Source: an optimization exercise on an open RTL-to-GDS flow (aim: small area and a short achievable clock period). Production flows keep margins and buffers that such runs may drop.
RTL that was checked went through simulation tests only; none was proved equivalent to the original.
Some runs may be left out. An edit can pass the tests and still lose a function that they never use.
The RTL of runs 8 to 11 was laid out without a check of its function.
Power is estimated from default activity; no workload was simulated.

==> design/flow/design.v <==
`timescale 1ns / 1ps
module smul(input wire [7:0] a, input wire [7:0] b, output wire [7:0] y);
  wire pp1 = a[0] & b[0];
  wire pp2 = a[0] & b[1];
  wire pp3 = a[0] & b[2];
  wire pp4 = a[0] & b[3];
  wire pp5 = a[0] & b[4];
  wire pp6 = a[0] & b[5];
  wire pp7 = a[0] & b[6];
  wire pp8 = a[0] & b[7];
  wire pp9 = a[1] & b[0];
  wire pp10 = a[1] & b[1];
  wire pp11 = a[1] & b[2];
  wire pp12 = a[1] & b[3];
  wire pp13 = a[1] & b[4];
  wire pp14 = a[1] & b[5];
  wire pp15 = a[1] & b[6];
  wire pp16 = a[2] & b[0];
  wire pp17 = a[2] & b[1];
  wire pp18 = a[2] & b[2];
  wire pp19 = a[2] & b[3];
  wire pp20 = a[2] & b[4];
  wire pp21 = a[2] & b[5];
  wire pp22 = a[3] & b[0];
  wire pp23 = a[3] & b[1];
  wire pp24 = a[3] & b[2];
  wire pp25 = a[3] & b[3];
  wire pp26 = a[3] & b[4];
  wire pp27 = a[4] & b[0];
  wire pp28 = a[4] & b[1];
  wire pp29 = a[4] & b[2];
  wire pp30 = a[4] & b[3];
  wire pp31 = a[5] & b[0];
  wire pp32 = a[5] & b[1];
  wire pp33 = a[5] & b[2];
  wire pp34 = a[6] & b[0];
  wire pp35 = a[6] & b[1];
  wire pp36 = a[7] & b[0];
  wire h39 = pp3 ^ pp10;
  wire s37 = h39 ^ pp16;
  wire c38 = h39 ? pp16 : pp3;
  wire h42 = pp4 ^ pp11;
  wire s40 = h42 ^ pp17;
  wire c41 = h42 ? pp17 : pp4;
  wire h45 = pp22 ^ c38;
  wire s43 = h45 ^ s40;
  wire c44 = h45 ? s40 : pp22;
  wire h48 = pp5 ^ pp12;
  wire s46 = h48 ^ pp18;
  wire c47 = h48 ? pp18 : pp5;
  wire h51 = pp23 ^ pp27;
  wire s49 = h51 ^ c41;
  wire c50 = h51 ? c41 : pp23;
  wire h54 = s46 ^ c44;
  wire s52 = h54 ^ s49;
  wire c53 = h54 ? s49 : s46;
  wire h57 = pp6 ^ pp13;
  wire s55 = h57 ^ pp19;
  wire c56 = h57 ? pp19 : pp6;
  wire h60 = pp24 ^ pp28;
  wire s58 = h60 ^ pp31;
  wire c59 = h60 ? pp31 : pp24;
  wire h63 = c47 ^ s55;
  wire s61 = h63 ^ s58;
  wire c62 = h63 ? s58 : c47;
  wire h66 = c50 ^ s61;
  wire s64 = h66 ^ c53;
  wire c65 = h66 ? c53 : c50;
  wire h69 = pp7 ^ pp14;
  wire s67 = h69 ^ pp20;
  wire c68 = h69 ? pp20 : pp7;
  wire h72 = pp25 ^ pp29;
  wire s70 = h72 ^ pp32;
  wire c71 = h72 ? pp32 : pp25;
  wire h75 = pp34 ^ c56;
  wire s73 = h75 ^ c59;
  wire c74 = h75 ? c59 : pp34;
  wire h78 = s67 ^ s70;
  wire s76 = h78 ^ c62;
  wire c77 = h78 ? c62 : s67;
  wire h81 = s73 ^ s76;
  wire s79 = h81 ^ c65;
  wire c80 = h81 ? c65 : s73;
  wire x82 = pp8 ^ pp15;
  wire x83 = pp21 ^ pp26;
  wire x84 = pp30 ^ pp33;
  wire x85 = pp35 ^ pp36;
  wire x86 = x82 ^ x83;
  wire x87 = x84 ^ x85;
  wire x88 = c68 ^ c71;
  wire x89 = x86 ^ x87;
  wire x90 = x88 ^ x89;
  wire x91 = c74 ^ x90;
  wire x92 = x91 ^ c77;
  wire x93 = x92 ^ c80;
  wire [7:0] rx = {x93, s79, s64, s52, s43, s37, pp2, pp1};
  wire [7:0] ry = {1'b0, 1'b0, 1'b0, 1'b0, 1'b0, 1'b0, pp9, 1'b0};
  assign y = rx + ry;
endmodule
module vdot_tree(input wire [63:0] a, input wire [63:0] b, output wire [7:0] y);
  wire pp1 = a[0] & b[0];
  wire pp2 = a[0] & b[1];
  wire pp3 = a[0] & b[2];
  wire pp4 = a[0] & b[3];
  wire pp5 = a[0] & b[4];
  wire pp6 = a[0] & b[5];
  wire pp7 = a[0] & b[6];
  wire pp8 = a[0] & b[7];
  wire pp9 = a[1] & b[0];
  wire pp10 = a[1] & b[1];
  wire pp11 = a[1] & b[2];
  wire pp12 = a[1] & b[3];
  wire pp13 = a[1] & b[4];
  wire pp14 = a[1] & b[5];
  wire pp15 = a[1] & b[6];
  wire pp16 = a[2] & b[0];
  wire pp17 = a[2] & b[1];
  wire pp18 = a[2] & b[2];
  wire pp19 = a[2] & b[3];
  wire pp20 = a[2] & b[4];
  wire pp21 = a[2] & b[5];
  wire pp22 = a[3] & b[0];
  wire pp23 = a[3] & b[1];
  wire pp24 = a[3] & b[2];
  wire pp25 = a[3] & b[3];
  wire pp26 = a[3] & b[4];
  wire pp27 = a[4] & b[0];
  wire pp28 = a[4] & b[1];
  wire pp29 = a[4] & b[2];
  wire pp30 = a[4] & b[3];
  wire pp31 = a[5] & b[0];
  wire pp32 = a[5] & b[1];
  wire pp33 = a[5] & b[2];
  wire pp34 = a[6] & b[0];
  wire pp35 = a[6] & b[1];
  wire pp36 = a[7] & b[0];
  wire pp37 = a[8] & b[8];
  wire pp38 = a[8] & b[9];
  wire pp39 = a[8] & b[10];
  wire pp40 = a[8] & b[11];
  wire pp41 = a[8] & b[12];
  wire pp42 = a[8] & b[13];
  wire pp43 = a[8] & b[14];
  wire pp44 = a[8] & b[15];
  wire pp45 = a[9] & b[8];
  wire pp46 = a[9] & b[9];
  wire pp47 = a[9] & b[10];
  wire pp48 = a[9] & b[11];
  wire pp49 = a[9] & b[12];
  wire pp50 = a[9] & b[13];
  wire pp51 = a[9] & b[14];
  wire pp52 = a[10] & b[8];
  wire pp53 = a[10] & b[9];
  wire pp54 = a[10] & b[10];
  wire pp55 = a[10] & b[11];
  wire pp56 = a[10] & b[12];
  wire pp57 = a[10] & b[13];
  wire pp58 = a[11] & b[8];
  wire pp59 = a[11] & b[9];
  wire pp60 = a[11] & b[10];
  wire pp61 = a[11] & b[11];
  wire pp62 = a[11] & b[12];
  wire pp63 = a[12] & b[8];
  wire pp64 = a[12] & b[9];
  wire pp65 = a[12] & b[10];
  wire pp66 = a[12] & b[11];
  wire pp67 = a[13] & b[8];
  wire pp68 = a[13] & b[9];
  wire pp69 = a[13] & b[10];
  wire pp70 = a[14] & b[8];
  wire pp71 = a[14] & b[9];
  wire pp72 = a[15] & b[8];
  wire pp73 = a[16] & b[16];
  wire pp74 = a[16] & b[17];
  wire pp75 = a[16] & b[18];
  wire pp76 = a[16] & b[19];
  wire pp77 = a[16] & b[20];
  wire pp78 = a[16] & b[21];
  wire pp79 = a[16] & b[22];
  wire pp80 = a[16] & b[23];
  wire pp81 = a[17] & b[16];
  wire pp82 = a[17] & b[17];
  wire pp83 = a[17] & b[18];
  wire pp84 = a[17] & b[19];
  wire pp85 = a[17] & b[20];
  wire pp86 = a[17] & b[21];
  wire pp87 = a[17] & b[22];
  wire pp88 = a[18] & b[16];
  wire pp89 = a[18] & b[17];
  wire pp90 = a[18] & b[18];
  wire pp91 = a[18] & b[19];
  wire pp92 = a[18] & b[20];
  wire pp93 = a[18] & b[21];
  wire pp94 = a[19] & b[16];
  wire pp95 = a[19] & b[17];
  wire pp96 = a[19] & b[18];
  wire pp97 = a[19] & b[19];
  wire pp98 = a[19] & b[20];
  wire pp99 = a[20] & b[16];
  wire pp100 = a[20] & b[17];
  wire pp101 = a[20] & b[18];
  wire pp102 = a[20] & b[19];
  wire pp103 = a[21] & b[16];
  wire pp104 = a[21] & b[17];
  wire pp105 = a[21] & b[18];
  wire pp106 = a[22] & b[16];
  wire pp107 = a[22] & b[17];
  wire pp108 = a[23] & b[16];
  wire pp109 = a[24] & b[24];
  wire pp110 = a[24] & b[25];
  wire pp111 = a[24] & b[26];
  wire pp112 = a[24] & b[27];
  wire pp113 = a[24] & b[28];
  wire pp114 = a[24] & b[29];
  wire pp115 = a[24] & b[30];
  wire pp116 = a[24] & b[31];
  wire pp117 = a[25] & b[24];
  wire pp118 = a[25] & b[25];
  wire pp119 = a[25] & b[26];
  wire pp120 = a[25] & b[27];
  wire pp121 = a[25] & b[28];
  wire pp122 = a[25] & b[29];
  wire pp123 = a[25] & b[30];
  wire pp124 = a[26] & b[24];
  wire pp125 = a[26] & b[25];
  wire pp126 = a[26] & b[26];
  wire pp127 = a[26] & b[27];
  wire pp128 = a[26] & b[28];
  wire pp129 = a[26] & b[29];
  wire pp130 = a[27] & b[24];
  wire pp131 = a[27] & b[25];
  wire pp132 = a[27] & b[26];
  wire pp133 = a[27] & b[27];
  wire pp134 = a[27] & b[28];
  wire pp135 = a[28] & b[24];
  wire pp136 = a[28] & b[25];
  wire pp137 = a[28] & b[26];
  wire pp138 = a[28] & b[27];
  wire pp139 = a[29] & b[24];
  wire pp140 = a[29] & b[25];
  wire pp141 = a[29] & b[26];
  wire pp142 = a[30] & b[24];
  wire pp143 = a[30] & b[25];
  wire pp144 = a[31] & b[24];
  wire pp145 = a[32] & b[32];
  wire pp146 = a[32] & b[33];
  wire pp147 = a[32] & b[34];
  wire pp148 = a[32] & b[35];
  wire pp149 = a[32] & b[36];
  wire pp150 = a[32] & b[37];
  wire pp151 = a[32] & b[38];
  wire pp152 = a[32] & b[39];
  wire pp153 = a[33] & b[32];
  wire pp154 = a[33] & b[33];
  wire pp155 = a[33] & b[34];
  wire pp156 = a[33] & b[35];
  wire pp157 = a[33] & b[36];
  wire pp158 = a[33] & b[37];
  wire pp159 = a[33] & b[38];
  wire pp160 = a[34] & b[32];
  wire pp161 = a[34] & b[33];
  wire pp162 = a[34] & b[34];
  wire pp163 = a[34] & b[35];
  wire pp164 = a[34] & b[36];
  wire pp165 = a[34] & b[37];
  wire pp166 = a[35] & b[32];
  wire pp167 = a[35] & b[33];
  wire pp168 = a[35] & b[34];
  wire pp169 = a[35] & b[35];
  wire pp170 = a[35] & b[36];
  wire pp171 = a[36] & b[32];
  wire pp172 = a[36] & b[33];
  wire pp173 = a[36] & b[34];
  wire pp174 = a[36] & b[35];
  wire pp175 = a[37] & b[32];
  wire pp176 = a[37] & b[33];
  wire pp177 = a[37] & b[34];
  wire pp178 = a[38] & b[32];
  wire pp179 = a[38] & b[33];
  wire pp180 = a[39] & b[32];
  wire pp181 = a[40] & b[40];
  wire pp182 = a[40] & b[41];
  wire pp183 = a[40] & b[42];
  wire pp184 = a[40] & b[43];
  wire pp185 = a[40] & b[44];
  wire pp186 = a[40] & b[45];
  wire pp187 = a[40] & b[46];
  wire pp188 = a[40] & b[47];
  wire pp189 = a[41] & b[40];
  wire pp190 = a[41] & b[41];
  wire pp191 = a[41] & b[42];
  wire pp192 = a[41] & b[43];
  wire pp193 = a[41] & b[44];
  wire pp194 = a[41] & b[45];
  wire pp195 = a[41] & b[46];
  wire pp196 = a[42] & b[40];
  wire pp197 = a[42] & b[41];
  wire pp198 = a[42] & b[42];
  wire pp199 = a[42] & b[43];
  wire pp200 = a[42] & b[44];
  wire pp201 = a[42] & b[45];
  wire pp202 = a[43] & b[40];
  wire pp203 = a[43] & b[41];
  wire pp204 = a[43] & b[42];
  wire pp205 = a[43] & b[43];
  wire pp206 = a[43] & b[44];
  wire pp207 = a[44] & b[40];
  wire pp208 = a[44] & b[41];
  wire pp209 = a[44] & b[42];
  wire pp210 = a[44] & b[43];
  wire pp211 = a[45] & b[40];
  wire pp212 = a[45] & b[41];
  wire pp213 = a[45] & b[42];
  wire pp214 = a[46] & b[40];
  wire pp215 = a[46] & b[41];
  wire pp216 = a[47] & b[40];
  wire pp217 = a[48] & b[48];
  wire pp218 = a[48] & b[49];
  wire pp219 = a[48] & b[50];
  wire pp220 = a[48] & b[51];
  wire pp221 = a[48] & b[52];
  wire pp222 = a[48] & b[53];
  wire pp223 = a[48] & b[54];
  wire pp224 = a[48] & b[55];
  wire pp225 = a[49] & b[48];
  wire pp226 = a[49] & b[49];
  wire pp227 = a[49] & b[50];
  wire pp228 = a[49] & b[51];
  wire pp229 = a[49] & b[52];
  wire pp230 = a[49] & b[53];
  wire pp231 = a[49] & b[54];
  wire pp232 = a[50] & b[48];
  wire pp233 = a[50] & b[49];
  wire pp234 = a[50] & b[50];
  wire pp235 = a[50] & b[51];
  wire pp236 = a[50] & b[52];
  wire pp237 = a[50] & b[53];
  wire pp238 = a[51] & b[48];
  wire pp239 = a[51] & b[49];
  wire pp240 = a[51] & b[50];
  wire pp241 = a[51] & b[51];
  wire pp242 = a[51] & b[52];
  wire pp243 = a[52] & b[48];
  wire pp244 = a[52] & b[49];
  wire pp245 = a[52] & b[50];
  wire pp246 = a[52] & b[51];
  wire pp247 = a[53] & b[48];
  wire pp248 = a[53] & b[49];
  wire pp249 = a[53] & b[50];
  wire pp250 = a[54] & b[48];
  wire pp251 = a[54] & b[49];
  wire pp252 = a[55] & b[48];
  wire pp253 = a[56] & b[56];
  wire pp254 = a[56] & b[57];
  wire pp255 = a[56] & b[58];
  wire pp256 = a[56] & b[59];
  wire pp257 = a[56] & b[60];
  wire pp258 = a[56] & b[61];
  wire pp259 = a[56] & b[62];
  wire pp260 = a[56] & b[63];
  wire pp261 = a[57] & b[56];
  wire pp262 = a[57] & b[57];
  wire pp263 = a[57] & b[58];
  wire pp264 = a[57] & b[59];
  wire pp265 = a[57] & b[60];
  wire pp266 = a[57] & b[61];
  wire pp267 = a[57] & b[62];
  wire pp268 = a[58] & b[56];
  wire pp269 = a[58] & b[57];
  wire pp270 = a[58] & b[58];
  wire pp271 = a[58] & b[59];
  wire pp272 = a[58] & b[60];
  wire pp273 = a[58] & b[61];
  wire pp274 = a[59] & b[56];
  wire pp275 = a[59] & b[57];
  wire pp276 = a[59] & b[58];
  wire pp277 = a[59] & b[59];
  wire pp278 = a[59] & b[60];
  wire pp279 = a[60] & b[56];
  wire pp280 = a[60] & b[57];
  wire pp281 = a[60] & b[58];
  wire pp282 = a[60] & b[59];
  wire pp283 = a[61] & b[56];
  wire pp284 = a[61] & b[57];
  wire pp285 = a[61] & b[58];
  wire pp286 = a[62] & b[56];
  wire pp287 = a[62] & b[57];
  wire pp288 = a[63] & b[56];
  wire h291 = pp1 ^ pp37;
  wire s289 = h291 ^ pp73;
  wire c290 = h291 ? pp73 : pp1;
  wire h294 = pp109 ^ pp145;
  wire s292 = h294 ^ pp181;
  wire c293 = h294 ? pp181 : pp109;
  wire h297 = pp217 ^ pp253;
  wire s295 = h297 ^ s289;
  wire c296 = h297 ? s289 : pp217;
  wire h300 = pp2 ^ pp9;
  wire s298 = h300 ^ pp38;
  wire c299 = h300 ? pp38 : pp2;
  wire h303 = pp45 ^ pp74;
  wire s301 = h303 ^ pp81;
  wire c302 = h303 ? pp81 : pp45;
  wire h306 = pp110 ^ pp117;
  wire s304 = h306 ^ pp146;
  wire c305 = h306 ? pp146 : pp110;
  wire h309 = pp153 ^ pp182;
  wire s307 = h309 ^ pp189;
  wire c308 = h309 ? pp189 : pp153;
  wire h312 = pp218 ^ pp225;
  wire s310 = h312 ^ pp254;
  wire c311 = h312 ? pp254 : pp218;
  wire h315 = pp261 ^ c290;
  wire s313 = h315 ^ c293;
  wire c314 = h315 ? c293 : pp261;
  wire h318 = s298 ^ s301;
  wire s316 = h318 ^ s304;
  wire c317 = h318 ? s304 : s298;
  wire h321 = s307 ^ s310;
  wire s319 = h321 ^ c296;
  wire c320 = h321 ? c296 : s307;
  wire h324 = s313 ^ s316;
  wire s322 = h324 ^ s319;
  wire c323 = h324 ? s319 : s313;
  wire h327 = pp3 ^ pp10;
  wire s325 = h327 ^ pp16;
  wire c326 = h327 ? pp16 : pp3;
  wire h330 = pp39 ^ pp46;
  wire s328 = h330 ^ pp52;
  wire c329 = h330 ? pp52 : pp39;
  wire h333 = pp75 ^ pp82;
  wire s331 = h333 ^ pp88;
  wire c332 = h333 ? pp88 : pp75;
  wire h336 = pp111 ^ pp118;
  wire s334 = h336 ^ pp124;
  wire c335 = h336 ? pp124 : pp111;
  wire h339 = pp147 ^ pp154;
  wire s337 = h339 ^ pp160;
  wire c338 = h339 ? pp160 : pp147;
  wire h342 = pp183 ^ pp190;
  wire s340 = h342 ^ pp196;
  wire c341 = h342 ? pp196 : pp183;
  wire h345 = pp219 ^ pp226;
  wire s343 = h345 ^ pp232;
  wire c344 = h345 ? pp232 : pp219;
  wire h348 = pp255 ^ pp262;
  wire s346 = h348 ^ pp268;
  wire c347 = h348 ? pp268 : pp255;
  wire h351 = c299 ^ c302;
  wire s349 = h351 ^ c305;
  wire c350 = h351 ? c305 : c299;
  wire h354 = c308 ^ c311;
  wire s352 = h354 ^ s325;
  wire c353 = h354 ? s325 : c308;
  wire h357 = s328 ^ s331;
  wire s355 = h357 ^ s334;
  wire c356 = h357 ? s334 : s328;
  wire h360 = s337 ^ s340;
  wire s358 = h360 ^ s343;
  wire c359 = h360 ? s343 : s337;
  wire h363 = s346 ^ c314;
  wire s361 = h363 ^ c317;
  wire c362 = h363 ? c317 : s346;
  wire h366 = s349 ^ s352;
  wire s364 = h366 ^ s355;
  wire c365 = h366 ? s355 : s349;
  wire h369 = s358 ^ c320;
  wire s367 = h369 ^ s361;
  wire c368 = h369 ? s361 : s358;
  wire h372 = s364 ^ c323;
  wire s370 = h372 ^ s367;
  wire c371 = h372 ? s367 : s364;
  wire h375 = pp4 ^ pp11;
  wire s373 = h375 ^ pp17;
  wire c374 = h375 ? pp17 : pp4;
  wire h378 = pp22 ^ pp40;
  wire s376 = h378 ^ pp47;
  wire c377 = h378 ? pp47 : pp22;
  wire h381 = pp53 ^ pp58;
  wire s379 = h381 ^ pp76;
  wire c380 = h381 ? pp76 : pp53;
  wire h384 = pp83 ^ pp89;
  wire s382 = h384 ^ pp94;
  wire c383 = h384 ? pp94 : pp83;
  wire h387 = pp112 ^ pp119;
  wire s385 = h387 ^ pp125;
  wire c386 = h387 ? pp125 : pp112;
  wire h390 = pp130 ^ pp148;
  wire s388 = h390 ^ pp155;
  wire c389 = h390 ? pp155 : pp130;
  wire h393 = pp161 ^ pp166;
  wire s391 = h393 ^ pp184;
  wire c392 = h393 ? pp184 : pp161;
  wire h396 = pp191 ^ pp197;
  wire s394 = h396 ^ pp202;
  wire c395 = h396 ? pp202 : pp191;
  wire h399 = pp220 ^ pp227;
  wire s397 = h399 ^ pp233;
  wire c398 = h399 ? pp233 : pp220;
  wire h402 = pp238 ^ pp256;
  wire s400 = h402 ^ pp263;
  wire c401 = h402 ? pp263 : pp238;
  wire h405 = pp269 ^ pp274;
  wire s403 = h405 ^ c326;
  wire c404 = h405 ? c326 : pp269;
  wire h408 = c329 ^ c332;
  wire s406 = h408 ^ c335;
  wire c407 = h408 ? c335 : c329;
  wire h411 = c338 ^ c341;
  wire s409 = h411 ^ c344;
  wire c410 = h411 ? c344 : c338;
  wire h414 = c347 ^ s373;
  wire s412 = h414 ^ s376;
  wire c413 = h414 ? s376 : c347;
  wire h417 = s379 ^ s382;
  wire s415 = h417 ^ s385;
  wire c416 = h417 ? s385 : s379;
  wire h420 = s388 ^ s391;
  wire s418 = h420 ^ s394;
  wire c419 = h420 ? s394 : s388;
  wire h423 = s397 ^ s400;
  wire s421 = h423 ^ c350;
  wire c422 = h423 ? c350 : s397;
  wire h426 = c353 ^ c356;
  wire s424 = h426 ^ c359;
  wire c425 = h426 ? c359 : c353;
  wire h429 = s403 ^ s406;
  wire s427 = h429 ^ s409;
  wire c428 = h429 ? s409 : s403;
  wire h432 = s412 ^ s415;
  wire s430 = h432 ^ s418;
  wire c431 = h432 ? s418 : s412;
  wire h435 = c362 ^ s421;
  wire s433 = h435 ^ c365;
  wire c434 = h435 ? c365 : c362;
  wire h438 = s424 ^ s427;
  wire s436 = h438 ^ s430;
  wire c437 = h438 ? s430 : s424;
  wire h441 = c368 ^ s433;
  wire s439 = h441 ^ s436;
  wire c440 = h441 ? s436 : c368;
  wire h444 = pp5 ^ pp12;
  wire s442 = h444 ^ pp18;
  wire c443 = h444 ? pp18 : pp5;
  wire h447 = pp23 ^ pp27;
  wire s445 = h447 ^ pp41;
  wire c446 = h447 ? pp41 : pp23;
  wire h450 = pp48 ^ pp54;
  wire s448 = h450 ^ pp59;
  wire c449 = h450 ? pp59 : pp48;
  wire h453 = pp63 ^ pp77;
  wire s451 = h453 ^ pp84;
  wire c452 = h453 ? pp84 : pp63;
  wire h456 = pp90 ^ pp95;
  wire s454 = h456 ^ pp99;
  wire c455 = h456 ? pp99 : pp90;
  wire h459 = pp113 ^ pp120;
  wire s457 = h459 ^ pp126;
  wire c458 = h459 ? pp126 : pp113;
  wire h462 = pp131 ^ pp135;
  wire s460 = h462 ^ pp149;
  wire c461 = h462 ? pp149 : pp131;
  wire h465 = pp156 ^ pp162;
  wire s463 = h465 ^ pp167;
  wire c464 = h465 ? pp167 : pp156;
  wire h468 = pp171 ^ pp185;
  wire s466 = h468 ^ pp192;
  wire c467 = h468 ? pp192 : pp171;
  wire h471 = pp198 ^ pp203;
  wire s469 = h471 ^ pp207;
  wire c470 = h471 ? pp207 : pp198;
  wire h474 = pp221 ^ pp228;
  wire s472 = h474 ^ pp234;
  wire c473 = h474 ? pp234 : pp221;
  wire h477 = pp239 ^ pp243;
  wire s475 = h477 ^ pp257;
  wire c476 = h477 ? pp257 : pp239;
  wire h480 = pp264 ^ pp270;
  wire s478 = h480 ^ pp275;
  wire c479 = h480 ? pp275 : pp264;
  wire h483 = pp279 ^ c374;
  wire s481 = h483 ^ c377;
  wire c482 = h483 ? c377 : pp279;
  wire h486 = c380 ^ c383;
  wire s484 = h486 ^ c386;
  wire c485 = h486 ? c386 : c380;
  wire h489 = c389 ^ c392;
  wire s487 = h489 ^ c395;
  wire c488 = h489 ? c395 : c389;
  wire h492 = c398 ^ c401;
  wire s490 = h492 ^ s442;
  wire c491 = h492 ? s442 : c398;
  wire h495 = s445 ^ s448;
  wire s493 = h495 ^ s451;
  wire c494 = h495 ? s451 : s445;
  wire h498 = s454 ^ s457;
  wire s496 = h498 ^ s460;
  wire c497 = h498 ? s460 : s454;
  wire h501 = s463 ^ s466;
  wire s499 = h501 ^ s469;
  wire c500 = h501 ? s469 : s463;
  wire h504 = s472 ^ s475;
  wire s502 = h504 ^ s478;
  wire c503 = h504 ? s478 : s472;
  wire h507 = c404 ^ c407;
  wire s505 = h507 ^ c410;
  wire c506 = h507 ? c410 : c404;
  wire h510 = c413 ^ c416;
  wire s508 = h510 ^ c419;
  wire c509 = h510 ? c419 : c413;
  wire h513 = s481 ^ s484;
  wire s511 = h513 ^ s487;
  wire c512 = h513 ? s487 : s481;
  wire h516 = s490 ^ s493;
  wire s514 = h516 ^ s496;
  wire c515 = h516 ? s496 : s490;
  wire h519 = s499 ^ s502;
  wire s517 = h519 ^ c422;
  wire c518 = h519 ? c422 : s499;
  wire h522 = c425 ^ c428;
  wire s520 = h522 ^ s505;
  wire c521 = h522 ? s505 : c425;
  wire h525 = c431 ^ s508;
  wire s523 = h525 ^ s511;
  wire c524 = h525 ? s511 : c431;
  wire h528 = s514 ^ s517;
  wire s526 = h528 ^ c434;
  wire c527 = h528 ? c434 : s514;
  wire h531 = s520 ^ c437;
  wire s529 = h531 ^ s523;
  wire c530 = h531 ? s523 : s520;
  wire h534 = s526 ^ s529;
  wire s532 = h534 ^ c440;
  wire c533 = h534 ? c440 : s526;
  wire h537 = pp6 ^ pp13;
  wire s535 = h537 ^ pp19;
  wire c536 = h537 ? pp19 : pp6;
  wire h540 = pp24 ^ pp28;
  wire s538 = h540 ^ pp31;
  wire c539 = h540 ? pp31 : pp24;
  wire h543 = pp42 ^ pp49;
  wire s541 = h543 ^ pp55;
  wire c542 = h543 ? pp55 : pp42;
  wire h546 = pp60 ^ pp64;
  wire s544 = h546 ^ pp67;
  wire c545 = h546 ? pp67 : pp60;
  wire h549 = pp78 ^ pp85;
  wire s547 = h549 ^ pp91;
  wire c548 = h549 ? pp91 : pp78;
  wire h552 = pp96 ^ pp100;
  wire s550 = h552 ^ pp103;
  wire c551 = h552 ? pp103 : pp96;
  wire h555 = pp114 ^ pp121;
  wire s553 = h555 ^ pp127;
  wire c554 = h555 ? pp127 : pp114;
  wire h558 = pp132 ^ pp136;
  wire s556 = h558 ^ pp139;
  wire c557 = h558 ? pp139 : pp132;
  wire h561 = pp150 ^ pp157;
  wire s559 = h561 ^ pp163;
  wire c560 = h561 ? pp163 : pp150;
  wire h564 = pp168 ^ pp172;
  wire s562 = h564 ^ pp175;
  wire c563 = h564 ? pp175 : pp168;
  wire h567 = pp186 ^ pp193;
  wire s565 = h567 ^ pp199;
  wire c566 = h567 ? pp199 : pp186;
  wire h570 = pp204 ^ pp208;
  wire s568 = h570 ^ pp211;
  wire c569 = h570 ? pp211 : pp204;
  wire h573 = pp222 ^ pp229;
  wire s571 = h573 ^ pp235;
  wire c572 = h573 ? pp235 : pp222;
  wire h576 = pp240 ^ pp244;
  wire s574 = h576 ^ pp247;
  wire c575 = h576 ? pp247 : pp240;
  wire h579 = pp258 ^ pp265;
  wire s577 = h579 ^ pp271;
  wire c578 = h579 ? pp271 : pp258;
  wire h582 = pp276 ^ pp280;
  wire s580 = h582 ^ pp283;
  wire c581 = h582 ? pp283 : pp276;
  wire h585 = c443 ^ c446;
  wire s583 = h585 ^ c449;
  wire c584 = h585 ? c449 : c443;
  wire h588 = c452 ^ c455;
  wire s586 = h588 ^ c458;
  wire c587 = h588 ? c458 : c452;
  wire h591 = c461 ^ c464;
  wire s589 = h591 ^ c467;
  wire c590 = h591 ? c467 : c461;
  wire h594 = c470 ^ c473;
  wire s592 = h594 ^ c476;
  wire c593 = h594 ? c476 : c470;
  wire h597 = c479 ^ s535;
  wire s595 = h597 ^ s538;
  wire c596 = h597 ? s538 : c479;
  wire h600 = s541 ^ s544;
  wire s598 = h600 ^ s547;
  wire c599 = h600 ? s547 : s541;
  wire h603 = s550 ^ s553;
  wire s601 = h603 ^ s556;
  wire c602 = h603 ? s556 : s550;
  wire h606 = s559 ^ s562;
  wire s604 = h606 ^ s565;
  wire c605 = h606 ? s565 : s559;
  wire h609 = s568 ^ s571;
  wire s607 = h609 ^ s574;
  wire c608 = h609 ? s574 : s568;
  wire h612 = s577 ^ s580;
  wire s610 = h612 ^ c482;
  wire c611 = h612 ? c482 : s577;
  wire h615 = c485 ^ c488;
  wire s613 = h615 ^ c491;
  wire c614 = h615 ? c491 : c485;
  wire h618 = c494 ^ c497;
  wire s616 = h618 ^ c500;
  wire c617 = h618 ? c500 : c494;
  wire h621 = c503 ^ s583;
  wire s619 = h621 ^ s586;
  wire c620 = h621 ? s586 : c503;
  wire h624 = s589 ^ s592;
  wire s622 = h624 ^ s595;
  wire c623 = h624 ? s595 : s589;
  wire h627 = s598 ^ s601;
  wire s625 = h627 ^ s604;
  wire c626 = h627 ? s604 : s598;
  wire h630 = s607 ^ c506;
  wire s628 = h630 ^ c509;
  wire c629 = h630 ? c509 : s607;
  wire h633 = c512 ^ s610;
  wire s631 = h633 ^ c515;
  wire c632 = h633 ? c515 : c512;
  wire h636 = s613 ^ s616;
  wire s634 = h636 ^ s619;
  wire c635 = h636 ? s619 : s613;
  wire h639 = s622 ^ s625;
  wire s637 = h639 ^ c518;
  wire c638 = h639 ? c518 : s622;
  wire h642 = c521 ^ c524;
  wire s640 = h642 ^ s628;
  wire c641 = h642 ? s628 : c521;
  wire h645 = s631 ^ s634;
  wire s643 = h645 ^ s637;
  wire c644 = h645 ? s637 : s631;
  wire h648 = c527 ^ s640;
  wire s646 = h648 ^ c530;
  wire c647 = h648 ? c530 : c527;
  wire h651 = s643 ^ s646;
  wire s649 = h651 ^ c533;
  wire c650 = h651 ? c533 : s643;
  wire h654 = pp7 ^ pp14;
  wire s652 = h654 ^ pp20;
  wire c653 = h654 ? pp20 : pp7;
  wire h657 = pp25 ^ pp29;
  wire s655 = h657 ^ pp32;
  wire c656 = h657 ? pp32 : pp25;
  wire h660 = pp34 ^ pp43;
  wire s658 = h660 ^ pp50;
  wire c659 = h660 ? pp50 : pp34;
  wire h663 = pp56 ^ pp61;
  wire s661 = h663 ^ pp65;
  wire c662 = h663 ? pp65 : pp56;
  wire h666 = pp68 ^ pp70;
  wire s664 = h666 ^ pp79;
  wire c665 = h666 ? pp79 : pp68;
  wire h669 = pp86 ^ pp92;
  wire s667 = h669 ^ pp97;
  wire c668 = h669 ? pp97 : pp86;
  wire h672 = pp101 ^ pp104;
  wire s670 = h672 ^ pp106;
  wire c671 = h672 ? pp106 : pp101;
  wire h675 = pp115 ^ pp122;
  wire s673 = h675 ^ pp128;
  wire c674 = h675 ? pp128 : pp115;
  wire h678 = pp133 ^ pp137;
  wire s676 = h678 ^ pp140;
  wire c677 = h678 ? pp140 : pp133;
  wire h681 = pp142 ^ pp151;
  wire s679 = h681 ^ pp158;
  wire c680 = h681 ? pp158 : pp142;
  wire h684 = pp164 ^ pp169;
  wire s682 = h684 ^ pp173;
  wire c683 = h684 ? pp173 : pp164;
  wire h687 = pp176 ^ pp178;
  wire s685 = h687 ^ pp187;
  wire c686 = h687 ? pp187 : pp176;
  wire h690 = pp194 ^ pp200;
  wire s688 = h690 ^ pp205;
  wire c689 = h690 ? pp205 : pp194;
  wire h693 = pp209 ^ pp212;
  wire s691 = h693 ^ pp214;
  wire c692 = h693 ? pp214 : pp209;
  wire h696 = pp223 ^ pp230;
  wire s694 = h696 ^ pp236;
  wire c695 = h696 ? pp236 : pp223;
  wire h699 = pp241 ^ pp245;
  wire s697 = h699 ^ pp248;
  wire c698 = h699 ? pp248 : pp241;
  wire h702 = pp250 ^ pp259;
  wire s700 = h702 ^ pp266;
  wire c701 = h702 ? pp266 : pp250;
  wire h705 = pp272 ^ pp277;
  wire s703 = h705 ^ pp281;
  wire c704 = h705 ? pp281 : pp272;
  wire h708 = pp284 ^ pp286;
  wire s706 = h708 ^ c536;
  wire c707 = h708 ? c536 : pp284;
  wire h711 = c539 ^ c542;
  wire s709 = h711 ^ c545;
  wire c710 = h711 ? c545 : c539;
  wire h714 = c548 ^ c551;
  wire s712 = h714 ^ c554;
  wire c713 = h714 ? c554 : c548;
  wire h717 = c557 ^ c560;
  wire s715 = h717 ^ c563;
  wire c716 = h717 ? c563 : c557;
  wire h720 = c566 ^ c569;
  wire s718 = h720 ^ c572;
  wire c719 = h720 ? c572 : c566;
  wire h723 = c575 ^ c578;
  wire s721 = h723 ^ c581;
  wire c722 = h723 ? c581 : c575;
  wire h726 = s652 ^ s655;
  wire s724 = h726 ^ s658;
  wire c725 = h726 ? s658 : s652;
  wire h729 = s661 ^ s664;
  wire s727 = h729 ^ s667;
  wire c728 = h729 ? s667 : s661;
  wire h732 = s670 ^ s673;
  wire s730 = h732 ^ s676;
  wire c731 = h732 ? s676 : s670;
  wire h735 = s679 ^ s682;
  wire s733 = h735 ^ s685;
  wire c734 = h735 ? s685 : s679;
  wire h738 = s688 ^ s691;
  wire s736 = h738 ^ s694;
  wire c737 = h738 ? s694 : s688;
  wire h741 = s697 ^ s700;
  wire s739 = h741 ^ s703;
  wire c740 = h741 ? s703 : s697;
  wire h744 = c584 ^ c587;
  wire s742 = h744 ^ c590;
  wire c743 = h744 ? c590 : c584;
  wire h747 = c593 ^ c596;
  wire s745 = h747 ^ c599;
  wire c746 = h747 ? c599 : c593;
  wire h750 = c602 ^ c605;
  wire s748 = h750 ^ c608;
  wire c749 = h750 ? c608 : c602;
  wire h753 = s706 ^ s709;
  wire s751 = h753 ^ s712;
  wire c752 = h753 ? s712 : s706;
  wire h756 = s715 ^ s718;
  wire s754 = h756 ^ s721;
  wire c755 = h756 ? s721 : s715;
  wire h759 = s724 ^ s727;
  wire s757 = h759 ^ s730;
  wire c758 = h759 ? s730 : s724;
  wire h762 = s733 ^ s736;
  wire s760 = h762 ^ s739;
  wire c761 = h762 ? s739 : s733;
  wire h765 = c611 ^ c614;
  wire s763 = h765 ^ c617;
  wire c764 = h765 ? c617 : c611;
  wire h768 = c620 ^ s742;
  wire s766 = h768 ^ c623;
  wire c767 = h768 ? c623 : c620;
  wire h771 = c626 ^ s745;
  wire s769 = h771 ^ s748;
  wire c770 = h771 ? s748 : c626;
  wire h774 = s751 ^ s754;
  wire s772 = h774 ^ s757;
  wire c773 = h774 ? s757 : s751;
  wire h777 = s760 ^ c629;
  wire s775 = h777 ^ c632;
  wire c776 = h777 ? c632 : s760;
  wire h780 = c635 ^ s763;
  wire s778 = h780 ^ s766;
  wire c779 = h780 ? s766 : c635;
  wire h783 = s769 ^ s772;
  wire s781 = h783 ^ c638;
  wire c782 = h783 ? c638 : s769;
  wire h786 = c641 ^ s775;
  wire s784 = h786 ^ s778;
  wire c785 = h786 ? s778 : c641;
  wire h789 = c644 ^ s781;
  wire s787 = h789 ^ c647;
  wire c788 = h789 ? c647 : c644;
  wire h792 = s784 ^ s787;
  wire s790 = h792 ^ c650;
  wire c791 = h792 ? c650 : s784;
  wire x793 = pp8 ^ pp15;
  wire x794 = pp21 ^ pp26;
  wire x795 = pp30 ^ pp33;
  wire x796 = pp35 ^ pp36;
  wire x797 = pp44 ^ pp51;
  wire x798 = pp57 ^ pp62;
  wire x799 = pp66 ^ pp69;
  wire x800 = pp71 ^ pp72;
  wire x801 = pp80 ^ pp87;
  wire x802 = pp93 ^ pp98;
  wire x803 = pp102 ^ pp105;
  wire x804 = pp107 ^ pp108;
  wire x805 = pp116 ^ pp123;
  wire x806 = pp129 ^ pp134;
  wire x807 = pp138 ^ pp141;
  wire x808 = pp143 ^ pp144;
  wire x809 = pp152 ^ pp159;
  wire x810 = pp165 ^ pp170;
  wire x811 = pp174 ^ pp177;
  wire x812 = pp179 ^ pp180;
  wire x813 = pp188 ^ pp195;
  wire x814 = pp201 ^ pp206;
  wire x815 = pp210 ^ pp213;
  wire x816 = pp215 ^ pp216;
  wire x817 = pp224 ^ pp231;
  wire x818 = pp237 ^ pp242;
  wire x819 = pp246 ^ pp249;
  wire x820 = pp251 ^ pp252;
  wire x821 = pp260 ^ pp267;
  wire x822 = pp273 ^ pp278;
  wire x823 = pp282 ^ pp285;
  wire x824 = pp287 ^ pp288;
  wire x825 = x793 ^ x794;
  wire x826 = x795 ^ x796;
  wire x827 = x797 ^ x798;
  wire x828 = x799 ^ x800;
  wire x829 = x801 ^ x802;
  wire x830 = x803 ^ x804;
  wire x831 = x805 ^ x806;
  wire x832 = x807 ^ x808;
  wire x833 = x809 ^ x810;
  wire x834 = x811 ^ x812;
  wire x835 = x813 ^ x814;
  wire x836 = x815 ^ x816;
  wire x837 = x817 ^ x818;
  wire x838 = x819 ^ x820;
  wire x839 = x821 ^ x822;
  wire x840 = x823 ^ x824;
  wire x841 = c653 ^ c656;
  wire x842 = c659 ^ c662;
  wire x843 = c665 ^ c668;
  wire x844 = c671 ^ c674;
  wire x845 = c677 ^ c680;
  wire x846 = c683 ^ c686;
  wire x847 = c689 ^ c692;
  wire x848 = c695 ^ c698;
  wire x849 = c701 ^ c704;
  wire x850 = x825 ^ x826;
  wire x851 = x827 ^ x828;
  wire x852 = x829 ^ x830;
  wire x853 = x831 ^ x832;
  wire x854 = x833 ^ x834;
  wire x855 = x835 ^ x836;
  wire x856 = x837 ^ x838;
  wire x857 = x839 ^ x840;
  wire x858 = x841 ^ x842;
  wire x859 = x843 ^ x844;
  wire x860 = x845 ^ x846;
  wire x861 = x847 ^ x848;
  wire x862 = x849 ^ x850;
  wire x863 = x851 ^ x852;
  wire x864 = x853 ^ x854;
  wire x865 = x855 ^ x856;
  wire x866 = x857 ^ c707;
  wire x867 = c710 ^ c713;
  wire x868 = c716 ^ c719;
  wire x869 = c722 ^ c725;
  wire x870 = c728 ^ c731;
  wire x871 = c734 ^ c737;
  wire x872 = c740 ^ x858;
  wire x873 = x859 ^ x860;
  wire x874 = x861 ^ x862;
  wire x875 = x863 ^ x864;
  wire x876 = x865 ^ x866;
  wire x877 = x867 ^ x868;
  wire x878 = x869 ^ x870;
  wire x879 = x871 ^ x872;
  wire x880 = x873 ^ x874;
  wire x881 = x875 ^ c743;
  wire x882 = c746 ^ c749;
  wire x883 = c752 ^ c755;
  wire x884 = x876 ^ x877;
  wire x885 = c758 ^ c761;
  wire x886 = x878 ^ x879;
  wire x887 = x880 ^ x881;
  wire x888 = x882 ^ x883;
  wire x889 = x884 ^ x885;
  wire x890 = x886 ^ c764;
  wire x891 = x887 ^ c767;
  wire x892 = c770 ^ x888;
  wire x893 = c773 ^ x889;
  wire x894 = x890 ^ x891;
  wire x895 = x892 ^ x893;
  wire x896 = c776 ^ x894;
  wire x897 = c779 ^ x895;
  wire x898 = x896 ^ x897;
  wire x899 = c782 ^ c785;
  wire x900 = x898 ^ x899;
  wire x901 = c788 ^ x900;
  wire x902 = x901 ^ c791;
  wire [7:0] rx = {x902, s790, s649, s532, c371, s370, s322, s292};
  wire [7:0] ry = {1'b0, 1'b0, 1'b0, 1'b0, s439, 1'b0, 1'b0, s295};
  assign y = rx + ry;
endmodule
`timescale 1ns / 1ps
module CPU( input clk,
	input rst,
	input wire [31:0] inst,
	input wire [63:0]	main_memory_input_data_path,
	output reg[63:0] main_memory_output_data_path,
	output wire[31:0] pc_inst_addr,
	output wire		Vector_Write_Access,
	output wire		Memory_Write_Access,
	output wire		Load_Vector_Flag,
	output wire 		Load_Word_Flag,
	output wire[11:0]	Main_Memory_Address
	);
	wire [5:0] op  = inst[31:26];
	wire [4:0] rd  = inst[25:21];
	wire [4:0] rs1 = inst[20:16];
	wire [4:0] rs2 = inst[15:11];
	wire [7:0] imm = inst[15:8];
	wire [63:0] mem = main_memory_input_data_path;
	wire op_add  = op == 6'b000000;
	wire op_sub  = op == 6'b000001;
	wire op_mul  = op == 6'b000010;
	wire op_and  = op == 6'b000100;
	wire op_or   = op == 6'b000101;
	wire op_xor  = op == 6'b000110;
	wire op_sll  = op == 6'b001000;
	wire op_srl  = op == 6'b001001;
	wire op_slt  = op == 6'b001010;
	wire op_seq  = op == 6'b001011;
	wire op_addi = op == 6'b001101;
	wire op_andi = op == 6'b001110;
	wire op_xori = op == 6'b001111;
	wire op_slti = op == 6'b101000;
	wire op_vadd = op == 6'b010000;
	wire op_vsub = op == 6'b010001;
	wire op_vdot = op == 6'b010010;
	wire op_lw   = op == 6'b100101;
	wire op_lv   = op == 6'b101101;
	wire op_sw   = op == 6'b100110;
	wire op_sv   = op == 6'b101110;
	wire op_rar  = op == 6'b101111;
	wire op_raw  = op == 6'b101100;
	wire op_beq  = op == 6'b100011;
	wire op_bgt  = op == 6'b011111;
	wire op_jmp  = op == 6'b110000;
	assign Load_Word_Flag      = op_lw | op_rar;
	assign Load_Vector_Flag    = op_lv | op_rar;
	assign Memory_Write_Access = op_sw | op_raw;
	assign Vector_Write_Access = op_sv | op_raw;
	assign Main_Memory_Address = inst[11:0];
	wire imm_sel = op_addi | op_andi | op_xori | op_slti | op_beq | op_bgt;
	wire s_we = op_add | op_sub | op_mul | op_and | op_or | op_xor | op_sll | op_srl |
	            op_slt | op_seq | op_addi | op_andi | op_xori | op_slti | op_lw;
	wire v_we = op_vadd | op_vsub | op_vdot | op_lv;
	reg [7:0]  R [0:30];
	reg [63:0] V [0:2];
	reg [31:0] T;
	reg [31:0] PC;
	assign pc_inst_addr = PC;
	reg [7:0] A, B;
	integer i;
	always @(*) begin
		A = 8'd0;
		B = 8'd0;
		for (i = 0; i < 31; i = i + 1) begin
			A = A | (R[i] & {8{rs1 == i}});
			B = B | (R[i] & {8{rs2 == i}});
		end
	end
	wire nva = op_sw | op_raw;
	wire [63:0] VA = (V[0] & {64{rs1 == 5'd0 && !nva}}) |
	                 (V[1] & {64{rs1 == 5'd1 && !nva}}) |
	                 (V[2] & {64{rs1 == 5'd2 && !nva}});
	wire [63:0] VB = (V[0] & {64{rs2 == 5'd0}}) |
	                 (V[1] & {64{rs2 == 5'd1}}) |
	                 (V[2] & {64{rs2 == 5'd2}});
	always @(*) begin
		main_memory_output_data_path = VA;
		main_memory_output_data_path[7:0] = VA[7:0] | (A & {8{op_sw}}) | (PC[7:0] & {8{op_raw}});
		main_memory_output_data_path[31:8] = VA[31:8] | (PC[31:8] & {24{op_raw}});
	end
	wire [7:0] B2 = imm_sel ? imm : B;
	wire do_sub = !(op_add | op_addi);
	wire [7:0] b2x = B2 ^ {8{do_sub}};
	reg [8:0] dc;
	reg [7:0] diff;
	integer d;
	always @(*) begin
		dc[0] = do_sub;
		for (d = 0; d < 8; d = d + 1) begin
			diff[d] = A[d] ^ b2x[d] ^ dc[d];
			dc[d+1] = (A[d] ^ b2x[d]) ? dc[d] : A[d];
		end
	end
	wire lt = !dc[8];                 
	wire eq = (A == B2);
	wire [7:0] prod;
	smul u_mul(.a(A), .b(B), .y(prod));
	wire [7:0] shl = (B[7:3] != 5'd0) ? 8'd0 : (A << B[2:0]);
	wire [7:0] shr = (B[7:3] != 5'd0) ? 8'd0 : (A >> B[2:0]);
	reg [7:0] alu;
	always @(*) begin
		alu = 8'd0;
		if (op_add | op_addi | op_sub) alu = diff;
		if (op_mul)                    alu = prod;
		if (op_and | op_andi)          alu = A & B2;
		if (op_or)                     alu = A | B2;
		if (op_xor | op_xori)          alu = A ^ B2;
		if (op_sll)                    alu = shl;
		if (op_srl)                    alu = shr;
		if (op_slt | op_slti)          alu = {7'd0, lt};
		if (op_seq)                    alu = {7'd0, eq};
	end
	wire [7:0] s_wdata = op_lw ? mem[7:0] : alu;
	reg [63:0] vaddsub;
	wire [7:0] dot;
	vdot_tree u_dot(.a(VA), .b(VB), .y(dot));
	integer k, m;
	reg [8:0] cy;
	reg [7:0] bb;
	always @(*) begin
		for (k = 0; k < 8; k = k + 1) begin
			bb = VB[8*k +: 8] ^ {8{op_vsub}};
			cy[0] = op_vsub;
			for (m = 0; m < 8; m = m + 1) begin
				vaddsub[8*k+m] = VA[8*k+m] ^ bb[m] ^ cy[m];
				cy[m+1] = (VA[8*k+m] ^ bb[m]) ? cy[m] : VA[8*k+m];
			end
		end
	end
	wire [63:0] v_wdata = op_lv ? mem : (op_vdot ? {56'd0, dot} : vaddsub);
	wire taken = (op_beq & !eq) | (op_bgt & !lt & !eq);
	always @(posedge clk) begin
		if (rst) PC <= 32'd0;
		else if (op_jmp) PC <= {6'd0, inst[25:0]};
		else if (taken) PC <= T;
		else PC <= PC + 32'd4;
	end
	always @(posedge clk)
		if (op_rar) T <= mem[31:0];
	integer j;
	always @(posedge clk) begin
		for (j = 0; j < 31; j = j + 1)
			if (s_we && rd == j) R[j] <= s_wdata;
		for (j = 0; j < 3; j = j + 1)
			if (v_we && rd == j) V[j] <= v_wdata;
	end
endmodule
==> design/flow/flow/run.sh <==
#!/bin/bash
set -euo pipefail
bash standard.sh "BUFFER_PORTS_ARGS=-buffer_cell sky130_fd_sc_hd__buf_2" \
  "CTS_ARGS=-sink_clustering_enable -repair_clock_nets -dont_use_dummy_load -buf_list {sky130_fd_sc_hd__clkbuf_2 sky130_fd_sc_hd__clkbuf_4 sky130_fd_sc_hd__clkbuf_8}" \
  finish > standard_flow.log 2>&1
==> design/flow/standard.sh <==
#!/bin/bash
# synth_recipe.tcl (not shown) runs the flow's synth.tcl, then flattens the netlist and writes it again
# the make line also repeats each setting of config.mk as NAME=value (left out here)
make -C /OpenROAD-flow-scripts/flow DESIGN_CONFIG=/design/flow/config.mk WORK_HOME=/design/flow/orfs CLKGATE_MAP_FILE= SYNTH_SCRIPT=/design/flow/synth_recipe.tcl "${@:-finish}"
==> design/flow/config.mk <==
export PLATFORM = sky130hd
export DESIGN_NAME = CPU
export DESIGN_NICKNAME = CPU
export VERILOG_FILES = /design/flow/design.v
export SDC_FILE = /design/flow/constraint.sdc
export NUM_CORES = 4
export LEC_CHECK = 0
export CAP_MARGIN = 20
export CORE_MARGIN = 2
export CORE_UTILIZATION = 40
export CTS_BUF_LIST = sky130_fd_sc_hd__clkbuf_2 sky130_fd_sc_hd__clkbuf_4 sky130_fd_sc_hd__clkbuf_8
export SETUP_SLACK_MARGIN = 5
export SLEW_MARGIN = 20
==> design/flow/constraint.sdc <==
create_clock -name core_clock -period 12.0 [get_ports {clk}]
set_input_delay 2.4000 -clock core_clock [delete_from_list [all_inputs] [get_ports {clk}]]
set_output_delay 2.4000 -clock core_clock [all_outputs]
set_load 0.01 [all_outputs]
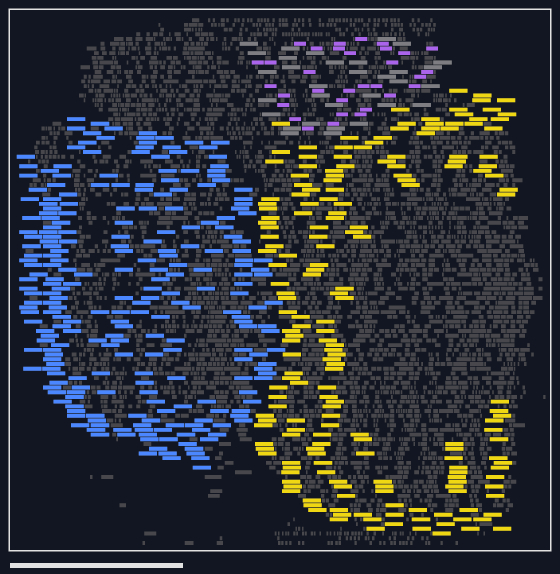
(run_1/ff_map.png)
Bar = 100 um. Other sequential cells in the stronger grey, the rest of the logic in the fainter grey.
name in the netlist	colour	placed flops
`PC`	purple	32
`V`	yellow	192
`R`	blue	248

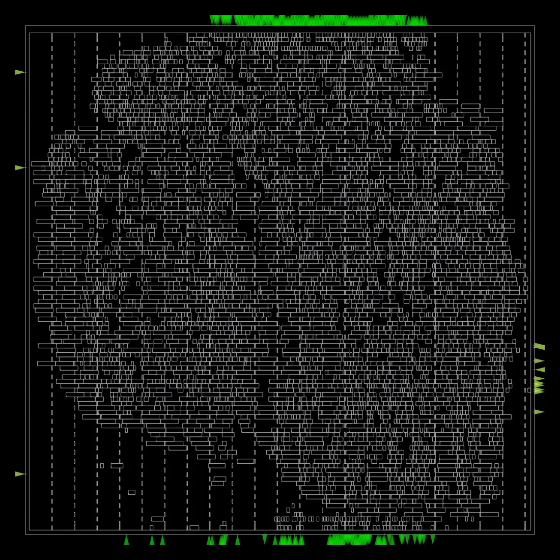
(run_1/placed.png)
Row Count: 112
CORE AREA: 93,610 um2

==> results.json, run 1 <==
{
  "status": "no timing/DRC/antenna violations",
  "num_vias": 36320,
  "hpwl_mm": 113.1,
  "synthFlopType": "edfxtp_1",
  "reg2regPathDepth": 20,
  "drt_pass1_iterations": 8,
  "grt.overflow.total": 0,
  "grt_max_degree": 71,
  "required_ns": 9.60,
  "wl_mm": 180.0,
  "setup_tns_ns": 0,
  "met3_wirelength_mm": 20.83,
  "dieArea_um2": 97270,
  "drv_cap": 0,
  "finalCriticalPeriod_ns": 7.198,
  "synth_cells": 3845,
  "syn_area_um2": 37920,
  "drt-met1-wl_mm": 64.51,
  "drt-wirelength-per-cell_um": 32.20,
  "grt_use_total_pct": 34.37,
  "worst_slack_ns": 4.802,
  "crit_path_max_fanout": 29,
  "max_stage_delay_ns": 0.44,
  "fin_worst_skew_ns": 0.09494,
  "ios": 210,
  "tightest_slew_ns": 1.212,
  "synth.avg_cell_area_um2": 9.861,
  "final_common_cell": "nand2_1",
  "grt_pass1_wl_mm": 243.6,
  "wl_met2_mm": 79.76,
  "multi_input_area_um2": 23500,
  "fill_cells": 8513,
  "ys_seq_area_share_pct": 39.07,
  "port_buffers": 209,
  "cts_buffers": 88,
  "place.gp.congestion": 1.033,
  "synthArstFlopShare_pct": 0,
  "cts_buffer_depth": 3,
  "hold_class": "reg -> reg",
  "via_per_inst": 6.498,
  "drive_gt1_share_pct": 28.97,
  "nNetsFinal": 4454,
  "path_class": "in -> out",
  "insertion_delay_ns": 0.75,
  "dp.cells": 5137,
  "timing.final.setup_violations": 0
}
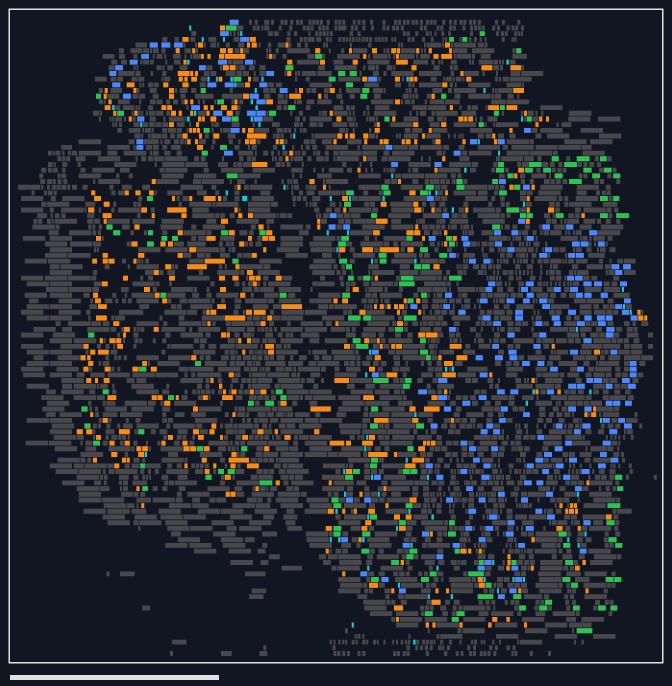
(run_1/gates.png)
Bar = 100 um.
family	colour	cells
inv cells	cyan	91
non-inverting ao/oa cells	green	191
aoi and oai cells	orange	494
fa/ha/maj cells	blue	236

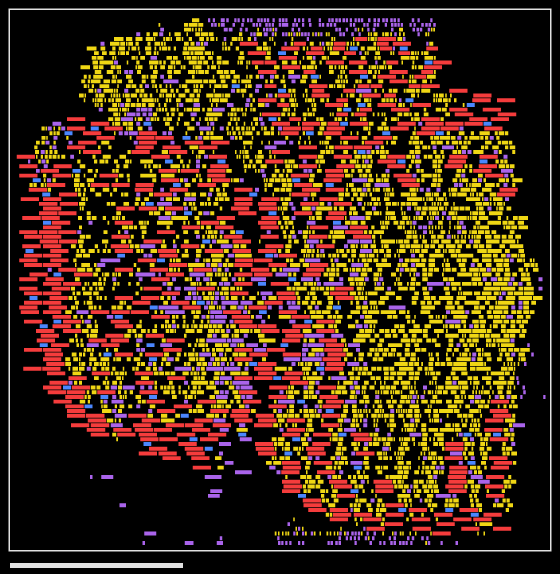
(run_1/class_map.png)
Bar = 100 um.
class	colour	cells	share of their area
clock-net drivers	blue	88	2.6%
remaining logic cells	yellow	3,083	52%
sequential cells	red	504	32%
remaining buffers and delay cells	purple	657	13%

==> run 1: stage by stage <==
step	total power, W	utilization [%]
finish	0.004346	50.75
global route	0.004439	50.74
CTS	0.004183	47.73
detailed placement	0.002761	42.96
global placement	0.002758	42.96
floorplan	0.002509	-
==> run 1: worst min-delay path by stage <==
stage                from      to  slack [ns]  cells after the start
global route        T[13]  PC[13]        0.60                      2
finish              T[20]  PC[20]        0.57                      2
CTS                  T[6]   PC[6]        0.56                      2
floorplan           T[25]  PC[25]        0.53                      2
detailed placement   T[6]   PC[6]        0.55                      2
global placement     T[7]   PC[7]        0.54                      2
==> run 1: cells in the mapped netlist (all sizes together), types with 39 or more instances <==
master | number | area (um2)
edfxtp | 472 | 14170
nand2 | 567 | 2138
a221o | 86 | 869.6
nor3 | 48 | 251.5
a22oi | 61 | 457.9
mux2i | 39 | 390.4
nand4 | 58 | 362.9
clkbuf | 125 | 471.7
xor2 | 95 | 839.6
nand3 | 116 | 580.6
buf | 145 | 875.8
nor2 | 163 | 645.6
inv | 91 | 341.6
xnor2 | 528 | 4654
maj3 | 214 | 2162
a21oi | 72 | 360.4
and3 | 205 | 1282
o21ai | 135 | 686.9
==> run 1: worst max-delay path, delay by kind of cell <==
family	cells	cell delay [ns]
AO/OA/AOI/OAI	2	0.67
AND/OR/NAND/NOR	4	0.87
buffers and inverters	5	0.80
==> run 1: power by group <==
part	internal [W]	total [W]	switching [W]	leakage [nW]
Sequential	0.00195	0.00196	0.00000948	4.61
Combinational	0.000423	0.00105	0.000630	12.3
Clock	0.000643	0.00134	0.000694	0.633
==> run 1: cell families (layout without fill, tap and decap cells) <==
kind of cell / Yosys count / after routing / synth area share, %
multiplexers: 70 / 70 / 2.010
AND/OR/NAND/NOR: 1322 / 1331 / 17.00
buffers and inverters: 361 / 836 / 4.455
other: 0 / 4 / 0
AO/OA/AOI/OAI: 682 / 685 / 13.69
flip-flops: 504 / 504 / 39.07
adder cells (fa/ha/maj): 236 / 236 / 6.428
XOR/XNOR: 670 / 670 / 17.34
==> run 1: timing repair <==
item	4_1_cts	5_1_grt
gates cloned	25	18
setup endpoints to repair	348	153
pin swaps	103	112
gates resized for setup	345	243
setup buffers	165	152
hold buffers	0	0
==> run 1: cell type report <==
type                            instances  area share [%]
Multi-Input combinational cell       2992           49.46
Sequential cell                       504           31.18
Timing Repair Buffer                  657           12.75
Tap cell                             1254           3.303
Clock buffer                           88           2.550
Inverter                               91          0.7269
Antenna cell                            4         0.02107
==> run 1: flip-flops by register name, summed over array words and instances, names as in the netlist <==
| signal | cells |
|---|---|
| T | 32 |
| R | 248 |
| V | 192 |
| PC | 32 |
==> run 1: per-layer routing <==
layer / vias up / track usage [%]
met4: 4 / 21.58
met5: - / 0
met3: 878 / 8.219
met2: 2862 / 54.09
li1: 15070 / -
met1: 17510 / 42.41
==> run_1/m3.png <==
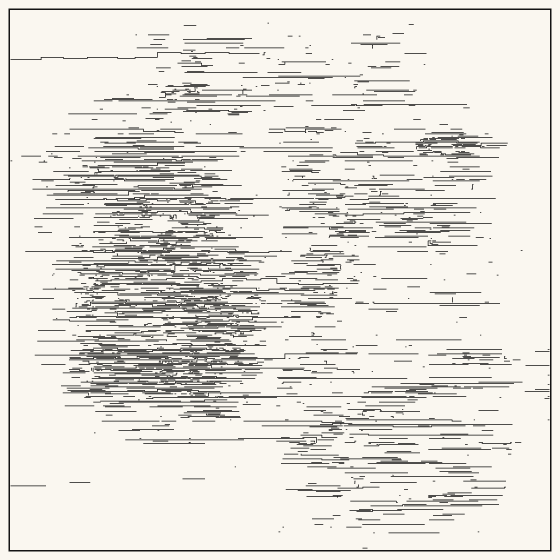

==> run 1 -> run 2 <==
==> design/flow/flow/run.sh (replaced) <==
#!/bin/bash
set -euo pipefail
bash standard.sh "BUFFER_PORTS_ARGS=-buffer_cell sky130_fd_sc_hd__buf_2" \
  "CTS_ARGS=-sink_clustering_enable -repair_clock_nets -dont_use_dummy_load -buf_list {sky130_fd_sc_hd__clkbuf_2 sky130_fd_sc_hd__clkbuf_4 sky130_fd_sc_hd__clkbuf_8}" \
  SETUP_SLACK_MARGIN=6 finish > standard_flow.log 2>&1
==> design/flow/config.mk (replaced) <==
export PLATFORM = sky130hd
export DESIGN_NAME = CPU
export DESIGN_NICKNAME = CPU
export VERILOG_FILES = /design/flow/design.v
export SDC_FILE = /design/flow/constraint.sdc
export NUM_CORES = 4
export LEC_CHECK = 0
export ABC_AREA = 1
export CAP_MARGIN = 20
export CORE_MARGIN = 2
export CORE_UTILIZATION = 40
export SETUP_SLACK_MARGIN = 5
export SLEW_MARGIN = 20
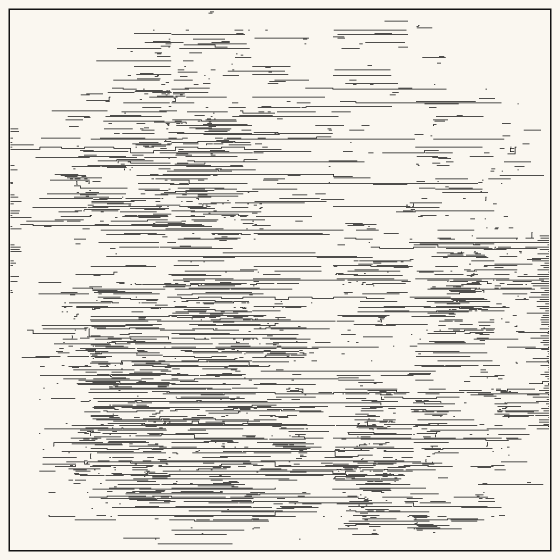
(run_2/m3.png)
longest straight run	150 um
nets with wire on the layer	1,043
main direction	horizontal
wire length on this layer	26.0 mm
share of all routed wire	12%

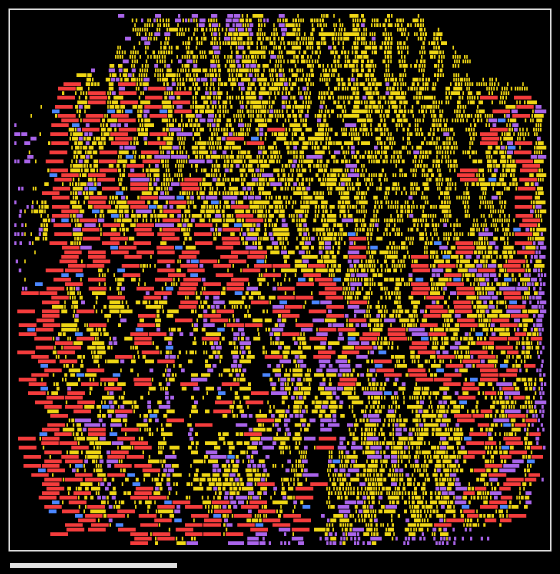
(run_2/class_map.png)
Bar = 100 um.
class	colour	cells	share of their area
remaining buffers and delay cells	purple	844	15%
sequential cells	red	504	26%
clock-net drivers	blue	90	2.2%
remaining logic cells	yellow	5,274	56%

==> run 2 against run 1 <==
Utilization is 6.2 points higher. Worst setup slack better by 0.29 ns. Final cell count is 45% higher. Critical endpoint is now main_memory_output_data_path[5]. Largest cell class unchanged. Critical path type unchanged. Sequential cell count stayed put. Via count is 30% higher. Area after synthesis is 7.4% higher. First-iteration DRC count is 7.8% higher.
==> results.json, run 2 <==
{
  "clock_power_share_pct": 30.1,
  "hpwl_mm": 142.6,
  "cts_buffers": 90,
  "p_int_w": 0.003055,
  "finalCriticalPeriod_ns": 6.910,
  "setup_tns_ns": 0,
  "synth.avg_cell_area_um2": 6.922,
  "drv_cap": 0,
  "grt.overflow.total": 0,
  "tightest_slew_ns": 1.126,
  "dp.cells": 7379,
  "synth_most_common_cell": "nand2_1",
  "largestRegisters": "R (248), V (192)",
  "holdPathStages": 2,
  "reg2regPathDepth": 25,
  "synthFlopType": "edfxtp_1",
  "path_class": "in -> out",
  "holdCritStartpoint": "T[17]",
  "grt_max_degree": 65,
  "insertion_delay_ns": 0.76,
  "drt_pass1_iterations": 6,
  "ys_seq_area_share_pct": 36.36,
  "ios": 210,
  "final_util_pct": 56.93,
  "port_buffers": 209,
  "status": "no timing/DRC/antenna violations"
}
==> run 2: changes by cell type in the layout (fill, tap and decap cells not counted), sizes merged, moves of 203 or more <==
cell | previous run | this run
nand2 | 569 | 2484
maj3 | 214 | 0
buf | 630 | 834
and3 | 205 | 2
inv | 90 | 659
xnor2 | 528 | 60
nand3 | 116 | 476
==> run 2: worst max-delay path by stage <==
stage          depth (start not counted)  slack, ns                              end      from
6_report                              14       5.09  main_memory_output_data_path[5]  inst[17]
5_1_grt                               34       5.07                          V[2][7]  inst[18]
4_1_cts                               14       5.19  main_memory_output_data_path[4]  inst[19]
3_5_place_dp                          33       3.16                           PC[20]  inst[20]
3_3_place_gp                          32       3.31                           PC[20]  inst[20]
2_1_floorplan                         12       5.60  main_memory_output_data_path[3]  inst[20]
==> run 2: critical path, cell delays in order <==
cell        delay (ns)
buf_12            0.13
clkinv_8          0.05
nor2_4            0.04
buf_6             0.13
nand3_4           0.12
clkinvlp_4        0.18
a22o_1            0.26
a221oi_4          0.22
nand2_2           0.10
nor3_4            0.27
nand3_4           0.22
inv_2             0.12
o221ai_2          0.08
buf_2             0.16
==> run 2: cell families after synthesis <==
logic type / Yosys count / synth area share, %
muxes: 3 / 0.07678
AOI/OAI and AO/OA: 713 / 11.01
buffers and inverters: 845 / 8.707
xor gates and xnor gates: 275 / 6.133
adders and majority gates: 22 / 0.6756
DFF: 504 / 36.36
and+or+nand+nor: 3524 / 37.04
==> run 2: area by class of cell <==
| class | count | area [um2] |
|---|---|---|
| fill | 9290 | 43690 |
| multi-input combinational | 4562 | 28660 |
| sequential | 504 | 14810 |
| timing repair buffer | 844 | 8347 |
| inverter | 708 | 2928 |
| tap | 1368 | 1712 |
| clock buffer | 90 | 1239 |
| timing repair inverter | 4 | 45.04 |
| antenna | 5 | 12.51 |
==> run 2: power by group through the flow <==
stage	sequential [W]	clock [W]	combinational, W
final	0.00196	0.00136	0.00119
after global routing	0.00196	0.00143	0.00124
after CTS	0.00196	0.00136	0.00101
after detailed placement	0.00200	0	0.000718
after global placement	0.00200	0	0.000718
after floorplan	0.00200	0	0.000468
==> run 2: routing by layer <==
metal / vias to the layer above / track usage [%] / share of wire [%]
met2: 3066 / 59.21 / 42
met1: 22390 / 50.39 / 38
met4: 8 / 24.63 / 8.0
met3: 847 / 8.822 / 12
met5: - / 0 / 0.027
li1: 21020 / - / -
==> run 2: per-stage QoR <==
stage          worst slack (ns)  instance area (um2)
5_1_grt                   5.068                57740
3_3_place_gp              3.314                43470
2_1_floorplan             5.596                41170
6_report                  5.090                57760
3_5_place_dp              3.158                43470
4_1_cts                   5.186                53460
==> run 2: timing repair <==
action / CTS / global route
setup buffers: 408 / 148
hold buffers: 0 / 0
endpoints found under the setup margin: 460 / 415
resized for setup: 1016 / 744
pin swaps: 214 / 284
cloned: 42 / 12
==> run_2/placed.png <==
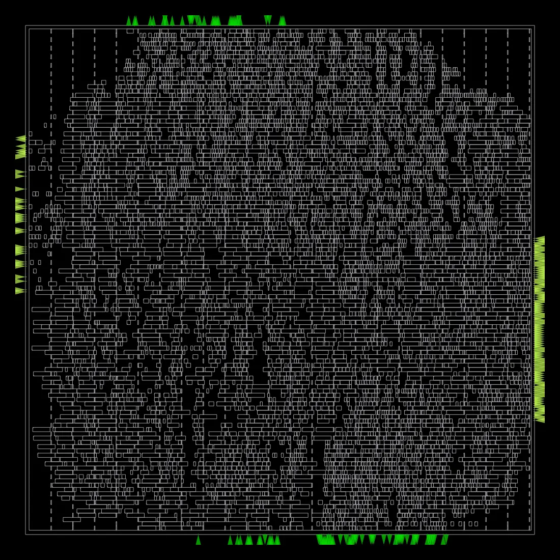

==> run 2 -> run 3 <==
==> design/flow/flow/run.sh (replaced) <==
#!/bin/bash
set -euo pipefail
bash standard.sh "BUFFER_PORTS_ARGS=-buffer_cell sky130_fd_sc_hd__buf_2" \
  "CTS_ARGS=-sink_clustering_enable -repair_clock_nets -dont_use_dummy_load -buf_list {sky130_fd_sc_hd__clkbuf_2 sky130_fd_sc_hd__clkbuf_4 sky130_fd_sc_hd__clkbuf_8}" \
  finish > standard_flow.log 2>&1
--- a/design/flow/config.mk
+++ b/design/flow/config.mk
@@ -8,6 +8,6 @@
 export ABC_AREA = 1
 export CAP_MARGIN = 20
 export CORE_MARGIN = 2
-export CORE_UTILIZATION = 40
+export CORE_UTILIZATION = 50
 export SETUP_SLACK_MARGIN = 5
 export SLEW_MARGIN = 20
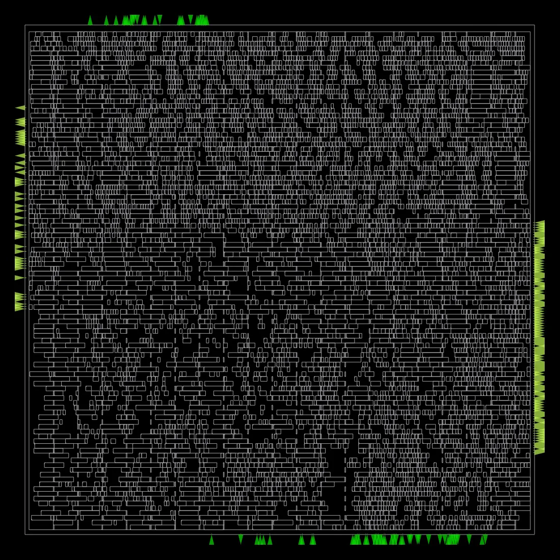
(run_3/placed.png)
Finished Core Util: 59.51%
CORE AREA: 80,550 um2
Finished Layout Cells: 7,373
fillcell total: 7,568

==> run 3 against run 2 <==
Still clean on timing, DRC and antenna. Final cell count fell by 8.8%. Wire length decreased by 11%. Sequential cell count unchanged. Count of clock-buffer cells in the layout stayed put. Combinational power fell by about 30%. Worst hold slack gained 0.018 ns. Die area is 20% lower. Worst setup slack worse by 0.15 ns. Cell area fell by 17%.
==> results.json, run 3 <==
{
  "endpoint": "main_memory_output_data_path[0]",
  "finalMaxSlewViolations": 0,
  "synth_most_common_cell": "nand2_1",
  "ios": 210,
  "die_w_um": 289.5,
  "relSlewSlack_pct": 20.20,
  "synthFlopType": "edfxtp_1",
  "grt_max_degree": 68,
  "hold_slack_ns": 0.4815,
  "finalCriticalPeriod_ns": 7.058,
  "ys_seq_area_share_pct": 36.36,
  "place.gp.congestion": 1.092,
  "hold_class": "reg -> reg",
  "synthTopCellsByArea": "edfxtp_1 (35%), nand2_1 (22%), inv_1 (5.8%), nand3_1 (4.9%), xor2_1 (4.4%)",
  "crit_start": "inst[16]",
  "dieArea_um2": 83780,
  "pwr-share-seq_pct": 47.3,
  "drt_pass1_iterations": 8,
  "holdCritStartpoint": "T[18]",
  "leakage_nw": 22.37,
  "required_ns": 9.60,
  "path_class": "in -> out",
  "insertion_delay_ns": 0.76,
  "fin_worst_skew_ns": 0.1360,
  "cts_hold_buf": 0,
  "drc": 0,
  "synth_cells": 5886,
  "p_int_w": 0.002864,
  "reg2regPathDepth": 24,
  "synth.avg_cell_area_um2": 6.922,
  "largestRegisters": "R (248), V (192)",
  "clock_power_share_pct": 32.5,
  "p_sw_w": 0.001283,
  "drv_cap": 0,
  "setup_tns_ns": 0,
  "grt.overflow.total": 0,
  "cts_buffers": 90,
  "r2r_start": "R[0][4]",
  "hpwl_mm": 135.7,
  "port_buffers": 209,
  "dp.cells": 7082,
  "tightest_slew_ns": 1.190,
  "drive_gt1_share_pct": 17.55,
  "via_per_inst": 6.117,
  "status": "no timing/DRC/antenna violations"
}
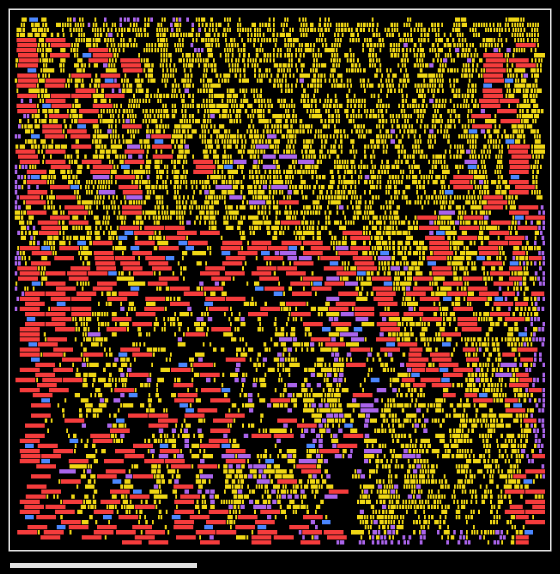
(run_3/class_map.png)
Bar = 100 um.
class	colour	cells	share of their area
sequential cells	red	504	32%
clock-net drivers	blue	90	2.7%
remaining logic cells	yellow	5,255	58%
remaining buffers and delay cells	purple	458	7.8%

[run 3: cell types whose count changed in the layout (fill, tap and decap cells not counted), sizes merged, moves of 2 or more]
cell and delta:
a32o -3, buf -389, bufbuf -3, clkbuf +6, clkinvlp -10, inv +8
nand2 -11, nand3 -3, nor2 +2
[run 3: worst min-delay path by stage]
stage / end / cells after the start
2_1_floorplan: PC[18] / 2
3_3_place_gp: PC[18] / 2
3_5_place_dp: PC[18] / 2
4_1_cts: PC[18] / 2
5_1_grt: PC[18] / 2
6_report: PC[18] / 2
[run 3: cell families (layout without fill, tap and decap cells)]
group | after synthesis | count (layout) | share of synthesized area [%]
AND/OR/NAND/NOR | 3524 | 3533 | 37.04
buffers and inverters | 845 | 1257 | 8.707
AO/OA/AOI/OAI | 713 | 713 | 11.01
flip-flops | 504 | 504 | 36.36
XOR/XNOR | 275 | 275 | 6.133
adder cells (fa/ha/maj) | 22 | 22 | 0.6756
multiplexers | 3 | 3 | 0.07678
other | 0 | 6 | 0
[run 3: worst max-delay path, stage by stage]
cell	delay (ns)
buf_4	0.16
inv_4	0.10
nand2_2	0.10
nor3_4	0.70
nand2_1	0.17
o2111ai_1	0.20
nor2_1	0.11
nand4_1	0.12
buf_6	0.23
a21oi_4	0.11
o21ai_0	0.08
buf_2	0.17
[run 3: metal layers]
layer / vias up / share of wire, % / wire, um / track usage (%)
met4: 6 / 7.3 / 14000 / 24.37
li1: 20170 / - / - / -
met5: - / 0.015 / 28 / 0
met1: 20730 / 38 / 72350 / 57.66
met3: 750 / 14 / 27920 / 11.39
met2: 3448 / 41 / 78460 / 62.49
[run 3: final cells by class]
cell class              instances  area, um2
diodes                          6      15.01
clock buffers                  90       1239
fillers                      7568      32620
inverters                     708       2810
multi-input cells            4546      24070
flip-flops and latches        504      14810
well taps                    1060       1326
repair buffers                458       3649
repair inverters                1      7.507
[run 3: repair_timing]
| item | in CTS | in global routing |
|---|---|---|
| cloned | 7 | 15 |
| endpoints found under the setup margin | 304 | 188 |
| hold endpoints to repair | 0 | 0 |
| setup buffers | 81 | 90 |
| pin swaps | 33 | 48 |
| gates resized for setup | 213 | 243 |
[run 3: power by group through the flow]
stage                     Sequential (W)  Combinational [W]  Clock (W)
after floorplan                  0.00200           0.000454          0
after global placement           0.00200           0.000694          0
after detailed placement         0.00200           0.000697          0
after CTS                        0.00196           0.000745    0.00134
after global routing             0.00196           0.000887    0.00140
final                            0.00196           0.000834    0.00135
[run 3: stage by stage]
stage          setup WS, ns  instance area (um2)
2_1_floorplan         5.392                40740
3_3_place_gp          2.759                42820
3_5_place_dp          2.999                42830
4_1_cts               4.897                45760
5_1_grt               4.912                47920
6_report              4.942                47930
==> run_3/gates.png <==
Bar = 100 um.
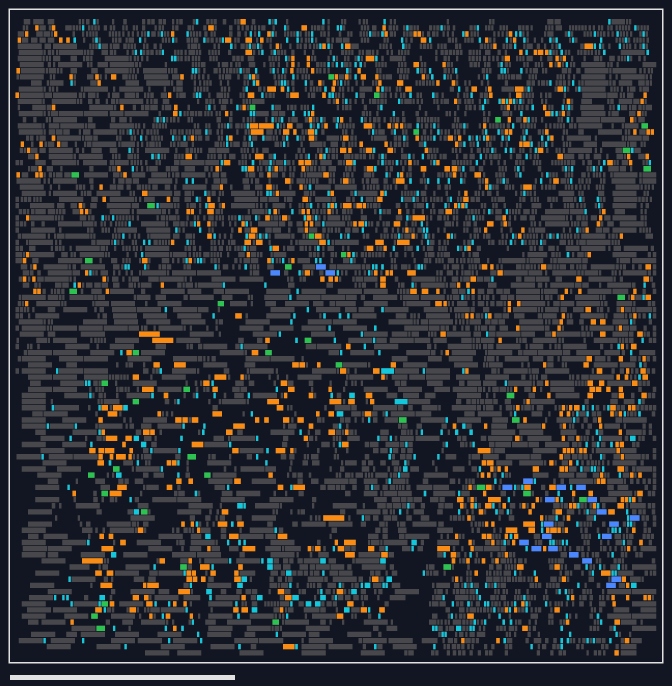

==> run 3 -> run 4 <==
--- a/design/flow/config.mk
+++ b/design/flow/config.mk
@@ -8,6 +8,6 @@
 export ABC_AREA = 1
 export CAP_MARGIN = 20
 export CORE_MARGIN = 2
-export CORE_UTILIZATION = 50
+export CORE_UTILIZATION = 40
 export SETUP_SLACK_MARGIN = 5
 export SLEW_MARGIN = 20
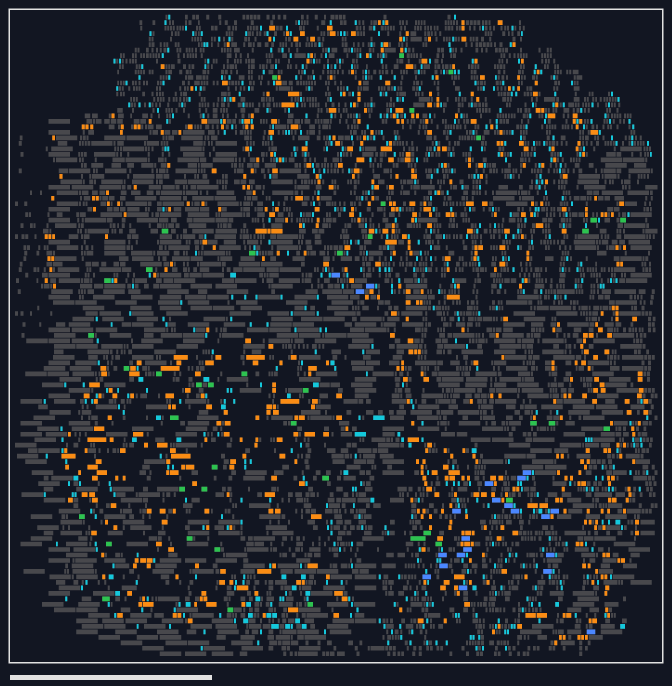
(run_4/gates.png)
Bar = 100 um.
family	colour	cells
fa/ha/maj cells	blue	22
inv cells	cyan	710
aoi and oai cells	orange	671
non-inverting ao/oa cells	green	42

==> run 4 against run 3 <==
Highest routed layer unchanged. Synthesized cell count is the same. Worst setup slack gained 0.0088 ns. Global-route usage down 7.3 points. Area after synthesis stayed put. Wire length rose by 1.1%. Clock power is essentially flat. Final cell count up 4.0%. Still clean on timing, DRC and antenna. Non-clock buffer count shrank 11. Count of clock-buffer cells in the layout down 1. Critical path type unchanged.
==> results.json, run 4 <==
{
  "cts_buffers": 89,
  "stdcell_count": 7665,
  "port_buffers": 209,
  "insertion_delay_ns": 0.73,
  "reg2regPathDepth": 24,
  "largestRegisters": "R (248), V (192)",
  "finalMaxSlewViolations": 0,
  "pwr-share-seq_pct": 47.5,
  "endpoint": "main_memory_output_data_path[2]",
  "dieArea_um2": 104400,
  "drt-met1-wl_mm": 78.38,
  "clock_power_share_pct": 32.2,
  "path_class": "in -> out",
  "drt_pass1_iterations": 7,
  "core_um2": 101400,
  "drc": 0,
  "required_ns": 9.60,
  "via_per_inst": 5.701,
  "ys_seq_area_share_pct": 36.36,
  "hold_class": "reg -> reg",
  "drv_cap": 0,
  "synthFlopType": "edfxtp_1",
  "fill_cells": 10280,
  "cts_hold_buf": 0,
  "status": "no timing/DRC/antenna violations",
  "dp.cells": 7382,
  "multi_input_area_um2": 24190,
  "r2r_start": "R[2][4]",
  "place.gp.congestion": 1.054,
  "placed_area_um2": 43160,
  "die_w_um": 323.1,
  "top_layer": "met5",
  "met3_wirelength_mm": 21.14,
  "synth.avg_cell_area_um2": 6.922,
  "wl_met2_mm": 84.56,
  "drive_gt1_share_pct": 17.42,
  "ios": 210,
  "relSlewSlack_pct": 19.70,
  "tightest_slew_ns": 1.203
}
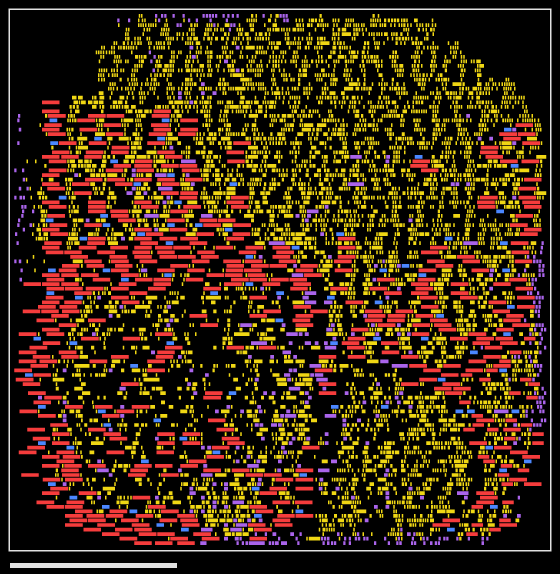
(run_4/class_map.png)
Bar = 100 um.
class	colour	cells	share of their area
sequential cells	red	504	32%
clock-net drivers	blue	89	2.6%
remaining buffers and delay cells	purple	447	7.3%
remaining logic cells	yellow	5,253	58%

==> run 4: layout make-up <==
cell class | count | area share, %
antenna | 4 | 0.02077
clock buffer | 89 | 2.542
inverter | 708 | 5.836
multi-input combinational | 4543 | 50.20
sequential | 504 | 30.74
tap | 1368 | 3.551
timing repair buffer | 447 | 7.082
timing repair inverter | 2 | 0.03375
==> run 4: repair_timing <==
| action | in CTS | in global routing |
|---|---|---|
| gates cloned | 5 | 9 |
| setup endpoints to repair | 354 | 308 |
| pin swaps | 30 | 54 |
| buffers inserted | 59 | 116 |
| gates resized for setup | 213 | 266 |
==> run 4: worst max-delay path: stages <==
cell and delay [ns]:
buf_4 0.16, nor2_4 0.08, buf_12 0.14, nand3_4 0.13
clkinvlp_4 0.24, nand2_1 0.13, nand4_1 0.24, a211oi_2 0.35
nand3_1 0.17, buf_6 0.18, a21oi_4 0.17, o21ai_1 0.10
buf_2 0.15
==> run 4: power groups by stage <==
stage | sequential [W] | combinational, W | clock (W)
after global routing | 0.00196 | 0.000899 | 0.00141
after global placement | 0.00200 | 0.000713 | 0
after CTS | 0.00196 | 0.000764 | 0.00134
after detailed placement | 0.00200 | 0.000714 | 0
after floorplan | 0.00200 | 0.000454 | 0
final | 0.00197 | 0.000837 | 0.00133
==> run 4: worst min path at each step <==
stage	end	cells after the start	slack (ns)	start
after floorplan	PC[18]	2	0.44	T[18]
after CTS	PC[13]	2	0.48	T[13]
after global placement	PC[13]	2	0.47	T[13]
after global routing	PC[18]	2	0.51	T[18]
after detailed placement	PC[20]	2	0.47	T[20]
final	PC[13]	2	0.48	T[13]
==> run 4: logic make-up after synthesis <==
family | share of synthesized area (%)
AOI/OAI and AO/OA | 11.01
xor gates and xnor gates | 6.133
adders and majority gates | 0.6756
buffers and inverters | 8.707
DFF | 36.36
muxes | 0.07678
and+or+nand+nor | 37.04
==> run 4: stage by stage <==
| step | setup slack, ns | hold WS (ns) | utilization, % |
|---|---|---|---|
| after floorplan | 5.392 | 0.4437 | - |
| after global placement | 3.230 | 0.4714 | 42.51 |
| after detailed placement | 3.210 | 0.4725 | 42.55 |
| after CTS | 4.905 | 0.4825 | 45.13 |
| after global routing | 4.965 | 0.5112 | 47.50 |
| final | 4.951 | 0.4767 | 47.51 |
==> run 4: metal layers <==
metal	track usage, %	vias up
li1	-	20110
met3	7.425	518
met5	0	-
met1	47.52	20640
met4	17.16	2
met2	54.93	2429
==> run_4/m3.png <==
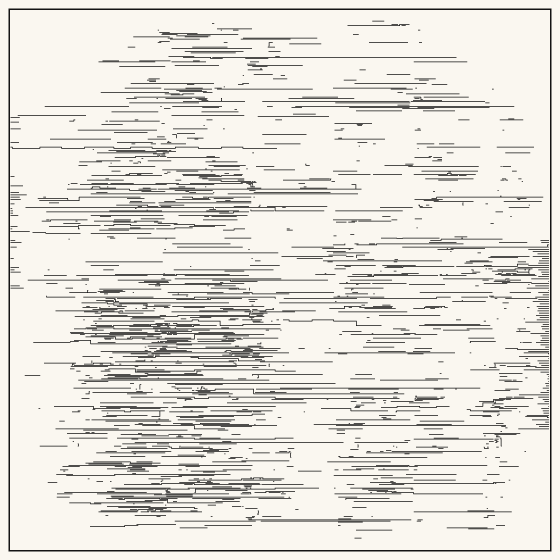

==> run 4 -> run 5 <==
--- a/design/flow/config.mk
+++ b/design/flow/config.mk
@@ -9,5 +9,5 @@
 export CAP_MARGIN = 20
 export CORE_MARGIN = 2
 export CORE_UTILIZATION = 40
-export SETUP_SLACK_MARGIN = 5
+export SETUP_SLACK_MARGIN = 4.5
 export SLEW_MARGIN = 20
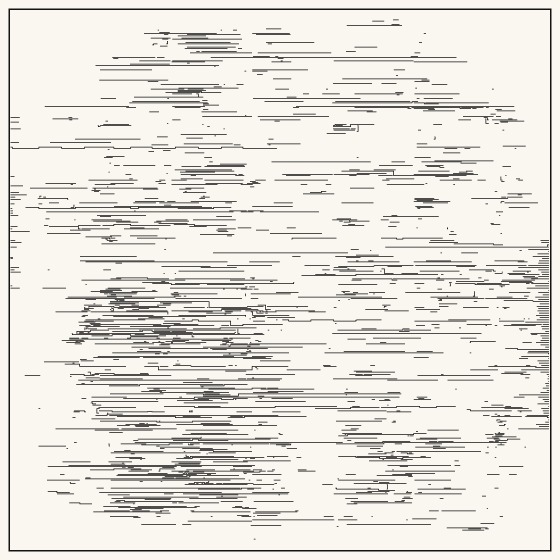
(run_5/m3.png)
nets with wire on the layer	799
longest straight run	147 um
main direction	horizontal

==> run 5 against run 4 <==
Utilization shrank 2.5 points. Highest routed layer unchanged. Worst setup slack got worse by 0.48 ns. Still clean. Largest cell class unchanged. Register-to-register slack lost 0.11 ns.
==> results.json, run 5 <==
{
  "ys_warn_count": 3,
  "crit_top_cell": "buf_2",
  "fill_cells": 10420,
  "combPwrFrac_pct": 19.0,
  "reg2regPathDepth": 22,
  "p_int_w": 0.002822,
  "crit_path_top_delay_cell": "nor3_4",
  "path_delay_family": "simple AND/OR/NAND/NOR gates",
  "synth.avg_cell_area_um2": 6.922,
  "holdPathStages": 2,
  "r2r_start": "R[2][4]",
  "cp-end-kind": "output port",
  "pwr-share-seq_pct": 48.3,
  "max_stage_delay_ns": 0.50,
  "place.gp.congestion": 1.054,
  "p_sw_w": 0.001242,
  "cts_buffers": 89,
  "via_per_inst": 5.707,
  "port_buffers": 209,
  "dp.cells": 7382,
  "post-route-period-util_pct": 62.74,
  "synth_edf_count": 472,
  "synthFlopType": "edfxtp_1",
  "hold_slack_ns": 0.4802,
  "die_w_um": 323.1,
  "ys_seq_area_share_pct": 36.36,
  "leakage_nw": 21.36,
  "drt_pass1_iterations": 7,
  "grt_use_total_pct": 35.27,
  "insertion_delay_ns": 0.73,
  "core_um2": 101400,
  "drtIter0Drc": 5693,
  "critPathBufInv": 4,
  "required_ns": 9.60,
  "largestRegisters": "R (248), V (192)",
  "stdcell_count": 7533,
  "rows": 117,
  "ir_drop_uv": 74.63,
  "relSlewSlack_pct": 19.46,
  "finalMaxSlewViolations": 0,
  "drc": 0,
  "dieArea_um2": 104400,
  "tightest_slew_ns": 1.201,
  "synth_top_area_cell": "edfxtp_1",
  "p_sw_share_pct": 30.56,
  "area_delta_synth_final_pct": 12.01,
  "path_class": "in -> out",
  "dpl_worst_slack_ns": 3.210,
  "drv_cap": 0,
  "drive_gt1_share_pct": 12.84,
  "cts_hold_buf": 0,
  "endpoint": "main_memory_output_data_path[4]",
  "clock_power_share_pct": 32.7,
  "worst_slack_ns": 4.471,
  "crit_cells": 11,
  "ios": 210,
  "status": "no timing/DRC/antenna violations",
  "hold_class": "reg -> reg",
  "path_cells": "buf_2, inv_2, nand2_1, nor2_1, nand2_2, clkinvlp_4, a221oi_1, nand3_1, nor3_4, o221ai_1, buf_2"
}
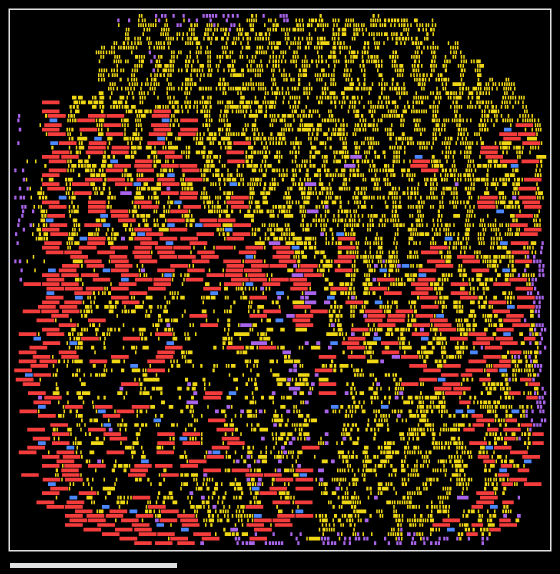
(run_5/class_map.png)
Bar = 100 um.
class	colour	cells	share of their area
clock-net drivers	blue	89	2.8%
remaining buffers and delay cells	purple	316	4.7%
remaining logic cells	yellow	5,250	59%
sequential cells	red	504	34%

[run 5: cell counts after synthesis]
Identical to the previous run, type by type.
[run 5: worst register-to-register path: cells and delay by family, from the launching register on]
| family | cells | cell delay [ns] |
|---|---|---|
| AND/OR/NAND/NOR | 16 | 2.53 |
| AO/OA/AOI/OAI | 3 | 1.04 |
| XOR/XNOR | 1 | 0.15 |
| buffers and inverters | 2 | 0.35 |
| flip-flops | 1 | 0.55 |
[run 5: power by group through the flow]
| stage | clock [W] | sequential [W] | combinational, W |
|---|---|---|---|
| 2_1_floorplan | 0 | 0.00200 | 0.000454 |
| 4_1_cts | 0.00134 | 0.00196 | 0.000735 |
| 3_3_place_gp | 0 | 0.00200 | 0.000713 |
| 6_report | 0.00133 | 0.00197 | 0.000772 |
| 5_1_grt | 0.00141 | 0.00196 | 0.000833 |
| 3_5_place_dp | 0 | 0.00200 | 0.000714 |
[run 5: logic make-up (layout without fill, tap and decap cells)]
| group | count (synthesis) | in the layout | synth area share, % |
|---|---|---|---|
| adder cells (fa/ha/maj) | 22 | 22 | 0.6756 |
| multiplexers | 3 | 3 | 0.07678 |
| AO/OA/AOI/OAI | 713 | 713 | 11.01 |
| XOR/XNOR | 275 | 275 | 6.133 |
| other | 0 | 6 | 0 |
| flip-flops | 504 | 504 | 36.36 |
| buffers and inverters | 845 | 1114 | 8.707 |
| AND/OR/NAND/NOR | 3524 | 3528 | 37.04 |
[run 5: area by class of cell]
type | count | area, um2 | area share, %
timing repair buffer | 316 | 2077 | 4.551
antenna | 6 | 15.01 | 0.03290
sequential | 504 | 14810 | 32.46
clock buffer | 89 | 1225 | 2.684
multi-input combinational | 4541 | 23070 | 50.55
inverter | 708 | 2716 | 5.952
timing repair inverter | 1 | 7.507 | 0.01645
tap | 1368 | 1712 | 3.751
[run 5: routing by layer]
| metal | global-route usage, % | up-vias | share of wire, % |
|---|---|---|---|
| met5 | 0 | - | 0.0058 |
| met3 | 7.000 | 459 | 10 |
| met1 | 47.37 | 20300 | 41 |
| met2 | 54.65 | 2384 | 44 |
| li1 | - | 19840 | - |
| met4 | 16.24 | 2 | 5.1 |
[run 5: how the worst min path moves through the flow]
stage | slack (ns) | from | endpoint
floorplan | 0.44 | T[18] | PC[18]
global placement | 0.47 | T[13] | PC[13]
detailed placement | 0.47 | T[20] | PC[20]
CTS | 0.48 | T[13] | PC[13]
global route | 0.52 | T[18] | PC[18]
finish | 0.48 | T[18] | PC[18]
[run 5: what timing repair did]
item | CTS | global route
setup endpoints to repair | 266 | 272
hold endpoints to repair | 0 | 0
resized for setup | 63 | 108
cloned | 3 | 2
pin swaps | 9 | 13
setup buffers | 20 | 30
[run 5: through the flow]
step                      utilization [%]  area (um2)
after CTS                           44.21       44850
after global routing                44.97       45620
after floorplan                         -       40740
final                               44.98       45640
after global placement              42.51       43130
after detailed placement            42.55       43160
==> run_5/ff_map.png <==
Bar = 100 um. Other sequential cells in the stronger grey, the rest of the logic in the fainter grey.
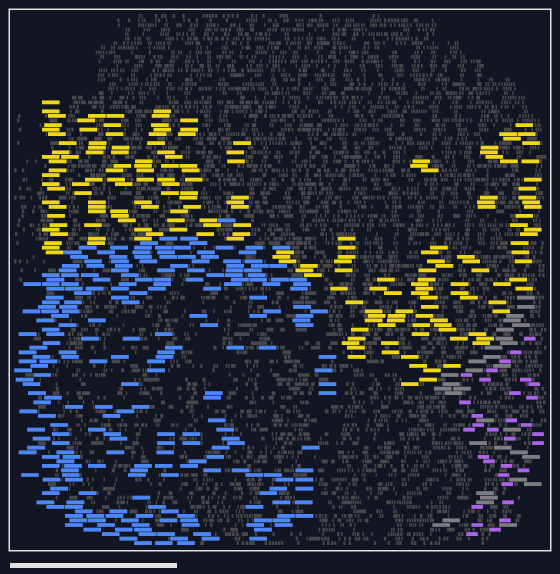

==> run 5 -> run 6 <==
--- a/design/flow/design.v
+++ b/design/flow/design.v
@@ -1063,16 +1063,38 @@
 	reg [31:0] T;
 	reg [31:0] PC;
 	assign pc_inst_addr = PC;
-	reg [7:0] A, B;
-	integer i;
-	always @(*) begin
-		A = 8'd0;
-		B = 8'd0;
-		for (i = 0; i < 31; i = i + 1) begin
-			A = A | (R[i] & {8{rs1 == i}});
-			B = B | (R[i] & {8{rs2 == i}});
+	wire [255:0] rf;
+	genvar g;
+	generate
+		for (g = 0; g < 31; g = g + 1) begin : rf_flat
+			assign rf[8*g +: 8] = R[g];
 		end
-	end
+	endgenerate
+	assign rf[255:248] = 8'd0;
+	function [7:0] rdmux(input [255:0] x, input [4:0] s);
+		reg [63:0] l1;
+		reg [15:0] l2;
+		integer q;
+		begin
+			for (q = 0; q < 8; q = q + 1)
+				case (s[1:0])
+					2'd0: l1[8*q +: 8] = x[32*q +: 8];
+					2'd1: l1[8*q +: 8] = x[32*q + 8 +: 8];
+					2'd2: l1[8*q +: 8] = x[32*q + 16 +: 8];
+					default: l1[8*q +: 8] = x[32*q + 24 +: 8];
+				endcase
+			for (q = 0; q < 2; q = q + 1)
+				case (s[3:2])
+					2'd0: l2[8*q +: 8] = l1[32*q +: 8];
+					2'd1: l2[8*q +: 8] = l1[32*q + 8 +: 8];
+					2'd2: l2[8*q +: 8] = l1[32*q + 16 +: 8];
+					default: l2[8*q +: 8] = l1[32*q + 24 +: 8];
+				endcase
+			rdmux = s[4] ? l2[15:8] : l2[7:0];
+		end
+	endfunction
+	wire [7:0] A = rdmux(rf, rs1);
+	wire [7:0] B = rdmux(rf, rs2);
 	wire nva = op_sw | op_raw;
 	wire [63:0] VA = (V[0] & {64{rs1 == 5'd0 && !nva}}) |
 	                 (V[1] & {64{rs1 == 5'd1 && !nva}}) |
--- a/design/flow/config.mk
+++ b/design/flow/config.mk
@@ -9,5 +9,5 @@
 export CAP_MARGIN = 20
 export CORE_MARGIN = 2
 export CORE_UTILIZATION = 40
-export SETUP_SLACK_MARGIN = 4.5
+export SETUP_SLACK_MARGIN = 5
 export SLEW_MARGIN = 20
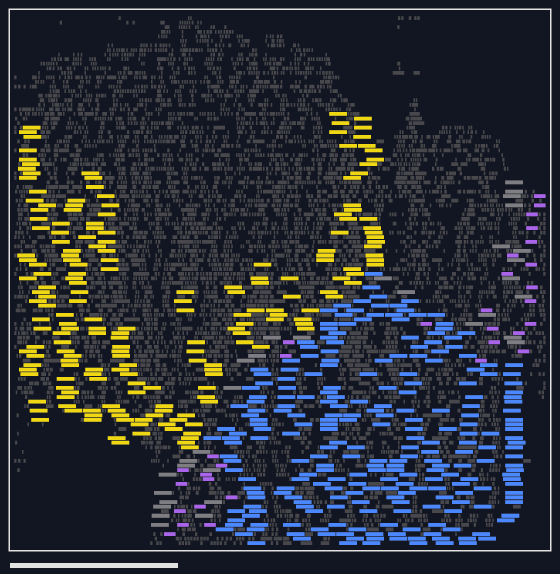
(run_6/ff_map.png)
Bar = 100 um. Other sequential cells in the stronger grey, the rest of the logic in the fainter grey.
name in the netlist	colour	placed flops
`PC`	purple	32
`R`	blue	248
`V`	yellow	192
not coloured	32

==> run 6 against run 5 <==
Area after synthesis decreased by 0.91%. Critical endpoint is now main_memory_output_data_path[7]. Critical path depth is 3 higher. Largest power group unchanged. Clock power hardly changed. Wire length shrank 9.4%. Total power grew 2.2%. Still clean. Non-clock buffer count grew 211. Highest routed layer unchanged. Combinational power up 14%. Sequential share of layout area fell by 1.6 points. Global-route usage down 3.5 points. Critical path type unchanged. Synthesized cell count down 4.8%. Largest cell class unchanged.
==> results.json, run 6 <==
{
  "drc": 0,
  "synth-simple-area-share_pct": 34.92,
  "r2r_start": "R[10][2]",
  "endpoint": "main_memory_output_data_path[7]",
  "status": "no timing/DRC/antenna violations",
  "port_buffers": 209,
  "synth_fa_ha_area_share_pct": 0.9298,
  "drive_gt1_share_pct": 17.02,
  "largestRegisters": "R (248), V (192)",
  "synth_top_area_cell": "edfxtp_1",
  "leakage_nw": 21.51,
  "core_um2": 100000,
  "cts_hold_buf": 0,
  "area_delta_synth_final_pct": 18.85,
  "ys_warn_count": 3,
  "use_met3_pct": 5.848,
  "gr-usage-met2_pct": 50.68,
  "synth_compound_area_share_pct": 11.83,
  "final_util_pct": 47.98,
  "holdPathStages": 2,
  "synth-xor-area-share_pct": 7.070,
  "die_w_um": 321.7,
  "drtIter0Drc": 4927,
  "path_class": "in -> out",
  "synth_mux_area_share_pct": 0.1488,
  "cts_buffers": 87,
  "synth.avg_cell_area_um2": 7.206,
  "tightest_slew_ns": 1.118,
  "max_stage_delay_ns": 0.40,
  "synth_edf_count": 472,
  "finalMaxSlewViolations": 0,
  "path_cells": "buf_8, inv_4, nand2_8, inv_6, clkbuf_16, nand2_1, nand3_1, o211ai_1, nand3_1, o21ai_2, nand2_1, nand2_2, o21ai_0, buf_2",
  "synthFlopType": "edfxtp_1",
  "insertion_delay_ns": 0.74,
  "grt_busiest_layer": "met2",
  "grt_use_total_pct": 31.75,
  "rows": 116,
  "crit_path_top_delay_cell": "o21ai_0",
  "hold_class": "reg -> reg",
  "reg2regPathDepth": 21
}
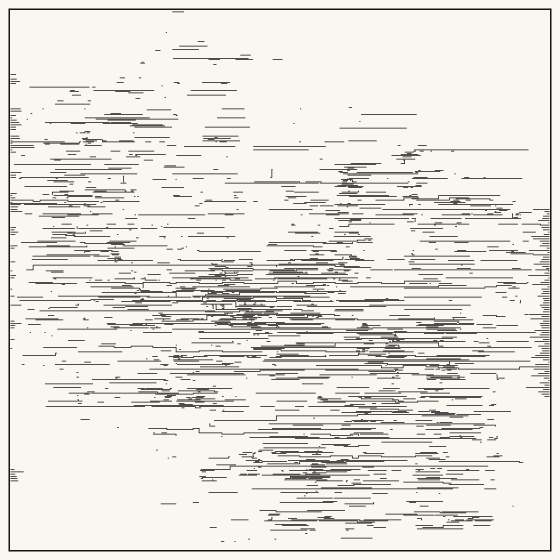
(run_6/m3.png)
nets with wire on the layer	860
longest straight run	180 um
share of all routed wire	11%

run 6: stage by stage:
stage / total power [W] / std cells / instance area (um2) / hold slack [ns] / setup slack [ns]
floorplan: 0.002491 / 5602 / 40370 / 0.4676 / 5.107
global placement: 0.002736 / 6942 / 42190 / 0.4811 / 2.660
detailed placement: 0.002742 / 6942 / 42190 / 0.4894 / 2.526
CTS: 0.004080 / 7140 / 45530 / 0.4620 / 4.883
global route: 0.004293 / 7316 / 47970 / 0.4840 / 4.787
finish: 0.004153 / 7319 / 47980 / 0.4720 / 4.966
run 6: how the worst min path moves through the flow:
| stage | from | end | slack, ns |
|---|---|---|---|
| after CTS | T[25] | PC[25] | 0.46 |
| after global placement | T[28] | PC[28] | 0.48 |
| final | T[25] | PC[25] | 0.47 |
| after detailed placement | T[26] | PC[26] | 0.49 |
| after global routing | T[25] | PC[25] | 0.48 |
| after floorplan | T[30] | PC[30] | 0.47 |
run 6: layer usage:
metal | up-vias | part of all wire (%)
li1 | 19630 | -
met1 | 19660 | 38
met2 | 2499 | 44
met3 | 570 | 11
met4 | 6 | 6.9
met5 | - | 0.027
run 6: final cells by class:
class,instances,area [um2],share of cell area [%]
Clock buffer,87,1197,2.496
Inverter,554,2180,4.543
Antenna cell,4,10.01,0.02086
Multi-Input combinational cell,4344,23730,49.45
Timing Repair Buffer,527,4424,9.221
Sequential cell,504,14810,30.88
Timing Repair inverter,1,5.005,0.01043
Tap cell,1298,1624,3.385
run 6: cells by family (layout without fill, tap and decap cells):
group | Yosys count | count (layout)
compound gates | 757 | 757
xor+xnor | 319 | 319
fa+ha+maj | 28 | 28
buf+inv | 775 | 1169
flops | 504 | 504
mux | 6 | 6
other cells | 0 | 4
simple gates | 3213 | 3234
run 6: worst max-delay path, delay by kind of cell:
kind	cells	cell delay, ns
compound gates	3	0.59
buf+inv	5	0.86
simple gates	6	0.76
run 6: repair_timing:
| action | 4_1_cts | 5_1_grt |
|---|---|---|
| gates cloned | 24 | 12 |
| setup endpoints to repair | 392 | 199 |
| setup buffers | 87 | 163 |
| pin swaps | 42 | 106 |
| gates resized for setup | 191 | 224 |
run 6: power by group:
group | switching, W | internal (W) | total, W
combinational | 0.000604 | 0.000278 | 0.000882
clock | 0.000675 | 0.000635 | 0.00131
sequential | 0.00000885 | 0.00195 | 0.00196
==> run_6/gates.png <==
Bar = 100 um.
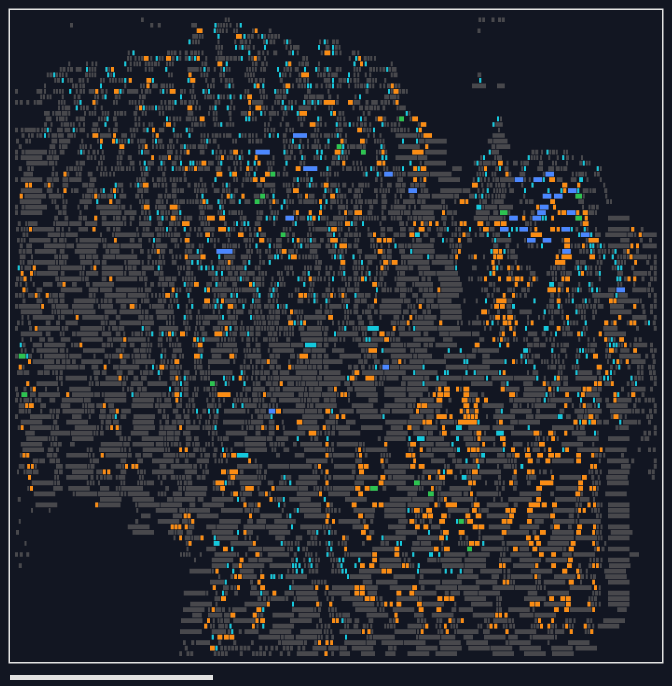

==> run 6 -> run 7 <==
==> design/flow/flow/run.sh (replaced) <==
#!/bin/bash
set -euo pipefail
bash standard.sh "BUFFER_PORTS_ARGS=-buffer_cell sky130_fd_sc_hd__buf_2" \
  "CTS_ARGS=-sink_clustering_enable -repair_clock_nets -dont_use_dummy_load -sink_clustering_size 16 -sink_clustering_max_diameter 50 -buf_list {sky130_fd_sc_hd__clkbuf_2 sky130_fd_sc_hd__clkbuf_4 sky130_fd_sc_hd__clkbuf_8}" \
  finish > standard_flow.log 2>&1
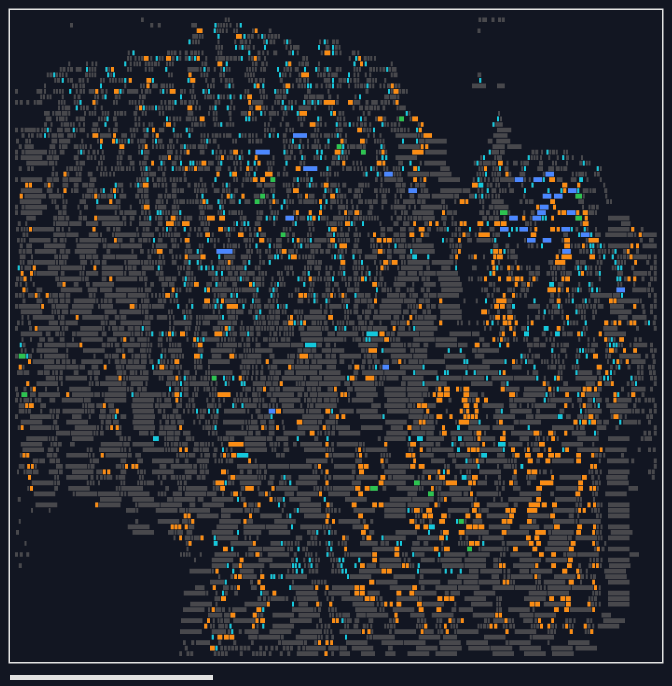
(run_7/gates.png)
Bar = 100 um.
family	colour	cells
aoi and oai cells	orange	739
fa/ha/maj cells	blue	28
inv cells	cyan	556
non-inverting ao/oa cells	green	18

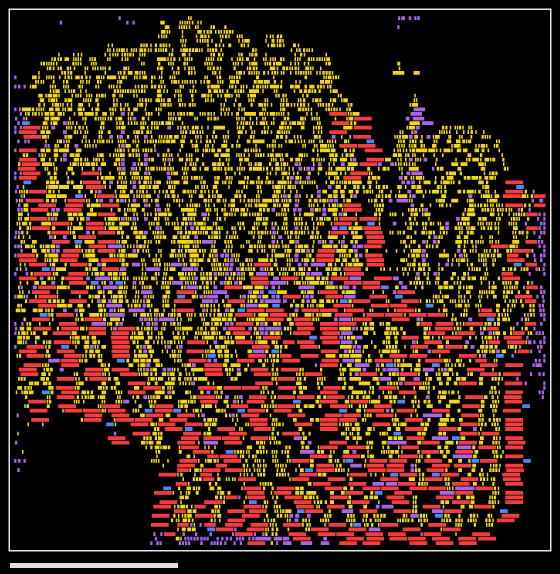
(run_7/class_map.png)
Bar = 100 um.
class	colour	cells	share of their area
clock-net drivers	blue	57	1.7%
remaining logic cells	yellow	4,900	56%
sequential cells	red	504	32%
remaining buffers and delay cells	purple	553	10%

==> run 7 against run 6 <==
Worst hold slack improved by 0.031 ns. Area after synthesis unchanged. First-iteration DRC count decreased by 0.91%. Still clean on timing, DRC and antenna. Non-clock buffer count increased by 26. Critical path type unchanged. Maximum frequency decreased by 0.32%. Via count about the same. Combinational power increased by 1%.
==> results.json, run 7 <==
{
  "grt_pass1_vias": 37760,
  "ys_warn_count": 3,
  "drc": 0,
  "seq_area_um2": 14810,
  "multi_input_area_um2": 23660,
  "grt_pass1_wl_mm": 242.8,
  "synth_edf_count": 472,
  "finalMaxSlewViolations": 0,
  "hold_slack_ns": 0.5032,
  "area_delta_synth_final_pct": 18.40,
  "largestRegisters": "R (248), V (192)",
  "grt_use_total_pct": 31.43,
  "stdcell_area_um2": 47800,
  "drtIter0Drc": 4882,
  "path_class": "in -> out",
  "port_buffers": 209,
  "synthTopCellsByArea": "edfxtp_1 (35%), nand2_1 (20%), nand3_1 (6.2%), xor2_1 (5.0%), inv_1 (4.8%)",
  "cts_hold_buf": 0,
  "max_stage_delay_ns": 0.41,
  "hold_class": "reg -> reg",
  "synthFlopType": "edfxtp_1",
  "tightest_slew_ns": 1.140,
  "placed_area_um2": 42190,
  "setup_tns_ns": 0,
  "status": "no timing/DRC/antenna violations",
  "core_um2": 100000,
  "cts_buffers": 57,
  "finalPower_w": 0.003879,
  "rows": 116,
  "path_cells": "buf_16, buf_12, inv_2, nand2_4, buf_4, clkinv_2, a221oi_1, nand3_1, o21ai_1, nand2_1, nand2_2, o21ai_0, buf_2",
  "stdcell_count": 7315,
  "synth_top_area_cell": "edfxtp_1",
  "dp.cells": 6942
}
-- run 7: cell counts after synthesis --
Identical to the previous run, type by type.
-- run 7: worst max-delay path, delay by kind of cell --
family,cells,cell delay (ns)
compound gates,3,0.79
buf+inv,6,0.87
simple gates,4,0.54
-- run 7: routing by layer --
metal,wire length [um],vias to the layer above,GRT usage [%]
li1,-,19630,-
met1,65900,19740,40.15
met2,76510,2443,50.30
met3,19110,552,5.665
met4,12000,4,17.29
met5,27,-,0
-- run 7: path summary, 6_finish.rpt --
path                                from                              end  slack [ns]  cells after the start
worst max-delay path            inst[16]  main_memory_output_data_path[7]        4.94                     13
worst min-delay path               T[31]                           PC[31]        0.50                      2
worst max register to register   R[0][0]                          R[5][6]        7.23                     30
worst min register to register     T[31]                           PC[31]        0.50                      2
-- run 7: power by group --
group	total (W)	leakage [nW]	internal [W]	switching (W)
logic	0.000891	16.4	0.000284	0.000606
clock network	0.00103	0.410	0.000417	0.000613
registers	0.00196	4.60	0.00195	0.00000885
total	0.00388	21.5	0.00265	0.00123
-- run 7: logic make-up (layout without fill, tap and decap cells) --
group | Yosys count | in the layout | share of synthesized area (%)
buf+inv | 775 | 1166 | 8.408
fa+ha+maj | 28 | 28 | 0.9298
xor+xnor | 319 | 319 | 7.070
compound gates | 757 | 757 | 11.83
flops | 504 | 504 | 36.70
simple gates | 3213 | 3234 | 34.92
other cells | 0 | 3 | 0
mux | 6 | 6 | 0.1488
-- run 7: through the flow --
step	setup slack (ns)	util [%]
finish	4.943	47.80
detailed placement	2.526	42.19
CTS	4.887	45.10
floorplan	5.107	-
global placement	2.660	42.19
global route	4.802	47.79
-- run 7: final cells by class --
type,instances,area share (%)
Multi-Input combinational cell,4344,49.50
Tap cell,1298,3.398
Sequential cell,504,30.99
Timing Repair inverter,2,0.02879
Timing Repair Buffer,553,9.860
Antenna cell,3,0.01571
Inverter,554,4.562
Clock buffer,57,1.641
-- run 7: timing repair --
action / CTS / global route
pin swaps: 31 / 108
setup endpoints to repair: 393 / 202
buffers inserted: 82 / 187
endpoints found under the hold margin: 0 / 0
gates cloned: 24 / 20
resized for setup: 193 / 207
==> run_7/cts.png <==
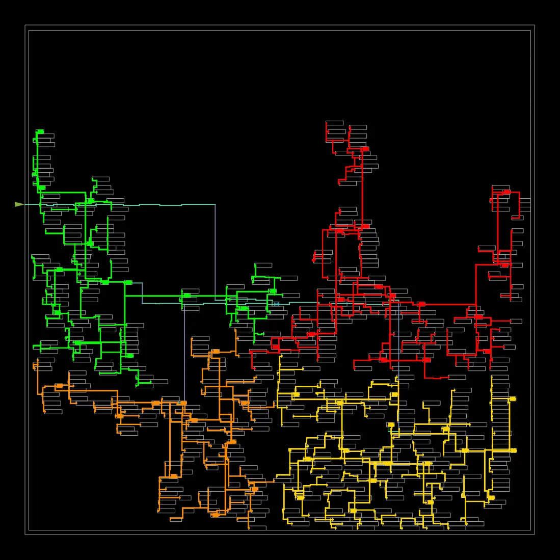

==> run 8: a larger rewrite; changed files in full <==
==> design/flow/design.v <==
`timescale 1ns / 1ps
module smul(input wire [7:0] a, input wire [7:0] b, output wire [7:0] y);
  wire pp1 = ~(a[0] & b[0]);
  wire pp2 = ~(a[0] & b[1]);
  wire pp3 = ~(a[0] & b[2]);
  wire pp4 = ~(a[0] & b[3]);
  wire pp5 = ~(a[0] & b[4]);
  wire pp6 = ~(a[0] & b[5]);
  wire pp7 = ~(a[0] & b[6]);
  wire pp8 = ~(a[0] & b[7]);
  wire pp9 = ~(a[1] & b[0]);
  wire pp10 = ~(a[1] & b[1]);
  wire pp11 = ~(a[1] & b[2]);
  wire pp12 = ~(a[1] & b[3]);
  wire pp13 = ~(a[1] & b[4]);
  wire pp14 = ~(a[1] & b[5]);
  wire pp15 = ~(a[1] & b[6]);
  wire pp16 = ~(a[2] & b[0]);
  wire pp17 = ~(a[2] & b[1]);
  wire pp18 = ~(a[2] & b[2]);
  wire pp19 = ~(a[2] & b[3]);
  wire pp20 = ~(a[2] & b[4]);
  wire pp21 = ~(a[2] & b[5]);
  wire pp22 = ~(a[3] & b[0]);
  wire pp23 = ~(a[3] & b[1]);
  wire pp24 = ~(a[3] & b[2]);
  wire pp25 = ~(a[3] & b[3]);
  wire pp26 = ~(a[3] & b[4]);
  wire pp27 = ~(a[4] & b[0]);
  wire pp28 = ~(a[4] & b[1]);
  wire pp29 = ~(a[4] & b[2]);
  wire pp30 = ~(a[4] & b[3]);
  wire pp31 = ~(a[5] & b[0]);
  wire pp32 = ~(a[5] & b[1]);
  wire pp33 = ~(a[5] & b[2]);
  wire pp34 = ~(a[6] & b[0]);
  wire pp35 = ~(a[6] & b[1]);
  wire pp36 = ~(a[7] & b[0]);
  wire h39 = pp3 ^ pp10;
  wire s37 = h39 ^ pp16;
  wire c38 = h39 ? pp16 : pp3;
  wire h42 = pp4 ^ pp11;
  wire s40 = h42 ^ pp17;
  wire c41 = h42 ? pp17 : pp4;
  wire h45 = pp22 ^ c38;
  wire s43 = h45 ^ s40;
  wire c44 = h45 ? s40 : pp22;
  wire h48 = pp5 ^ pp12;
  wire s46 = h48 ^ pp18;
  wire c47 = h48 ? pp18 : pp5;
  wire h51 = pp23 ^ pp27;
  wire s49 = h51 ^ c41;
  wire c50 = h51 ? c41 : pp23;
  wire h54 = s46 ^ c44;
  wire s52 = h54 ^ s49;
  wire c53 = h54 ? s49 : s46;
  wire h57 = pp6 ^ pp13;
  wire s55 = h57 ^ pp19;
  wire c56 = h57 ? pp19 : pp6;
  wire h60 = pp24 ^ pp28;
  wire s58 = h60 ^ pp31;
  wire c59 = h60 ? pp31 : pp24;
  wire h63 = c47 ^ s55;
  wire s61 = h63 ^ s58;
  wire c62 = h63 ? s58 : c47;
  wire h66 = c50 ^ s61;
  wire s64 = h66 ^ c53;
  wire c65 = h66 ? c53 : c50;
  wire h69 = pp7 ^ pp14;
  wire s67 = h69 ^ pp20;
  wire c68 = h69 ? pp20 : pp7;
  wire h72 = pp25 ^ pp29;
  wire s70 = h72 ^ pp32;
  wire c71 = h72 ? pp32 : pp25;
  wire h75 = pp34 ^ c56;
  wire s73 = h75 ^ c59;
  wire c74 = h75 ? c59 : pp34;
  wire h78 = s67 ^ s70;
  wire s76 = h78 ^ c62;
  wire c77 = h78 ? c62 : s67;
  wire h81 = s73 ^ s76;
  wire s79 = h81 ^ c65;
  wire c80 = h81 ? c65 : s73;
  wire x82 = pp8 ^ pp15;
  wire x83 = pp21 ^ pp26;
  wire x84 = pp30 ^ pp33;
  wire x85 = pp35 ^ pp36;
  wire x86 = x82 ^ x83;
  wire x87 = x84 ^ x85;
  wire x88 = c68 ^ c71;
  wire x89 = x86 ^ x87;
  wire x90 = x88 ^ x89;
  wire x91 = c74 ^ x90;
  wire x92 = x91 ^ c77;
  wire x93 = x92 ^ c80;
  wire [7:0] rx = {~x93, ~s79, ~s64, ~s52, ~s43, ~s37, ~pp2, ~pp1};
  wire [7:0] ry = {1'b0, 1'b0, 1'b0, 1'b0, 1'b0, 1'b0, ~pp9, 1'b0};
  assign y = rx + ry;
endmodule
module vdot_tree(input wire [63:0] a, input wire [63:0] b, output wire [7:0] y);
  wire pp1 = ~(a[0] & b[0]);
  wire pp2 = ~(a[0] & b[1]);
  wire pp3 = ~(a[0] & b[2]);
  wire pp4 = ~(a[0] & b[3]);
  wire pp5 = ~(a[0] & b[4]);
  wire pp6 = ~(a[0] & b[5]);
  wire pp7 = ~(a[0] & b[6]);
  wire pp8 = ~(a[0] & b[7]);
  wire pp9 = ~(a[1] & b[0]);
  wire pp10 = ~(a[1] & b[1]);
  wire pp11 = ~(a[1] & b[2]);
  wire pp12 = ~(a[1] & b[3]);
  wire pp13 = ~(a[1] & b[4]);
  wire pp14 = ~(a[1] & b[5]);
  wire pp15 = ~(a[1] & b[6]);
  wire pp16 = ~(a[2] & b[0]);
  wire pp17 = ~(a[2] & b[1]);
  wire pp18 = ~(a[2] & b[2]);
  wire pp19 = ~(a[2] & b[3]);
  wire pp20 = ~(a[2] & b[4]);
  wire pp21 = ~(a[2] & b[5]);
  wire pp22 = ~(a[3] & b[0]);
  wire pp23 = ~(a[3] & b[1]);
  wire pp24 = ~(a[3] & b[2]);
  wire pp25 = ~(a[3] & b[3]);
  wire pp26 = ~(a[3] & b[4]);
  wire pp27 = ~(a[4] & b[0]);
  wire pp28 = ~(a[4] & b[1]);
  wire pp29 = ~(a[4] & b[2]);
  wire pp30 = ~(a[4] & b[3]);
  wire pp31 = ~(a[5] & b[0]);
  wire pp32 = ~(a[5] & b[1]);
  wire pp33 = ~(a[5] & b[2]);
  wire pp34 = ~(a[6] & b[0]);
  wire pp35 = ~(a[6] & b[1]);
  wire pp36 = ~(a[7] & b[0]);
  wire pp37 = ~(a[8] & b[8]);
  wire pp38 = ~(a[8] & b[9]);
  wire pp39 = ~(a[8] & b[10]);
  wire pp40 = ~(a[8] & b[11]);
  wire pp41 = ~(a[8] & b[12]);
  wire pp42 = ~(a[8] & b[13]);
  wire pp43 = ~(a[8] & b[14]);
  wire pp44 = ~(a[8] & b[15]);
  wire pp45 = ~(a[9] & b[8]);
  wire pp46 = ~(a[9] & b[9]);
  wire pp47 = ~(a[9] & b[10]);
  wire pp48 = ~(a[9] & b[11]);
  wire pp49 = ~(a[9] & b[12]);
  wire pp50 = ~(a[9] & b[13]);
  wire pp51 = ~(a[9] & b[14]);
  wire pp52 = ~(a[10] & b[8]);
  wire pp53 = ~(a[10] & b[9]);
  wire pp54 = ~(a[10] & b[10]);
  wire pp55 = ~(a[10] & b[11]);
  wire pp56 = ~(a[10] & b[12]);
  wire pp57 = ~(a[10] & b[13]);
  wire pp58 = ~(a[11] & b[8]);
  wire pp59 = ~(a[11] & b[9]);
  wire pp60 = ~(a[11] & b[10]);
  wire pp61 = ~(a[11] & b[11]);
  wire pp62 = ~(a[11] & b[12]);
  wire pp63 = ~(a[12] & b[8]);
  wire pp64 = ~(a[12] & b[9]);
  wire pp65 = ~(a[12] & b[10]);
  wire pp66 = ~(a[12] & b[11]);
  wire pp67 = ~(a[13] & b[8]);
  wire pp68 = ~(a[13] & b[9]);
  wire pp69 = ~(a[13] & b[10]);
  wire pp70 = ~(a[14] & b[8]);
  wire pp71 = ~(a[14] & b[9]);
  wire pp72 = ~(a[15] & b[8]);
  wire pp73 = ~(a[16] & b[16]);
  wire pp74 = ~(a[16] & b[17]);
  wire pp75 = ~(a[16] & b[18]);
  wire pp76 = ~(a[16] & b[19]);
  wire pp77 = ~(a[16] & b[20]);
  wire pp78 = ~(a[16] & b[21]);
  wire pp79 = ~(a[16] & b[22]);
  wire pp80 = ~(a[16] & b[23]);
  wire pp81 = ~(a[17] & b[16]);
  wire pp82 = ~(a[17] & b[17]);
  wire pp83 = ~(a[17] & b[18]);
  wire pp84 = ~(a[17] & b[19]);
  wire pp85 = ~(a[17] & b[20]);
  wire pp86 = ~(a[17] & b[21]);
  wire pp87 = ~(a[17] & b[22]);
  wire pp88 = ~(a[18] & b[16]);
  wire pp89 = ~(a[18] & b[17]);
  wire pp90 = ~(a[18] & b[18]);
  wire pp91 = ~(a[18] & b[19]);
  wire pp92 = ~(a[18] & b[20]);
  wire pp93 = ~(a[18] & b[21]);
  wire pp94 = ~(a[19] & b[16]);
  wire pp95 = ~(a[19] & b[17]);
  wire pp96 = ~(a[19] & b[18]);
  wire pp97 = ~(a[19] & b[19]);
  wire pp98 = ~(a[19] & b[20]);
  wire pp99 = ~(a[20] & b[16]);
  wire pp100 = ~(a[20] & b[17]);
  wire pp101 = ~(a[20] & b[18]);
  wire pp102 = ~(a[20] & b[19]);
  wire pp103 = ~(a[21] & b[16]);
  wire pp104 = ~(a[21] & b[17]);
  wire pp105 = ~(a[21] & b[18]);
  wire pp106 = ~(a[22] & b[16]);
  wire pp107 = ~(a[22] & b[17]);
  wire pp108 = ~(a[23] & b[16]);
  wire pp109 = ~(a[24] & b[24]);
  wire pp110 = ~(a[24] & b[25]);
  wire pp111 = ~(a[24] & b[26]);
  wire pp112 = ~(a[24] & b[27]);
  wire pp113 = ~(a[24] & b[28]);
  wire pp114 = ~(a[24] & b[29]);
  wire pp115 = ~(a[24] & b[30]);
  wire pp116 = ~(a[24] & b[31]);
  wire pp117 = ~(a[25] & b[24]);
  wire pp118 = ~(a[25] & b[25]);
  wire pp119 = ~(a[25] & b[26]);
  wire pp120 = ~(a[25] & b[27]);
  wire pp121 = ~(a[25] & b[28]);
  wire pp122 = ~(a[25] & b[29]);
  wire pp123 = ~(a[25] & b[30]);
  wire pp124 = ~(a[26] & b[24]);
  wire pp125 = ~(a[26] & b[25]);
  wire pp126 = ~(a[26] & b[26]);
  wire pp127 = ~(a[26] & b[27]);
  wire pp128 = ~(a[26] & b[28]);
  wire pp129 = ~(a[26] & b[29]);
  wire pp130 = ~(a[27] & b[24]);
  wire pp131 = ~(a[27] & b[25]);
  wire pp132 = ~(a[27] & b[26]);
  wire pp133 = ~(a[27] & b[27]);
  wire pp134 = ~(a[27] & b[28]);
  wire pp135 = ~(a[28] & b[24]);
  wire pp136 = ~(a[28] & b[25]);
  wire pp137 = ~(a[28] & b[26]);
  wire pp138 = ~(a[28] & b[27]);
  wire pp139 = ~(a[29] & b[24]);
  wire pp140 = ~(a[29] & b[25]);
  wire pp141 = ~(a[29] & b[26]);
  wire pp142 = ~(a[30] & b[24]);
  wire pp143 = ~(a[30] & b[25]);
  wire pp144 = ~(a[31] & b[24]);
  wire pp145 = ~(a[32] & b[32]);
  wire pp146 = ~(a[32] & b[33]);
  wire pp147 = ~(a[32] & b[34]);
  wire pp148 = ~(a[32] & b[35]);
  wire pp149 = ~(a[32] & b[36]);
  wire pp150 = ~(a[32] & b[37]);
  wire pp151 = ~(a[32] & b[38]);
  wire pp152 = ~(a[32] & b[39]);
  wire pp153 = ~(a[33] & b[32]);
  wire pp154 = ~(a[33] & b[33]);
  wire pp155 = ~(a[33] & b[34]);
  wire pp156 = ~(a[33] & b[35]);
  wire pp157 = ~(a[33] & b[36]);
  wire pp158 = ~(a[33] & b[37]);
  wire pp159 = ~(a[33] & b[38]);
  wire pp160 = ~(a[34] & b[32]);
  wire pp161 = ~(a[34] & b[33]);
  wire pp162 = ~(a[34] & b[34]);
  wire pp163 = ~(a[34] & b[35]);
  wire pp164 = ~(a[34] & b[36]);
  wire pp165 = ~(a[34] & b[37]);
  wire pp166 = ~(a[35] & b[32]);
  wire pp167 = ~(a[35] & b[33]);
  wire pp168 = ~(a[35] & b[34]);
  wire pp169 = ~(a[35] & b[35]);
  wire pp170 = ~(a[35] & b[36]);
  wire pp171 = ~(a[36] & b[32]);
  wire pp172 = ~(a[36] & b[33]);
  wire pp173 = ~(a[36] & b[34]);
  wire pp174 = ~(a[36] & b[35]);
  wire pp175 = ~(a[37] & b[32]);
  wire pp176 = ~(a[37] & b[33]);
  wire pp177 = ~(a[37] & b[34]);
  wire pp178 = ~(a[38] & b[32]);
  wire pp179 = ~(a[38] & b[33]);
  wire pp180 = ~(a[39] & b[32]);
  wire pp181 = ~(a[40] & b[40]);
  wire pp182 = ~(a[40] & b[41]);
  wire pp183 = ~(a[40] & b[42]);
  wire pp184 = ~(a[40] & b[43]);
  wire pp185 = ~(a[40] & b[44]);
  wire pp186 = ~(a[40] & b[45]);
  wire pp187 = ~(a[40] & b[46]);
  wire pp188 = ~(a[40] & b[47]);
  wire pp189 = ~(a[41] & b[40]);
  wire pp190 = ~(a[41] & b[41]);
  wire pp191 = ~(a[41] & b[42]);
  wire pp192 = ~(a[41] & b[43]);
  wire pp193 = ~(a[41] & b[44]);
  wire pp194 = ~(a[41] & b[45]);
  wire pp195 = ~(a[41] & b[46]);
  wire pp196 = ~(a[42] & b[40]);
  wire pp197 = ~(a[42] & b[41]);
  wire pp198 = ~(a[42] & b[42]);
  wire pp199 = ~(a[42] & b[43]);
  wire pp200 = ~(a[42] & b[44]);
  wire pp201 = ~(a[42] & b[45]);
  wire pp202 = ~(a[43] & b[40]);
  wire pp203 = ~(a[43] & b[41]);
  wire pp204 = ~(a[43] & b[42]);
  wire pp205 = ~(a[43] & b[43]);
  wire pp206 = ~(a[43] & b[44]);
  wire pp207 = ~(a[44] & b[40]);
  wire pp208 = ~(a[44] & b[41]);
  wire pp209 = ~(a[44] & b[42]);
  wire pp210 = ~(a[44] & b[43]);
  wire pp211 = ~(a[45] & b[40]);
  wire pp212 = ~(a[45] & b[41]);
  wire pp213 = ~(a[45] & b[42]);
  wire pp214 = ~(a[46] & b[40]);
  wire pp215 = ~(a[46] & b[41]);
  wire pp216 = ~(a[47] & b[40]);
  wire pp217 = ~(a[48] & b[48]);
  wire pp218 = ~(a[48] & b[49]);
  wire pp219 = ~(a[48] & b[50]);
  wire pp220 = ~(a[48] & b[51]);
  wire pp221 = ~(a[48] & b[52]);
  wire pp222 = ~(a[48] & b[53]);
  wire pp223 = ~(a[48] & b[54]);
  wire pp224 = ~(a[48] & b[55]);
  wire pp225 = ~(a[49] & b[48]);
  wire pp226 = ~(a[49] & b[49]);
  wire pp227 = ~(a[49] & b[50]);
  wire pp228 = ~(a[49] & b[51]);
  wire pp229 = ~(a[49] & b[52]);
  wire pp230 = ~(a[49] & b[53]);
  wire pp231 = ~(a[49] & b[54]);
  wire pp232 = ~(a[50] & b[48]);
  wire pp233 = ~(a[50] & b[49]);
  wire pp234 = ~(a[50] & b[50]);
  wire pp235 = ~(a[50] & b[51]);
  wire pp236 = ~(a[50] & b[52]);
  wire pp237 = ~(a[50] & b[53]);
  wire pp238 = ~(a[51] & b[48]);
  wire pp239 = ~(a[51] & b[49]);
  wire pp240 = ~(a[51] & b[50]);
  wire pp241 = ~(a[51] & b[51]);
  wire pp242 = ~(a[51] & b[52]);
  wire pp243 = ~(a[52] & b[48]);
  wire pp244 = ~(a[52] & b[49]);
  wire pp245 = ~(a[52] & b[50]);
  wire pp246 = ~(a[52] & b[51]);
  wire pp247 = ~(a[53] & b[48]);
  wire pp248 = ~(a[53] & b[49]);
  wire pp249 = ~(a[53] & b[50]);
  wire pp250 = ~(a[54] & b[48]);
  wire pp251 = ~(a[54] & b[49]);
  wire pp252 = ~(a[55] & b[48]);
  wire pp253 = ~(a[56] & b[56]);
  wire pp254 = ~(a[56] & b[57]);
  wire pp255 = ~(a[56] & b[58]);
  wire pp256 = ~(a[56] & b[59]);
  wire pp257 = ~(a[56] & b[60]);
  wire pp258 = ~(a[56] & b[61]);
  wire pp259 = ~(a[56] & b[62]);
  wire pp260 = ~(a[56] & b[63]);
  wire pp261 = ~(a[57] & b[56]);
  wire pp262 = ~(a[57] & b[57]);
  wire pp263 = ~(a[57] & b[58]);
  wire pp264 = ~(a[57] & b[59]);
  wire pp265 = ~(a[57] & b[60]);
  wire pp266 = ~(a[57] & b[61]);
  wire pp267 = ~(a[57] & b[62]);
  wire pp268 = ~(a[58] & b[56]);
  wire pp269 = ~(a[58] & b[57]);
  wire pp270 = ~(a[58] & b[58]);
  wire pp271 = ~(a[58] & b[59]);
  wire pp272 = ~(a[58] & b[60]);
  wire pp273 = ~(a[58] & b[61]);
  wire pp274 = ~(a[59] & b[56]);
  wire pp275 = ~(a[59] & b[57]);
  wire pp276 = ~(a[59] & b[58]);
  wire pp277 = ~(a[59] & b[59]);
  wire pp278 = ~(a[59] & b[60]);
  wire pp279 = ~(a[60] & b[56]);
  wire pp280 = ~(a[60] & b[57]);
  wire pp281 = ~(a[60] & b[58]);
  wire pp282 = ~(a[60] & b[59]);
  wire pp283 = ~(a[61] & b[56]);
  wire pp284 = ~(a[61] & b[57]);
  wire pp285 = ~(a[61] & b[58]);
  wire pp286 = ~(a[62] & b[56]);
  wire pp287 = ~(a[62] & b[57]);
  wire pp288 = ~(a[63] & b[56]);
  wire h291 = pp1 ^ pp37;
  wire s289 = h291 ^ pp73;
  wire c290 = h291 ? pp73 : pp1;
  wire h294 = pp109 ^ pp145;
  wire s292 = h294 ^ pp181;
  wire c293 = h294 ? pp181 : pp109;
  wire h297 = pp217 ^ pp253;
  wire s295 = h297 ^ s289;
  wire c296 = h297 ? s289 : pp217;
  wire h300 = pp2 ^ pp9;
  wire s298 = h300 ^ pp38;
  wire c299 = h300 ? pp38 : pp2;
  wire h303 = pp45 ^ pp74;
  wire s301 = h303 ^ pp81;
  wire c302 = h303 ? pp81 : pp45;
  wire h306 = pp110 ^ pp117;
  wire s304 = h306 ^ pp146;
  wire c305 = h306 ? pp146 : pp110;
  wire h309 = pp153 ^ pp182;
  wire s307 = h309 ^ pp189;
  wire c308 = h309 ? pp189 : pp153;
  wire h312 = pp218 ^ pp225;
  wire s310 = h312 ^ pp254;
  wire c311 = h312 ? pp254 : pp218;
  wire h315 = pp261 ^ c290;
  wire s313 = h315 ^ c293;
  wire c314 = h315 ? c293 : pp261;
  wire h318 = s298 ^ s301;
  wire s316 = h318 ^ s304;
  wire c317 = h318 ? s304 : s298;
  wire h321 = s307 ^ s310;
  wire s319 = h321 ^ c296;
  wire c320 = h321 ? c296 : s307;
  wire h324 = s313 ^ s316;
  wire s322 = h324 ^ s319;
  wire c323 = h324 ? s319 : s313;
  wire h327 = pp3 ^ pp10;
  wire s325 = h327 ^ pp16;
  wire c326 = h327 ? pp16 : pp3;
  wire h330 = pp39 ^ pp46;
  wire s328 = h330 ^ pp52;
  wire c329 = h330 ? pp52 : pp39;
  wire h333 = pp75 ^ pp82;
  wire s331 = h333 ^ pp88;
  wire c332 = h333 ? pp88 : pp75;
  wire h336 = pp111 ^ pp118;
  wire s334 = h336 ^ pp124;
  wire c335 = h336 ? pp124 : pp111;
  wire h339 = pp147 ^ pp154;
  wire s337 = h339 ^ pp160;
  wire c338 = h339 ? pp160 : pp147;
  wire h342 = pp183 ^ pp190;
  wire s340 = h342 ^ pp196;
  wire c341 = h342 ? pp196 : pp183;
  wire h345 = pp219 ^ pp226;
  wire s343 = h345 ^ pp232;
  wire c344 = h345 ? pp232 : pp219;
  wire h348 = pp255 ^ pp262;
  wire s346 = h348 ^ pp268;
  wire c347 = h348 ? pp268 : pp255;
  wire h351 = c299 ^ c302;
  wire s349 = h351 ^ c305;
  wire c350 = h351 ? c305 : c299;
  wire h354 = c308 ^ c311;
  wire s352 = h354 ^ s325;
  wire c353 = h354 ? s325 : c308;
  wire h357 = s328 ^ s331;
  wire s355 = h357 ^ s334;
  wire c356 = h357 ? s334 : s328;
  wire h360 = s337 ^ s340;
  wire s358 = h360 ^ s343;
  wire c359 = h360 ? s343 : s337;
  wire h363 = s346 ^ c314;
  wire s361 = h363 ^ c317;
  wire c362 = h363 ? c317 : s346;
  wire h366 = s349 ^ s352;
  wire s364 = h366 ^ s355;
  wire c365 = h366 ? s355 : s349;
  wire h369 = s358 ^ c320;
  wire s367 = h369 ^ s361;
  wire c368 = h369 ? s361 : s358;
  wire h372 = s364 ^ c323;
  wire s370 = h372 ^ s367;
  wire c371 = h372 ? s367 : s364;
  wire h375 = pp4 ^ pp11;
  wire s373 = h375 ^ pp17;
  wire c374 = h375 ? pp17 : pp4;
  wire h378 = pp22 ^ pp40;
  wire s376 = h378 ^ pp47;
  wire c377 = h378 ? pp47 : pp22;
  wire h381 = pp53 ^ pp58;
  wire s379 = h381 ^ pp76;
  wire c380 = h381 ? pp76 : pp53;
  wire h384 = pp83 ^ pp89;
  wire s382 = h384 ^ pp94;
  wire c383 = h384 ? pp94 : pp83;
  wire h387 = pp112 ^ pp119;
  wire s385 = h387 ^ pp125;
  wire c386 = h387 ? pp125 : pp112;
  wire h390 = pp130 ^ pp148;
  wire s388 = h390 ^ pp155;
  wire c389 = h390 ? pp155 : pp130;
  wire h393 = pp161 ^ pp166;
  wire s391 = h393 ^ pp184;
  wire c392 = h393 ? pp184 : pp161;
  wire h396 = pp191 ^ pp197;
  wire s394 = h396 ^ pp202;
  wire c395 = h396 ? pp202 : pp191;
  wire h399 = pp220 ^ pp227;
  wire s397 = h399 ^ pp233;
  wire c398 = h399 ? pp233 : pp220;
  wire h402 = pp238 ^ pp256;
  wire s400 = h402 ^ pp263;
  wire c401 = h402 ? pp263 : pp238;
  wire h405 = pp269 ^ pp274;
  wire s403 = h405 ^ c326;
  wire c404 = h405 ? c326 : pp269;
  wire h408 = c329 ^ c332;
  wire s406 = h408 ^ c335;
  wire c407 = h408 ? c335 : c329;
  wire h411 = c338 ^ c341;
  wire s409 = h411 ^ c344;
  wire c410 = h411 ? c344 : c338;
  wire h414 = c347 ^ s373;
  wire s412 = h414 ^ s376;
  wire c413 = h414 ? s376 : c347;
  wire h417 = s379 ^ s382;
  wire s415 = h417 ^ s385;
  wire c416 = h417 ? s385 : s379;
  wire h420 = s388 ^ s391;
  wire s418 = h420 ^ s394;
  wire c419 = h420 ? s394 : s388;
  wire h423 = s397 ^ s400;
  wire s421 = h423 ^ c350;
  wire c422 = h423 ? c350 : s397;
  wire h426 = c353 ^ c356;
  wire s424 = h426 ^ c359;
  wire c425 = h426 ? c359 : c353;
  wire h429 = s403 ^ s406;
  wire s427 = h429 ^ s409;
  wire c428 = h429 ? s409 : s403;
  wire h432 = s412 ^ s415;
  wire s430 = h432 ^ s418;
  wire c431 = h432 ? s418 : s412;
  wire h435 = c362 ^ s421;
  wire s433 = h435 ^ c365;
  wire c434 = h435 ? c365 : c362;
  wire h438 = s424 ^ s427;
  wire s436 = h438 ^ s430;
  wire c437 = h438 ? s430 : s424;
  wire h441 = c368 ^ s433;
  wire s439 = h441 ^ s436;
  wire c440 = h441 ? s436 : c368;
  wire h444 = pp5 ^ pp12;
  wire s442 = h444 ^ pp18;
  wire c443 = h444 ? pp18 : pp5;
  wire h447 = pp23 ^ pp27;
  wire s445 = h447 ^ pp41;
  wire c446 = h447 ? pp41 : pp23;
  wire h450 = pp48 ^ pp54;
  wire s448 = h450 ^ pp59;
  wire c449 = h450 ? pp59 : pp48;
  wire h453 = pp63 ^ pp77;
  wire s451 = h453 ^ pp84;
  wire c452 = h453 ? pp84 : pp63;
  wire h456 = pp90 ^ pp95;
  wire s454 = h456 ^ pp99;
  wire c455 = h456 ? pp99 : pp90;
  wire h459 = pp113 ^ pp120;
  wire s457 = h459 ^ pp126;
  wire c458 = h459 ? pp126 : pp113;
  wire h462 = pp131 ^ pp135;
  wire s460 = h462 ^ pp149;
  wire c461 = h462 ? pp149 : pp131;
  wire h465 = pp156 ^ pp162;
  wire s463 = h465 ^ pp167;
  wire c464 = h465 ? pp167 : pp156;
  wire h468 = pp171 ^ pp185;
  wire s466 = h468 ^ pp192;
  wire c467 = h468 ? pp192 : pp171;
  wire h471 = pp198 ^ pp203;
  wire s469 = h471 ^ pp207;
  wire c470 = h471 ? pp207 : pp198;
  wire h474 = pp221 ^ pp228;
  wire s472 = h474 ^ pp234;
  wire c473 = h474 ? pp234 : pp221;
  wire h477 = pp239 ^ pp243;
  wire s475 = h477 ^ pp257;
  wire c476 = h477 ? pp257 : pp239;
  wire h480 = pp264 ^ pp270;
  wire s478 = h480 ^ pp275;
  wire c479 = h480 ? pp275 : pp264;
  wire h483 = pp279 ^ c374;
  wire s481 = h483 ^ c377;
  wire c482 = h483 ? c377 : pp279;
  wire h486 = c380 ^ c383;
  wire s484 = h486 ^ c386;
  wire c485 = h486 ? c386 : c380;
  wire h489 = c389 ^ c392;
  wire s487 = h489 ^ c395;
  wire c488 = h489 ? c395 : c389;
  wire h492 = c398 ^ c401;
  wire s490 = h492 ^ s442;
  wire c491 = h492 ? s442 : c398;
  wire h495 = s445 ^ s448;
  wire s493 = h495 ^ s451;
  wire c494 = h495 ? s451 : s445;
  wire h498 = s454 ^ s457;
  wire s496 = h498 ^ s460;
  wire c497 = h498 ? s460 : s454;
  wire h501 = s463 ^ s466;
  wire s499 = h501 ^ s469;
  wire c500 = h501 ? s469 : s463;
  wire h504 = s472 ^ s475;
  wire s502 = h504 ^ s478;
  wire c503 = h504 ? s478 : s472;
  wire h507 = c404 ^ c407;
  wire s505 = h507 ^ c410;
  wire c506 = h507 ? c410 : c404;
  wire h510 = c413 ^ c416;
  wire s508 = h510 ^ c419;
  wire c509 = h510 ? c419 : c413;
  wire h513 = s481 ^ s484;
  wire s511 = h513 ^ s487;
  wire c512 = h513 ? s487 : s481;
  wire h516 = s490 ^ s493;
  wire s514 = h516 ^ s496;
  wire c515 = h516 ? s496 : s490;
  wire h519 = s499 ^ s502;
  wire s517 = h519 ^ c422;
  wire c518 = h519 ? c422 : s499;
  wire h522 = c425 ^ c428;
  wire s520 = h522 ^ s505;
  wire c521 = h522 ? s505 : c425;
  wire h525 = c431 ^ s508;
  wire s523 = h525 ^ s511;
  wire c524 = h525 ? s511 : c431;
  wire h528 = s514 ^ s517;
  wire s526 = h528 ^ c434;
  wire c527 = h528 ? c434 : s514;
  wire h531 = s520 ^ c437;
  wire s529 = h531 ^ s523;
  wire c530 = h531 ? s523 : s520;
  wire h534 = s526 ^ s529;
  wire s532 = h534 ^ c440;
  wire c533 = h534 ? c440 : s526;
  wire h537 = pp6 ^ pp13;
  wire s535 = h537 ^ pp19;
  wire c536 = h537 ? pp19 : pp6;
  wire h540 = pp24 ^ pp28;
  wire s538 = h540 ^ pp31;
  wire c539 = h540 ? pp31 : pp24;
  wire h543 = pp42 ^ pp49;
  wire s541 = h543 ^ pp55;
  wire c542 = h543 ? pp55 : pp42;
  wire h546 = pp60 ^ pp64;
  wire s544 = h546 ^ pp67;
  wire c545 = h546 ? pp67 : pp60;
  wire h549 = pp78 ^ pp85;
  wire s547 = h549 ^ pp91;
  wire c548 = h549 ? pp91 : pp78;
  wire h552 = pp96 ^ pp100;
  wire s550 = h552 ^ pp103;
  wire c551 = h552 ? pp103 : pp96;
  wire h555 = pp114 ^ pp121;
  wire s553 = h555 ^ pp127;
  wire c554 = h555 ? pp127 : pp114;
  wire h558 = pp132 ^ pp136;
  wire s556 = h558 ^ pp139;
  wire c557 = h558 ? pp139 : pp132;
  wire h561 = pp150 ^ pp157;
  wire s559 = h561 ^ pp163;
  wire c560 = h561 ? pp163 : pp150;
  wire h564 = pp168 ^ pp172;
  wire s562 = h564 ^ pp175;
  wire c563 = h564 ? pp175 : pp168;
  wire h567 = pp186 ^ pp193;
  wire s565 = h567 ^ pp199;
  wire c566 = h567 ? pp199 : pp186;
  wire h570 = pp204 ^ pp208;
  wire s568 = h570 ^ pp211;
  wire c569 = h570 ? pp211 : pp204;
  wire h573 = pp222 ^ pp229;
  wire s571 = h573 ^ pp235;
  wire c572 = h573 ? pp235 : pp222;
  wire h576 = pp240 ^ pp244;
  wire s574 = h576 ^ pp247;
  wire c575 = h576 ? pp247 : pp240;
  wire h579 = pp258 ^ pp265;
  wire s577 = h579 ^ pp271;
  wire c578 = h579 ? pp271 : pp258;
  wire h582 = pp276 ^ pp280;
  wire s580 = h582 ^ pp283;
  wire c581 = h582 ? pp283 : pp276;
  wire h585 = c443 ^ c446;
  wire s583 = h585 ^ c449;
  wire c584 = h585 ? c449 : c443;
  wire h588 = c452 ^ c455;
  wire s586 = h588 ^ c458;
  wire c587 = h588 ? c458 : c452;
  wire h591 = c461 ^ c464;
  wire s589 = h591 ^ c467;
  wire c590 = h591 ? c467 : c461;
  wire h594 = c470 ^ c473;
  wire s592 = h594 ^ c476;
  wire c593 = h594 ? c476 : c470;
  wire h597 = c479 ^ s535;
  wire s595 = h597 ^ s538;
  wire c596 = h597 ? s538 : c479;
  wire h600 = s541 ^ s544;
  wire s598 = h600 ^ s547;
  wire c599 = h600 ? s547 : s541;
  wire h603 = s550 ^ s553;
  wire s601 = h603 ^ s556;
  wire c602 = h603 ? s556 : s550;
  wire h606 = s559 ^ s562;
  wire s604 = h606 ^ s565;
  wire c605 = h606 ? s565 : s559;
  wire h609 = s568 ^ s571;
  wire s607 = h609 ^ s574;
  wire c608 = h609 ? s574 : s568;
  wire h612 = s577 ^ s580;
  wire s610 = h612 ^ c482;
  wire c611 = h612 ? c482 : s577;
  wire h615 = c485 ^ c488;
  wire s613 = h615 ^ c491;
  wire c614 = h615 ? c491 : c485;
  wire h618 = c494 ^ c497;
  wire s616 = h618 ^ c500;
  wire c617 = h618 ? c500 : c494;
  wire h621 = c503 ^ s583;
  wire s619 = h621 ^ s586;
  wire c620 = h621 ? s586 : c503;
  wire h624 = s589 ^ s592;
  wire s622 = h624 ^ s595;
  wire c623 = h624 ? s595 : s589;
  wire h627 = s598 ^ s601;
  wire s625 = h627 ^ s604;
  wire c626 = h627 ? s604 : s598;
  wire h630 = s607 ^ c506;
  wire s628 = h630 ^ c509;
  wire c629 = h630 ? c509 : s607;
  wire h633 = c512 ^ s610;
  wire s631 = h633 ^ c515;
  wire c632 = h633 ? c515 : c512;
  wire h636 = s613 ^ s616;
  wire s634 = h636 ^ s619;
  wire c635 = h636 ? s619 : s613;
  wire h639 = s622 ^ s625;
  wire s637 = h639 ^ c518;
  wire c638 = h639 ? c518 : s622;
  wire h642 = c521 ^ c524;
  wire s640 = h642 ^ s628;
  wire c641 = h642 ? s628 : c521;
  wire h645 = s631 ^ s634;
  wire s643 = h645 ^ s637;
  wire c644 = h645 ? s637 : s631;
  wire h648 = c527 ^ s640;
  wire s646 = h648 ^ c530;
  wire c647 = h648 ? c530 : c527;
  wire h651 = s643 ^ s646;
  wire s649 = h651 ^ c533;
  wire c650 = h651 ? c533 : s643;
  wire h654 = pp7 ^ pp14;
  wire s652 = h654 ^ pp20;
  wire c653 = h654 ? pp20 : pp7;
  wire h657 = pp25 ^ pp29;
  wire s655 = h657 ^ pp32;
  wire c656 = h657 ? pp32 : pp25;
  wire h660 = pp34 ^ pp43;
  wire s658 = h660 ^ pp50;
  wire c659 = h660 ? pp50 : pp34;
  wire h663 = pp56 ^ pp61;
  wire s661 = h663 ^ pp65;
  wire c662 = h663 ? pp65 : pp56;
  wire h666 = pp68 ^ pp70;
  wire s664 = h666 ^ pp79;
  wire c665 = h666 ? pp79 : pp68;
  wire h669 = pp86 ^ pp92;
  wire s667 = h669 ^ pp97;
  wire c668 = h669 ? pp97 : pp86;
  wire h672 = pp101 ^ pp104;
  wire s670 = h672 ^ pp106;
  wire c671 = h672 ? pp106 : pp101;
  wire h675 = pp115 ^ pp122;
  wire s673 = h675 ^ pp128;
  wire c674 = h675 ? pp128 : pp115;
  wire h678 = pp133 ^ pp137;
  wire s676 = h678 ^ pp140;
  wire c677 = h678 ? pp140 : pp133;
  wire h681 = pp142 ^ pp151;
  wire s679 = h681 ^ pp158;
  wire c680 = h681 ? pp158 : pp142;
  wire h684 = pp164 ^ pp169;
  wire s682 = h684 ^ pp173;
  wire c683 = h684 ? pp173 : pp164;
  wire h687 = pp176 ^ pp178;
  wire s685 = h687 ^ pp187;
  wire c686 = h687 ? pp187 : pp176;
  wire h690 = pp194 ^ pp200;
  wire s688 = h690 ^ pp205;
  wire c689 = h690 ? pp205 : pp194;
  wire h693 = pp209 ^ pp212;
  wire s691 = h693 ^ pp214;
  wire c692 = h693 ? pp214 : pp209;
  wire h696 = pp223 ^ pp230;
  wire s694 = h696 ^ pp236;
  wire c695 = h696 ? pp236 : pp223;
  wire h699 = pp241 ^ pp245;
  wire s697 = h699 ^ pp248;
  wire c698 = h699 ? pp248 : pp241;
  wire h702 = pp250 ^ pp259;
  wire s700 = h702 ^ pp266;
  wire c701 = h702 ? pp266 : pp250;
  wire h705 = pp272 ^ pp277;
  wire s703 = h705 ^ pp281;
  wire c704 = h705 ? pp281 : pp272;
  wire h708 = pp284 ^ pp286;
  wire s706 = h708 ^ c536;
  wire c707 = h708 ? c536 : pp284;
  wire h711 = c539 ^ c542;
  wire s709 = h711 ^ c545;
  wire c710 = h711 ? c545 : c539;
  wire h714 = c548 ^ c551;
  wire s712 = h714 ^ c554;
  wire c713 = h714 ? c554 : c548;
  wire h717 = c557 ^ c560;
  wire s715 = h717 ^ c563;
  wire c716 = h717 ? c563 : c557;
  wire h720 = c566 ^ c569;
  wire s718 = h720 ^ c572;
  wire c719 = h720 ? c572 : c566;
  wire h723 = c575 ^ c578;
  wire s721 = h723 ^ c581;
  wire c722 = h723 ? c581 : c575;
  wire h726 = s652 ^ s655;
  wire s724 = h726 ^ s658;
  wire c725 = h726 ? s658 : s652;
  wire h729 = s661 ^ s664;
  wire s727 = h729 ^ s667;
  wire c728 = h729 ? s667 : s661;
  wire h732 = s670 ^ s673;
  wire s730 = h732 ^ s676;
  wire c731 = h732 ? s676 : s670;
  wire h735 = s679 ^ s682;
  wire s733 = h735 ^ s685;
  wire c734 = h735 ? s685 : s679;
  wire h738 = s688 ^ s691;
  wire s736 = h738 ^ s694;
  wire c737 = h738 ? s694 : s688;
  wire h741 = s697 ^ s700;
  wire s739 = h741 ^ s703;
  wire c740 = h741 ? s703 : s697;
  wire h744 = c584 ^ c587;
  wire s742 = h744 ^ c590;
  wire c743 = h744 ? c590 : c584;
  wire h747 = c593 ^ c596;
  wire s745 = h747 ^ c599;
  wire c746 = h747 ? c599 : c593;
  wire h750 = c602 ^ c605;
  wire s748 = h750 ^ c608;
  wire c749 = h750 ? c608 : c602;
  wire h753 = s706 ^ s709;
  wire s751 = h753 ^ s712;
  wire c752 = h753 ? s712 : s706;
  wire h756 = s715 ^ s718;
  wire s754 = h756 ^ s721;
  wire c755 = h756 ? s721 : s715;
  wire h759 = s724 ^ s727;
  wire s757 = h759 ^ s730;
  wire c758 = h759 ? s730 : s724;
  wire h762 = s733 ^ s736;
  wire s760 = h762 ^ s739;
  wire c761 = h762 ? s739 : s733;
  wire h765 = c611 ^ c614;
  wire s763 = h765 ^ c617;
  wire c764 = h765 ? c617 : c611;
  wire h768 = c620 ^ s742;
  wire s766 = h768 ^ c623;
  wire c767 = h768 ? c623 : c620;
  wire h771 = c626 ^ s745;
  wire s769 = h771 ^ s748;
  wire c770 = h771 ? s748 : c626;
  wire h774 = s751 ^ s754;
  wire s772 = h774 ^ s757;
  wire c773 = h774 ? s757 : s751;
  wire h777 = s760 ^ c629;
  wire s775 = h777 ^ c632;
  wire c776 = h777 ? c632 : s760;
  wire h780 = c635 ^ s763;
  wire s778 = h780 ^ s766;
  wire c779 = h780 ? s766 : c635;
  wire h783 = s769 ^ s772;
  wire s781 = h783 ^ c638;
  wire c782 = h783 ? c638 : s769;
  wire h786 = c641 ^ s775;
  wire s784 = h786 ^ s778;
  wire c785 = h786 ? s778 : c641;
  wire h789 = c644 ^ s781;
  wire s787 = h789 ^ c647;
  wire c788 = h789 ? c647 : c644;
  wire h792 = s784 ^ s787;
  wire s790 = h792 ^ c650;
  wire c791 = h792 ? c650 : s784;
  wire x793 = pp8 ^ pp15;
  wire x794 = pp21 ^ pp26;
  wire x795 = pp30 ^ pp33;
  wire x796 = pp35 ^ pp36;
  wire x797 = pp44 ^ pp51;
  wire x798 = pp57 ^ pp62;
  wire x799 = pp66 ^ pp69;
  wire x800 = pp71 ^ pp72;
  wire x801 = pp80 ^ pp87;
  wire x802 = pp93 ^ pp98;
  wire x803 = pp102 ^ pp105;
  wire x804 = pp107 ^ pp108;
  wire x805 = pp116 ^ pp123;
  wire x806 = pp129 ^ pp134;
  wire x807 = pp138 ^ pp141;
  wire x808 = pp143 ^ pp144;
  wire x809 = pp152 ^ pp159;
  wire x810 = pp165 ^ pp170;
  wire x811 = pp174 ^ pp177;
  wire x812 = pp179 ^ pp180;
  wire x813 = pp188 ^ pp195;
  wire x814 = pp201 ^ pp206;
  wire x815 = pp210 ^ pp213;
  wire x816 = pp215 ^ pp216;
  wire x817 = pp224 ^ pp231;
  wire x818 = pp237 ^ pp242;
  wire x819 = pp246 ^ pp249;
  wire x820 = pp251 ^ pp252;
  wire x821 = pp260 ^ pp267;
  wire x822 = pp273 ^ pp278;
  wire x823 = pp282 ^ pp285;
  wire x824 = pp287 ^ pp288;
  wire x825 = x793 ^ x794;
  wire x826 = x795 ^ x796;
  wire x827 = x797 ^ x798;
  wire x828 = x799 ^ x800;
  wire x829 = x801 ^ x802;
  wire x830 = x803 ^ x804;
  wire x831 = x805 ^ x806;
  wire x832 = x807 ^ x808;
  wire x833 = x809 ^ x810;
  wire x834 = x811 ^ x812;
  wire x835 = x813 ^ x814;
  wire x836 = x815 ^ x816;
  wire x837 = x817 ^ x818;
  wire x838 = x819 ^ x820;
  wire x839 = x821 ^ x822;
  wire x840 = x823 ^ x824;
  wire x841 = c653 ^ c656;
  wire x842 = c659 ^ c662;
  wire x843 = c665 ^ c668;
  wire x844 = c671 ^ c674;
  wire x845 = c677 ^ c680;
  wire x846 = c683 ^ c686;
  wire x847 = c689 ^ c692;
  wire x848 = c695 ^ c698;
  wire x849 = c701 ^ c704;
  wire x850 = x825 ^ x826;
  wire x851 = x827 ^ x828;
  wire x852 = x829 ^ x830;
  wire x853 = x831 ^ x832;
  wire x854 = x833 ^ x834;
  wire x855 = x835 ^ x836;
  wire x856 = x837 ^ x838;
  wire x857 = x839 ^ x840;
  wire x858 = x841 ^ x842;
  wire x859 = x843 ^ x844;
  wire x860 = x845 ^ x846;
  wire x861 = x847 ^ x848;
  wire x862 = x849 ^ x850;
  wire x863 = x851 ^ x852;
  wire x864 = x853 ^ x854;
  wire x865 = x855 ^ x856;
  wire x866 = x857 ^ c707;
  wire x867 = c710 ^ c713;
  wire x868 = c716 ^ c719;
  wire x869 = c722 ^ c725;
  wire x870 = c728 ^ c731;
  wire x871 = c734 ^ c737;
  wire x872 = c740 ^ x858;
  wire x873 = x859 ^ x860;
  wire x874 = x861 ^ x862;
  wire x875 = x863 ^ x864;
  wire x876 = x865 ^ x866;
  wire x877 = x867 ^ x868;
  wire x878 = x869 ^ x870;
  wire x879 = x871 ^ x872;
  wire x880 = x873 ^ x874;
  wire x881 = x875 ^ c743;
  wire x882 = c746 ^ c749;
  wire x883 = c752 ^ c755;
  wire x884 = x876 ^ x877;
  wire x885 = c758 ^ c761;
  wire x886 = x878 ^ x879;
  wire x887 = x880 ^ x881;
  wire x888 = x882 ^ x883;
  wire x889 = x884 ^ x885;
  wire x890 = x886 ^ c764;
  wire x891 = x887 ^ c767;
  wire x892 = c770 ^ x888;
  wire x893 = c773 ^ x889;
  wire x894 = x890 ^ x891;
  wire x895 = x892 ^ x893;
  wire x896 = c776 ^ x894;
  wire x897 = c779 ^ x895;
  wire x898 = x896 ^ x897;
  wire x899 = c782 ^ c785;
  wire x900 = x898 ^ x899;
  wire x901 = c788 ^ x900;
  wire x902 = x901 ^ c791;
  wire [7:0] rx = {~x902, ~s790, ~s649, ~s532, ~c371, ~s370, ~s322, ~s292};
  wire [7:0] ry = {1'b0, 1'b0, 1'b0, 1'b0, ~s439, 1'b0, 1'b0, ~s295};
  assign y = rx + ry;
endmodule
`timescale 1ns / 1ps
module CPU( input clk,
	input rst,
	input wire [31:0] inst,
	input wire [63:0]	main_memory_input_data_path,
	output reg[63:0] main_memory_output_data_path,
	output wire[31:0] pc_inst_addr,
	output wire		Vector_Write_Access,
	output wire		Memory_Write_Access,
	output wire		Load_Vector_Flag,
	output wire 		Load_Word_Flag,
	output wire[11:0]	Main_Memory_Address
	);
	wire [5:0] op  = inst[31:26];
	wire [4:0] rd  = inst[25:21];
	wire [4:0] rs1 = inst[20:16];
	wire [4:0] rs2 = inst[15:11];
	wire [7:0] imm = inst[15:8];
	wire [63:0] mem = main_memory_input_data_path;
	wire op_add  = op == 6'b000000;
	wire op_sub  = op == 6'b000001;
	wire op_mul  = op == 6'b000010;
	wire op_and  = op == 6'b000100;
	wire op_or   = op == 6'b000101;
	wire op_xor  = op == 6'b000110;
	wire op_sll  = op == 6'b001000;
	wire op_srl  = op == 6'b001001;
	wire op_slt  = op == 6'b001010;
	wire op_seq  = op == 6'b001011;
	wire op_addi = op == 6'b001101;
	wire op_andi = op == 6'b001110;
	wire op_xori = op == 6'b001111;
	wire op_slti = op == 6'b101000;
	wire op_vadd = op == 6'b010000;
	wire op_vsub = op == 6'b010001;
	wire op_vdot = op == 6'b010010;
	wire op_lw   = op == 6'b100101;
	wire op_lv   = op == 6'b101101;
	wire op_sw   = op == 6'b100110;
	wire op_sv   = op == 6'b101110;
	wire op_rar  = op == 6'b101111;
	wire op_raw  = op == 6'b101100;
	wire op_beq  = op == 6'b100011;
	wire op_bgt  = op == 6'b011111;
	wire op_jmp  = op == 6'b110000;
	assign Load_Word_Flag      = op_lw | op_rar;
	assign Load_Vector_Flag    = op_lv | op_rar;
	assign Memory_Write_Access = op_sw | op_raw;
	assign Vector_Write_Access = op_sv | op_raw;
	assign Main_Memory_Address = inst[11:0];
	wire imm_sel = op_addi | op_andi | op_xori | op_slti | op_beq | op_bgt;
	wire s_we = op_add | op_sub | op_mul | op_and | op_or | op_xor | op_sll | op_srl |
	            op_slt | op_seq | op_addi | op_andi | op_xori | op_slti | op_lw;
	wire v_we = op_vadd | op_vsub | op_vdot | op_lv;
	reg [7:0]  R [0:30];
	reg [63:0] V [0:2];
	reg [31:0] T;
	reg [31:0] PC;
	assign pc_inst_addr = PC;
	reg [7:0] A, B;
	integer i;
	always @(*) begin
		A = 8'd0;
		B = 8'd0;
		for (i = 0; i < 31; i = i + 1) begin
			A = A | (R[i] & {8{rs1 == i}});
			B = B | (R[i] & {8{rs2 == i}});
		end
	end
	wire nva = op_sw | op_raw;
	wire [63:0] VA = (V[0] & {64{rs1 == 5'd0 && !nva}}) |
	                 (V[1] & {64{rs1 == 5'd1 && !nva}}) |
	                 (V[2] & {64{rs1 == 5'd2 && !nva}});
	wire [63:0] VB = (V[0] & {64{rs2 == 5'd0}}) |
	                 (V[1] & {64{rs2 == 5'd1}}) |
	                 (V[2] & {64{rs2 == 5'd2}});
	always @(*) begin
		main_memory_output_data_path = VA;
		main_memory_output_data_path[7:0] = VA[7:0] | (A & {8{op_sw}}) | (PC[7:0] & {8{op_raw}});
		main_memory_output_data_path[31:8] = VA[31:8] | (PC[31:8] & {24{op_raw}});
	end
	wire [7:0] B2 = imm_sel ? imm : B;
	wire do_sub = !(op_add | op_addi);
	wire [7:0] b2x = B2 ^ {8{do_sub}};
	reg [8:0] dc;
	reg [7:0] diff;
	integer d;
	always @(*) begin
		dc[0] = do_sub;
		for (d = 0; d < 8; d = d + 1) begin
			diff[d] = A[d] ^ b2x[d] ^ dc[d];
			dc[d+1] = (A[d] ^ b2x[d]) ? dc[d] : A[d];
		end
	end
	wire lt = !dc[8];                 
	wire eq = (A == B2);
	wire [7:0] prod;
	smul u_mul(.a(A), .b(B), .y(prod));
	wire [7:0] shl = (B[7:3] != 5'd0) ? 8'd0 : (A << B[2:0]);
	wire [7:0] shr = (B[7:3] != 5'd0) ? 8'd0 : (A >> B[2:0]);
	reg [7:0] alu;
	always @(*) begin
		alu = 8'd0;
		if (op_add | op_addi | op_sub) alu = diff;
		if (op_mul)                    alu = prod;
		if (op_and | op_andi)          alu = A & B2;
		if (op_or)                     alu = A | B2;
		if (op_xor | op_xori)          alu = A ^ B2;
		if (op_sll)                    alu = shl;
		if (op_srl)                    alu = shr;
		if (op_slt | op_slti)          alu = {7'd0, lt};
		if (op_seq)                    alu = {7'd0, eq};
	end
	wire [7:0] s_wdata = op_lw ? mem[7:0] : alu;
	reg [63:0] vaddsub;
	wire [7:0] dot;
	vdot_tree u_dot(.a(VA), .b(VB), .y(dot));
	integer k, m;
	reg [8:0] cy;
	reg [7:0] bb;
	always @(*) begin
		for (k = 0; k < 8; k = k + 1) begin
			bb = VB[8*k +: 8] ^ {8{op_vsub}};
			cy[0] = op_vsub;
			for (m = 0; m < 8; m = m + 1) begin
				vaddsub[8*k+m] = VA[8*k+m] ^ bb[m] ^ cy[m];
				cy[m+1] = (VA[8*k+m] ^ bb[m]) ? cy[m] : VA[8*k+m];
			end
		end
	end
	wire [63:0] v_wdata = op_lv ? mem : (op_vdot ? {56'd0, dot} : vaddsub);
	wire taken = (op_beq & !eq) | (op_bgt & !lt & !eq);
	always @(posedge clk) begin
		if (rst) PC <= 32'd0;
		else if (op_jmp) PC <= {6'd0, inst[25:0]};
		else if (taken) PC <= T;
		else PC <= PC + 32'd4;
	end
	always @(posedge clk)
		if (op_rar) T <= mem[31:0];
	integer j;
	always @(posedge clk) begin
		for (j = 0; j < 31; j = j + 1)
			if (s_we && rd == j) R[j] <= s_wdata;
		for (j = 0; j < 3; j = j + 1)
			if (v_we && rd == j) V[j] <= v_wdata;
	end
endmodule
==> design/flow/flow/run.sh <==
#!/bin/bash
set -euo pipefail
bash standard.sh "BUFFER_PORTS_ARGS=-buffer_cell sky130_fd_sc_hd__buf_2" \
  "CTS_ARGS=-sink_clustering_enable -repair_clock_nets -dont_use_dummy_load -buf_list {sky130_fd_sc_hd__clkbuf_2 sky130_fd_sc_hd__clkbuf_4 sky130_fd_sc_hd__clkbuf_8}" \
  finish > standard_flow.log 2>&1
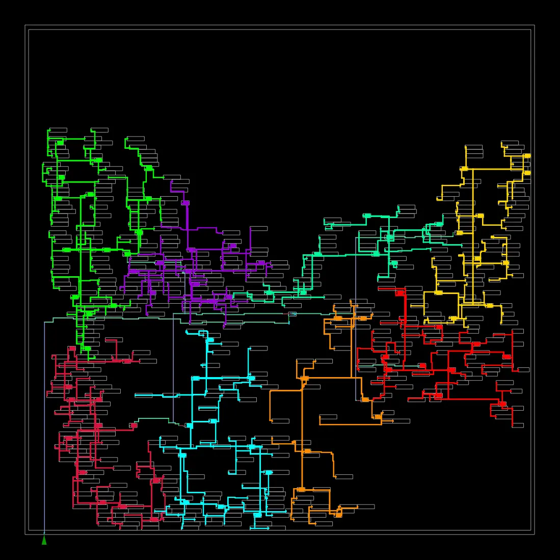
(run_8/cts.png)
number of flip-flops and latches: 504
TritonCTS buffer count: 87
CTS sink cnt: 504

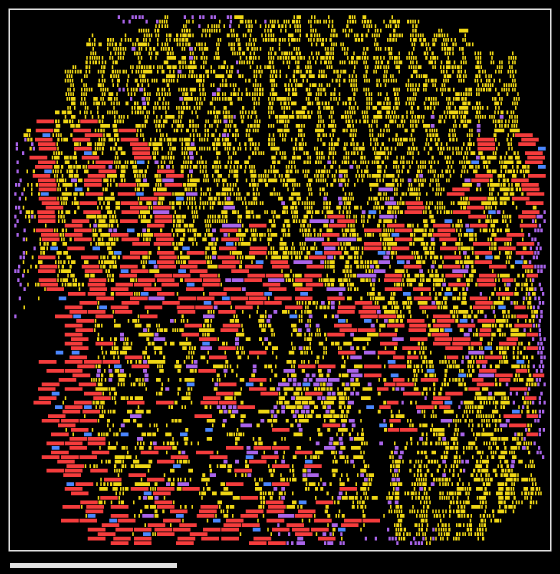
(run_8/class_map.png)
Bar = 100 um.
class	colour	cells	share of their area
sequential cells	red	504	31%
remaining buffers and delay cells	purple	480	8.2%
remaining logic cells	yellow	5,321	58%
clock-net drivers	blue	87	2.5%

==> run 8 against run 7 <==
Critical path depth is 3 higher. Area after synthesis is 1.4% higher. Maximum frequency rose by 0.37%. Non-clock buffer count fell by 73. Worst setup slack better by 0.026 ns. Final cell count up 6.1%. Clock power increased by 28%. First-iteration DRC count increased by 16%. Cell area up 3.0%. Utilization rose by 0.65 points. Critical path type unchanged. Largest cell class unchanged.
==> results.json, run 8 <==
{
  "finalMaxSlewViolations": 0,
  "hold_class": "reg -> reg",
  "r2r_start": "R[3][2]",
  "holdPathStages": 2,
  "crit_start": "inst[20]",
  "dpl_worst_slack_ns": 3.164,
  "synth_cell_type_count": 72,
  "cts_buffer_depth": 3,
  "die_w_um": 323.9,
  "path_class": "in -> out",
  "wl_mm": 199.5,
  "grt_pass1_wl_mm": 274.1,
  "synth_edf_count": 472,
  "drc": 0,
  "port_buffers": 209,
  "holdCritStartpoint": "T[8]",
  "p_sw_w": 0.001260,
  "ys_seq_area_share_pct": 36.20,
  "r2r-end": "R[3][3]",
  "synth_top_area_cell": "edfxtp_1",
  "worst_slack_ns": 4.969,
  "final_util_pct": 48.45,
  "combPwrFrac_pct": 20.0,
  "clock.fmax_mhz": 142.2,
  "reg2regPathDepth": 22,
  "setup_tns_ns": 0,
  "tightest_slew_ns": 1.214,
  "core_um2": 101600,
  "area_delta_synth_final_pct": 20.27,
  "holdPathEnd": "PC[8]",
  "p_sw_share_pct": 30.68,
  "ys_warn_count": 3,
  "synthFlopType": "edfxtp_1",
  "grt.overflow.total": 0,
  "synthTopCellsByArea": "edfxtp_1 (35%), nand2_1 (23%), inv_1 (5.6%), nand3_1 (4.7%), xor2_1 (4.5%)",
  "r2r_slack_ns": 7.20,
  "drtIter0Drc": 5650,
  "rows": 117,
  "grt_use_total_pct": 36.31,
  "synthTopCellsByCount": "nand2_1 (2,454), inv_1 (615), edfxtp_1 (472), nand3_1 (386), nor2_1 (359)",
  "p_int_w": 0.002846,
  "largestRegisters": "R (248), V (192)",
  "grt_pass1_vias": 39800,
  "pwr-share-seq_pct": 47.9,
  "status": "no timing/DRC/antenna violations",
  "clock_power_share_pct": 32.1,
  "rsz0062_at_grt": "true"
}
## run 8: cells by family after synthesis
group	Yosys count	share of synthesized area, %
AOI/OAI and AO/OA	708	10.71
adders and majority gates	22	0.6725
and+or+nand+nor	3585	37.57
buffers and inverters	858	8.734
xor gates and xnor gates	281	6.068
DFF	504	36.20
muxes	2	0.04892
## run 8: critical path, cell delays in order
cell	delay, ns
buf_16	0.12
buf_4	0.13
nor2_4	0.05
nand2_1	0.08
buf_6	0.17
clkinvlp_4	0.17
a22oi_2	0.24
o221ai_1	0.14
inv_1	0.07
nand2_1	0.07
nor3_2	0.21
nand3b_1	0.12
buf_6	0.17
clkinvlp_4	0.14
o221ai_4	0.16
buf_6	0.16
## run 8: area by class of cell
class                   count  area, um2  share of cell area, %
well taps                1368       1712                  3.477
multi-input cells        4604      24700                  50.19
repair buffers            480       3892                  7.908
clock buffers              87       1197                  2.433
flip-flops and latches    504      14810                  30.10
inverters                 715       2877                  5.844
diodes                      4      10.01                0.02034
repair inverters            2      17.52                0.03559
## run 8: repair_timing
action | in CTS | in global routing
buffers inserted | 84 | 125
resized for setup | 249 | 297
hold buffers | 0 | 0
cloned | 11 | 7
pin swaps | 42 | 65
endpoints found under the setup margin | 337 | 294
## run 8: stage by stage
| step | total power, W | hold WS [ns] | instances | instance area [um2] |
|---|---|---|---|---|
| final | 0.004106 | 0.4651 | 7764 | 49220 |
| after global routing | 0.004232 | 0.5068 | 7761 | 49220 |
| after CTS | 0.004026 | 0.4703 | 7628 | 46660 |
| after detailed placement | 0.002675 | 0.4552 | 7446 | 43340 |
| after global placement | 0.002672 | 0.4560 | 7446 | 43320 |
| after floorplan | 0.002425 | 0.4396 | 5960 | 40930 |
## run 8: routing by layer
layer	track usage, %	up-vias	part of all wire, %	wire length, um
met5	0	-	0.011	22
met3	8.029	523	12	24290
met4	15.98	4	5.0	10070
li1	-	20400	-	-
met2	54.76	2653	42	83790
met1	49.78	21040	41	81340
## run 8: how the worst max path moves through the flow
stage          cells after the start  slack [ns]                         endpoint
4_1_cts                           14        4.95  main_memory_output_data_path[6]
6_report                          16        4.97  main_memory_output_data_path[1]
2_1_floorplan                     12        5.29  main_memory_output_data_path[4]
5_1_grt                           14        4.92  main_memory_output_data_path[6]
3_3_place_gp                      24        3.15                         R[16][5]
3_5_place_dp                      35        3.16                          V[1][6]
## run 8: power by group through the flow
stage | combinational, W | clock (W) | sequential [W]
floorplan | 0.000426 | 0 | 0.00200
global placement | 0.000670 | 0 | 0.00200
detailed placement | 0.000673 | 0 | 0.00200
CTS | 0.000736 | 0.00132 | 0.00197
global route | 0.000879 | 0.00139 | 0.00197
finish | 0.000821 | 0.00132 | 0.00197
==> run_8/ff_map.png <==
Bar = 100 um. Other sequential cells in the stronger grey, the rest of the logic in the fainter grey.
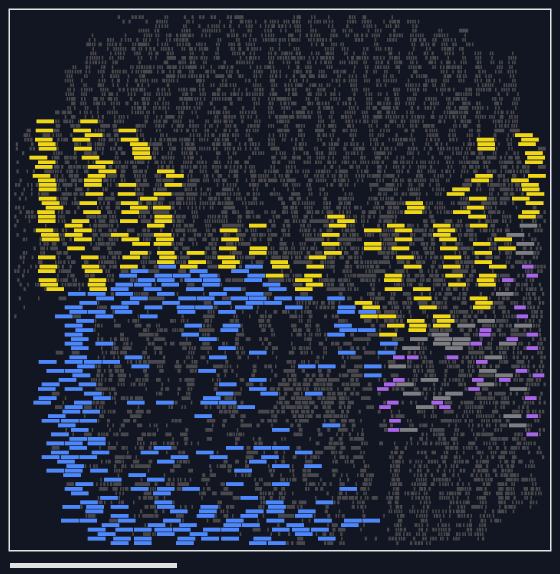

## Run 9: files that changed since run 8, shown whole
==> design/flow/design.v <==
`timescale 1ns / 1ps
module smul(input wire [7:0] a, input wire [7:0] b, output wire [7:0] y);
  wire pp1 = a[0] & b[0];
  wire pp2 = a[0] & b[1];
  wire pp3 = a[0] & b[2];
  wire pp4 = a[0] & b[3];
  wire pp5 = a[0] & b[4];
  wire pp6 = a[0] & b[5];
  wire pp7 = a[0] & b[6];
  wire pp8 = a[0] & b[7];
  wire pp9 = a[1] & b[0];
  wire pp10 = a[1] & b[1];
  wire pp11 = a[1] & b[2];
  wire pp12 = a[1] & b[3];
  wire pp13 = a[1] & b[4];
  wire pp14 = a[1] & b[5];
  wire pp15 = a[1] & b[6];
  wire pp16 = a[2] & b[0];
  wire pp17 = a[2] & b[1];
  wire pp18 = a[2] & b[2];
  wire pp19 = a[2] & b[3];
  wire pp20 = a[2] & b[4];
  wire pp21 = a[2] & b[5];
  wire pp22 = a[3] & b[0];
  wire pp23 = a[3] & b[1];
  wire pp24 = a[3] & b[2];
  wire pp25 = a[3] & b[3];
  wire pp26 = a[3] & b[4];
  wire pp27 = a[4] & b[0];
  wire pp28 = a[4] & b[1];
  wire pp29 = a[4] & b[2];
  wire pp30 = a[4] & b[3];
  wire pp31 = a[5] & b[0];
  wire pp32 = a[5] & b[1];
  wire pp33 = a[5] & b[2];
  wire pp34 = a[6] & b[0];
  wire pp35 = a[6] & b[1];
  wire pp36 = a[7] & b[0];
  wire h39 = pp3 ^ pp10;
  wire s37 = h39 ^ pp16;
  wire c38 = h39 ? pp16 : pp3;
  wire h42 = pp4 ^ pp11;
  wire s40 = h42 ^ pp17;
  wire c41 = h42 ? pp17 : pp4;
  wire h45 = pp22 ^ c38;
  wire s43 = h45 ^ s40;
  wire c44 = h45 ? s40 : pp22;
  wire h48 = pp5 ^ pp12;
  wire s46 = h48 ^ pp18;
  wire c47 = h48 ? pp18 : pp5;
  wire h51 = pp23 ^ pp27;
  wire s49 = h51 ^ c41;
  wire c50 = h51 ? c41 : pp23;
  wire h54 = s46 ^ c44;
  wire s52 = h54 ^ s49;
  wire c53 = h54 ? s49 : s46;
  wire h57 = pp6 ^ pp13;
  wire s55 = h57 ^ pp19;
  wire c56 = h57 ? pp19 : pp6;
  wire h60 = pp24 ^ pp28;
  wire s58 = h60 ^ pp31;
  wire c59 = h60 ? pp31 : pp24;
  wire h63 = c47 ^ s55;
  wire s61 = h63 ^ s58;
  wire c62 = h63 ? s58 : c47;
  wire h66 = c50 ^ s61;
  wire s64 = h66 ^ c53;
  wire c65 = h66 ? c53 : c50;
  wire h69 = pp7 ^ pp14;
  wire s67 = h69 ^ pp20;
  wire c68 = h69 ? pp20 : pp7;
  wire h72 = pp25 ^ pp29;
  wire s70 = h72 ^ pp32;
  wire c71 = h72 ? pp32 : pp25;
  wire h75 = pp34 ^ c56;
  wire s73 = h75 ^ c59;
  wire c74 = h75 ? c59 : pp34;
  wire h78 = s67 ^ s70;
  wire s76 = h78 ^ c62;
  wire c77 = h78 ? c62 : s67;
  wire h81 = s73 ^ s76;
  wire s79 = h81 ^ c65;
  wire c80 = h81 ? c65 : s73;
  wire x82 = pp8 ^ pp15;
  wire x83 = pp21 ^ pp26;
  wire x84 = pp30 ^ pp33;
  wire x85 = pp35 ^ pp36;
  wire x86 = x82 ^ x83;
  wire x87 = x84 ^ x85;
  wire x88 = c68 ^ c71;
  wire x89 = x86 ^ x87;
  wire x90 = x88 ^ x89;
  wire x91 = c74 ^ x90;
  wire x92 = x91 ^ c77;
  wire x93 = x92 ^ c80;
  wire [7:0] rx = {x93, s79, s64, s52, s43, s37, pp2, pp1};
  wire [7:0] ry = {1'b0, 1'b0, 1'b0, 1'b0, 1'b0, 1'b0, pp9, 1'b0};
  assign y = rx + ry;
endmodule
module vdot_tree(input wire [63:0] a, input wire [63:0] b, output wire [7:0] y);
  wire pp1 = a[0] & b[0];
  wire pp2 = a[0] & b[1];
  wire pp3 = a[0] & b[2];
  wire pp4 = a[0] & b[3];
  wire pp5 = a[0] & b[4];
  wire pp6 = a[0] & b[5];
  wire pp7 = a[0] & b[6];
  wire pp8 = a[0] & b[7];
  wire pp9 = a[1] & b[0];
  wire pp10 = a[1] & b[1];
  wire pp11 = a[1] & b[2];
  wire pp12 = a[1] & b[3];
  wire pp13 = a[1] & b[4];
  wire pp14 = a[1] & b[5];
  wire pp15 = a[1] & b[6];
  wire pp16 = a[2] & b[0];
  wire pp17 = a[2] & b[1];
  wire pp18 = a[2] & b[2];
  wire pp19 = a[2] & b[3];
  wire pp20 = a[2] & b[4];
  wire pp21 = a[2] & b[5];
  wire pp22 = a[3] & b[0];
  wire pp23 = a[3] & b[1];
  wire pp24 = a[3] & b[2];
  wire pp25 = a[3] & b[3];
  wire pp26 = a[3] & b[4];
  wire pp27 = a[4] & b[0];
  wire pp28 = a[4] & b[1];
  wire pp29 = a[4] & b[2];
  wire pp30 = a[4] & b[3];
  wire pp31 = a[5] & b[0];
  wire pp32 = a[5] & b[1];
  wire pp33 = a[5] & b[2];
  wire pp34 = a[6] & b[0];
  wire pp35 = a[6] & b[1];
  wire pp36 = a[7] & b[0];
  wire pp37 = a[8] & b[8];
  wire pp38 = a[8] & b[9];
  wire pp39 = a[8] & b[10];
  wire pp40 = a[8] & b[11];
  wire pp41 = a[8] & b[12];
  wire pp42 = a[8] & b[13];
  wire pp43 = a[8] & b[14];
  wire pp44 = a[8] & b[15];
  wire pp45 = a[9] & b[8];
  wire pp46 = a[9] & b[9];
  wire pp47 = a[9] & b[10];
  wire pp48 = a[9] & b[11];
  wire pp49 = a[9] & b[12];
  wire pp50 = a[9] & b[13];
  wire pp51 = a[9] & b[14];
  wire pp52 = a[10] & b[8];
  wire pp53 = a[10] & b[9];
  wire pp54 = a[10] & b[10];
  wire pp55 = a[10] & b[11];
  wire pp56 = a[10] & b[12];
  wire pp57 = a[10] & b[13];
  wire pp58 = a[11] & b[8];
  wire pp59 = a[11] & b[9];
  wire pp60 = a[11] & b[10];
  wire pp61 = a[11] & b[11];
  wire pp62 = a[11] & b[12];
  wire pp63 = a[12] & b[8];
  wire pp64 = a[12] & b[9];
  wire pp65 = a[12] & b[10];
  wire pp66 = a[12] & b[11];
  wire pp67 = a[13] & b[8];
  wire pp68 = a[13] & b[9];
  wire pp69 = a[13] & b[10];
  wire pp70 = a[14] & b[8];
  wire pp71 = a[14] & b[9];
  wire pp72 = a[15] & b[8];
  wire pp73 = a[16] & b[16];
  wire pp74 = a[16] & b[17];
  wire pp75 = a[16] & b[18];
  wire pp76 = a[16] & b[19];
  wire pp77 = a[16] & b[20];
  wire pp78 = a[16] & b[21];
  wire pp79 = a[16] & b[22];
  wire pp80 = a[16] & b[23];
  wire pp81 = a[17] & b[16];
  wire pp82 = a[17] & b[17];
  wire pp83 = a[17] & b[18];
  wire pp84 = a[17] & b[19];
  wire pp85 = a[17] & b[20];
  wire pp86 = a[17] & b[21];
  wire pp87 = a[17] & b[22];
  wire pp88 = a[18] & b[16];
  wire pp89 = a[18] & b[17];
  wire pp90 = a[18] & b[18];
  wire pp91 = a[18] & b[19];
  wire pp92 = a[18] & b[20];
  wire pp93 = a[18] & b[21];
  wire pp94 = a[19] & b[16];
  wire pp95 = a[19] & b[17];
  wire pp96 = a[19] & b[18];
  wire pp97 = a[19] & b[19];
  wire pp98 = a[19] & b[20];
  wire pp99 = a[20] & b[16];
  wire pp100 = a[20] & b[17];
  wire pp101 = a[20] & b[18];
  wire pp102 = a[20] & b[19];
  wire pp103 = a[21] & b[16];
  wire pp104 = a[21] & b[17];
  wire pp105 = a[21] & b[18];
  wire pp106 = a[22] & b[16];
  wire pp107 = a[22] & b[17];
  wire pp108 = a[23] & b[16];
  wire pp109 = a[24] & b[24];
  wire pp110 = a[24] & b[25];
  wire pp111 = a[24] & b[26];
  wire pp112 = a[24] & b[27];
  wire pp113 = a[24] & b[28];
  wire pp114 = a[24] & b[29];
  wire pp115 = a[24] & b[30];
  wire pp116 = a[24] & b[31];
  wire pp117 = a[25] & b[24];
  wire pp118 = a[25] & b[25];
  wire pp119 = a[25] & b[26];
  wire pp120 = a[25] & b[27];
  wire pp121 = a[25] & b[28];
  wire pp122 = a[25] & b[29];
  wire pp123 = a[25] & b[30];
  wire pp124 = a[26] & b[24];
  wire pp125 = a[26] & b[25];
  wire pp126 = a[26] & b[26];
  wire pp127 = a[26] & b[27];
  wire pp128 = a[26] & b[28];
  wire pp129 = a[26] & b[29];
  wire pp130 = a[27] & b[24];
  wire pp131 = a[27] & b[25];
  wire pp132 = a[27] & b[26];
  wire pp133 = a[27] & b[27];
  wire pp134 = a[27] & b[28];
  wire pp135 = a[28] & b[24];
  wire pp136 = a[28] & b[25];
  wire pp137 = a[28] & b[26];
  wire pp138 = a[28] & b[27];
  wire pp139 = a[29] & b[24];
  wire pp140 = a[29] & b[25];
  wire pp141 = a[29] & b[26];
  wire pp142 = a[30] & b[24];
  wire pp143 = a[30] & b[25];
  wire pp144 = a[31] & b[24];
  wire pp145 = a[32] & b[32];
  wire pp146 = a[32] & b[33];
  wire pp147 = a[32] & b[34];
  wire pp148 = a[32] & b[35];
  wire pp149 = a[32] & b[36];
  wire pp150 = a[32] & b[37];
  wire pp151 = a[32] & b[38];
  wire pp152 = a[32] & b[39];
  wire pp153 = a[33] & b[32];
  wire pp154 = a[33] & b[33];
  wire pp155 = a[33] & b[34];
  wire pp156 = a[33] & b[35];
  wire pp157 = a[33] & b[36];
  wire pp158 = a[33] & b[37];
  wire pp159 = a[33] & b[38];
  wire pp160 = a[34] & b[32];
  wire pp161 = a[34] & b[33];
  wire pp162 = a[34] & b[34];
  wire pp163 = a[34] & b[35];
  wire pp164 = a[34] & b[36];
  wire pp165 = a[34] & b[37];
  wire pp166 = a[35] & b[32];
  wire pp167 = a[35] & b[33];
  wire pp168 = a[35] & b[34];
  wire pp169 = a[35] & b[35];
  wire pp170 = a[35] & b[36];
  wire pp171 = a[36] & b[32];
  wire pp172 = a[36] & b[33];
  wire pp173 = a[36] & b[34];
  wire pp174 = a[36] & b[35];
  wire pp175 = a[37] & b[32];
  wire pp176 = a[37] & b[33];
  wire pp177 = a[37] & b[34];
  wire pp178 = a[38] & b[32];
  wire pp179 = a[38] & b[33];
  wire pp180 = a[39] & b[32];
  wire pp181 = a[40] & b[40];
  wire pp182 = a[40] & b[41];
  wire pp183 = a[40] & b[42];
  wire pp184 = a[40] & b[43];
  wire pp185 = a[40] & b[44];
  wire pp186 = a[40] & b[45];
  wire pp187 = a[40] & b[46];
  wire pp188 = a[40] & b[47];
  wire pp189 = a[41] & b[40];
  wire pp190 = a[41] & b[41];
  wire pp191 = a[41] & b[42];
  wire pp192 = a[41] & b[43];
  wire pp193 = a[41] & b[44];
  wire pp194 = a[41] & b[45];
  wire pp195 = a[41] & b[46];
  wire pp196 = a[42] & b[40];
  wire pp197 = a[42] & b[41];
  wire pp198 = a[42] & b[42];
  wire pp199 = a[42] & b[43];
  wire pp200 = a[42] & b[44];
  wire pp201 = a[42] & b[45];
  wire pp202 = a[43] & b[40];
  wire pp203 = a[43] & b[41];
  wire pp204 = a[43] & b[42];
  wire pp205 = a[43] & b[43];
  wire pp206 = a[43] & b[44];
  wire pp207 = a[44] & b[40];
  wire pp208 = a[44] & b[41];
  wire pp209 = a[44] & b[42];
  wire pp210 = a[44] & b[43];
  wire pp211 = a[45] & b[40];
  wire pp212 = a[45] & b[41];
  wire pp213 = a[45] & b[42];
  wire pp214 = a[46] & b[40];
  wire pp215 = a[46] & b[41];
  wire pp216 = a[47] & b[40];
  wire pp217 = a[48] & b[48];
  wire pp218 = a[48] & b[49];
  wire pp219 = a[48] & b[50];
  wire pp220 = a[48] & b[51];
  wire pp221 = a[48] & b[52];
  wire pp222 = a[48] & b[53];
  wire pp223 = a[48] & b[54];
  wire pp224 = a[48] & b[55];
  wire pp225 = a[49] & b[48];
  wire pp226 = a[49] & b[49];
  wire pp227 = a[49] & b[50];
  wire pp228 = a[49] & b[51];
  wire pp229 = a[49] & b[52];
  wire pp230 = a[49] & b[53];
  wire pp231 = a[49] & b[54];
  wire pp232 = a[50] & b[48];
  wire pp233 = a[50] & b[49];
  wire pp234 = a[50] & b[50];
  wire pp235 = a[50] & b[51];
  wire pp236 = a[50] & b[52];
  wire pp237 = a[50] & b[53];
  wire pp238 = a[51] & b[48];
  wire pp239 = a[51] & b[49];
  wire pp240 = a[51] & b[50];
  wire pp241 = a[51] & b[51];
  wire pp242 = a[51] & b[52];
  wire pp243 = a[52] & b[48];
  wire pp244 = a[52] & b[49];
  wire pp245 = a[52] & b[50];
  wire pp246 = a[52] & b[51];
  wire pp247 = a[53] & b[48];
  wire pp248 = a[53] & b[49];
  wire pp249 = a[53] & b[50];
  wire pp250 = a[54] & b[48];
  wire pp251 = a[54] & b[49];
  wire pp252 = a[55] & b[48];
  wire pp253 = a[56] & b[56];
  wire pp254 = a[56] & b[57];
  wire pp255 = a[56] & b[58];
  wire pp256 = a[56] & b[59];
  wire pp257 = a[56] & b[60];
  wire pp258 = a[56] & b[61];
  wire pp259 = a[56] & b[62];
  wire pp260 = a[56] & b[63];
  wire pp261 = a[57] & b[56];
  wire pp262 = a[57] & b[57];
  wire pp263 = a[57] & b[58];
  wire pp264 = a[57] & b[59];
  wire pp265 = a[57] & b[60];
  wire pp266 = a[57] & b[61];
  wire pp267 = a[57] & b[62];
  wire pp268 = a[58] & b[56];
  wire pp269 = a[58] & b[57];
  wire pp270 = a[58] & b[58];
  wire pp271 = a[58] & b[59];
  wire pp272 = a[58] & b[60];
  wire pp273 = a[58] & b[61];
  wire pp274 = a[59] & b[56];
  wire pp275 = a[59] & b[57];
  wire pp276 = a[59] & b[58];
  wire pp277 = a[59] & b[59];
  wire pp278 = a[59] & b[60];
  wire pp279 = a[60] & b[56];
  wire pp280 = a[60] & b[57];
  wire pp281 = a[60] & b[58];
  wire pp282 = a[60] & b[59];
  wire pp283 = a[61] & b[56];
  wire pp284 = a[61] & b[57];
  wire pp285 = a[61] & b[58];
  wire pp286 = a[62] & b[56];
  wire pp287 = a[62] & b[57];
  wire pp288 = a[63] & b[56];
  wire s289 = pp1 ^ pp37 ^ pp73;
  wire c290 = (pp1 & pp37) | (pp1 & pp73) | (pp37 & pp73);
  wire s291 = pp109 ^ pp145 ^ pp181;
  wire c292 = (pp109 & pp145) | (pp109 & pp181) | (pp145 & pp181);
  wire h295 = pp217 ^ pp253;
  wire s293 = h295 ^ s289;
  wire c294 = h295 ? s289 : pp217;
  wire s296 = pp2 ^ pp9 ^ pp38;
  wire c297 = (pp2 & pp9) | (pp2 & pp38) | (pp9 & pp38);
  wire s298 = pp45 ^ pp74 ^ pp81;
  wire c299 = (pp45 & pp74) | (pp45 & pp81) | (pp74 & pp81);
  wire s300 = pp110 ^ pp117 ^ pp146;
  wire c301 = (pp110 & pp117) | (pp110 & pp146) | (pp117 & pp146);
  wire s302 = pp153 ^ pp182 ^ pp189;
  wire c303 = (pp153 & pp182) | (pp153 & pp189) | (pp182 & pp189);
  wire s304 = pp218 ^ pp225 ^ pp254;
  wire c305 = (pp218 & pp225) | (pp218 & pp254) | (pp225 & pp254);
  wire h308 = pp261 ^ c290;
  wire s306 = h308 ^ c292;
  wire c307 = h308 ? c292 : pp261;
  wire h311 = s296 ^ s298;
  wire s309 = h311 ^ s300;
  wire c310 = h311 ? s300 : s296;
  wire h314 = s302 ^ s304;
  wire s312 = h314 ^ c294;
  wire c313 = h314 ? c294 : s302;
  wire h317 = s306 ^ s309;
  wire s315 = h317 ^ s312;
  wire c316 = h317 ? s312 : s306;
  wire s318 = pp3 ^ pp10 ^ pp16;
  wire c319 = (pp3 & pp10) | (pp3 & pp16) | (pp10 & pp16);
  wire s320 = pp39 ^ pp46 ^ pp52;
  wire c321 = (pp39 & pp46) | (pp39 & pp52) | (pp46 & pp52);
  wire s322 = pp75 ^ pp82 ^ pp88;
  wire c323 = (pp75 & pp82) | (pp75 & pp88) | (pp82 & pp88);
  wire s324 = pp111 ^ pp118 ^ pp124;
  wire c325 = (pp111 & pp118) | (pp111 & pp124) | (pp118 & pp124);
  wire s326 = pp147 ^ pp154 ^ pp160;
  wire c327 = (pp147 & pp154) | (pp147 & pp160) | (pp154 & pp160);
  wire s328 = pp183 ^ pp190 ^ pp196;
  wire c329 = (pp183 & pp190) | (pp183 & pp196) | (pp190 & pp196);
  wire s330 = pp219 ^ pp226 ^ pp232;
  wire c331 = (pp219 & pp226) | (pp219 & pp232) | (pp226 & pp232);
  wire s332 = pp255 ^ pp262 ^ pp268;
  wire c333 = (pp255 & pp262) | (pp255 & pp268) | (pp262 & pp268);
  wire h336 = c297 ^ c299;
  wire s334 = h336 ^ c301;
  wire c335 = h336 ? c301 : c297;
  wire h339 = c303 ^ c305;
  wire s337 = h339 ^ s318;
  wire c338 = h339 ? s318 : c303;
  wire h342 = s320 ^ s322;
  wire s340 = h342 ^ s324;
  wire c341 = h342 ? s324 : s320;
  wire h345 = s326 ^ s328;
  wire s343 = h345 ^ s330;
  wire c344 = h345 ? s330 : s326;
  wire h348 = s332 ^ c307;
  wire s346 = h348 ^ c310;
  wire c347 = h348 ? c310 : s332;
  wire h351 = s334 ^ s337;
  wire s349 = h351 ^ s340;
  wire c350 = h351 ? s340 : s334;
  wire h354 = s343 ^ c313;
  wire s352 = h354 ^ s346;
  wire c353 = h354 ? s346 : s343;
  wire h357 = s349 ^ c316;
  wire s355 = h357 ^ s352;
  wire c356 = h357 ? s352 : s349;
  wire s358 = pp4 ^ pp11 ^ pp17;
  wire c359 = (pp4 & pp11) | (pp4 & pp17) | (pp11 & pp17);
  wire s360 = pp22 ^ pp40 ^ pp47;
  wire c361 = (pp22 & pp40) | (pp22 & pp47) | (pp40 & pp47);
  wire s362 = pp53 ^ pp58 ^ pp76;
  wire c363 = (pp53 & pp58) | (pp53 & pp76) | (pp58 & pp76);
  wire s364 = pp83 ^ pp89 ^ pp94;
  wire c365 = (pp83 & pp89) | (pp83 & pp94) | (pp89 & pp94);
  wire s366 = pp112 ^ pp119 ^ pp125;
  wire c367 = (pp112 & pp119) | (pp112 & pp125) | (pp119 & pp125);
  wire s368 = pp130 ^ pp148 ^ pp155;
  wire c369 = (pp130 & pp148) | (pp130 & pp155) | (pp148 & pp155);
  wire s370 = pp161 ^ pp166 ^ pp184;
  wire c371 = (pp161 & pp166) | (pp161 & pp184) | (pp166 & pp184);
  wire s372 = pp191 ^ pp197 ^ pp202;
  wire c373 = (pp191 & pp197) | (pp191 & pp202) | (pp197 & pp202);
  wire s374 = pp220 ^ pp227 ^ pp233;
  wire c375 = (pp220 & pp227) | (pp220 & pp233) | (pp227 & pp233);
  wire s376 = pp238 ^ pp256 ^ pp263;
  wire c377 = (pp238 & pp256) | (pp238 & pp263) | (pp256 & pp263);
  wire h380 = pp269 ^ pp274;
  wire s378 = h380 ^ c319;
  wire c379 = h380 ? c319 : pp269;
  wire h383 = c321 ^ c323;
  wire s381 = h383 ^ c325;
  wire c382 = h383 ? c325 : c321;
  wire h386 = c327 ^ c329;
  wire s384 = h386 ^ c331;
  wire c385 = h386 ? c331 : c327;
  wire h389 = c333 ^ s358;
  wire s387 = h389 ^ s360;
  wire c388 = h389 ? s360 : c333;
  wire h392 = s362 ^ s364;
  wire s390 = h392 ^ s366;
  wire c391 = h392 ? s366 : s362;
  wire h395 = s368 ^ s370;
  wire s393 = h395 ^ s372;
  wire c394 = h395 ? s372 : s368;
  wire h398 = s374 ^ s376;
  wire s396 = h398 ^ c335;
  wire c397 = h398 ? c335 : s374;
  wire h401 = c338 ^ c341;
  wire s399 = h401 ^ c344;
  wire c400 = h401 ? c344 : c338;
  wire h404 = s378 ^ s381;
  wire s402 = h404 ^ s384;
  wire c403 = h404 ? s384 : s378;
  wire h407 = s387 ^ s390;
  wire s405 = h407 ^ s393;
  wire c406 = h407 ? s393 : s387;
  wire h410 = c347 ^ s396;
  wire s408 = h410 ^ c350;
  wire c409 = h410 ? c350 : c347;
  wire h413 = s399 ^ s402;
  wire s411 = h413 ^ s405;
  wire c412 = h413 ? s405 : s399;
  wire h416 = c353 ^ s408;
  wire s414 = h416 ^ s411;
  wire c415 = h416 ? s411 : c353;
  wire s417 = pp5 ^ pp12 ^ pp18;
  wire c418 = (pp5 & pp12) | (pp5 & pp18) | (pp12 & pp18);
  wire s419 = pp23 ^ pp27 ^ pp41;
  wire c420 = (pp23 & pp27) | (pp23 & pp41) | (pp27 & pp41);
  wire s421 = pp48 ^ pp54 ^ pp59;
  wire c422 = (pp48 & pp54) | (pp48 & pp59) | (pp54 & pp59);
  wire s423 = pp63 ^ pp77 ^ pp84;
  wire c424 = (pp63 & pp77) | (pp63 & pp84) | (pp77 & pp84);
  wire s425 = pp90 ^ pp95 ^ pp99;
  wire c426 = (pp90 & pp95) | (pp90 & pp99) | (pp95 & pp99);
  wire s427 = pp113 ^ pp120 ^ pp126;
  wire c428 = (pp113 & pp120) | (pp113 & pp126) | (pp120 & pp126);
  wire s429 = pp131 ^ pp135 ^ pp149;
  wire c430 = (pp131 & pp135) | (pp131 & pp149) | (pp135 & pp149);
  wire s431 = pp156 ^ pp162 ^ pp167;
  wire c432 = (pp156 & pp162) | (pp156 & pp167) | (pp162 & pp167);
  wire s433 = pp171 ^ pp185 ^ pp192;
  wire c434 = (pp171 & pp185) | (pp171 & pp192) | (pp185 & pp192);
  wire s435 = pp198 ^ pp203 ^ pp207;
  wire c436 = (pp198 & pp203) | (pp198 & pp207) | (pp203 & pp207);
  wire s437 = pp221 ^ pp228 ^ pp234;
  wire c438 = (pp221 & pp228) | (pp221 & pp234) | (pp228 & pp234);
  wire s439 = pp239 ^ pp243 ^ pp257;
  wire c440 = (pp239 & pp243) | (pp239 & pp257) | (pp243 & pp257);
  wire s441 = pp264 ^ pp270 ^ pp275;
  wire c442 = (pp264 & pp270) | (pp264 & pp275) | (pp270 & pp275);
  wire h445 = pp279 ^ c359;
  wire s443 = h445 ^ c361;
  wire c444 = h445 ? c361 : pp279;
  wire h448 = c363 ^ c365;
  wire s446 = h448 ^ c367;
  wire c447 = h448 ? c367 : c363;
  wire h451 = c369 ^ c371;
  wire s449 = h451 ^ c373;
  wire c450 = h451 ? c373 : c369;
  wire h454 = c375 ^ c377;
  wire s452 = h454 ^ s417;
  wire c453 = h454 ? s417 : c375;
  wire h457 = s419 ^ s421;
  wire s455 = h457 ^ s423;
  wire c456 = h457 ? s423 : s419;
  wire h460 = s425 ^ s427;
  wire s458 = h460 ^ s429;
  wire c459 = h460 ? s429 : s425;
  wire h463 = s431 ^ s433;
  wire s461 = h463 ^ s435;
  wire c462 = h463 ? s435 : s431;
  wire h466 = s437 ^ s439;
  wire s464 = h466 ^ s441;
  wire c465 = h466 ? s441 : s437;
  wire h469 = c379 ^ c382;
  wire s467 = h469 ^ c385;
  wire c468 = h469 ? c385 : c379;
  wire h472 = c388 ^ c391;
  wire s470 = h472 ^ c394;
  wire c471 = h472 ? c394 : c388;
  wire h475 = s443 ^ s446;
  wire s473 = h475 ^ s449;
  wire c474 = h475 ? s449 : s443;
  wire h478 = s452 ^ s455;
  wire s476 = h478 ^ s458;
  wire c477 = h478 ? s458 : s452;
  wire h481 = s461 ^ s464;
  wire s479 = h481 ^ c397;
  wire c480 = h481 ? c397 : s461;
  wire h484 = c400 ^ c403;
  wire s482 = h484 ^ s467;
  wire c483 = h484 ? s467 : c400;
  wire h487 = c406 ^ s470;
  wire s485 = h487 ^ s473;
  wire c486 = h487 ? s473 : c406;
  wire h490 = s476 ^ s479;
  wire s488 = h490 ^ c409;
  wire c489 = h490 ? c409 : s476;
  wire h493 = s482 ^ c412;
  wire s491 = h493 ^ s485;
  wire c492 = h493 ? s485 : s482;
  wire h496 = s488 ^ s491;
  wire s494 = h496 ^ c415;
  wire c495 = h496 ? c415 : s488;
  wire s497 = pp6 ^ pp13 ^ pp19;
  wire c498 = (pp6 & pp13) | (pp6 & pp19) | (pp13 & pp19);
  wire s499 = pp24 ^ pp28 ^ pp31;
  wire c500 = (pp24 & pp28) | (pp24 & pp31) | (pp28 & pp31);
  wire s501 = pp42 ^ pp49 ^ pp55;
  wire c502 = (pp42 & pp49) | (pp42 & pp55) | (pp49 & pp55);
  wire s503 = pp60 ^ pp64 ^ pp67;
  wire c504 = (pp60 & pp64) | (pp60 & pp67) | (pp64 & pp67);
  wire s505 = pp78 ^ pp85 ^ pp91;
  wire c506 = (pp78 & pp85) | (pp78 & pp91) | (pp85 & pp91);
  wire s507 = pp96 ^ pp100 ^ pp103;
  wire c508 = (pp96 & pp100) | (pp96 & pp103) | (pp100 & pp103);
  wire s509 = pp114 ^ pp121 ^ pp127;
  wire c510 = (pp114 & pp121) | (pp114 & pp127) | (pp121 & pp127);
  wire s511 = pp132 ^ pp136 ^ pp139;
  wire c512 = (pp132 & pp136) | (pp132 & pp139) | (pp136 & pp139);
  wire s513 = pp150 ^ pp157 ^ pp163;
  wire c514 = (pp150 & pp157) | (pp150 & pp163) | (pp157 & pp163);
  wire s515 = pp168 ^ pp172 ^ pp175;
  wire c516 = (pp168 & pp172) | (pp168 & pp175) | (pp172 & pp175);
  wire s517 = pp186 ^ pp193 ^ pp199;
  wire c518 = (pp186 & pp193) | (pp186 & pp199) | (pp193 & pp199);
  wire s519 = pp204 ^ pp208 ^ pp211;
  wire c520 = (pp204 & pp208) | (pp204 & pp211) | (pp208 & pp211);
  wire s521 = pp222 ^ pp229 ^ pp235;
  wire c522 = (pp222 & pp229) | (pp222 & pp235) | (pp229 & pp235);
  wire s523 = pp240 ^ pp244 ^ pp247;
  wire c524 = (pp240 & pp244) | (pp240 & pp247) | (pp244 & pp247);
  wire s525 = pp258 ^ pp265 ^ pp271;
  wire c526 = (pp258 & pp265) | (pp258 & pp271) | (pp265 & pp271);
  wire s527 = pp276 ^ pp280 ^ pp283;
  wire c528 = (pp276 & pp280) | (pp276 & pp283) | (pp280 & pp283);
  wire h531 = c418 ^ c420;
  wire s529 = h531 ^ c422;
  wire c530 = h531 ? c422 : c418;
  wire h534 = c424 ^ c426;
  wire s532 = h534 ^ c428;
  wire c533 = h534 ? c428 : c424;
  wire h537 = c430 ^ c432;
  wire s535 = h537 ^ c434;
  wire c536 = h537 ? c434 : c430;
  wire h540 = c436 ^ c438;
  wire s538 = h540 ^ c440;
  wire c539 = h540 ? c440 : c436;
  wire h543 = c442 ^ s497;
  wire s541 = h543 ^ s499;
  wire c542 = h543 ? s499 : c442;
  wire h546 = s501 ^ s503;
  wire s544 = h546 ^ s505;
  wire c545 = h546 ? s505 : s501;
  wire h549 = s507 ^ s509;
  wire s547 = h549 ^ s511;
  wire c548 = h549 ? s511 : s507;
  wire h552 = s513 ^ s515;
  wire s550 = h552 ^ s517;
  wire c551 = h552 ? s517 : s513;
  wire h555 = s519 ^ s521;
  wire s553 = h555 ^ s523;
  wire c554 = h555 ? s523 : s519;
  wire h558 = s525 ^ s527;
  wire s556 = h558 ^ c444;
  wire c557 = h558 ? c444 : s525;
  wire h561 = c447 ^ c450;
  wire s559 = h561 ^ c453;
  wire c560 = h561 ? c453 : c447;
  wire h564 = c456 ^ c459;
  wire s562 = h564 ^ c462;
  wire c563 = h564 ? c462 : c456;
  wire h567 = c465 ^ s529;
  wire s565 = h567 ^ s532;
  wire c566 = h567 ? s532 : c465;
  wire h570 = s535 ^ s538;
  wire s568 = h570 ^ s541;
  wire c569 = h570 ? s541 : s535;
  wire h573 = s544 ^ s547;
  wire s571 = h573 ^ s550;
  wire c572 = h573 ? s550 : s544;
  wire h576 = s553 ^ c468;
  wire s574 = h576 ^ c471;
  wire c575 = h576 ? c471 : s553;
  wire h579 = c474 ^ s556;
  wire s577 = h579 ^ c477;
  wire c578 = h579 ? c477 : c474;
  wire h582 = s559 ^ s562;
  wire s580 = h582 ^ s565;
  wire c581 = h582 ? s565 : s559;
  wire h585 = s568 ^ s571;
  wire s583 = h585 ^ c480;
  wire c584 = h585 ? c480 : s568;
  wire h588 = c483 ^ c486;
  wire s586 = h588 ^ s574;
  wire c587 = h588 ? s574 : c483;
  wire h591 = s577 ^ s580;
  wire s589 = h591 ^ s583;
  wire c590 = h591 ? s583 : s577;
  wire h594 = c489 ^ s586;
  wire s592 = h594 ^ c492;
  wire c593 = h594 ? c492 : c489;
  wire h597 = s589 ^ s592;
  wire s595 = h597 ^ c495;
  wire c596 = h597 ? c495 : s589;
  wire s598 = pp7 ^ pp14 ^ pp20;
  wire c599 = (pp7 & pp14) | (pp7 & pp20) | (pp14 & pp20);
  wire s600 = pp25 ^ pp29 ^ pp32;
  wire c601 = (pp25 & pp29) | (pp25 & pp32) | (pp29 & pp32);
  wire s602 = pp34 ^ pp43 ^ pp50;
  wire c603 = (pp34 & pp43) | (pp34 & pp50) | (pp43 & pp50);
  wire s604 = pp56 ^ pp61 ^ pp65;
  wire c605 = (pp56 & pp61) | (pp56 & pp65) | (pp61 & pp65);
  wire s606 = pp68 ^ pp70 ^ pp79;
  wire c607 = (pp68 & pp70) | (pp68 & pp79) | (pp70 & pp79);
  wire s608 = pp86 ^ pp92 ^ pp97;
  wire c609 = (pp86 & pp92) | (pp86 & pp97) | (pp92 & pp97);
  wire s610 = pp101 ^ pp104 ^ pp106;
  wire c611 = (pp101 & pp104) | (pp101 & pp106) | (pp104 & pp106);
  wire s612 = pp115 ^ pp122 ^ pp128;
  wire c613 = (pp115 & pp122) | (pp115 & pp128) | (pp122 & pp128);
  wire s614 = pp133 ^ pp137 ^ pp140;
  wire c615 = (pp133 & pp137) | (pp133 & pp140) | (pp137 & pp140);
  wire s616 = pp142 ^ pp151 ^ pp158;
  wire c617 = (pp142 & pp151) | (pp142 & pp158) | (pp151 & pp158);
  wire s618 = pp164 ^ pp169 ^ pp173;
  wire c619 = (pp164 & pp169) | (pp164 & pp173) | (pp169 & pp173);
  wire s620 = pp176 ^ pp178 ^ pp187;
  wire c621 = (pp176 & pp178) | (pp176 & pp187) | (pp178 & pp187);
  wire s622 = pp194 ^ pp200 ^ pp205;
  wire c623 = (pp194 & pp200) | (pp194 & pp205) | (pp200 & pp205);
  wire s624 = pp209 ^ pp212 ^ pp214;
  wire c625 = (pp209 & pp212) | (pp209 & pp214) | (pp212 & pp214);
  wire s626 = pp223 ^ pp230 ^ pp236;
  wire c627 = (pp223 & pp230) | (pp223 & pp236) | (pp230 & pp236);
  wire s628 = pp241 ^ pp245 ^ pp248;
  wire c629 = (pp241 & pp245) | (pp241 & pp248) | (pp245 & pp248);
  wire s630 = pp250 ^ pp259 ^ pp266;
  wire c631 = (pp250 & pp259) | (pp250 & pp266) | (pp259 & pp266);
  wire s632 = pp272 ^ pp277 ^ pp281;
  wire c633 = (pp272 & pp277) | (pp272 & pp281) | (pp277 & pp281);
  wire h636 = pp284 ^ pp286;
  wire s634 = h636 ^ c498;
  wire c635 = h636 ? c498 : pp284;
  wire h639 = c500 ^ c502;
  wire s637 = h639 ^ c504;
  wire c638 = h639 ? c504 : c500;
  wire h642 = c506 ^ c508;
  wire s640 = h642 ^ c510;
  wire c641 = h642 ? c510 : c506;
  wire h645 = c512 ^ c514;
  wire s643 = h645 ^ c516;
  wire c644 = h645 ? c516 : c512;
  wire h648 = c518 ^ c520;
  wire s646 = h648 ^ c522;
  wire c647 = h648 ? c522 : c518;
  wire h651 = c524 ^ c526;
  wire s649 = h651 ^ c528;
  wire c650 = h651 ? c528 : c524;
  wire h654 = s598 ^ s600;
  wire s652 = h654 ^ s602;
  wire c653 = h654 ? s602 : s598;
  wire h657 = s604 ^ s606;
  wire s655 = h657 ^ s608;
  wire c656 = h657 ? s608 : s604;
  wire h660 = s610 ^ s612;
  wire s658 = h660 ^ s614;
  wire c659 = h660 ? s614 : s610;
  wire h663 = s616 ^ s618;
  wire s661 = h663 ^ s620;
  wire c662 = h663 ? s620 : s616;
  wire h666 = s622 ^ s624;
  wire s664 = h666 ^ s626;
  wire c665 = h666 ? s626 : s622;
  wire h669 = s628 ^ s630;
  wire s667 = h669 ^ s632;
  wire c668 = h669 ? s632 : s628;
  wire h672 = c530 ^ c533;
  wire s670 = h672 ^ c536;
  wire c671 = h672 ? c536 : c530;
  wire h675 = c539 ^ c542;
  wire s673 = h675 ^ c545;
  wire c674 = h675 ? c545 : c539;
  wire h678 = c548 ^ c551;
  wire s676 = h678 ^ c554;
  wire c677 = h678 ? c554 : c548;
  wire h681 = s634 ^ s637;
  wire s679 = h681 ^ s640;
  wire c680 = h681 ? s640 : s634;
  wire h684 = s643 ^ s646;
  wire s682 = h684 ^ s649;
  wire c683 = h684 ? s649 : s643;
  wire h687 = s652 ^ s655;
  wire s685 = h687 ^ s658;
  wire c686 = h687 ? s658 : s652;
  wire h690 = s661 ^ s664;
  wire s688 = h690 ^ s667;
  wire c689 = h690 ? s667 : s661;
  wire h693 = c557 ^ c560;
  wire s691 = h693 ^ c563;
  wire c692 = h693 ? c563 : c557;
  wire h696 = c566 ^ s670;
  wire s694 = h696 ^ c569;
  wire c695 = h696 ? c569 : c566;
  wire h699 = c572 ^ s673;
  wire s697 = h699 ^ s676;
  wire c698 = h699 ? s676 : c572;
  wire h702 = s679 ^ s682;
  wire s700 = h702 ^ s685;
  wire c701 = h702 ? s685 : s679;
  wire h705 = s688 ^ c575;
  wire s703 = h705 ^ c578;
  wire c704 = h705 ? c578 : s688;
  wire h708 = c581 ^ s691;
  wire s706 = h708 ^ s694;
  wire c707 = h708 ? s694 : c581;
  wire h711 = s697 ^ s700;
  wire s709 = h711 ^ c584;
  wire c710 = h711 ? c584 : s697;
  wire h714 = c587 ^ s703;
  wire s712 = h714 ^ s706;
  wire c713 = h714 ? s706 : c587;
  wire h717 = c590 ^ s709;
  wire s715 = h717 ^ c593;
  wire c716 = h717 ? c593 : c590;
  wire h720 = s712 ^ s715;
  wire s718 = h720 ^ c596;
  wire c719 = h720 ? c596 : s712;
  wire x721 = pp8 ^ pp15;
  wire x722 = pp21 ^ pp26;
  wire x723 = pp30 ^ pp33;
  wire x724 = pp35 ^ pp36;
  wire x725 = pp44 ^ pp51;
  wire x726 = pp57 ^ pp62;
  wire x727 = pp66 ^ pp69;
  wire x728 = pp71 ^ pp72;
  wire x729 = pp80 ^ pp87;
  wire x730 = pp93 ^ pp98;
  wire x731 = pp102 ^ pp105;
  wire x732 = pp107 ^ pp108;
  wire x733 = pp116 ^ pp123;
  wire x734 = pp129 ^ pp134;
  wire x735 = pp138 ^ pp141;
  wire x736 = pp143 ^ pp144;
  wire x737 = pp152 ^ pp159;
  wire x738 = pp165 ^ pp170;
  wire x739 = pp174 ^ pp177;
  wire x740 = pp179 ^ pp180;
  wire x741 = pp188 ^ pp195;
  wire x742 = pp201 ^ pp206;
  wire x743 = pp210 ^ pp213;
  wire x744 = pp215 ^ pp216;
  wire x745 = pp224 ^ pp231;
  wire x746 = pp237 ^ pp242;
  wire x747 = pp246 ^ pp249;
  wire x748 = pp251 ^ pp252;
  wire x749 = pp260 ^ pp267;
  wire x750 = pp273 ^ pp278;
  wire x751 = pp282 ^ pp285;
  wire x752 = pp287 ^ pp288;
  wire x753 = x721 ^ x722;
  wire x754 = x723 ^ x724;
  wire x755 = x725 ^ x726;
  wire x756 = x727 ^ x728;
  wire x757 = x729 ^ x730;
  wire x758 = x731 ^ x732;
  wire x759 = x733 ^ x734;
  wire x760 = x735 ^ x736;
  wire x761 = x737 ^ x738;
  wire x762 = x739 ^ x740;
  wire x763 = x741 ^ x742;
  wire x764 = x743 ^ x744;
  wire x765 = x745 ^ x746;
  wire x766 = x747 ^ x748;
  wire x767 = x749 ^ x750;
  wire x768 = x751 ^ x752;
  wire x769 = c599 ^ c601;
  wire x770 = c603 ^ c605;
  wire x771 = c607 ^ c609;
  wire x772 = c611 ^ c613;
  wire x773 = c615 ^ c617;
  wire x774 = c619 ^ c621;
  wire x775 = c623 ^ c625;
  wire x776 = c627 ^ c629;
  wire x777 = c631 ^ c633;
  wire x778 = x753 ^ x754;
  wire x779 = x755 ^ x756;
  wire x780 = x757 ^ x758;
  wire x781 = x759 ^ x760;
  wire x782 = x761 ^ x762;
  wire x783 = x763 ^ x764;
  wire x784 = x765 ^ x766;
  wire x785 = x767 ^ x768;
  wire x786 = x769 ^ x770;
  wire x787 = x771 ^ x772;
  wire x788 = x773 ^ x774;
  wire x789 = x775 ^ x776;
  wire x790 = x777 ^ x778;
  wire x791 = x779 ^ x780;
  wire x792 = x781 ^ x782;
  wire x793 = x783 ^ x784;
  wire x794 = x785 ^ c635;
  wire x795 = c638 ^ c641;
  wire x796 = c644 ^ c647;
  wire x797 = c650 ^ c653;
  wire x798 = c656 ^ c659;
  wire x799 = c662 ^ c665;
  wire x800 = c668 ^ x786;
  wire x801 = x787 ^ x788;
  wire x802 = x789 ^ x790;
  wire x803 = x791 ^ x792;
  wire x804 = x793 ^ x794;
  wire x805 = x795 ^ x796;
  wire x806 = x797 ^ x798;
  wire x807 = x799 ^ x800;
  wire x808 = x801 ^ x802;
  wire x809 = x803 ^ c671;
  wire x810 = c674 ^ c677;
  wire x811 = c680 ^ c683;
  wire x812 = x804 ^ x805;
  wire x813 = c686 ^ c689;
  wire x814 = x806 ^ x807;
  wire x815 = x808 ^ x809;
  wire x816 = x810 ^ x811;
  wire x817 = x812 ^ x813;
  wire x818 = x814 ^ c692;
  wire x819 = x815 ^ c695;
  wire x820 = c698 ^ x816;
  wire x821 = c701 ^ x817;
  wire x822 = x818 ^ x819;
  wire x823 = x820 ^ x821;
  wire x824 = c704 ^ x822;
  wire x825 = c707 ^ x823;
  wire x826 = x824 ^ x825;
  wire x827 = c710 ^ c713;
  wire x828 = x826 ^ x827;
  wire x829 = c716 ^ x828;
  wire x830 = x829 ^ c719;
  wire [7:0] rx = {x830, s718, s595, s494, c356, s355, s315, s291};
  wire [7:0] ry = {1'b0, 1'b0, 1'b0, 1'b0, s414, 1'b0, 1'b0, s293};
  assign y = rx + ry;
endmodule
`timescale 1ns / 1ps
module CPU( input clk,
	input rst,
	input wire [31:0] inst,
	input wire [63:0]	main_memory_input_data_path,
	output reg[63:0] main_memory_output_data_path,
	output wire[31:0] pc_inst_addr,
	output wire		Vector_Write_Access,
	output wire		Memory_Write_Access,
	output wire		Load_Vector_Flag,
	output wire 		Load_Word_Flag,
	output wire[11:0]	Main_Memory_Address
	);
	wire [5:0] op  = inst[31:26];
	wire [4:0] rd  = inst[25:21];
	wire [4:0] rs1 = inst[20:16];
	wire [4:0] rs2 = inst[15:11];
	wire [7:0] imm = inst[15:8];
	wire [63:0] mem = main_memory_input_data_path;
	wire op_add  = op == 6'b000000;
	wire op_sub  = op == 6'b000001;
	wire op_mul  = op == 6'b000010;
	wire op_and  = op == 6'b000100;
	wire op_or   = op == 6'b000101;
	wire op_xor  = op == 6'b000110;
	wire op_sll  = op == 6'b001000;
	wire op_srl  = op == 6'b001001;
	wire op_slt  = op == 6'b001010;
	wire op_seq  = op == 6'b001011;
	wire op_addi = op == 6'b001101;
	wire op_andi = op == 6'b001110;
	wire op_xori = op == 6'b001111;
	wire op_slti = op == 6'b101000;
	wire op_vadd = op == 6'b010000;
	wire op_vsub = op == 6'b010001;
	wire op_vdot = op == 6'b010010;
	wire op_lw   = op == 6'b100101;
	wire op_lv   = op == 6'b101101;
	wire op_sw   = op == 6'b100110;
	wire op_sv   = op == 6'b101110;
	wire op_rar  = op == 6'b101111;
	wire op_raw  = op == 6'b101100;
	wire op_beq  = op == 6'b100011;
	wire op_bgt  = op == 6'b011111;
	wire op_jmp  = op == 6'b110000;
	assign Load_Word_Flag      = op_lw | op_rar;
	assign Load_Vector_Flag    = op_lv | op_rar;
	assign Memory_Write_Access = op_sw | op_raw;
	assign Vector_Write_Access = op_sv | op_raw;
	assign Main_Memory_Address = inst[11:0];
	wire imm_sel = op_addi | op_andi | op_xori | op_slti | op_beq | op_bgt;
	wire s_we = op_add | op_sub | op_mul | op_and | op_or | op_xor | op_sll | op_srl |
	            op_slt | op_seq | op_addi | op_andi | op_xori | op_slti | op_lw;
	wire v_we = op_vadd | op_vsub | op_vdot | op_lv;
	reg [7:0]  R [0:30];
	reg [63:0] V [0:2];
	reg [31:0] T;
	reg [31:0] PC;
	assign pc_inst_addr = PC;
	wire [255:0] rf;
	genvar g;
	generate
		for (g = 0; g < 31; g = g + 1) begin : rf_flat
			assign rf[8*g +: 8] = R[g];
		end
	endgenerate
	assign rf[255:248] = 8'd0;
	function [7:0] rdmux(input [255:0] x, input [4:0] s);
		reg [63:0] l1;
		reg [15:0] l2;
		integer q;
		begin
			for (q = 0; q < 8; q = q + 1)
				case (s[1:0])
					2'd0: l1[8*q +: 8] = x[32*q +: 8];
					2'd1: l1[8*q +: 8] = x[32*q + 8 +: 8];
					2'd2: l1[8*q +: 8] = x[32*q + 16 +: 8];
					default: l1[8*q +: 8] = x[32*q + 24 +: 8];
				endcase
			for (q = 0; q < 2; q = q + 1)
				case (s[3:2])
					2'd0: l2[8*q +: 8] = l1[32*q +: 8];
					2'd1: l2[8*q +: 8] = l1[32*q + 8 +: 8];
					2'd2: l2[8*q +: 8] = l1[32*q + 16 +: 8];
					default: l2[8*q +: 8] = l1[32*q + 24 +: 8];
				endcase
			rdmux = s[4] ? l2[15:8] : l2[7:0];
		end
	endfunction
	wire [7:0] A = rdmux(rf, rs1);
	wire [7:0] B = rdmux(rf, rs2);
	wire nva = op_sw | op_raw;
	wire [63:0] VA = (V[0] & {64{rs1 == 5'd0 && !nva}}) |
	                 (V[1] & {64{rs1 == 5'd1 && !nva}}) |
	                 (V[2] & {64{rs1 == 5'd2 && !nva}});
	wire [63:0] VB = (V[0] & {64{rs2 == 5'd0}}) |
	                 (V[1] & {64{rs2 == 5'd1}}) |
	                 (V[2] & {64{rs2 == 5'd2}});
	always @(*) begin
		main_memory_output_data_path = VA;
		main_memory_output_data_path[7:0] = VA[7:0] | (A & {8{op_sw}}) | (PC[7:0] & {8{op_raw}});
		main_memory_output_data_path[31:8] = VA[31:8] | (PC[31:8] & {24{op_raw}});
	end
	wire [7:0] B2 = imm_sel ? imm : B;
	wire do_sub = !(op_add | op_addi);
	wire [7:0] b2x = B2 ^ {8{do_sub}};
	reg [8:0] dc;
	reg [7:0] diff;
	integer d;
	always @(*) begin
		dc[0] = do_sub;
		for (d = 0; d < 8; d = d + 1) begin
			diff[d] = A[d] ^ b2x[d] ^ dc[d];
			dc[d+1] = (A[d] ^ b2x[d]) ? dc[d] : A[d];
		end
	end
	wire lt = !dc[8];                 
	wire eq = (A == B2);
	wire [7:0] prod;
	smul u_mul(.a(A), .b(B), .y(prod));
	wire [7:0] shl = (B[7:3] != 5'd0) ? 8'd0 : (A << B[2:0]);
	wire [7:0] shr = (B[7:3] != 5'd0) ? 8'd0 : (A >> B[2:0]);
	reg [7:0] alu;
	always @(*) begin
		alu = 8'd0;
		if (op_add | op_addi | op_sub) alu = diff;
		if (op_mul)                    alu = prod;
		if (op_and | op_andi)          alu = A & B2;
		if (op_or)                     alu = A | B2;
		if (op_xor | op_xori)          alu = A ^ B2;
		if (op_sll)                    alu = shl;
		if (op_srl)                    alu = shr;
		if (op_slt | op_slti)          alu = {7'd0, lt};
		if (op_seq)                    alu = {7'd0, eq};
	end
	wire [7:0] s_wdata = op_lw ? mem[7:0] : alu;
	reg [63:0] vaddsub;
	wire [7:0] dot;
	vdot_tree u_dot(.a(VA), .b(VB), .y(dot));
	integer k, m;
	reg [8:0] cy;
	reg [7:0] bb;
	always @(*) begin
		for (k = 0; k < 8; k = k + 1) begin
			bb = VB[8*k +: 8] ^ {8{op_vsub}};
			cy[0] = op_vsub;
			for (m = 0; m < 8; m = m + 1) begin
				vaddsub[8*k+m] = VA[8*k+m] ^ bb[m] ^ cy[m];
				cy[m+1] = (VA[8*k+m] ^ bb[m]) ? cy[m] : VA[8*k+m];
			end
		end
	end
	wire [63:0] v_wdata = op_lv ? mem : (op_vdot ? {56'd0, dot} : vaddsub);
	wire taken = (op_beq & !eq) | (op_bgt & !lt & !eq);
	always @(posedge clk) begin
		if (rst) PC <= 32'd0;
		else if (op_jmp) PC <= {6'd0, inst[25:0]};
		else if (taken) PC <= T;
		else PC <= PC + 32'd4;
	end
	always @(posedge clk)
		if (op_rar) T <= mem[31:0];
	integer j;
	always @(posedge clk) begin
		for (j = 0; j < 31; j = j + 1)
			if (s_we && rd == j) R[j] <= s_wdata;
		for (j = 0; j < 3; j = j + 1)
			if (v_we && rd == j) V[j] <= v_wdata;
	end
endmodule
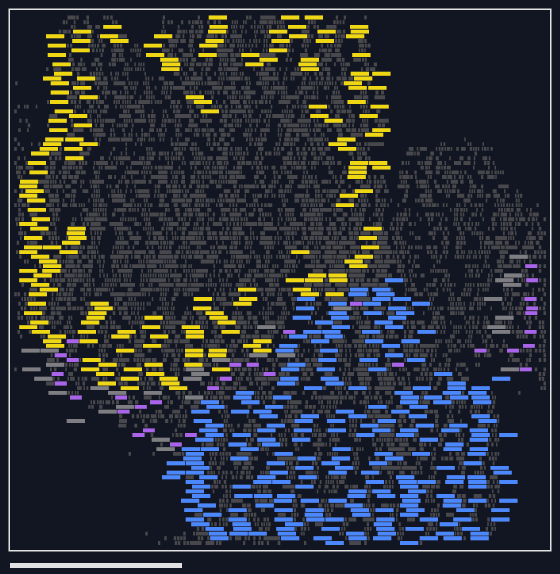
(run_9/ff_map.png)
Bar = 100 um. Other sequential cells in the stronger grey, the rest of the logic in the fainter grey.
name in the netlist	colour	placed flops
`V`	yellow	192
`PC`	purple	32
`R`	blue	248
not coloured	32

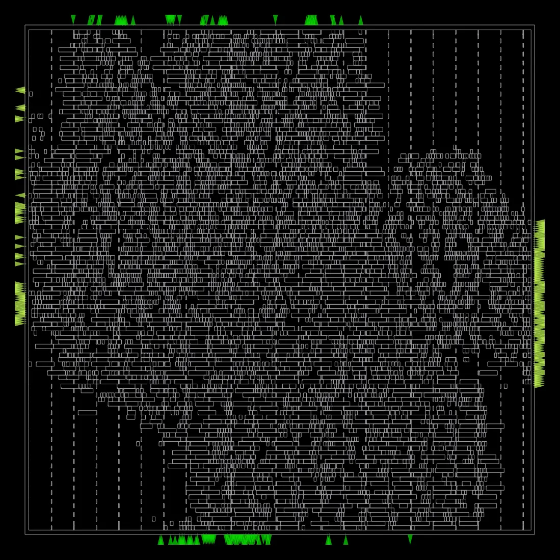
(run_9/placed.png)
tap cell count: 1,265
CORE AREA: 94,870 um2
sequential share of cell area: 31.55%

==> run 9 against run 8 <==
Worst hold slack improved by 0.020 ns. Largest power group unchanged. Via count decreased by 13%. Wire length decreased by 21%. Total power increased by 1.8%. Critical endpoint is now main_memory_output_data_path[3].
==> results.json, run 9 <==
{
  "status": "no timing/DRC/antenna violations",
  "wl_mm": 157.9,
  "cts_tree": "yes",
  "drc": 0,
  "synth_cell_type_count": 66,
  "largestRegisters": "R (248), V (192)",
  "area_delta_synth_final_pct": 22.90,
  "grt.overflow.total": 0,
  "synth_edf_count": 472,
  "synthFlopType": "edfxtp_1",
  "grt_pass1_vias": 35350,
  "synthTopCellsByArea": "edfxtp_1 (37%), nand2_1 (17%), nand3_1 (7.3%), inv_1 (5.3%), xor2_1 (5.1%)",
  "synth_most_common_cell": "nand2_1",
  "worst_slack_ns": 4.842,
  "cts_buffer_depth": 3,
  "placed_area_um2": 40710,
  "setup_tns_ns": 0,
  "ys_seq_area_share_pct": 38.77,
  "largest_reg_flops": 248,
  "die_w_um": 313.1,
  "rsz0062_at_grt": "true",
  "hold_violations": 0,
  "clock.fmax_mhz": 139.7,
  "path_class": "in -> out",
  "synthTopCellsByCount": "nand2_1 (1,754), nand3_1 (556), inv_1 (541), edfxtp_1 (472), o21ai_0 (263)",
  "rows": 113,
  "synth_top_area_cell": "edfxtp_1",
  "cts_sinks": 504,
  "dpl_worst_slack_ns": 2.961,
  "cts_hold_buf": 0,
  "tightest_slew_ns": 1.066,
  "dieArea_um2": 98010,
  "drtIter0Drc": 4631,
  "grt_use_total_pct": 30.16,
  "hold_class": "reg -> reg",
  "finalMaxSlewViolations": 0,
  "h-tree-depth": 3,
  "ys_warn_count": 3,
  "grt_pass1_wl_mm": 222.6,
  "stdcell_area_um2": 46960,
  "port_buffers": 209
}
run 9: changes by cell type in the layout (fill, tap and decap cells not counted), moves of 49 or more:
cell / delta
nand3_1: +94
fa_1: +55
nand4_1: -95
o211ai_1: +88
inv_1: -61
nor2_1: -105
nand2_1: -701
inv_2: -49
run 9: final cells by class:
cell class | count | area (um2)
Fill cell | 8999 | 47910
Timing Repair Buffer | 501 | 4464
Antenna cell | 6 | 15.01
Multi-Input combinational cell | 3829 | 22580
Timing Repair inverter | 4 | 38.79
Clock buffer | 89 | 1225
Inverter | 575 | 2242
Tap cell | 1265 | 1583
Sequential cell | 504 | 14810
run 9: per-stage QoR:
| step | total power, W | std cells | util [%] | hold slack (ns) |
|---|---|---|---|---|
| 2_1_floorplan | 0.002487 | 5087 | - | 0.4661 |
| 3_3_place_gp | 0.002730 | 6440 | 42.89 | 0.4770 |
| 3_5_place_dp | 0.002737 | 6441 | 42.91 | 0.4796 |
| 4_1_cts | 0.004090 | 6645 | 46.56 | 0.4907 |
| 5_1_grt | 0.004318 | 6771 | 49.49 | 0.5236 |
| 6_report | 0.004179 | 6773 | 49.50 | 0.4855 |
run 9: power by group:
part	internal, W	switching (W)
Combinational	0.000289	0.000613
Clock	0.000648	0.000667
Sequential	0.00195	0.00000899
run 9: cells by family (layout without fill, tap and decap cells):
family                     count (synthesis)  in the layout  synth area share (%)
DFF                                      504            504                 38.77
other                                      0              6                     0
buffers and inverters                    759           1169                 8.170
adders and majority gates                 96             96                 4.597
and+or+nand+nor                         2756           2761                 30.94
muxes                                      5              5                0.1343
AOI/OAI and AO/OA                        665            665                 10.41
xor gates and xnor gates                 302            302                 6.981
run 9: timing repair:
item,4_1_cts,5_1_grt
pin swaps,42,136
setup buffers,97,98
gates cloned,18,23
gates resized for setup,215,362
endpoints found under the setup margin,333,249
run 9: worst max-delay path: stages:
cell	delay, ns
buf_2	0.13
nand2_2	0.38
clkinvlp_4	0.48
a31oi_1	0.32
nand4_1	0.27
nand2_2	0.38
o221ai_1	0.19
buf_2	0.17
run 9: worst paths after layout:
path	depth (start not counted)	slack [ns]	startpoint	to
hold / removal	2	0.49	T[27]	PC[27]
setup / recovery	8	4.84	inst[18]	main_memory_output_data_path[3]
hold reg to reg	2	0.49	T[27]	PC[27]
setup reg to reg	36	7.13	V[2][2]	V[0][7]
run 9: layer usage:
layer	up-vias	share of wire, %	global-route usage (%)
met5	-	0.0082	0
met4	2	4.3	12.18
met3	393	12	6.001
met2	2314	44	46.86
met1	18320	40	41.21
li1	17610	-	-
==> run_9/gates.png <==
Bar = 100 um.
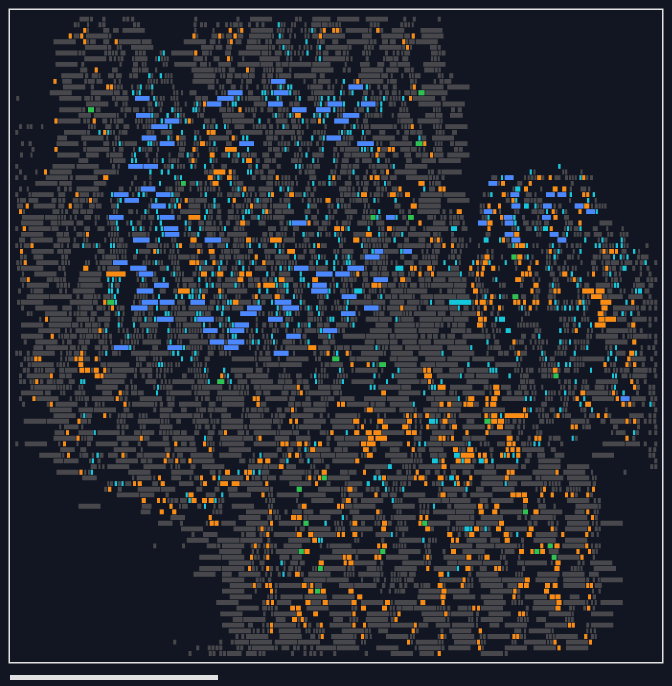

--- run 10: outline of the changes from run 9 ---
design/flow/design.v: 1104 -> 1038 lines; modules unchanged: 2
  vdot_tree: edited, 835 -> 769 lines
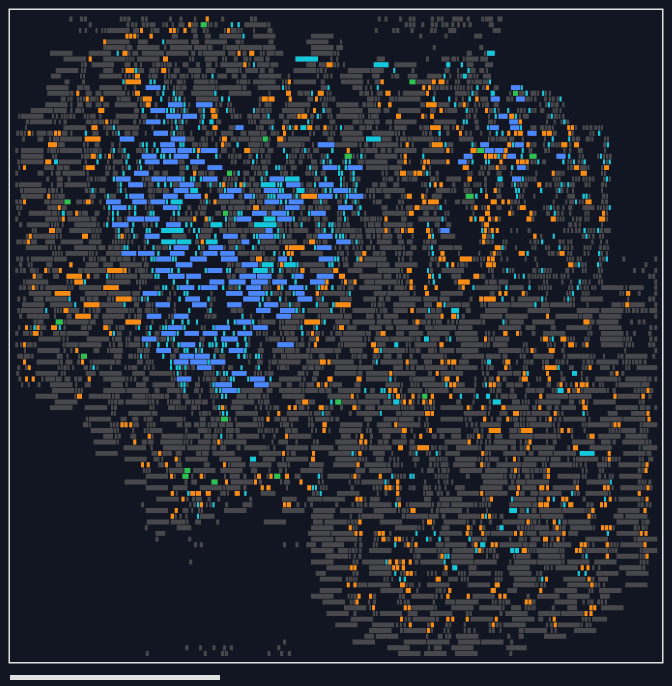
(run_10/gates.png)
Bar = 100 um.
family	colour	cells
inv cells	cyan	591
fa/ha/maj cells	blue	164
non-inverting ao/oa cells	green	20
aoi and oai cells	orange	579

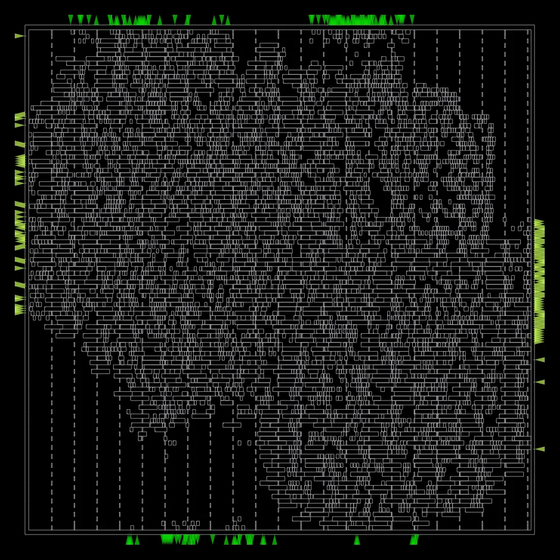
(run_10/placed.png)
fillcell total: 8,902
Finished Layout Cells: 6,361

==> run 10 against run 9 <==
Global-route usage grew 1.6 points. First-iteration DRC count grew 0.56%. Register-to-register slack lost 0.27 ns. Sequential share of layout area grew 1.2 points. Non-clock buffer count shrank 30. Sequential cell count is the same. Die area shrank 1.8%. Via count shrank 7.9%. Critical path type is now in -> reg. Largest cell class unchanged. Highest routed layer unchanged.
==> results.json, run 10 <==
{
  "status": "no timing/DRC/antenna violations",
  "clock.fmax_mhz": 137.0,
  "synthTopCellsByArea": "edfxtp_1 (38%), nand2_1 (16%), fa_1 (7.4%), inv_1 (5.3%), xor2_1 (4.7%)",
  "ys_seq_area_share_pct": 39.48,
  "synthTopCellsByCount": "nand2_1 (1,617), inv_1 (531), edfxtp_1 (472), nand3_1 (294), nor2_1 (262)",
  "pwr-share-seq_pct": 47.2,
  "dieArea_um2": 96280,
  "seq_area_um2": 14810,
  "synthFlopType": "edfxtp_1",
  "grt_pass1_wl_mm": 221.9,
  "holdCritStartpoint": "T[31]",
  "holdPathStages": 2,
  "hold_class": "reg -> reg",
  "drc": 0,
  "dp.cells": 6013,
  "area_delta_synth_final_pct": 20.44,
  "p_sw_w": 0.001283,
  "largest_reg_flops": 248,
  "largestRegisters": "R (248), V (192)",
  "ys_warn_count": 3,
  "core_um2": 93190,
  "final_util_pct": 48.50,
  "synth_top_area_cell": "edfxtp_1",
  "hold_violations": 0,
  "grt_use_total_pct": 31.73,
  "crit_start": "inst[19]",
  "clock_power_share_pct": 32.3,
  "r2r_start": "V[2][25]",
  "ir_drop_uv": 76.55,
  "setup_tns_ns": 0,
  "worst_slack_ns": 4.703,
  "rsz0062_at_grt": "true",
  "h-tree-depth": 3,
  "port_buffers": 209,
  "combPwrFrac_pct": 20.5,
  "cts_sinks": 504,
  "dpl_worst_slack_ns": 2.424,
  "synth_most_common_cell": "nand2_1",
  "max_stage_delay_ns": 0.56,
  "cts_tree": "yes",
  "synth_cell_type_count": 76,
  "grt_pass1_vias": 33870,
  "reg2regPathDepth": 31,
  "drtIter0Drc": 4657,
  "finalMaxSlewViolations": 0,
  "p_sw_share_pct": 30.81,
  "final_common_cell": "nand2_1",
  "p_int_w": 0.002881,
  "crit_path_top_delay_cell": "fa_2",
  "tightest_slew_ns": 1.128,
  "die_w_um": 310.3,
  "cts_hold_buf": 0,
  "rows": 112,
  "grt.overflow.total": 0,
  "wl_mm": 155.7
}
run 10: what timing repair did:
| action | 4_1_cts | 5_1_grt |
|---|---|---|
| endpoints found under the setup margin | 334 | 231 |
| setup buffers | 174 | 40 |
| pin swaps | 90 | 58 |
| gates resized for setup | 290 | 104 |
| gates cloned | 34 | 4 |
run 10: area by class of cell:
cell class	instances	area share, %
clock buffers	91	2.771
repair buffers	471	8.582
well taps	1254	3.472
multi-input cells	3445	46.58
inverters	576	5.166
diodes	5	0.02768
repair inverters	15	0.6201
flip-flops and latches	504	32.78
run 10: layer usage:
metal | share of wire (%) | routed length, um | global-route usage (%)
met1 | 37 | 57600 | 39.21
met2 | 45 | 70850 | 51.05
met3 | 11 | 16540 | 7.049
met4 | 6.9 | 10740 | 18.56
met5 | 0.014 | 22 | 0
run 10: worst max-delay path, delay by kind of cell:
| kind | cells | cell delay [ns] |
|---|---|---|
| AND/OR/NAND/NOR | 19 | 1.91 |
| adder cells (fa/ha/maj) | 4 | 1.72 |
| buffers and inverters | 10 | 0.97 |
| XOR/XNOR | 3 | 0.52 |
| AO/OA/AOI/OAI | 2 | 0.31 |
run 10: power by group through the flow:
stage / clock, W / sequential, W / combinational (W)
after floorplan: 0 / 0.00200 / 0.000482
after global placement: 0 / 0.00200 / 0.000707
after detailed placement: 0 / 0.00200 / 0.000714
after CTS: 0.00135 / 0.00196 / 0.000802
after global routing: 0.00141 / 0.00196 / 0.000917
final: 0.00135 / 0.00196 / 0.000854
run 10: kinds of logic after synthesis:
group / synth area share (%)
flip-flops: 39.48
AO/OA/AOI/OAI: 9.553
XOR/XNOR: 7.092
buffers and inverters: 8.706
adder cells (fa/ha/maj): 8.202
multiplexers: 0.05335
AND/OR/NAND/NOR: 26.91
run 10: worst paths after layout:
path,endpoint,slack [ns]
min reg2reg,PC[31],0.43
min,PC[31],0.43
max,V[0][7],4.70
max reg2reg,V[0][7],6.86
run 10: metrics by stage:
step | hold WS [ns] | power, W | instance area (um2)
after floorplan | 0.4557 | 0.002479 | 38020
after global placement | 0.4658 | 0.002705 | 39850
after detailed placement | 0.4718 | 0.002713 | 39850
after CTS | 0.4189 | 0.004118 | 44360
after global routing | 0.4589 | 0.004296 | 45190
final | 0.4339 | 0.004163 | 45200
==> run_10/m3.png <==
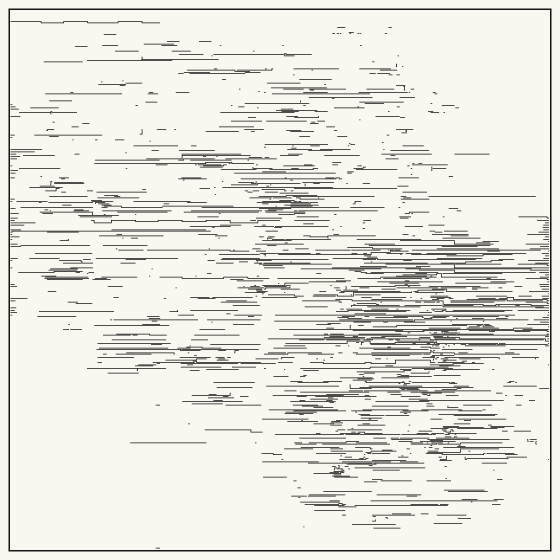

--- run 11: outline of the changes from run 10 ---
design/flow/design.v: 1038 -> 1024 lines; modules unchanged: 2
  vdot_tree: edited, 769 -> 755 lines
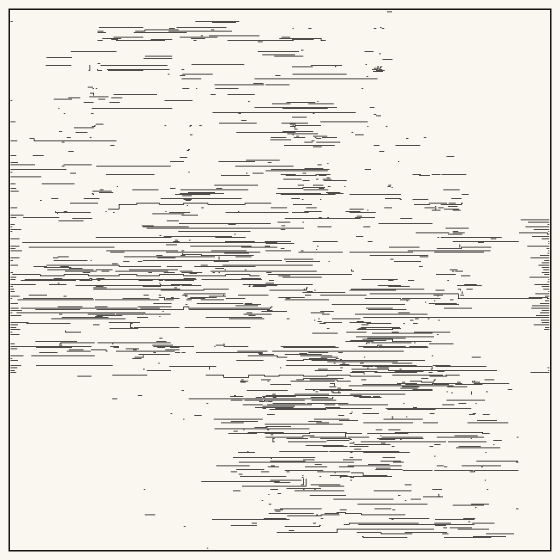
(run_11/m3.png)
main direction	horizontal
nets with wire on the layer	591
longest straight run	145 um
share of all routed wire	9.6%

==> run 11 against run 10 <==
Still clean. Worst setup slack got worse by 0.56 ns. Wire length decreased by 7.3%. Global-route usage decreased by 1.6 points. Clock power decreased by 4%. Via count decreased by 3.9%. Critical path depth unchanged. Sequential cell count unchanged. Register-to-register slack got worse by 0.54 ns. Combinational power about the same. Utilization decreased by 0.47 points. Count of clock-buffer cells in the layout decreased by 3. Critical path type unchanged.
==> results.json, run 11 <==
{
  "status": "no timing/DRC/antenna violations",
  "grt_pass1_vias": 32680,
  "ir_drop_uv": 81.31,
  "port_buffers": 209,
  "dieArea_um2": 94530,
  "cts_tree": "yes",
  "dpl_worst_slack_ns": 2.081,
  "final_common_cell": "nand2_1",
  "tightest_slew_ns": 1.143,
  "grt_use_total_pct": 30.09,
  "fill_cells": 8700,
  "rows": 111,
  "crit_path_top_delay_cell": "fa_2",
  "hold_violations": 0,
  "dp.cells": 5851,
  "synth-simple-area-share_pct": 25.27,
  "path_delay_family": "adder cells",
  "holdPathStages": 2,
  "synth_top_area_cell": "edfxtp_1",
  "hold_slack_ns": 0.4586,
  "reg2regPathDepth": 31,
  "worst_slack_ns": 4.146,
  "stdcell_count": 6151,
  "synth_fa_ha_area_share_pct": 9.117,
  "wl_mm": 144.4,
  "rsz0062_at_grt": "true",
  "die_w_um": 307.5,
  "synth_most_common_cell": "nand2_1",
  "grt_pass1_wl_mm": 210.6,
  "drc": 0,
  "cts_hold_buf": 0,
  "synth_cell_type_count": 64,
  "ys_seq_area_share_pct": 40.22,
  "area_delta_synth_final_pct": 19.34,
  "synthFlopType": "edfxtp_1",
  "largestRegisters": "R (248), V (192)",
  "final_util_pct": 48.03,
  "cts_sinks": 504,
  "r2r_slack_ns": 6.32,
  "synthTopCellsByArea": "edfxtp_1 (38%), nand2_1 (16%), fa_1 (8.3%), inv_1 (5.7%), xor2_1 (5.2%)",
  "synth-xor-area-share_pct": 7.157,
  "synth_mux_area_share_pct": 0.05435,
  "drtIter0Drc": 3871,
  "synthTopCellsByCount": "nand2_1 (1,542), inv_1 (556), edfxtp_1 (472), nand3_1 (320), nor2_1 (251)",
  "crit_cells": 38,
  "core_um2": 91520
}
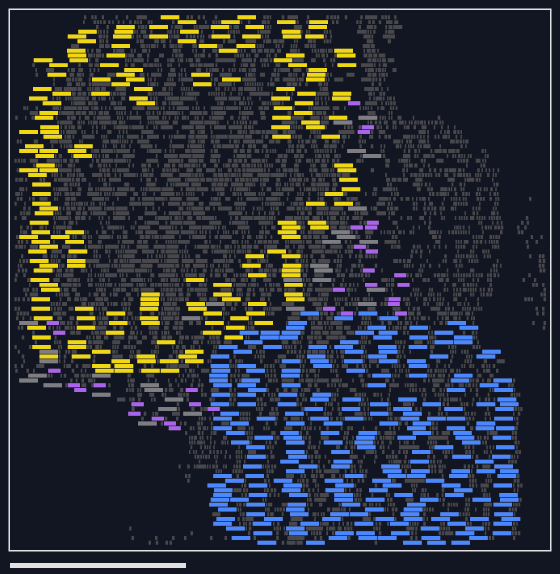
(run_11/ff_map.png)
Bar = 100 um. Other sequential cells in the stronger grey, the rest of the logic in the fainter grey.
name in the netlist	colour	placed flops
`R`	blue	248
`V`	yellow	192
`PC`	purple	32
not coloured	32

-- run 11: layout make-up --
class | count | area (um2) | area share [%]
diodes | 4 | 10.01 | 0.02277
clock buffers | 88 | 1211 | 2.755
inverters | 584 | 2392 | 5.442
multi-input cells | 3329 | 20410 | 46.42
flip-flops and latches | 504 | 14810 | 33.70
well taps | 1186 | 1484 | 3.376
repair buffers | 450 | 3553 | 8.083
repair inverters | 6 | 87.58 | 0.1992
-- run 11: per-layer routing --
metal / routed length [um] / track usage [%]
met2: 65320 / 47.88
met1: 58340 / 40.55
met3: 13820 / 5.086
met4: 6887 / 12.76
met5: 0 / 0
-- run 11: cells by family after synthesis --
| group | count (synthesis) |
|---|---|
| adder cells (fa/ha/maj) | 178 |
| AND/OR/NAND/NOR | 2246 |
| AO/OA/AOI/OAI | 597 |
| buffers and inverters | 750 |
| XOR/XNOR | 301 |
| flip-flops | 504 |
| multiplexers | 2 |
-- run 11: worst paths after layout --
check                               from  endpoint
worst max register to register   V[1][8]   V[1][7]
worst max-delay path            inst[26]   V[1][7]
worst min register to register     T[11]    PC[11]
worst min-delay path               T[11]    PC[11]
-- run 11: power by group --
group	internal, W	switching (W)	total (W)
logic	0.000273	0.000584	0.000857
clock network	0.000642	0.000657	0.00130
registers	0.00195	0.0000106	0.00196
-- run 11: worst register-to-register path: cells and delay by family, from the launching register on --
family	cells	cell delay, ns
AOI/OAI and AO/OA	2	0.27
DFF	1	0.37
buffers and inverters	6	0.46
and+or+nand+nor	14	1.75
xor gates and xnor gates	5	0.82
adders and majority gates	4	1.83
-- run 11: what timing repair did --
item                       in CTS  in global routing
gates cloned                   18                  3
setup endpoints to repair     334                157
buffers inserted              134                 53
resized for setup             328                122
pin swaps                     101                 37
-- run 11: metrics by stage --
stage               total power (W)  cell area [um2]
global placement           0.002713            39050
global route               0.004274            43960
CTS                        0.004083            43030
detailed placement         0.002721            39050
finish                     0.004120            43960
floorplan                  0.002479            37110
==> run_11/gates.png <==
Bar = 100 um.
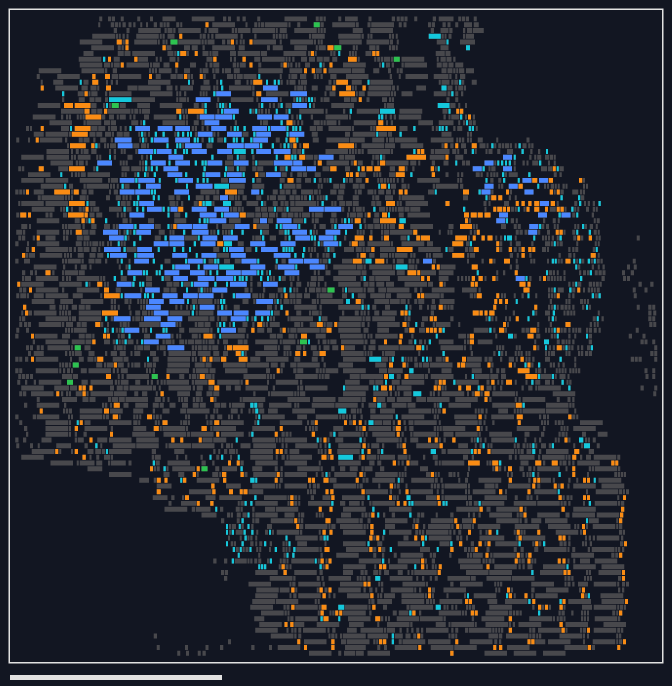

--- run 12: outline of the changes from run 11 ---
design/flow/design.v: 1024 -> 1062 lines; modules unchanged: 2
  vdot_tree: edited, 755 -> 793 lines
--- a/design/flow/config.mk
+++ b/design/flow/config.mk
@@ -6,5 +6,4 @@
 export NUM_CORES = 4
 export LEC_CHECK = 0
-export ABC_AREA = 1
 export CAP_MARGIN = 20
 export CORE_MARGIN = 2
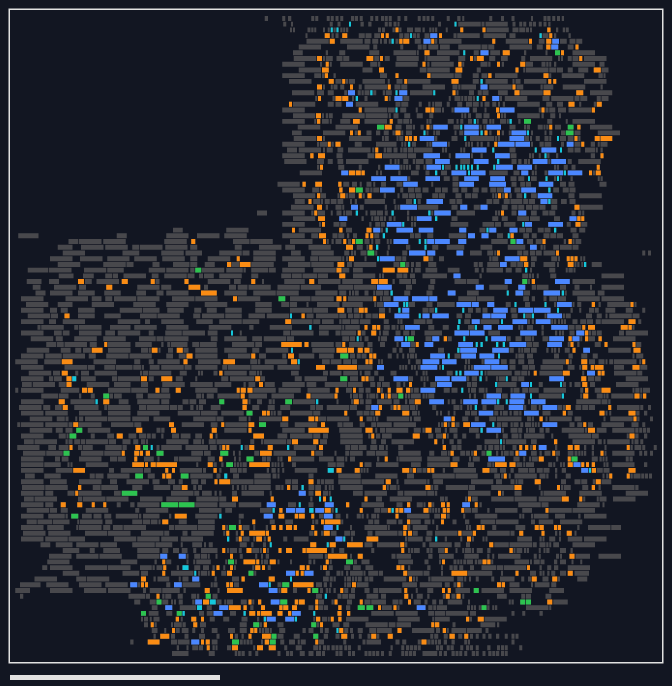
(run_12/gates.png)
Bar = 100 um.
family	colour	cells
fa/ha/maj cells	blue	212
non-inverting ao/oa cells	green	61
aoi and oai cells	orange	627
inv cells	cyan	154

==> run 12 against run 11 <==
Still clean. Maximum frequency decreased by 1.1%. Cell area increased by 1.2%. Critical path depth decreased by 11. First-iteration DRC count increased by 2.2%. Global-route usage about the same. Count of clock-buffer cells in the layout increased by 2. Sequential power about the same. Sequential cell count unchanged. Register-to-register slack got worse by 0.20 ns. Area after synthesis increased by 1.7%. Largest power group unchanged. Highest routed layer is now met5.
==> results.json, run 12 <==
{
  "status": "no timing/DRC/antenna violations",
  "synthTopCellsByCount": "edfxtp_1 (472), nand2_1 (467), nor2_1 (394), xnor2_1 (331), o21ai_0 (187)",
  "synthFlopType": "edfxtp_1",
  "rsz0062_at_grt": "true",
  "dieArea_um2": 96110,
  "dp.cells": 5007,
  "synth_most_common_cell": "edfxtp_1",
  "grt_use_total_pct": 30.08,
  "holdPathStages": 2,
  "port_buffers": 209,
  "stdcell_area_um2": 44490,
  "drt-met1-wl_mm": 56.66,
  "cts_tree": "yes",
  "tightest_slew_ns": 1.175,
  "cts_sinks": 504,
  "rows": 112,
  "final_common_cell": "edfxtp_1",
  "ys_seq_area_share_pct": 39.55,
  "reg2regPathDepth": 24,
  "top_layer": "met5",
  "hold_slack_ns": 0.5591,
  "placed_area_um2": 39940,
  "grt_pass1_vias": 30690,
  "area_delta_synth_final_pct": 18.77,
  "die_w_um": 310.0,
  "dpl_worst_slack_ns": 2.373
}
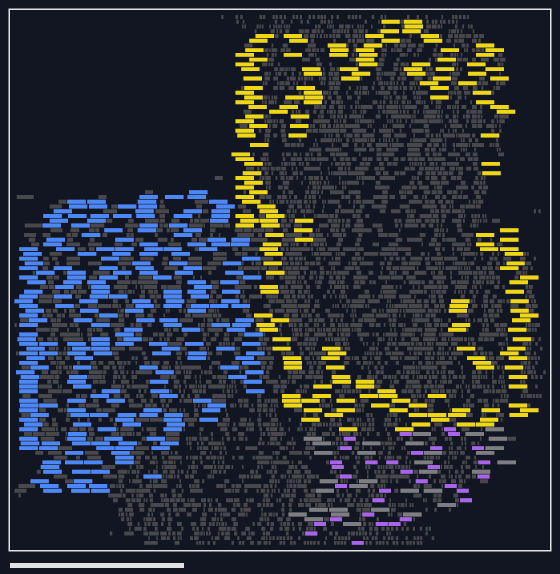
(run_12/ff_map.png)
Bar = 100 um. Other sequential cells in the stronger grey, the rest of the logic in the fainter grey.
name in the netlist	colour	placed flops
`V`	yellow	192
`R`	blue	248
`PC`	purple	32

[run 12: changes by cell type after synthesis, sizes merged, moves of 71 or more]
cell,previous run,this run
xor2,218,84
nand3,346,39
nand2,1560,467
mux2i,2,178
xnor2,83,332
maj3,4,75
o21ai,313,207
nor2,262,395
inv,578,148
[run 12: critical path, stage by stage]
cell and delay (ns):
buf_12 0.11, buf_12 0.12, or3_4 0.46, nor3_4 0.19, buf_6 0.14, buf_12 0.14, buf_12 0.15, a222oi_1 0.11
buf_4 0.17, clkdlybuf4s15_2 0.24, or2_2 0.30, fa_1 0.51, inv_1 0.06, fa_1 0.55, inv_1 0.06, maj3_2 0.35
xor2_2 0.25, xnor2_1 0.17, xnor2_1 0.15, xnor2_1 0.16, xnor2_1 0.10, xnor2_1 0.29, xnor2_1 0.21, xnor3_1 0.50
xnor2_1 0.21, nor2_1 0.07, a211oi_2 0.24
[run 12: metrics by stage]
| step | util [%] | power, W |
|---|---|---|
| 2_1_floorplan | - | 0.002537 |
| 3_3_place_gp | 42.92 | 0.002774 |
| 3_5_place_dp | 42.92 | 0.002778 |
| 4_1_cts | 46.91 | 0.004185 |
| 5_1_grt | 47.81 | 0.004364 |
| 6_report | 47.81 | 0.004243 |
[run 12: kinds of logic after synthesis]
logic type / Yosys count / share of synthesized area (%)
mux: 264 / 9.326
buf+inv: 378 / 4.710
simple gates: 1211 / 14.33
compound gates: 687 / 12.24
fa+ha+maj: 212 / 8.919
xor+xnor: 435 / 10.93
flops: 504 / 39.55
[run 12: layout make-up]
cell class,count,area [um2]
multi-input cells,2811,22070
clock buffers,90,1239
fillers,8674,48560
repair buffers,474,4192
well taps,1254,1569
inverters,154,603.1
diodes,2,5.005
flip-flops and latches,504,14810
[run 12: report_power, final]
group / internal, W / switching [W]
Clock: 0.000656 / 0.000680
Combinational: 0.000371 / 0.000579
Sequential: 0.00195 / 0.0000101
Total: 0.00297 / 0.00127
[run 12: final timing paths]
check | from | end | slack [ns]
setup / recovery | inst[11] | V[1][7] | 4.06
hold / removal | T[11] | PC[11] | 0.56
setup reg to reg | V[1][1] | V[1][6] | 6.12
hold reg to reg | T[11] | PC[11] | 0.56
[run 12: timing repair]
action                     CTS  global route
buffers inserted           118            42
hold buffers                 0             0
gates resized for setup    197           100
pin swaps                   79            60
gates cloned                24             6
setup endpoints to repair  348           212
[run 12: layer usage]
metal | up-vias | global-route usage (%)
li1 | 13910 | -
met4 | 6 | 15.53
met2 | 1948 | 48.56
met1 | 15840 | 38.50
met5 | - | 0
met3 | 417 | 5.694
==> run_12/cts.png <==
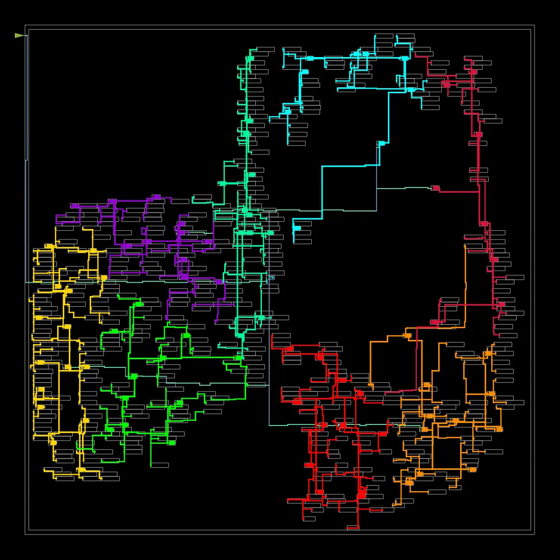

==> run 12 -> run 13 <==
--- a/design/flow/config.mk
+++ b/design/flow/config.mk
@@ -5,8 +5,10 @@
 export SDC_FILE = /design/flow/constraint.sdc
 export NUM_CORES = 4
 export LEC_CHECK = 0
+export ABC_AREA = 1
 export CAP_MARGIN = 20
 export CORE_MARGIN = 2
 export CORE_UTILIZATION = 40
 export SETUP_SLACK_MARGIN = 5
 export SLEW_MARGIN = 20
+export TNS_END_PERCENT = 0
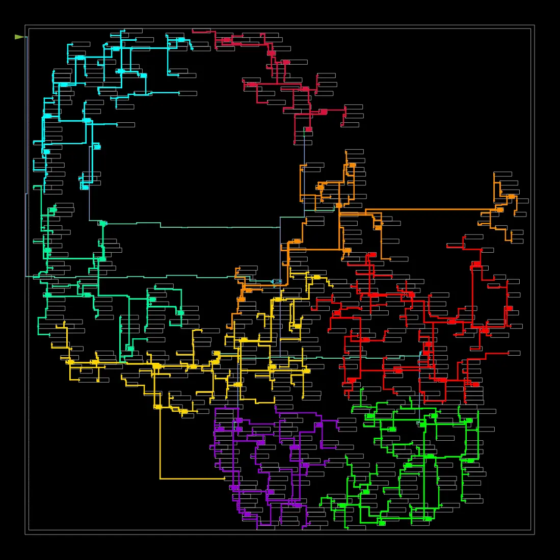
(run_13/cts.png)
CTS H-tree lvls: 3
root buffer cell: clkbuf_8
TritonCTS buffer count: 91

==> run 13 against run 12 <==
Clock power barely moved. Critical path depth fell by 14. Final cell count rose by 19%. Area after synthesis fell by 0.31%. Worst hold slack got worse by 0.086 ns. Still clean. Synthesized cell count rose by 27%. Total power fell by 3.1%. Sequential power barely moved. Worst setup slack improved by 0.70 ns.
==> results.json, run 13 <==
{
  "post-route-period-util_pct": 60.36,
  "seq_area_um2": 14810,
  "synth_top_area_cell": "edfxtp_1",
  "dieArea_um2": 95810,
  "synth_fa_ha_area_share_pct": 7.010,
  "ios": 210,
  "p_int_w": 0.002863,
  "cts.clk_slew.worst_paths_ns": 0.05,
  "path_cells": "buf_6, buf_12, buf_4, nand2_4, inv_8, a21oi_1, nand2_1, nand2_1, o21ai_0, nand2_2, a21oi_4, o21ai_0, buf_2",
  "synth_top_area_share_pct": 37.96,
  "synthTopCellsByArea": "edfxtp_1 (38%), nand2_1 (16%), fa_1 (6.2%), xor2_1 (5.1%), inv_1 (5.0%)",
  "cp-end-kind": "output port",
  "multi_input_area_um2": 20590,
  "synth-xor-area-share_pct": 7.760,
  "pwr-share-seq_pct": 47.7,
  "p_sw_share_pct": 30.39,
  "grt_max_degree": 51,
  "drt-wirelength-per-cell_um": 23.18,
  "cts_tree": "yes",
  "synthTopCellsByCount": "nand2_1 (1,614), inv_1 (502), edfxtp_1 (472), nand3_1 (325), nor2_1 (248)",
  "grt_pass1_vias": 32600,
  "tightest_slew_ns": 1.086,
  "p_sw_w": 0.001250,
  "dieHeight_um": 309.5,
  "die_w_um": 309.5,
  "final_util_pct": 47.08,
  "path_class": "in -> out",
  "ys_warn_count": 3,
  "status": "no timing/DRC/antenna violations",
  "dpl_worst_slack_ns": 2.307,
  "ys_seq_area_share_pct": 39.67,
  "synth_mux_area_share_pct": 0.08042,
  "synth_most_common_cell": "nand2_1",
  "final_common_cell": "nand2_1",
  "combPwrFrac_pct": 19.7,
  "cts_hold_buf": 0,
  "synthArstFlopShare_pct": 0,
  "via_per_inst": 5.524,
  "port_buffers": 209,
  "grt.overflow.total": 0,
  "synth-simple-area-share_pct": 27.34,
  "start_kind": "primary input",
  "drtIter0Drc": 4070,
  "drc": 0,
  "grt_use_total_pct": 29.87,
  "max_stage_delay_ns": 0.33,
  "syn_nets": 4915,
  "area_delta_synth_final_pct": 17.15,
  "synthFlopType": "edfxtp_1",
  "crit_path_top_delay_cell": "inv_8",
  "place.gp.congestion": 0.9676,
  "clock_power_share_pct": 32.6,
  "synth_top_family_by_area": "simple AND/OR/NAND/NOR gates",
  "synth_cell_type_count": 70,
  "cts_sinks": 504,
  "fill_cells": 9076,
  "rsz0062_at_grt": "true",
  "drv_cap": 0,
  "synth_compound_area_share_pct": 9.794,
  "rows": 112
}
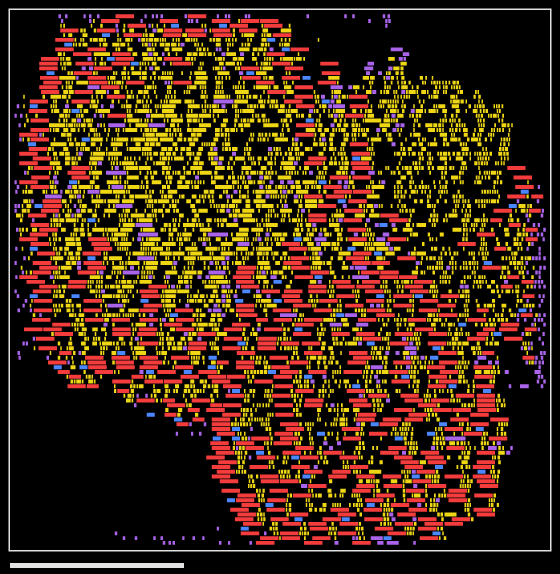
(run_13/class_map.png)
Bar = 100 um.
class	colour	cells	share of their area
clock-net drivers	blue	91	3.0%
remaining logic cells	yellow	4,019	54%
sequential cells	red	504	35%
remaining buffers and delay cells	purple	422	7.8%

-- run 13: per-stage QoR --
stage	power, W	cell area, um2	hold slack, ns	std cells
floorplan	0.002481	37630	0.4676	4680
global placement	0.002711	39550	0.4803	6024
detailed placement	0.002719	39550	0.4861	6024
CTS	0.004092	42970	0.4549	6244
global route	0.004261	43740	0.5080	6295
finish	0.004113	43750	0.4736	6296
-- run 13: cells by family after synthesis --
group,count (synthesis)
XOR/XNOR,324
multiplexers,3
adder cells (fa/ha/maj),141
AO/OA/AOI/OAI,617
AND/OR/NAND/NOR,2388
buffers and inverters,703
flip-flops,504
-- run 13: cell type report --
cell class / instances / area share (%)
Multi-Input combinational cell: 3476 / 47.07
Tap cell: 1254 / 3.587
Inverter: 539 / 4.948
Timing Repair Buffer: 422 / 7.539
Clock buffer: 91 / 2.863
Sequential cell: 504 / 33.86
Antenna cell: 6 / 0.03432
Timing Repair inverter: 4 / 0.09153
-- run 13: worst paths after layout --
path	cells after the start	to	from	slack [ns]
worst max-delay path	13	main_memory_output_data_path[1]	inst[16]	4.76
worst min-delay path	2	PC[31]	T[31]	0.47
worst min register to register	2	PC[31]	T[31]	0.47
worst max register to register	30	V[0][7]	V[1][1]	6.99
-- run 13: repair_timing --
| item | 4_1_cts | 5_1_grt |
|---|---|---|
| gates cloned | 15 | 1 |
| buffers inserted | 114 | 45 |
| gates resized for setup | 208 | 100 |
| pin swaps | 86 | 56 |
| setup endpoints to repair | 357 | 302 |
-- run 13: power by group through the flow --
| stage | Combinational, W | Clock, W | Sequential (W) |
|---|---|---|---|
| 2_1_floorplan | 0.000486 | 0 | 0.00199 |
| 3_3_place_gp | 0.000715 | 0 | 0.00200 |
| 3_5_place_dp | 0.000722 | 0 | 0.00200 |
| 4_1_cts | 0.000777 | 0.00135 | 0.00196 |
| 5_1_grt | 0.000879 | 0.00142 | 0.00196 |
| 6_report | 0.000812 | 0.00134 | 0.00196 |
-- run 13: metal layers --
metal  vias to the layer above  track usage, %  wire length [um]
met3                       334           5.888             14850
met2                      1874           48.00             66960
met5                         -               0                27
met4                         4           11.54              5777
li1                      15900               -                 -
met1                     16670           39.71             58330
-- run 13: critical path, delay by kind of cell --
kind	cells	cell delay, ns
AND/OR/NAND/NOR	4	0.79
AO/OA/AOI/OAI	4	0.72
buffers and inverters	5	0.87
==> run_13/placed.png <==
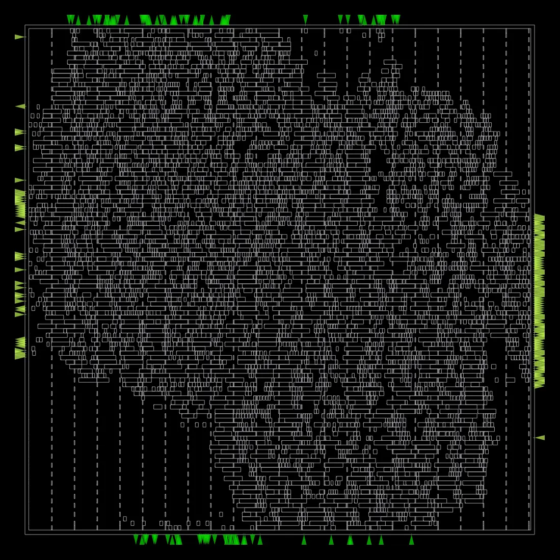

==> run 13 -> run 14 <==
--- a/design/flow/config.mk
+++ b/design/flow/config.mk
@@ -11,4 +11,4 @@
 export CORE_UTILIZATION = 40
 export SETUP_SLACK_MARGIN = 5
 export SLEW_MARGIN = 20
-export TNS_END_PERCENT = 0
+export TNS_END_PERCENT = 30
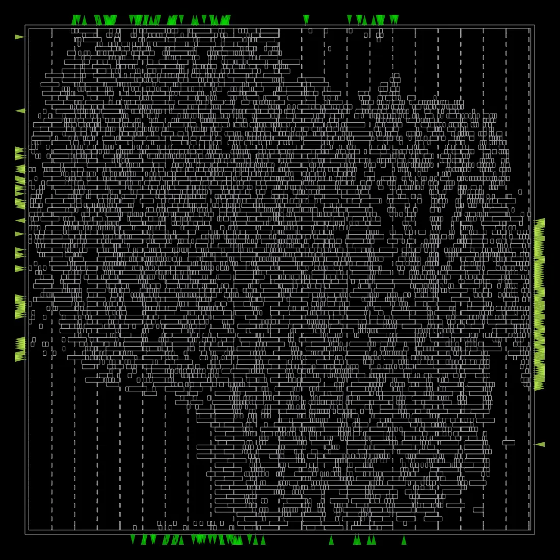
(run_14/placed.png)
tap cell count: 1,254
Finished Layout Cells: 6,312
sequential share of cell area: 33.29%

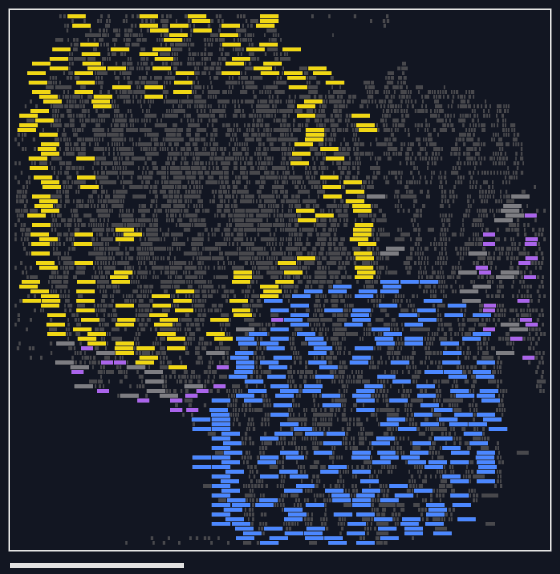
(run_14/ff_map.png)
Bar = 100 um. Other sequential cells in the stronger grey, the rest of the logic in the fainter grey.
name in the netlist	colour	placed flops
`PC`	purple	32
`V`	yellow	192
`R`	blue	248
not coloured	32

==> run 14 against run 13 <==
Sequential share of layout area decreased by 0.57 points. Register-to-register slack better by 0.08 ns. Clock skew fell by 0.035 ns. Die area is the same. Maximum frequency rose by 0.69%. Critical path type is now in -> reg. Largest power group unchanged.
==> results.json, run 14 <==
{
  "cts.clk_slew.worst_paths_ns": 0.05,
  "cts-root-buf": "clkbuf_8",
  "synth_top_area_cell": "edfxtp_1",
  "drtIter0Drc": 4144,
  "rsz0062_at_grt": "true",
  "status": "no timing/DRC/antenna violations",
  "dieArea_um2": 95810,
  "crit_start": "inst[26]",
  "cts_buffers": 91,
  "synth_most_common_cell": "nand2_1",
  "pwr-share-seq_pct": 47.3,
  "post-route-period-util_pct": 59.95,
  "combPwrFrac_pct": 20.4,
  "synth_cell_type_count": 70,
  "ios": 210,
  "final_common_cell": "nand2_1",
  "ys_seq_area_share_pct": 39.67,
  "ys_warn_count": 3,
  "p_sw_share_pct": 30.65,
  "dieHeight_um": 309.5,
  "die_w_um": 309.5,
  "multi_input_area_um2": 20940,
  "area_delta_synth_final_pct": 19.17,
  "drc": 0,
  "r2r-end": "V[0][7]",
  "dp.cells": 6020,
  "via_per_inst": 5.575,
  "h-tree-depth": 3,
  "r2r_slack_ns": 7.07,
  "p_int_w": 0.002877,
  "clock_power_share_pct": 32.4,
  "finalPower_w": 0.004149,
  "drt-wirelength-per-cell_um": 23.45
}
## run 14: changes by cell type in the layout (fill, tap and decap cells not counted), moves of 7 or more
cell     previous run  this run
nand2_1          1571      1541
nand2_2            47        70
inv_1             480       466
inv_2              31        45
buf_12             16        28
nand3_1           291       283
o21ai_0           239       232
## run 14: through the flow
stage                     hold WS [ns]  utilization [%]
after floorplan                 0.4676                -
after global placement          0.4822            42.60
after detailed placement        0.4883            42.61
after CTS                       0.4841            46.35
after global routing            0.5109            47.89
final                           0.4694            47.89
## run 14: per-layer routing
metal / track usage (%) / share of wire [%] / up-vias
met5: 0 / 0.0047 / -
met4: 13.22 / 4.7 / 2
met3: 5.950 / 11 / 385
met2: 47.69 / 45 / 1998
met1: 39.86 / 39 / 16860
li1: - / - / 15940
## run 14: layout make-up
type                       count  area share [%]
timing repair buffer         433           7.952
multi-input combinational   3477           47.05
tap                         1254           3.526
antenna                        4         0.02249
clock buffer                  91           2.815
timing repair inverter        10          0.3965
inverter                     539           4.943
sequential                   504           33.29
## run 14: how the worst max path moves through the flow
| stage | end | slack, ns | cells past startpoint |
|---|---|---|---|
| 5_1_grt | V[0][7] | 4.58 | 46 |
| 3_5_place_dp | V[1][7] | 2.21 | 41 |
| 2_1_floorplan | V[0][7] | 4.84 | 36 |
| 4_1_cts | V[0][7] | 4.82 | 40 |
| 6_report | V[0][7] | 4.81 | 42 |
| 3_3_place_gp | V[0][7] | 2.36 | 41 |
## run 14: logic make-up after synthesis
family | Yosys count | share of synthesized area (%)
compound gates | 617 | 9.794
xor+xnor | 324 | 7.760
fa+ha+maj | 141 | 7.010
buf+inv | 703 | 8.343
flops | 504 | 39.67
mux | 3 | 0.08042
simple gates | 2388 | 27.34
## run 14: power by group through the flow
stage	clock, W	sequential, W	combinational [W]
floorplan	0	0.00199	0.000487
CTS	0.00135	0.00196	0.000792
global placement	0	0.00200	0.000717
finish	0.00134	0.00196	0.000845
global route	0.00142	0.00196	0.000912
detailed placement	0	0.00200	0.000724
## run 14: critical path: cells and delay by family
kind / cells / cell delay (ns)
fa+ha+maj: 2 / 1.06
xor+xnor: 2 / 0.35
buf+inv: 10 / 0.86
simple gates: 26 / 2.57
compound gates: 2 / 0.24
## run 14: timing repair
| item | in CTS | in global routing |
|---|---|---|
| setup buffers | 105 | 64 |
| endpoints found under the setup margin | 374 | 181 |
| gates cloned | 23 | 5 |
| resized for setup | 244 | 184 |
| endpoints found under the hold margin | 0 | 0 |
| pin swaps | 84 | 99 |

==> notes/layouts.md <==
Pictures saved along the way, in no particular order.

Register map, names as in the netlist.
Bar = 100 um. Other sequential cells in the stronger grey, the rest of the logic in the fainter grey.
(a)
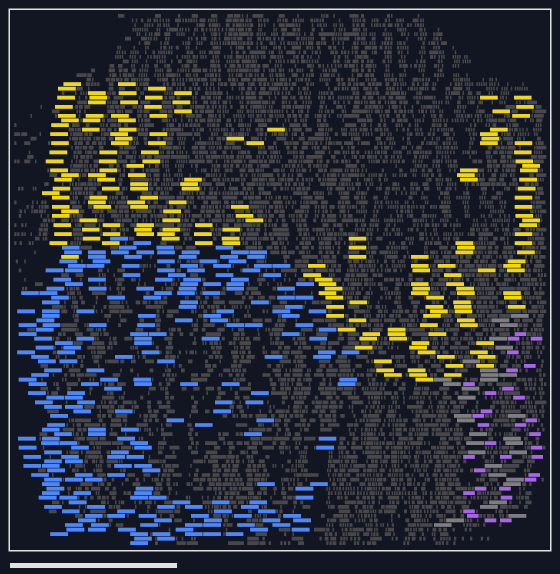
(b)
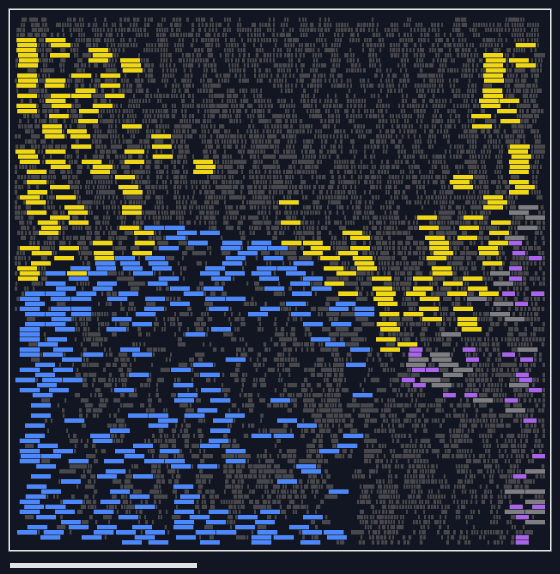
(c)
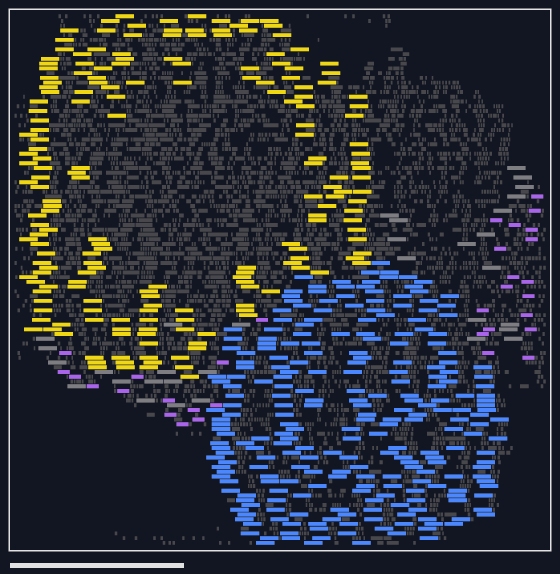
(d)
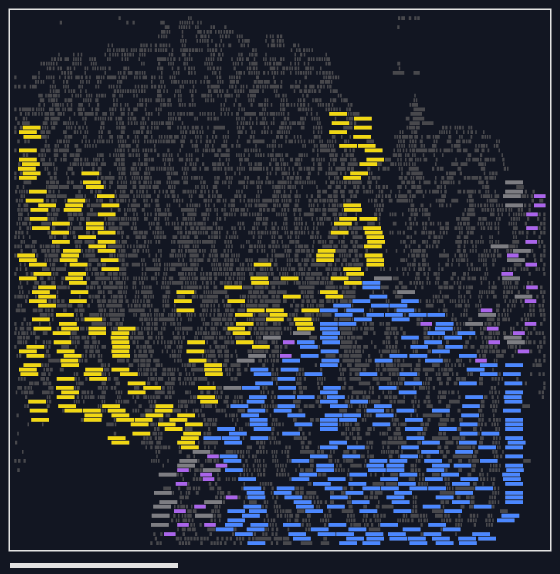
run 3 -> (b)
run 2 -> (a)
run 13 -> (c)
run 7 -> (d)


==> notes/layouts.md <==
Pictures saved along the way, in no particular order.

Cells coloured by class.
Bar = 100 um.
picture 1
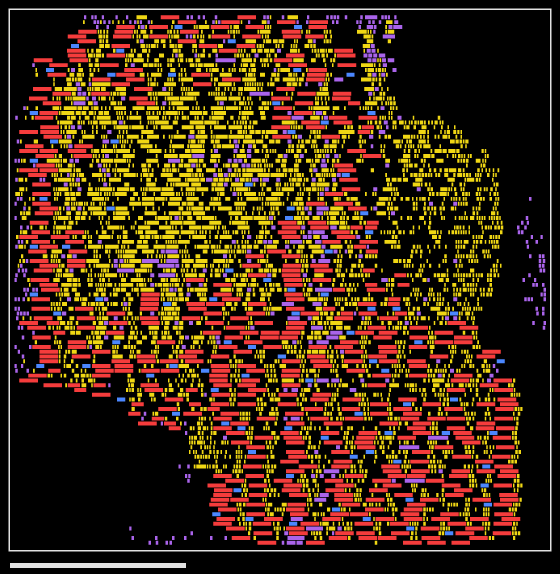
picture 2
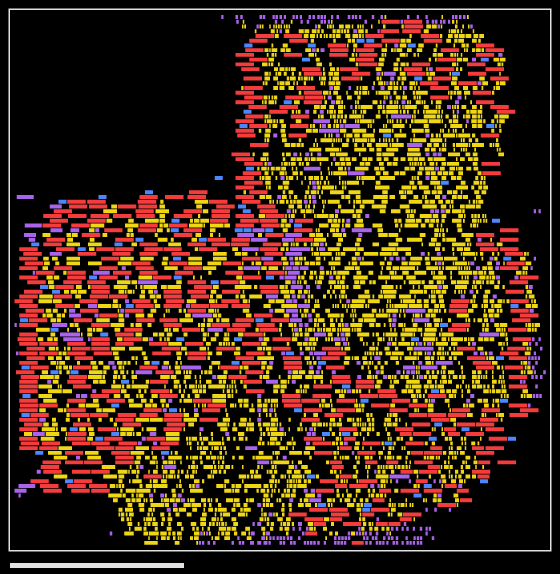
For run 12, see picture 2.
For run 11, see picture 1.

separate check: timing with driven ports:
In the flow no input, the clock included, has a driving cell. The finished layouts below were timed again as built, in two steps.
Step 1: set_driving_cell puts a clkbuf_16 on clk and a buf_2 on each other input, an assumption about the parent block.
Step 2 times the ports against the registers' clock, not the clock port: input delays grow and output delays shrink by t, the midpoint of the rising clock arrivals with the driver on.
Three values: ideal ports, drivers, drivers and shift; two values: the first two.
run | t (ns) | slack for setup (ns) | hold slack, ns | worst slew at a driven data input, ns
run 1 | 0.773 | 4.802 / 4.628 / 4.022 | 0.569 / 0.569 / 0.569 | 0.24
run 2 | 0.775 | 5.090 / 5.028 / 4.543 | 0.463 / 0.463 / 0.463 | 0.08
run 3 | 0.751 | 4.942 / 4.876 / 4.332 | 0.481 / 0.481 / 0.481 | 0.14
run 4 | 0.754 | 4.951 / 4.898 / 4.336 | 0.477 / 0.477 / 0.477 | 0.09
run 5 | 0.752 | 4.471 / 4.416 / 4.004 | 0.480 / 0.480 / 0.480 | 0.06
run 6 | 0.748 | 4.966 / 4.921 / 4.386 | 0.472 / 0.472 / 0.472 | 0.12
run 7 | 0.767 | 4.943 / 4.757 / 4.344 | 0.503 / 0.503 / 0.503 | 0.19
run 8 | 0.761 | 4.969 / 4.874 / 4.286 | 0.465 / 0.465 / 0.465 | 0.09
run 9 | 0.772 | 4.842 / 4.793 / 4.138 | 0.486 / 0.486 / 0.486 | 0.10
run 10 | 0.802 | 4.703 / 4.635 / 3.833 | 0.434 / 0.434 / 0.434 | 0.22
run 11 | 0.741 | 4.146 / 4.149 / 3.409 | 0.459 / 0.459 / 0.459 | 0.09
run 12 | 0.779 | 4.058 / 4.028 / 3.249 | 0.559 / 0.559 / 0.559 | 0.24
run 13 | 0.765 | 4.757 / 4.719 / 3.960 | 0.474 / 0.474 / 0.474 | 0.11
run 14 | 0.748 | 4.807 / 4.796 / 4.087 | 0.469 / 0.469 / 0.469 | 0.12
After both steps setup and hold are still met in every run listed. The setup slack of run 10, which loses most, moves by -0.068 ns with the drivers and by -0.870 ns with both steps.
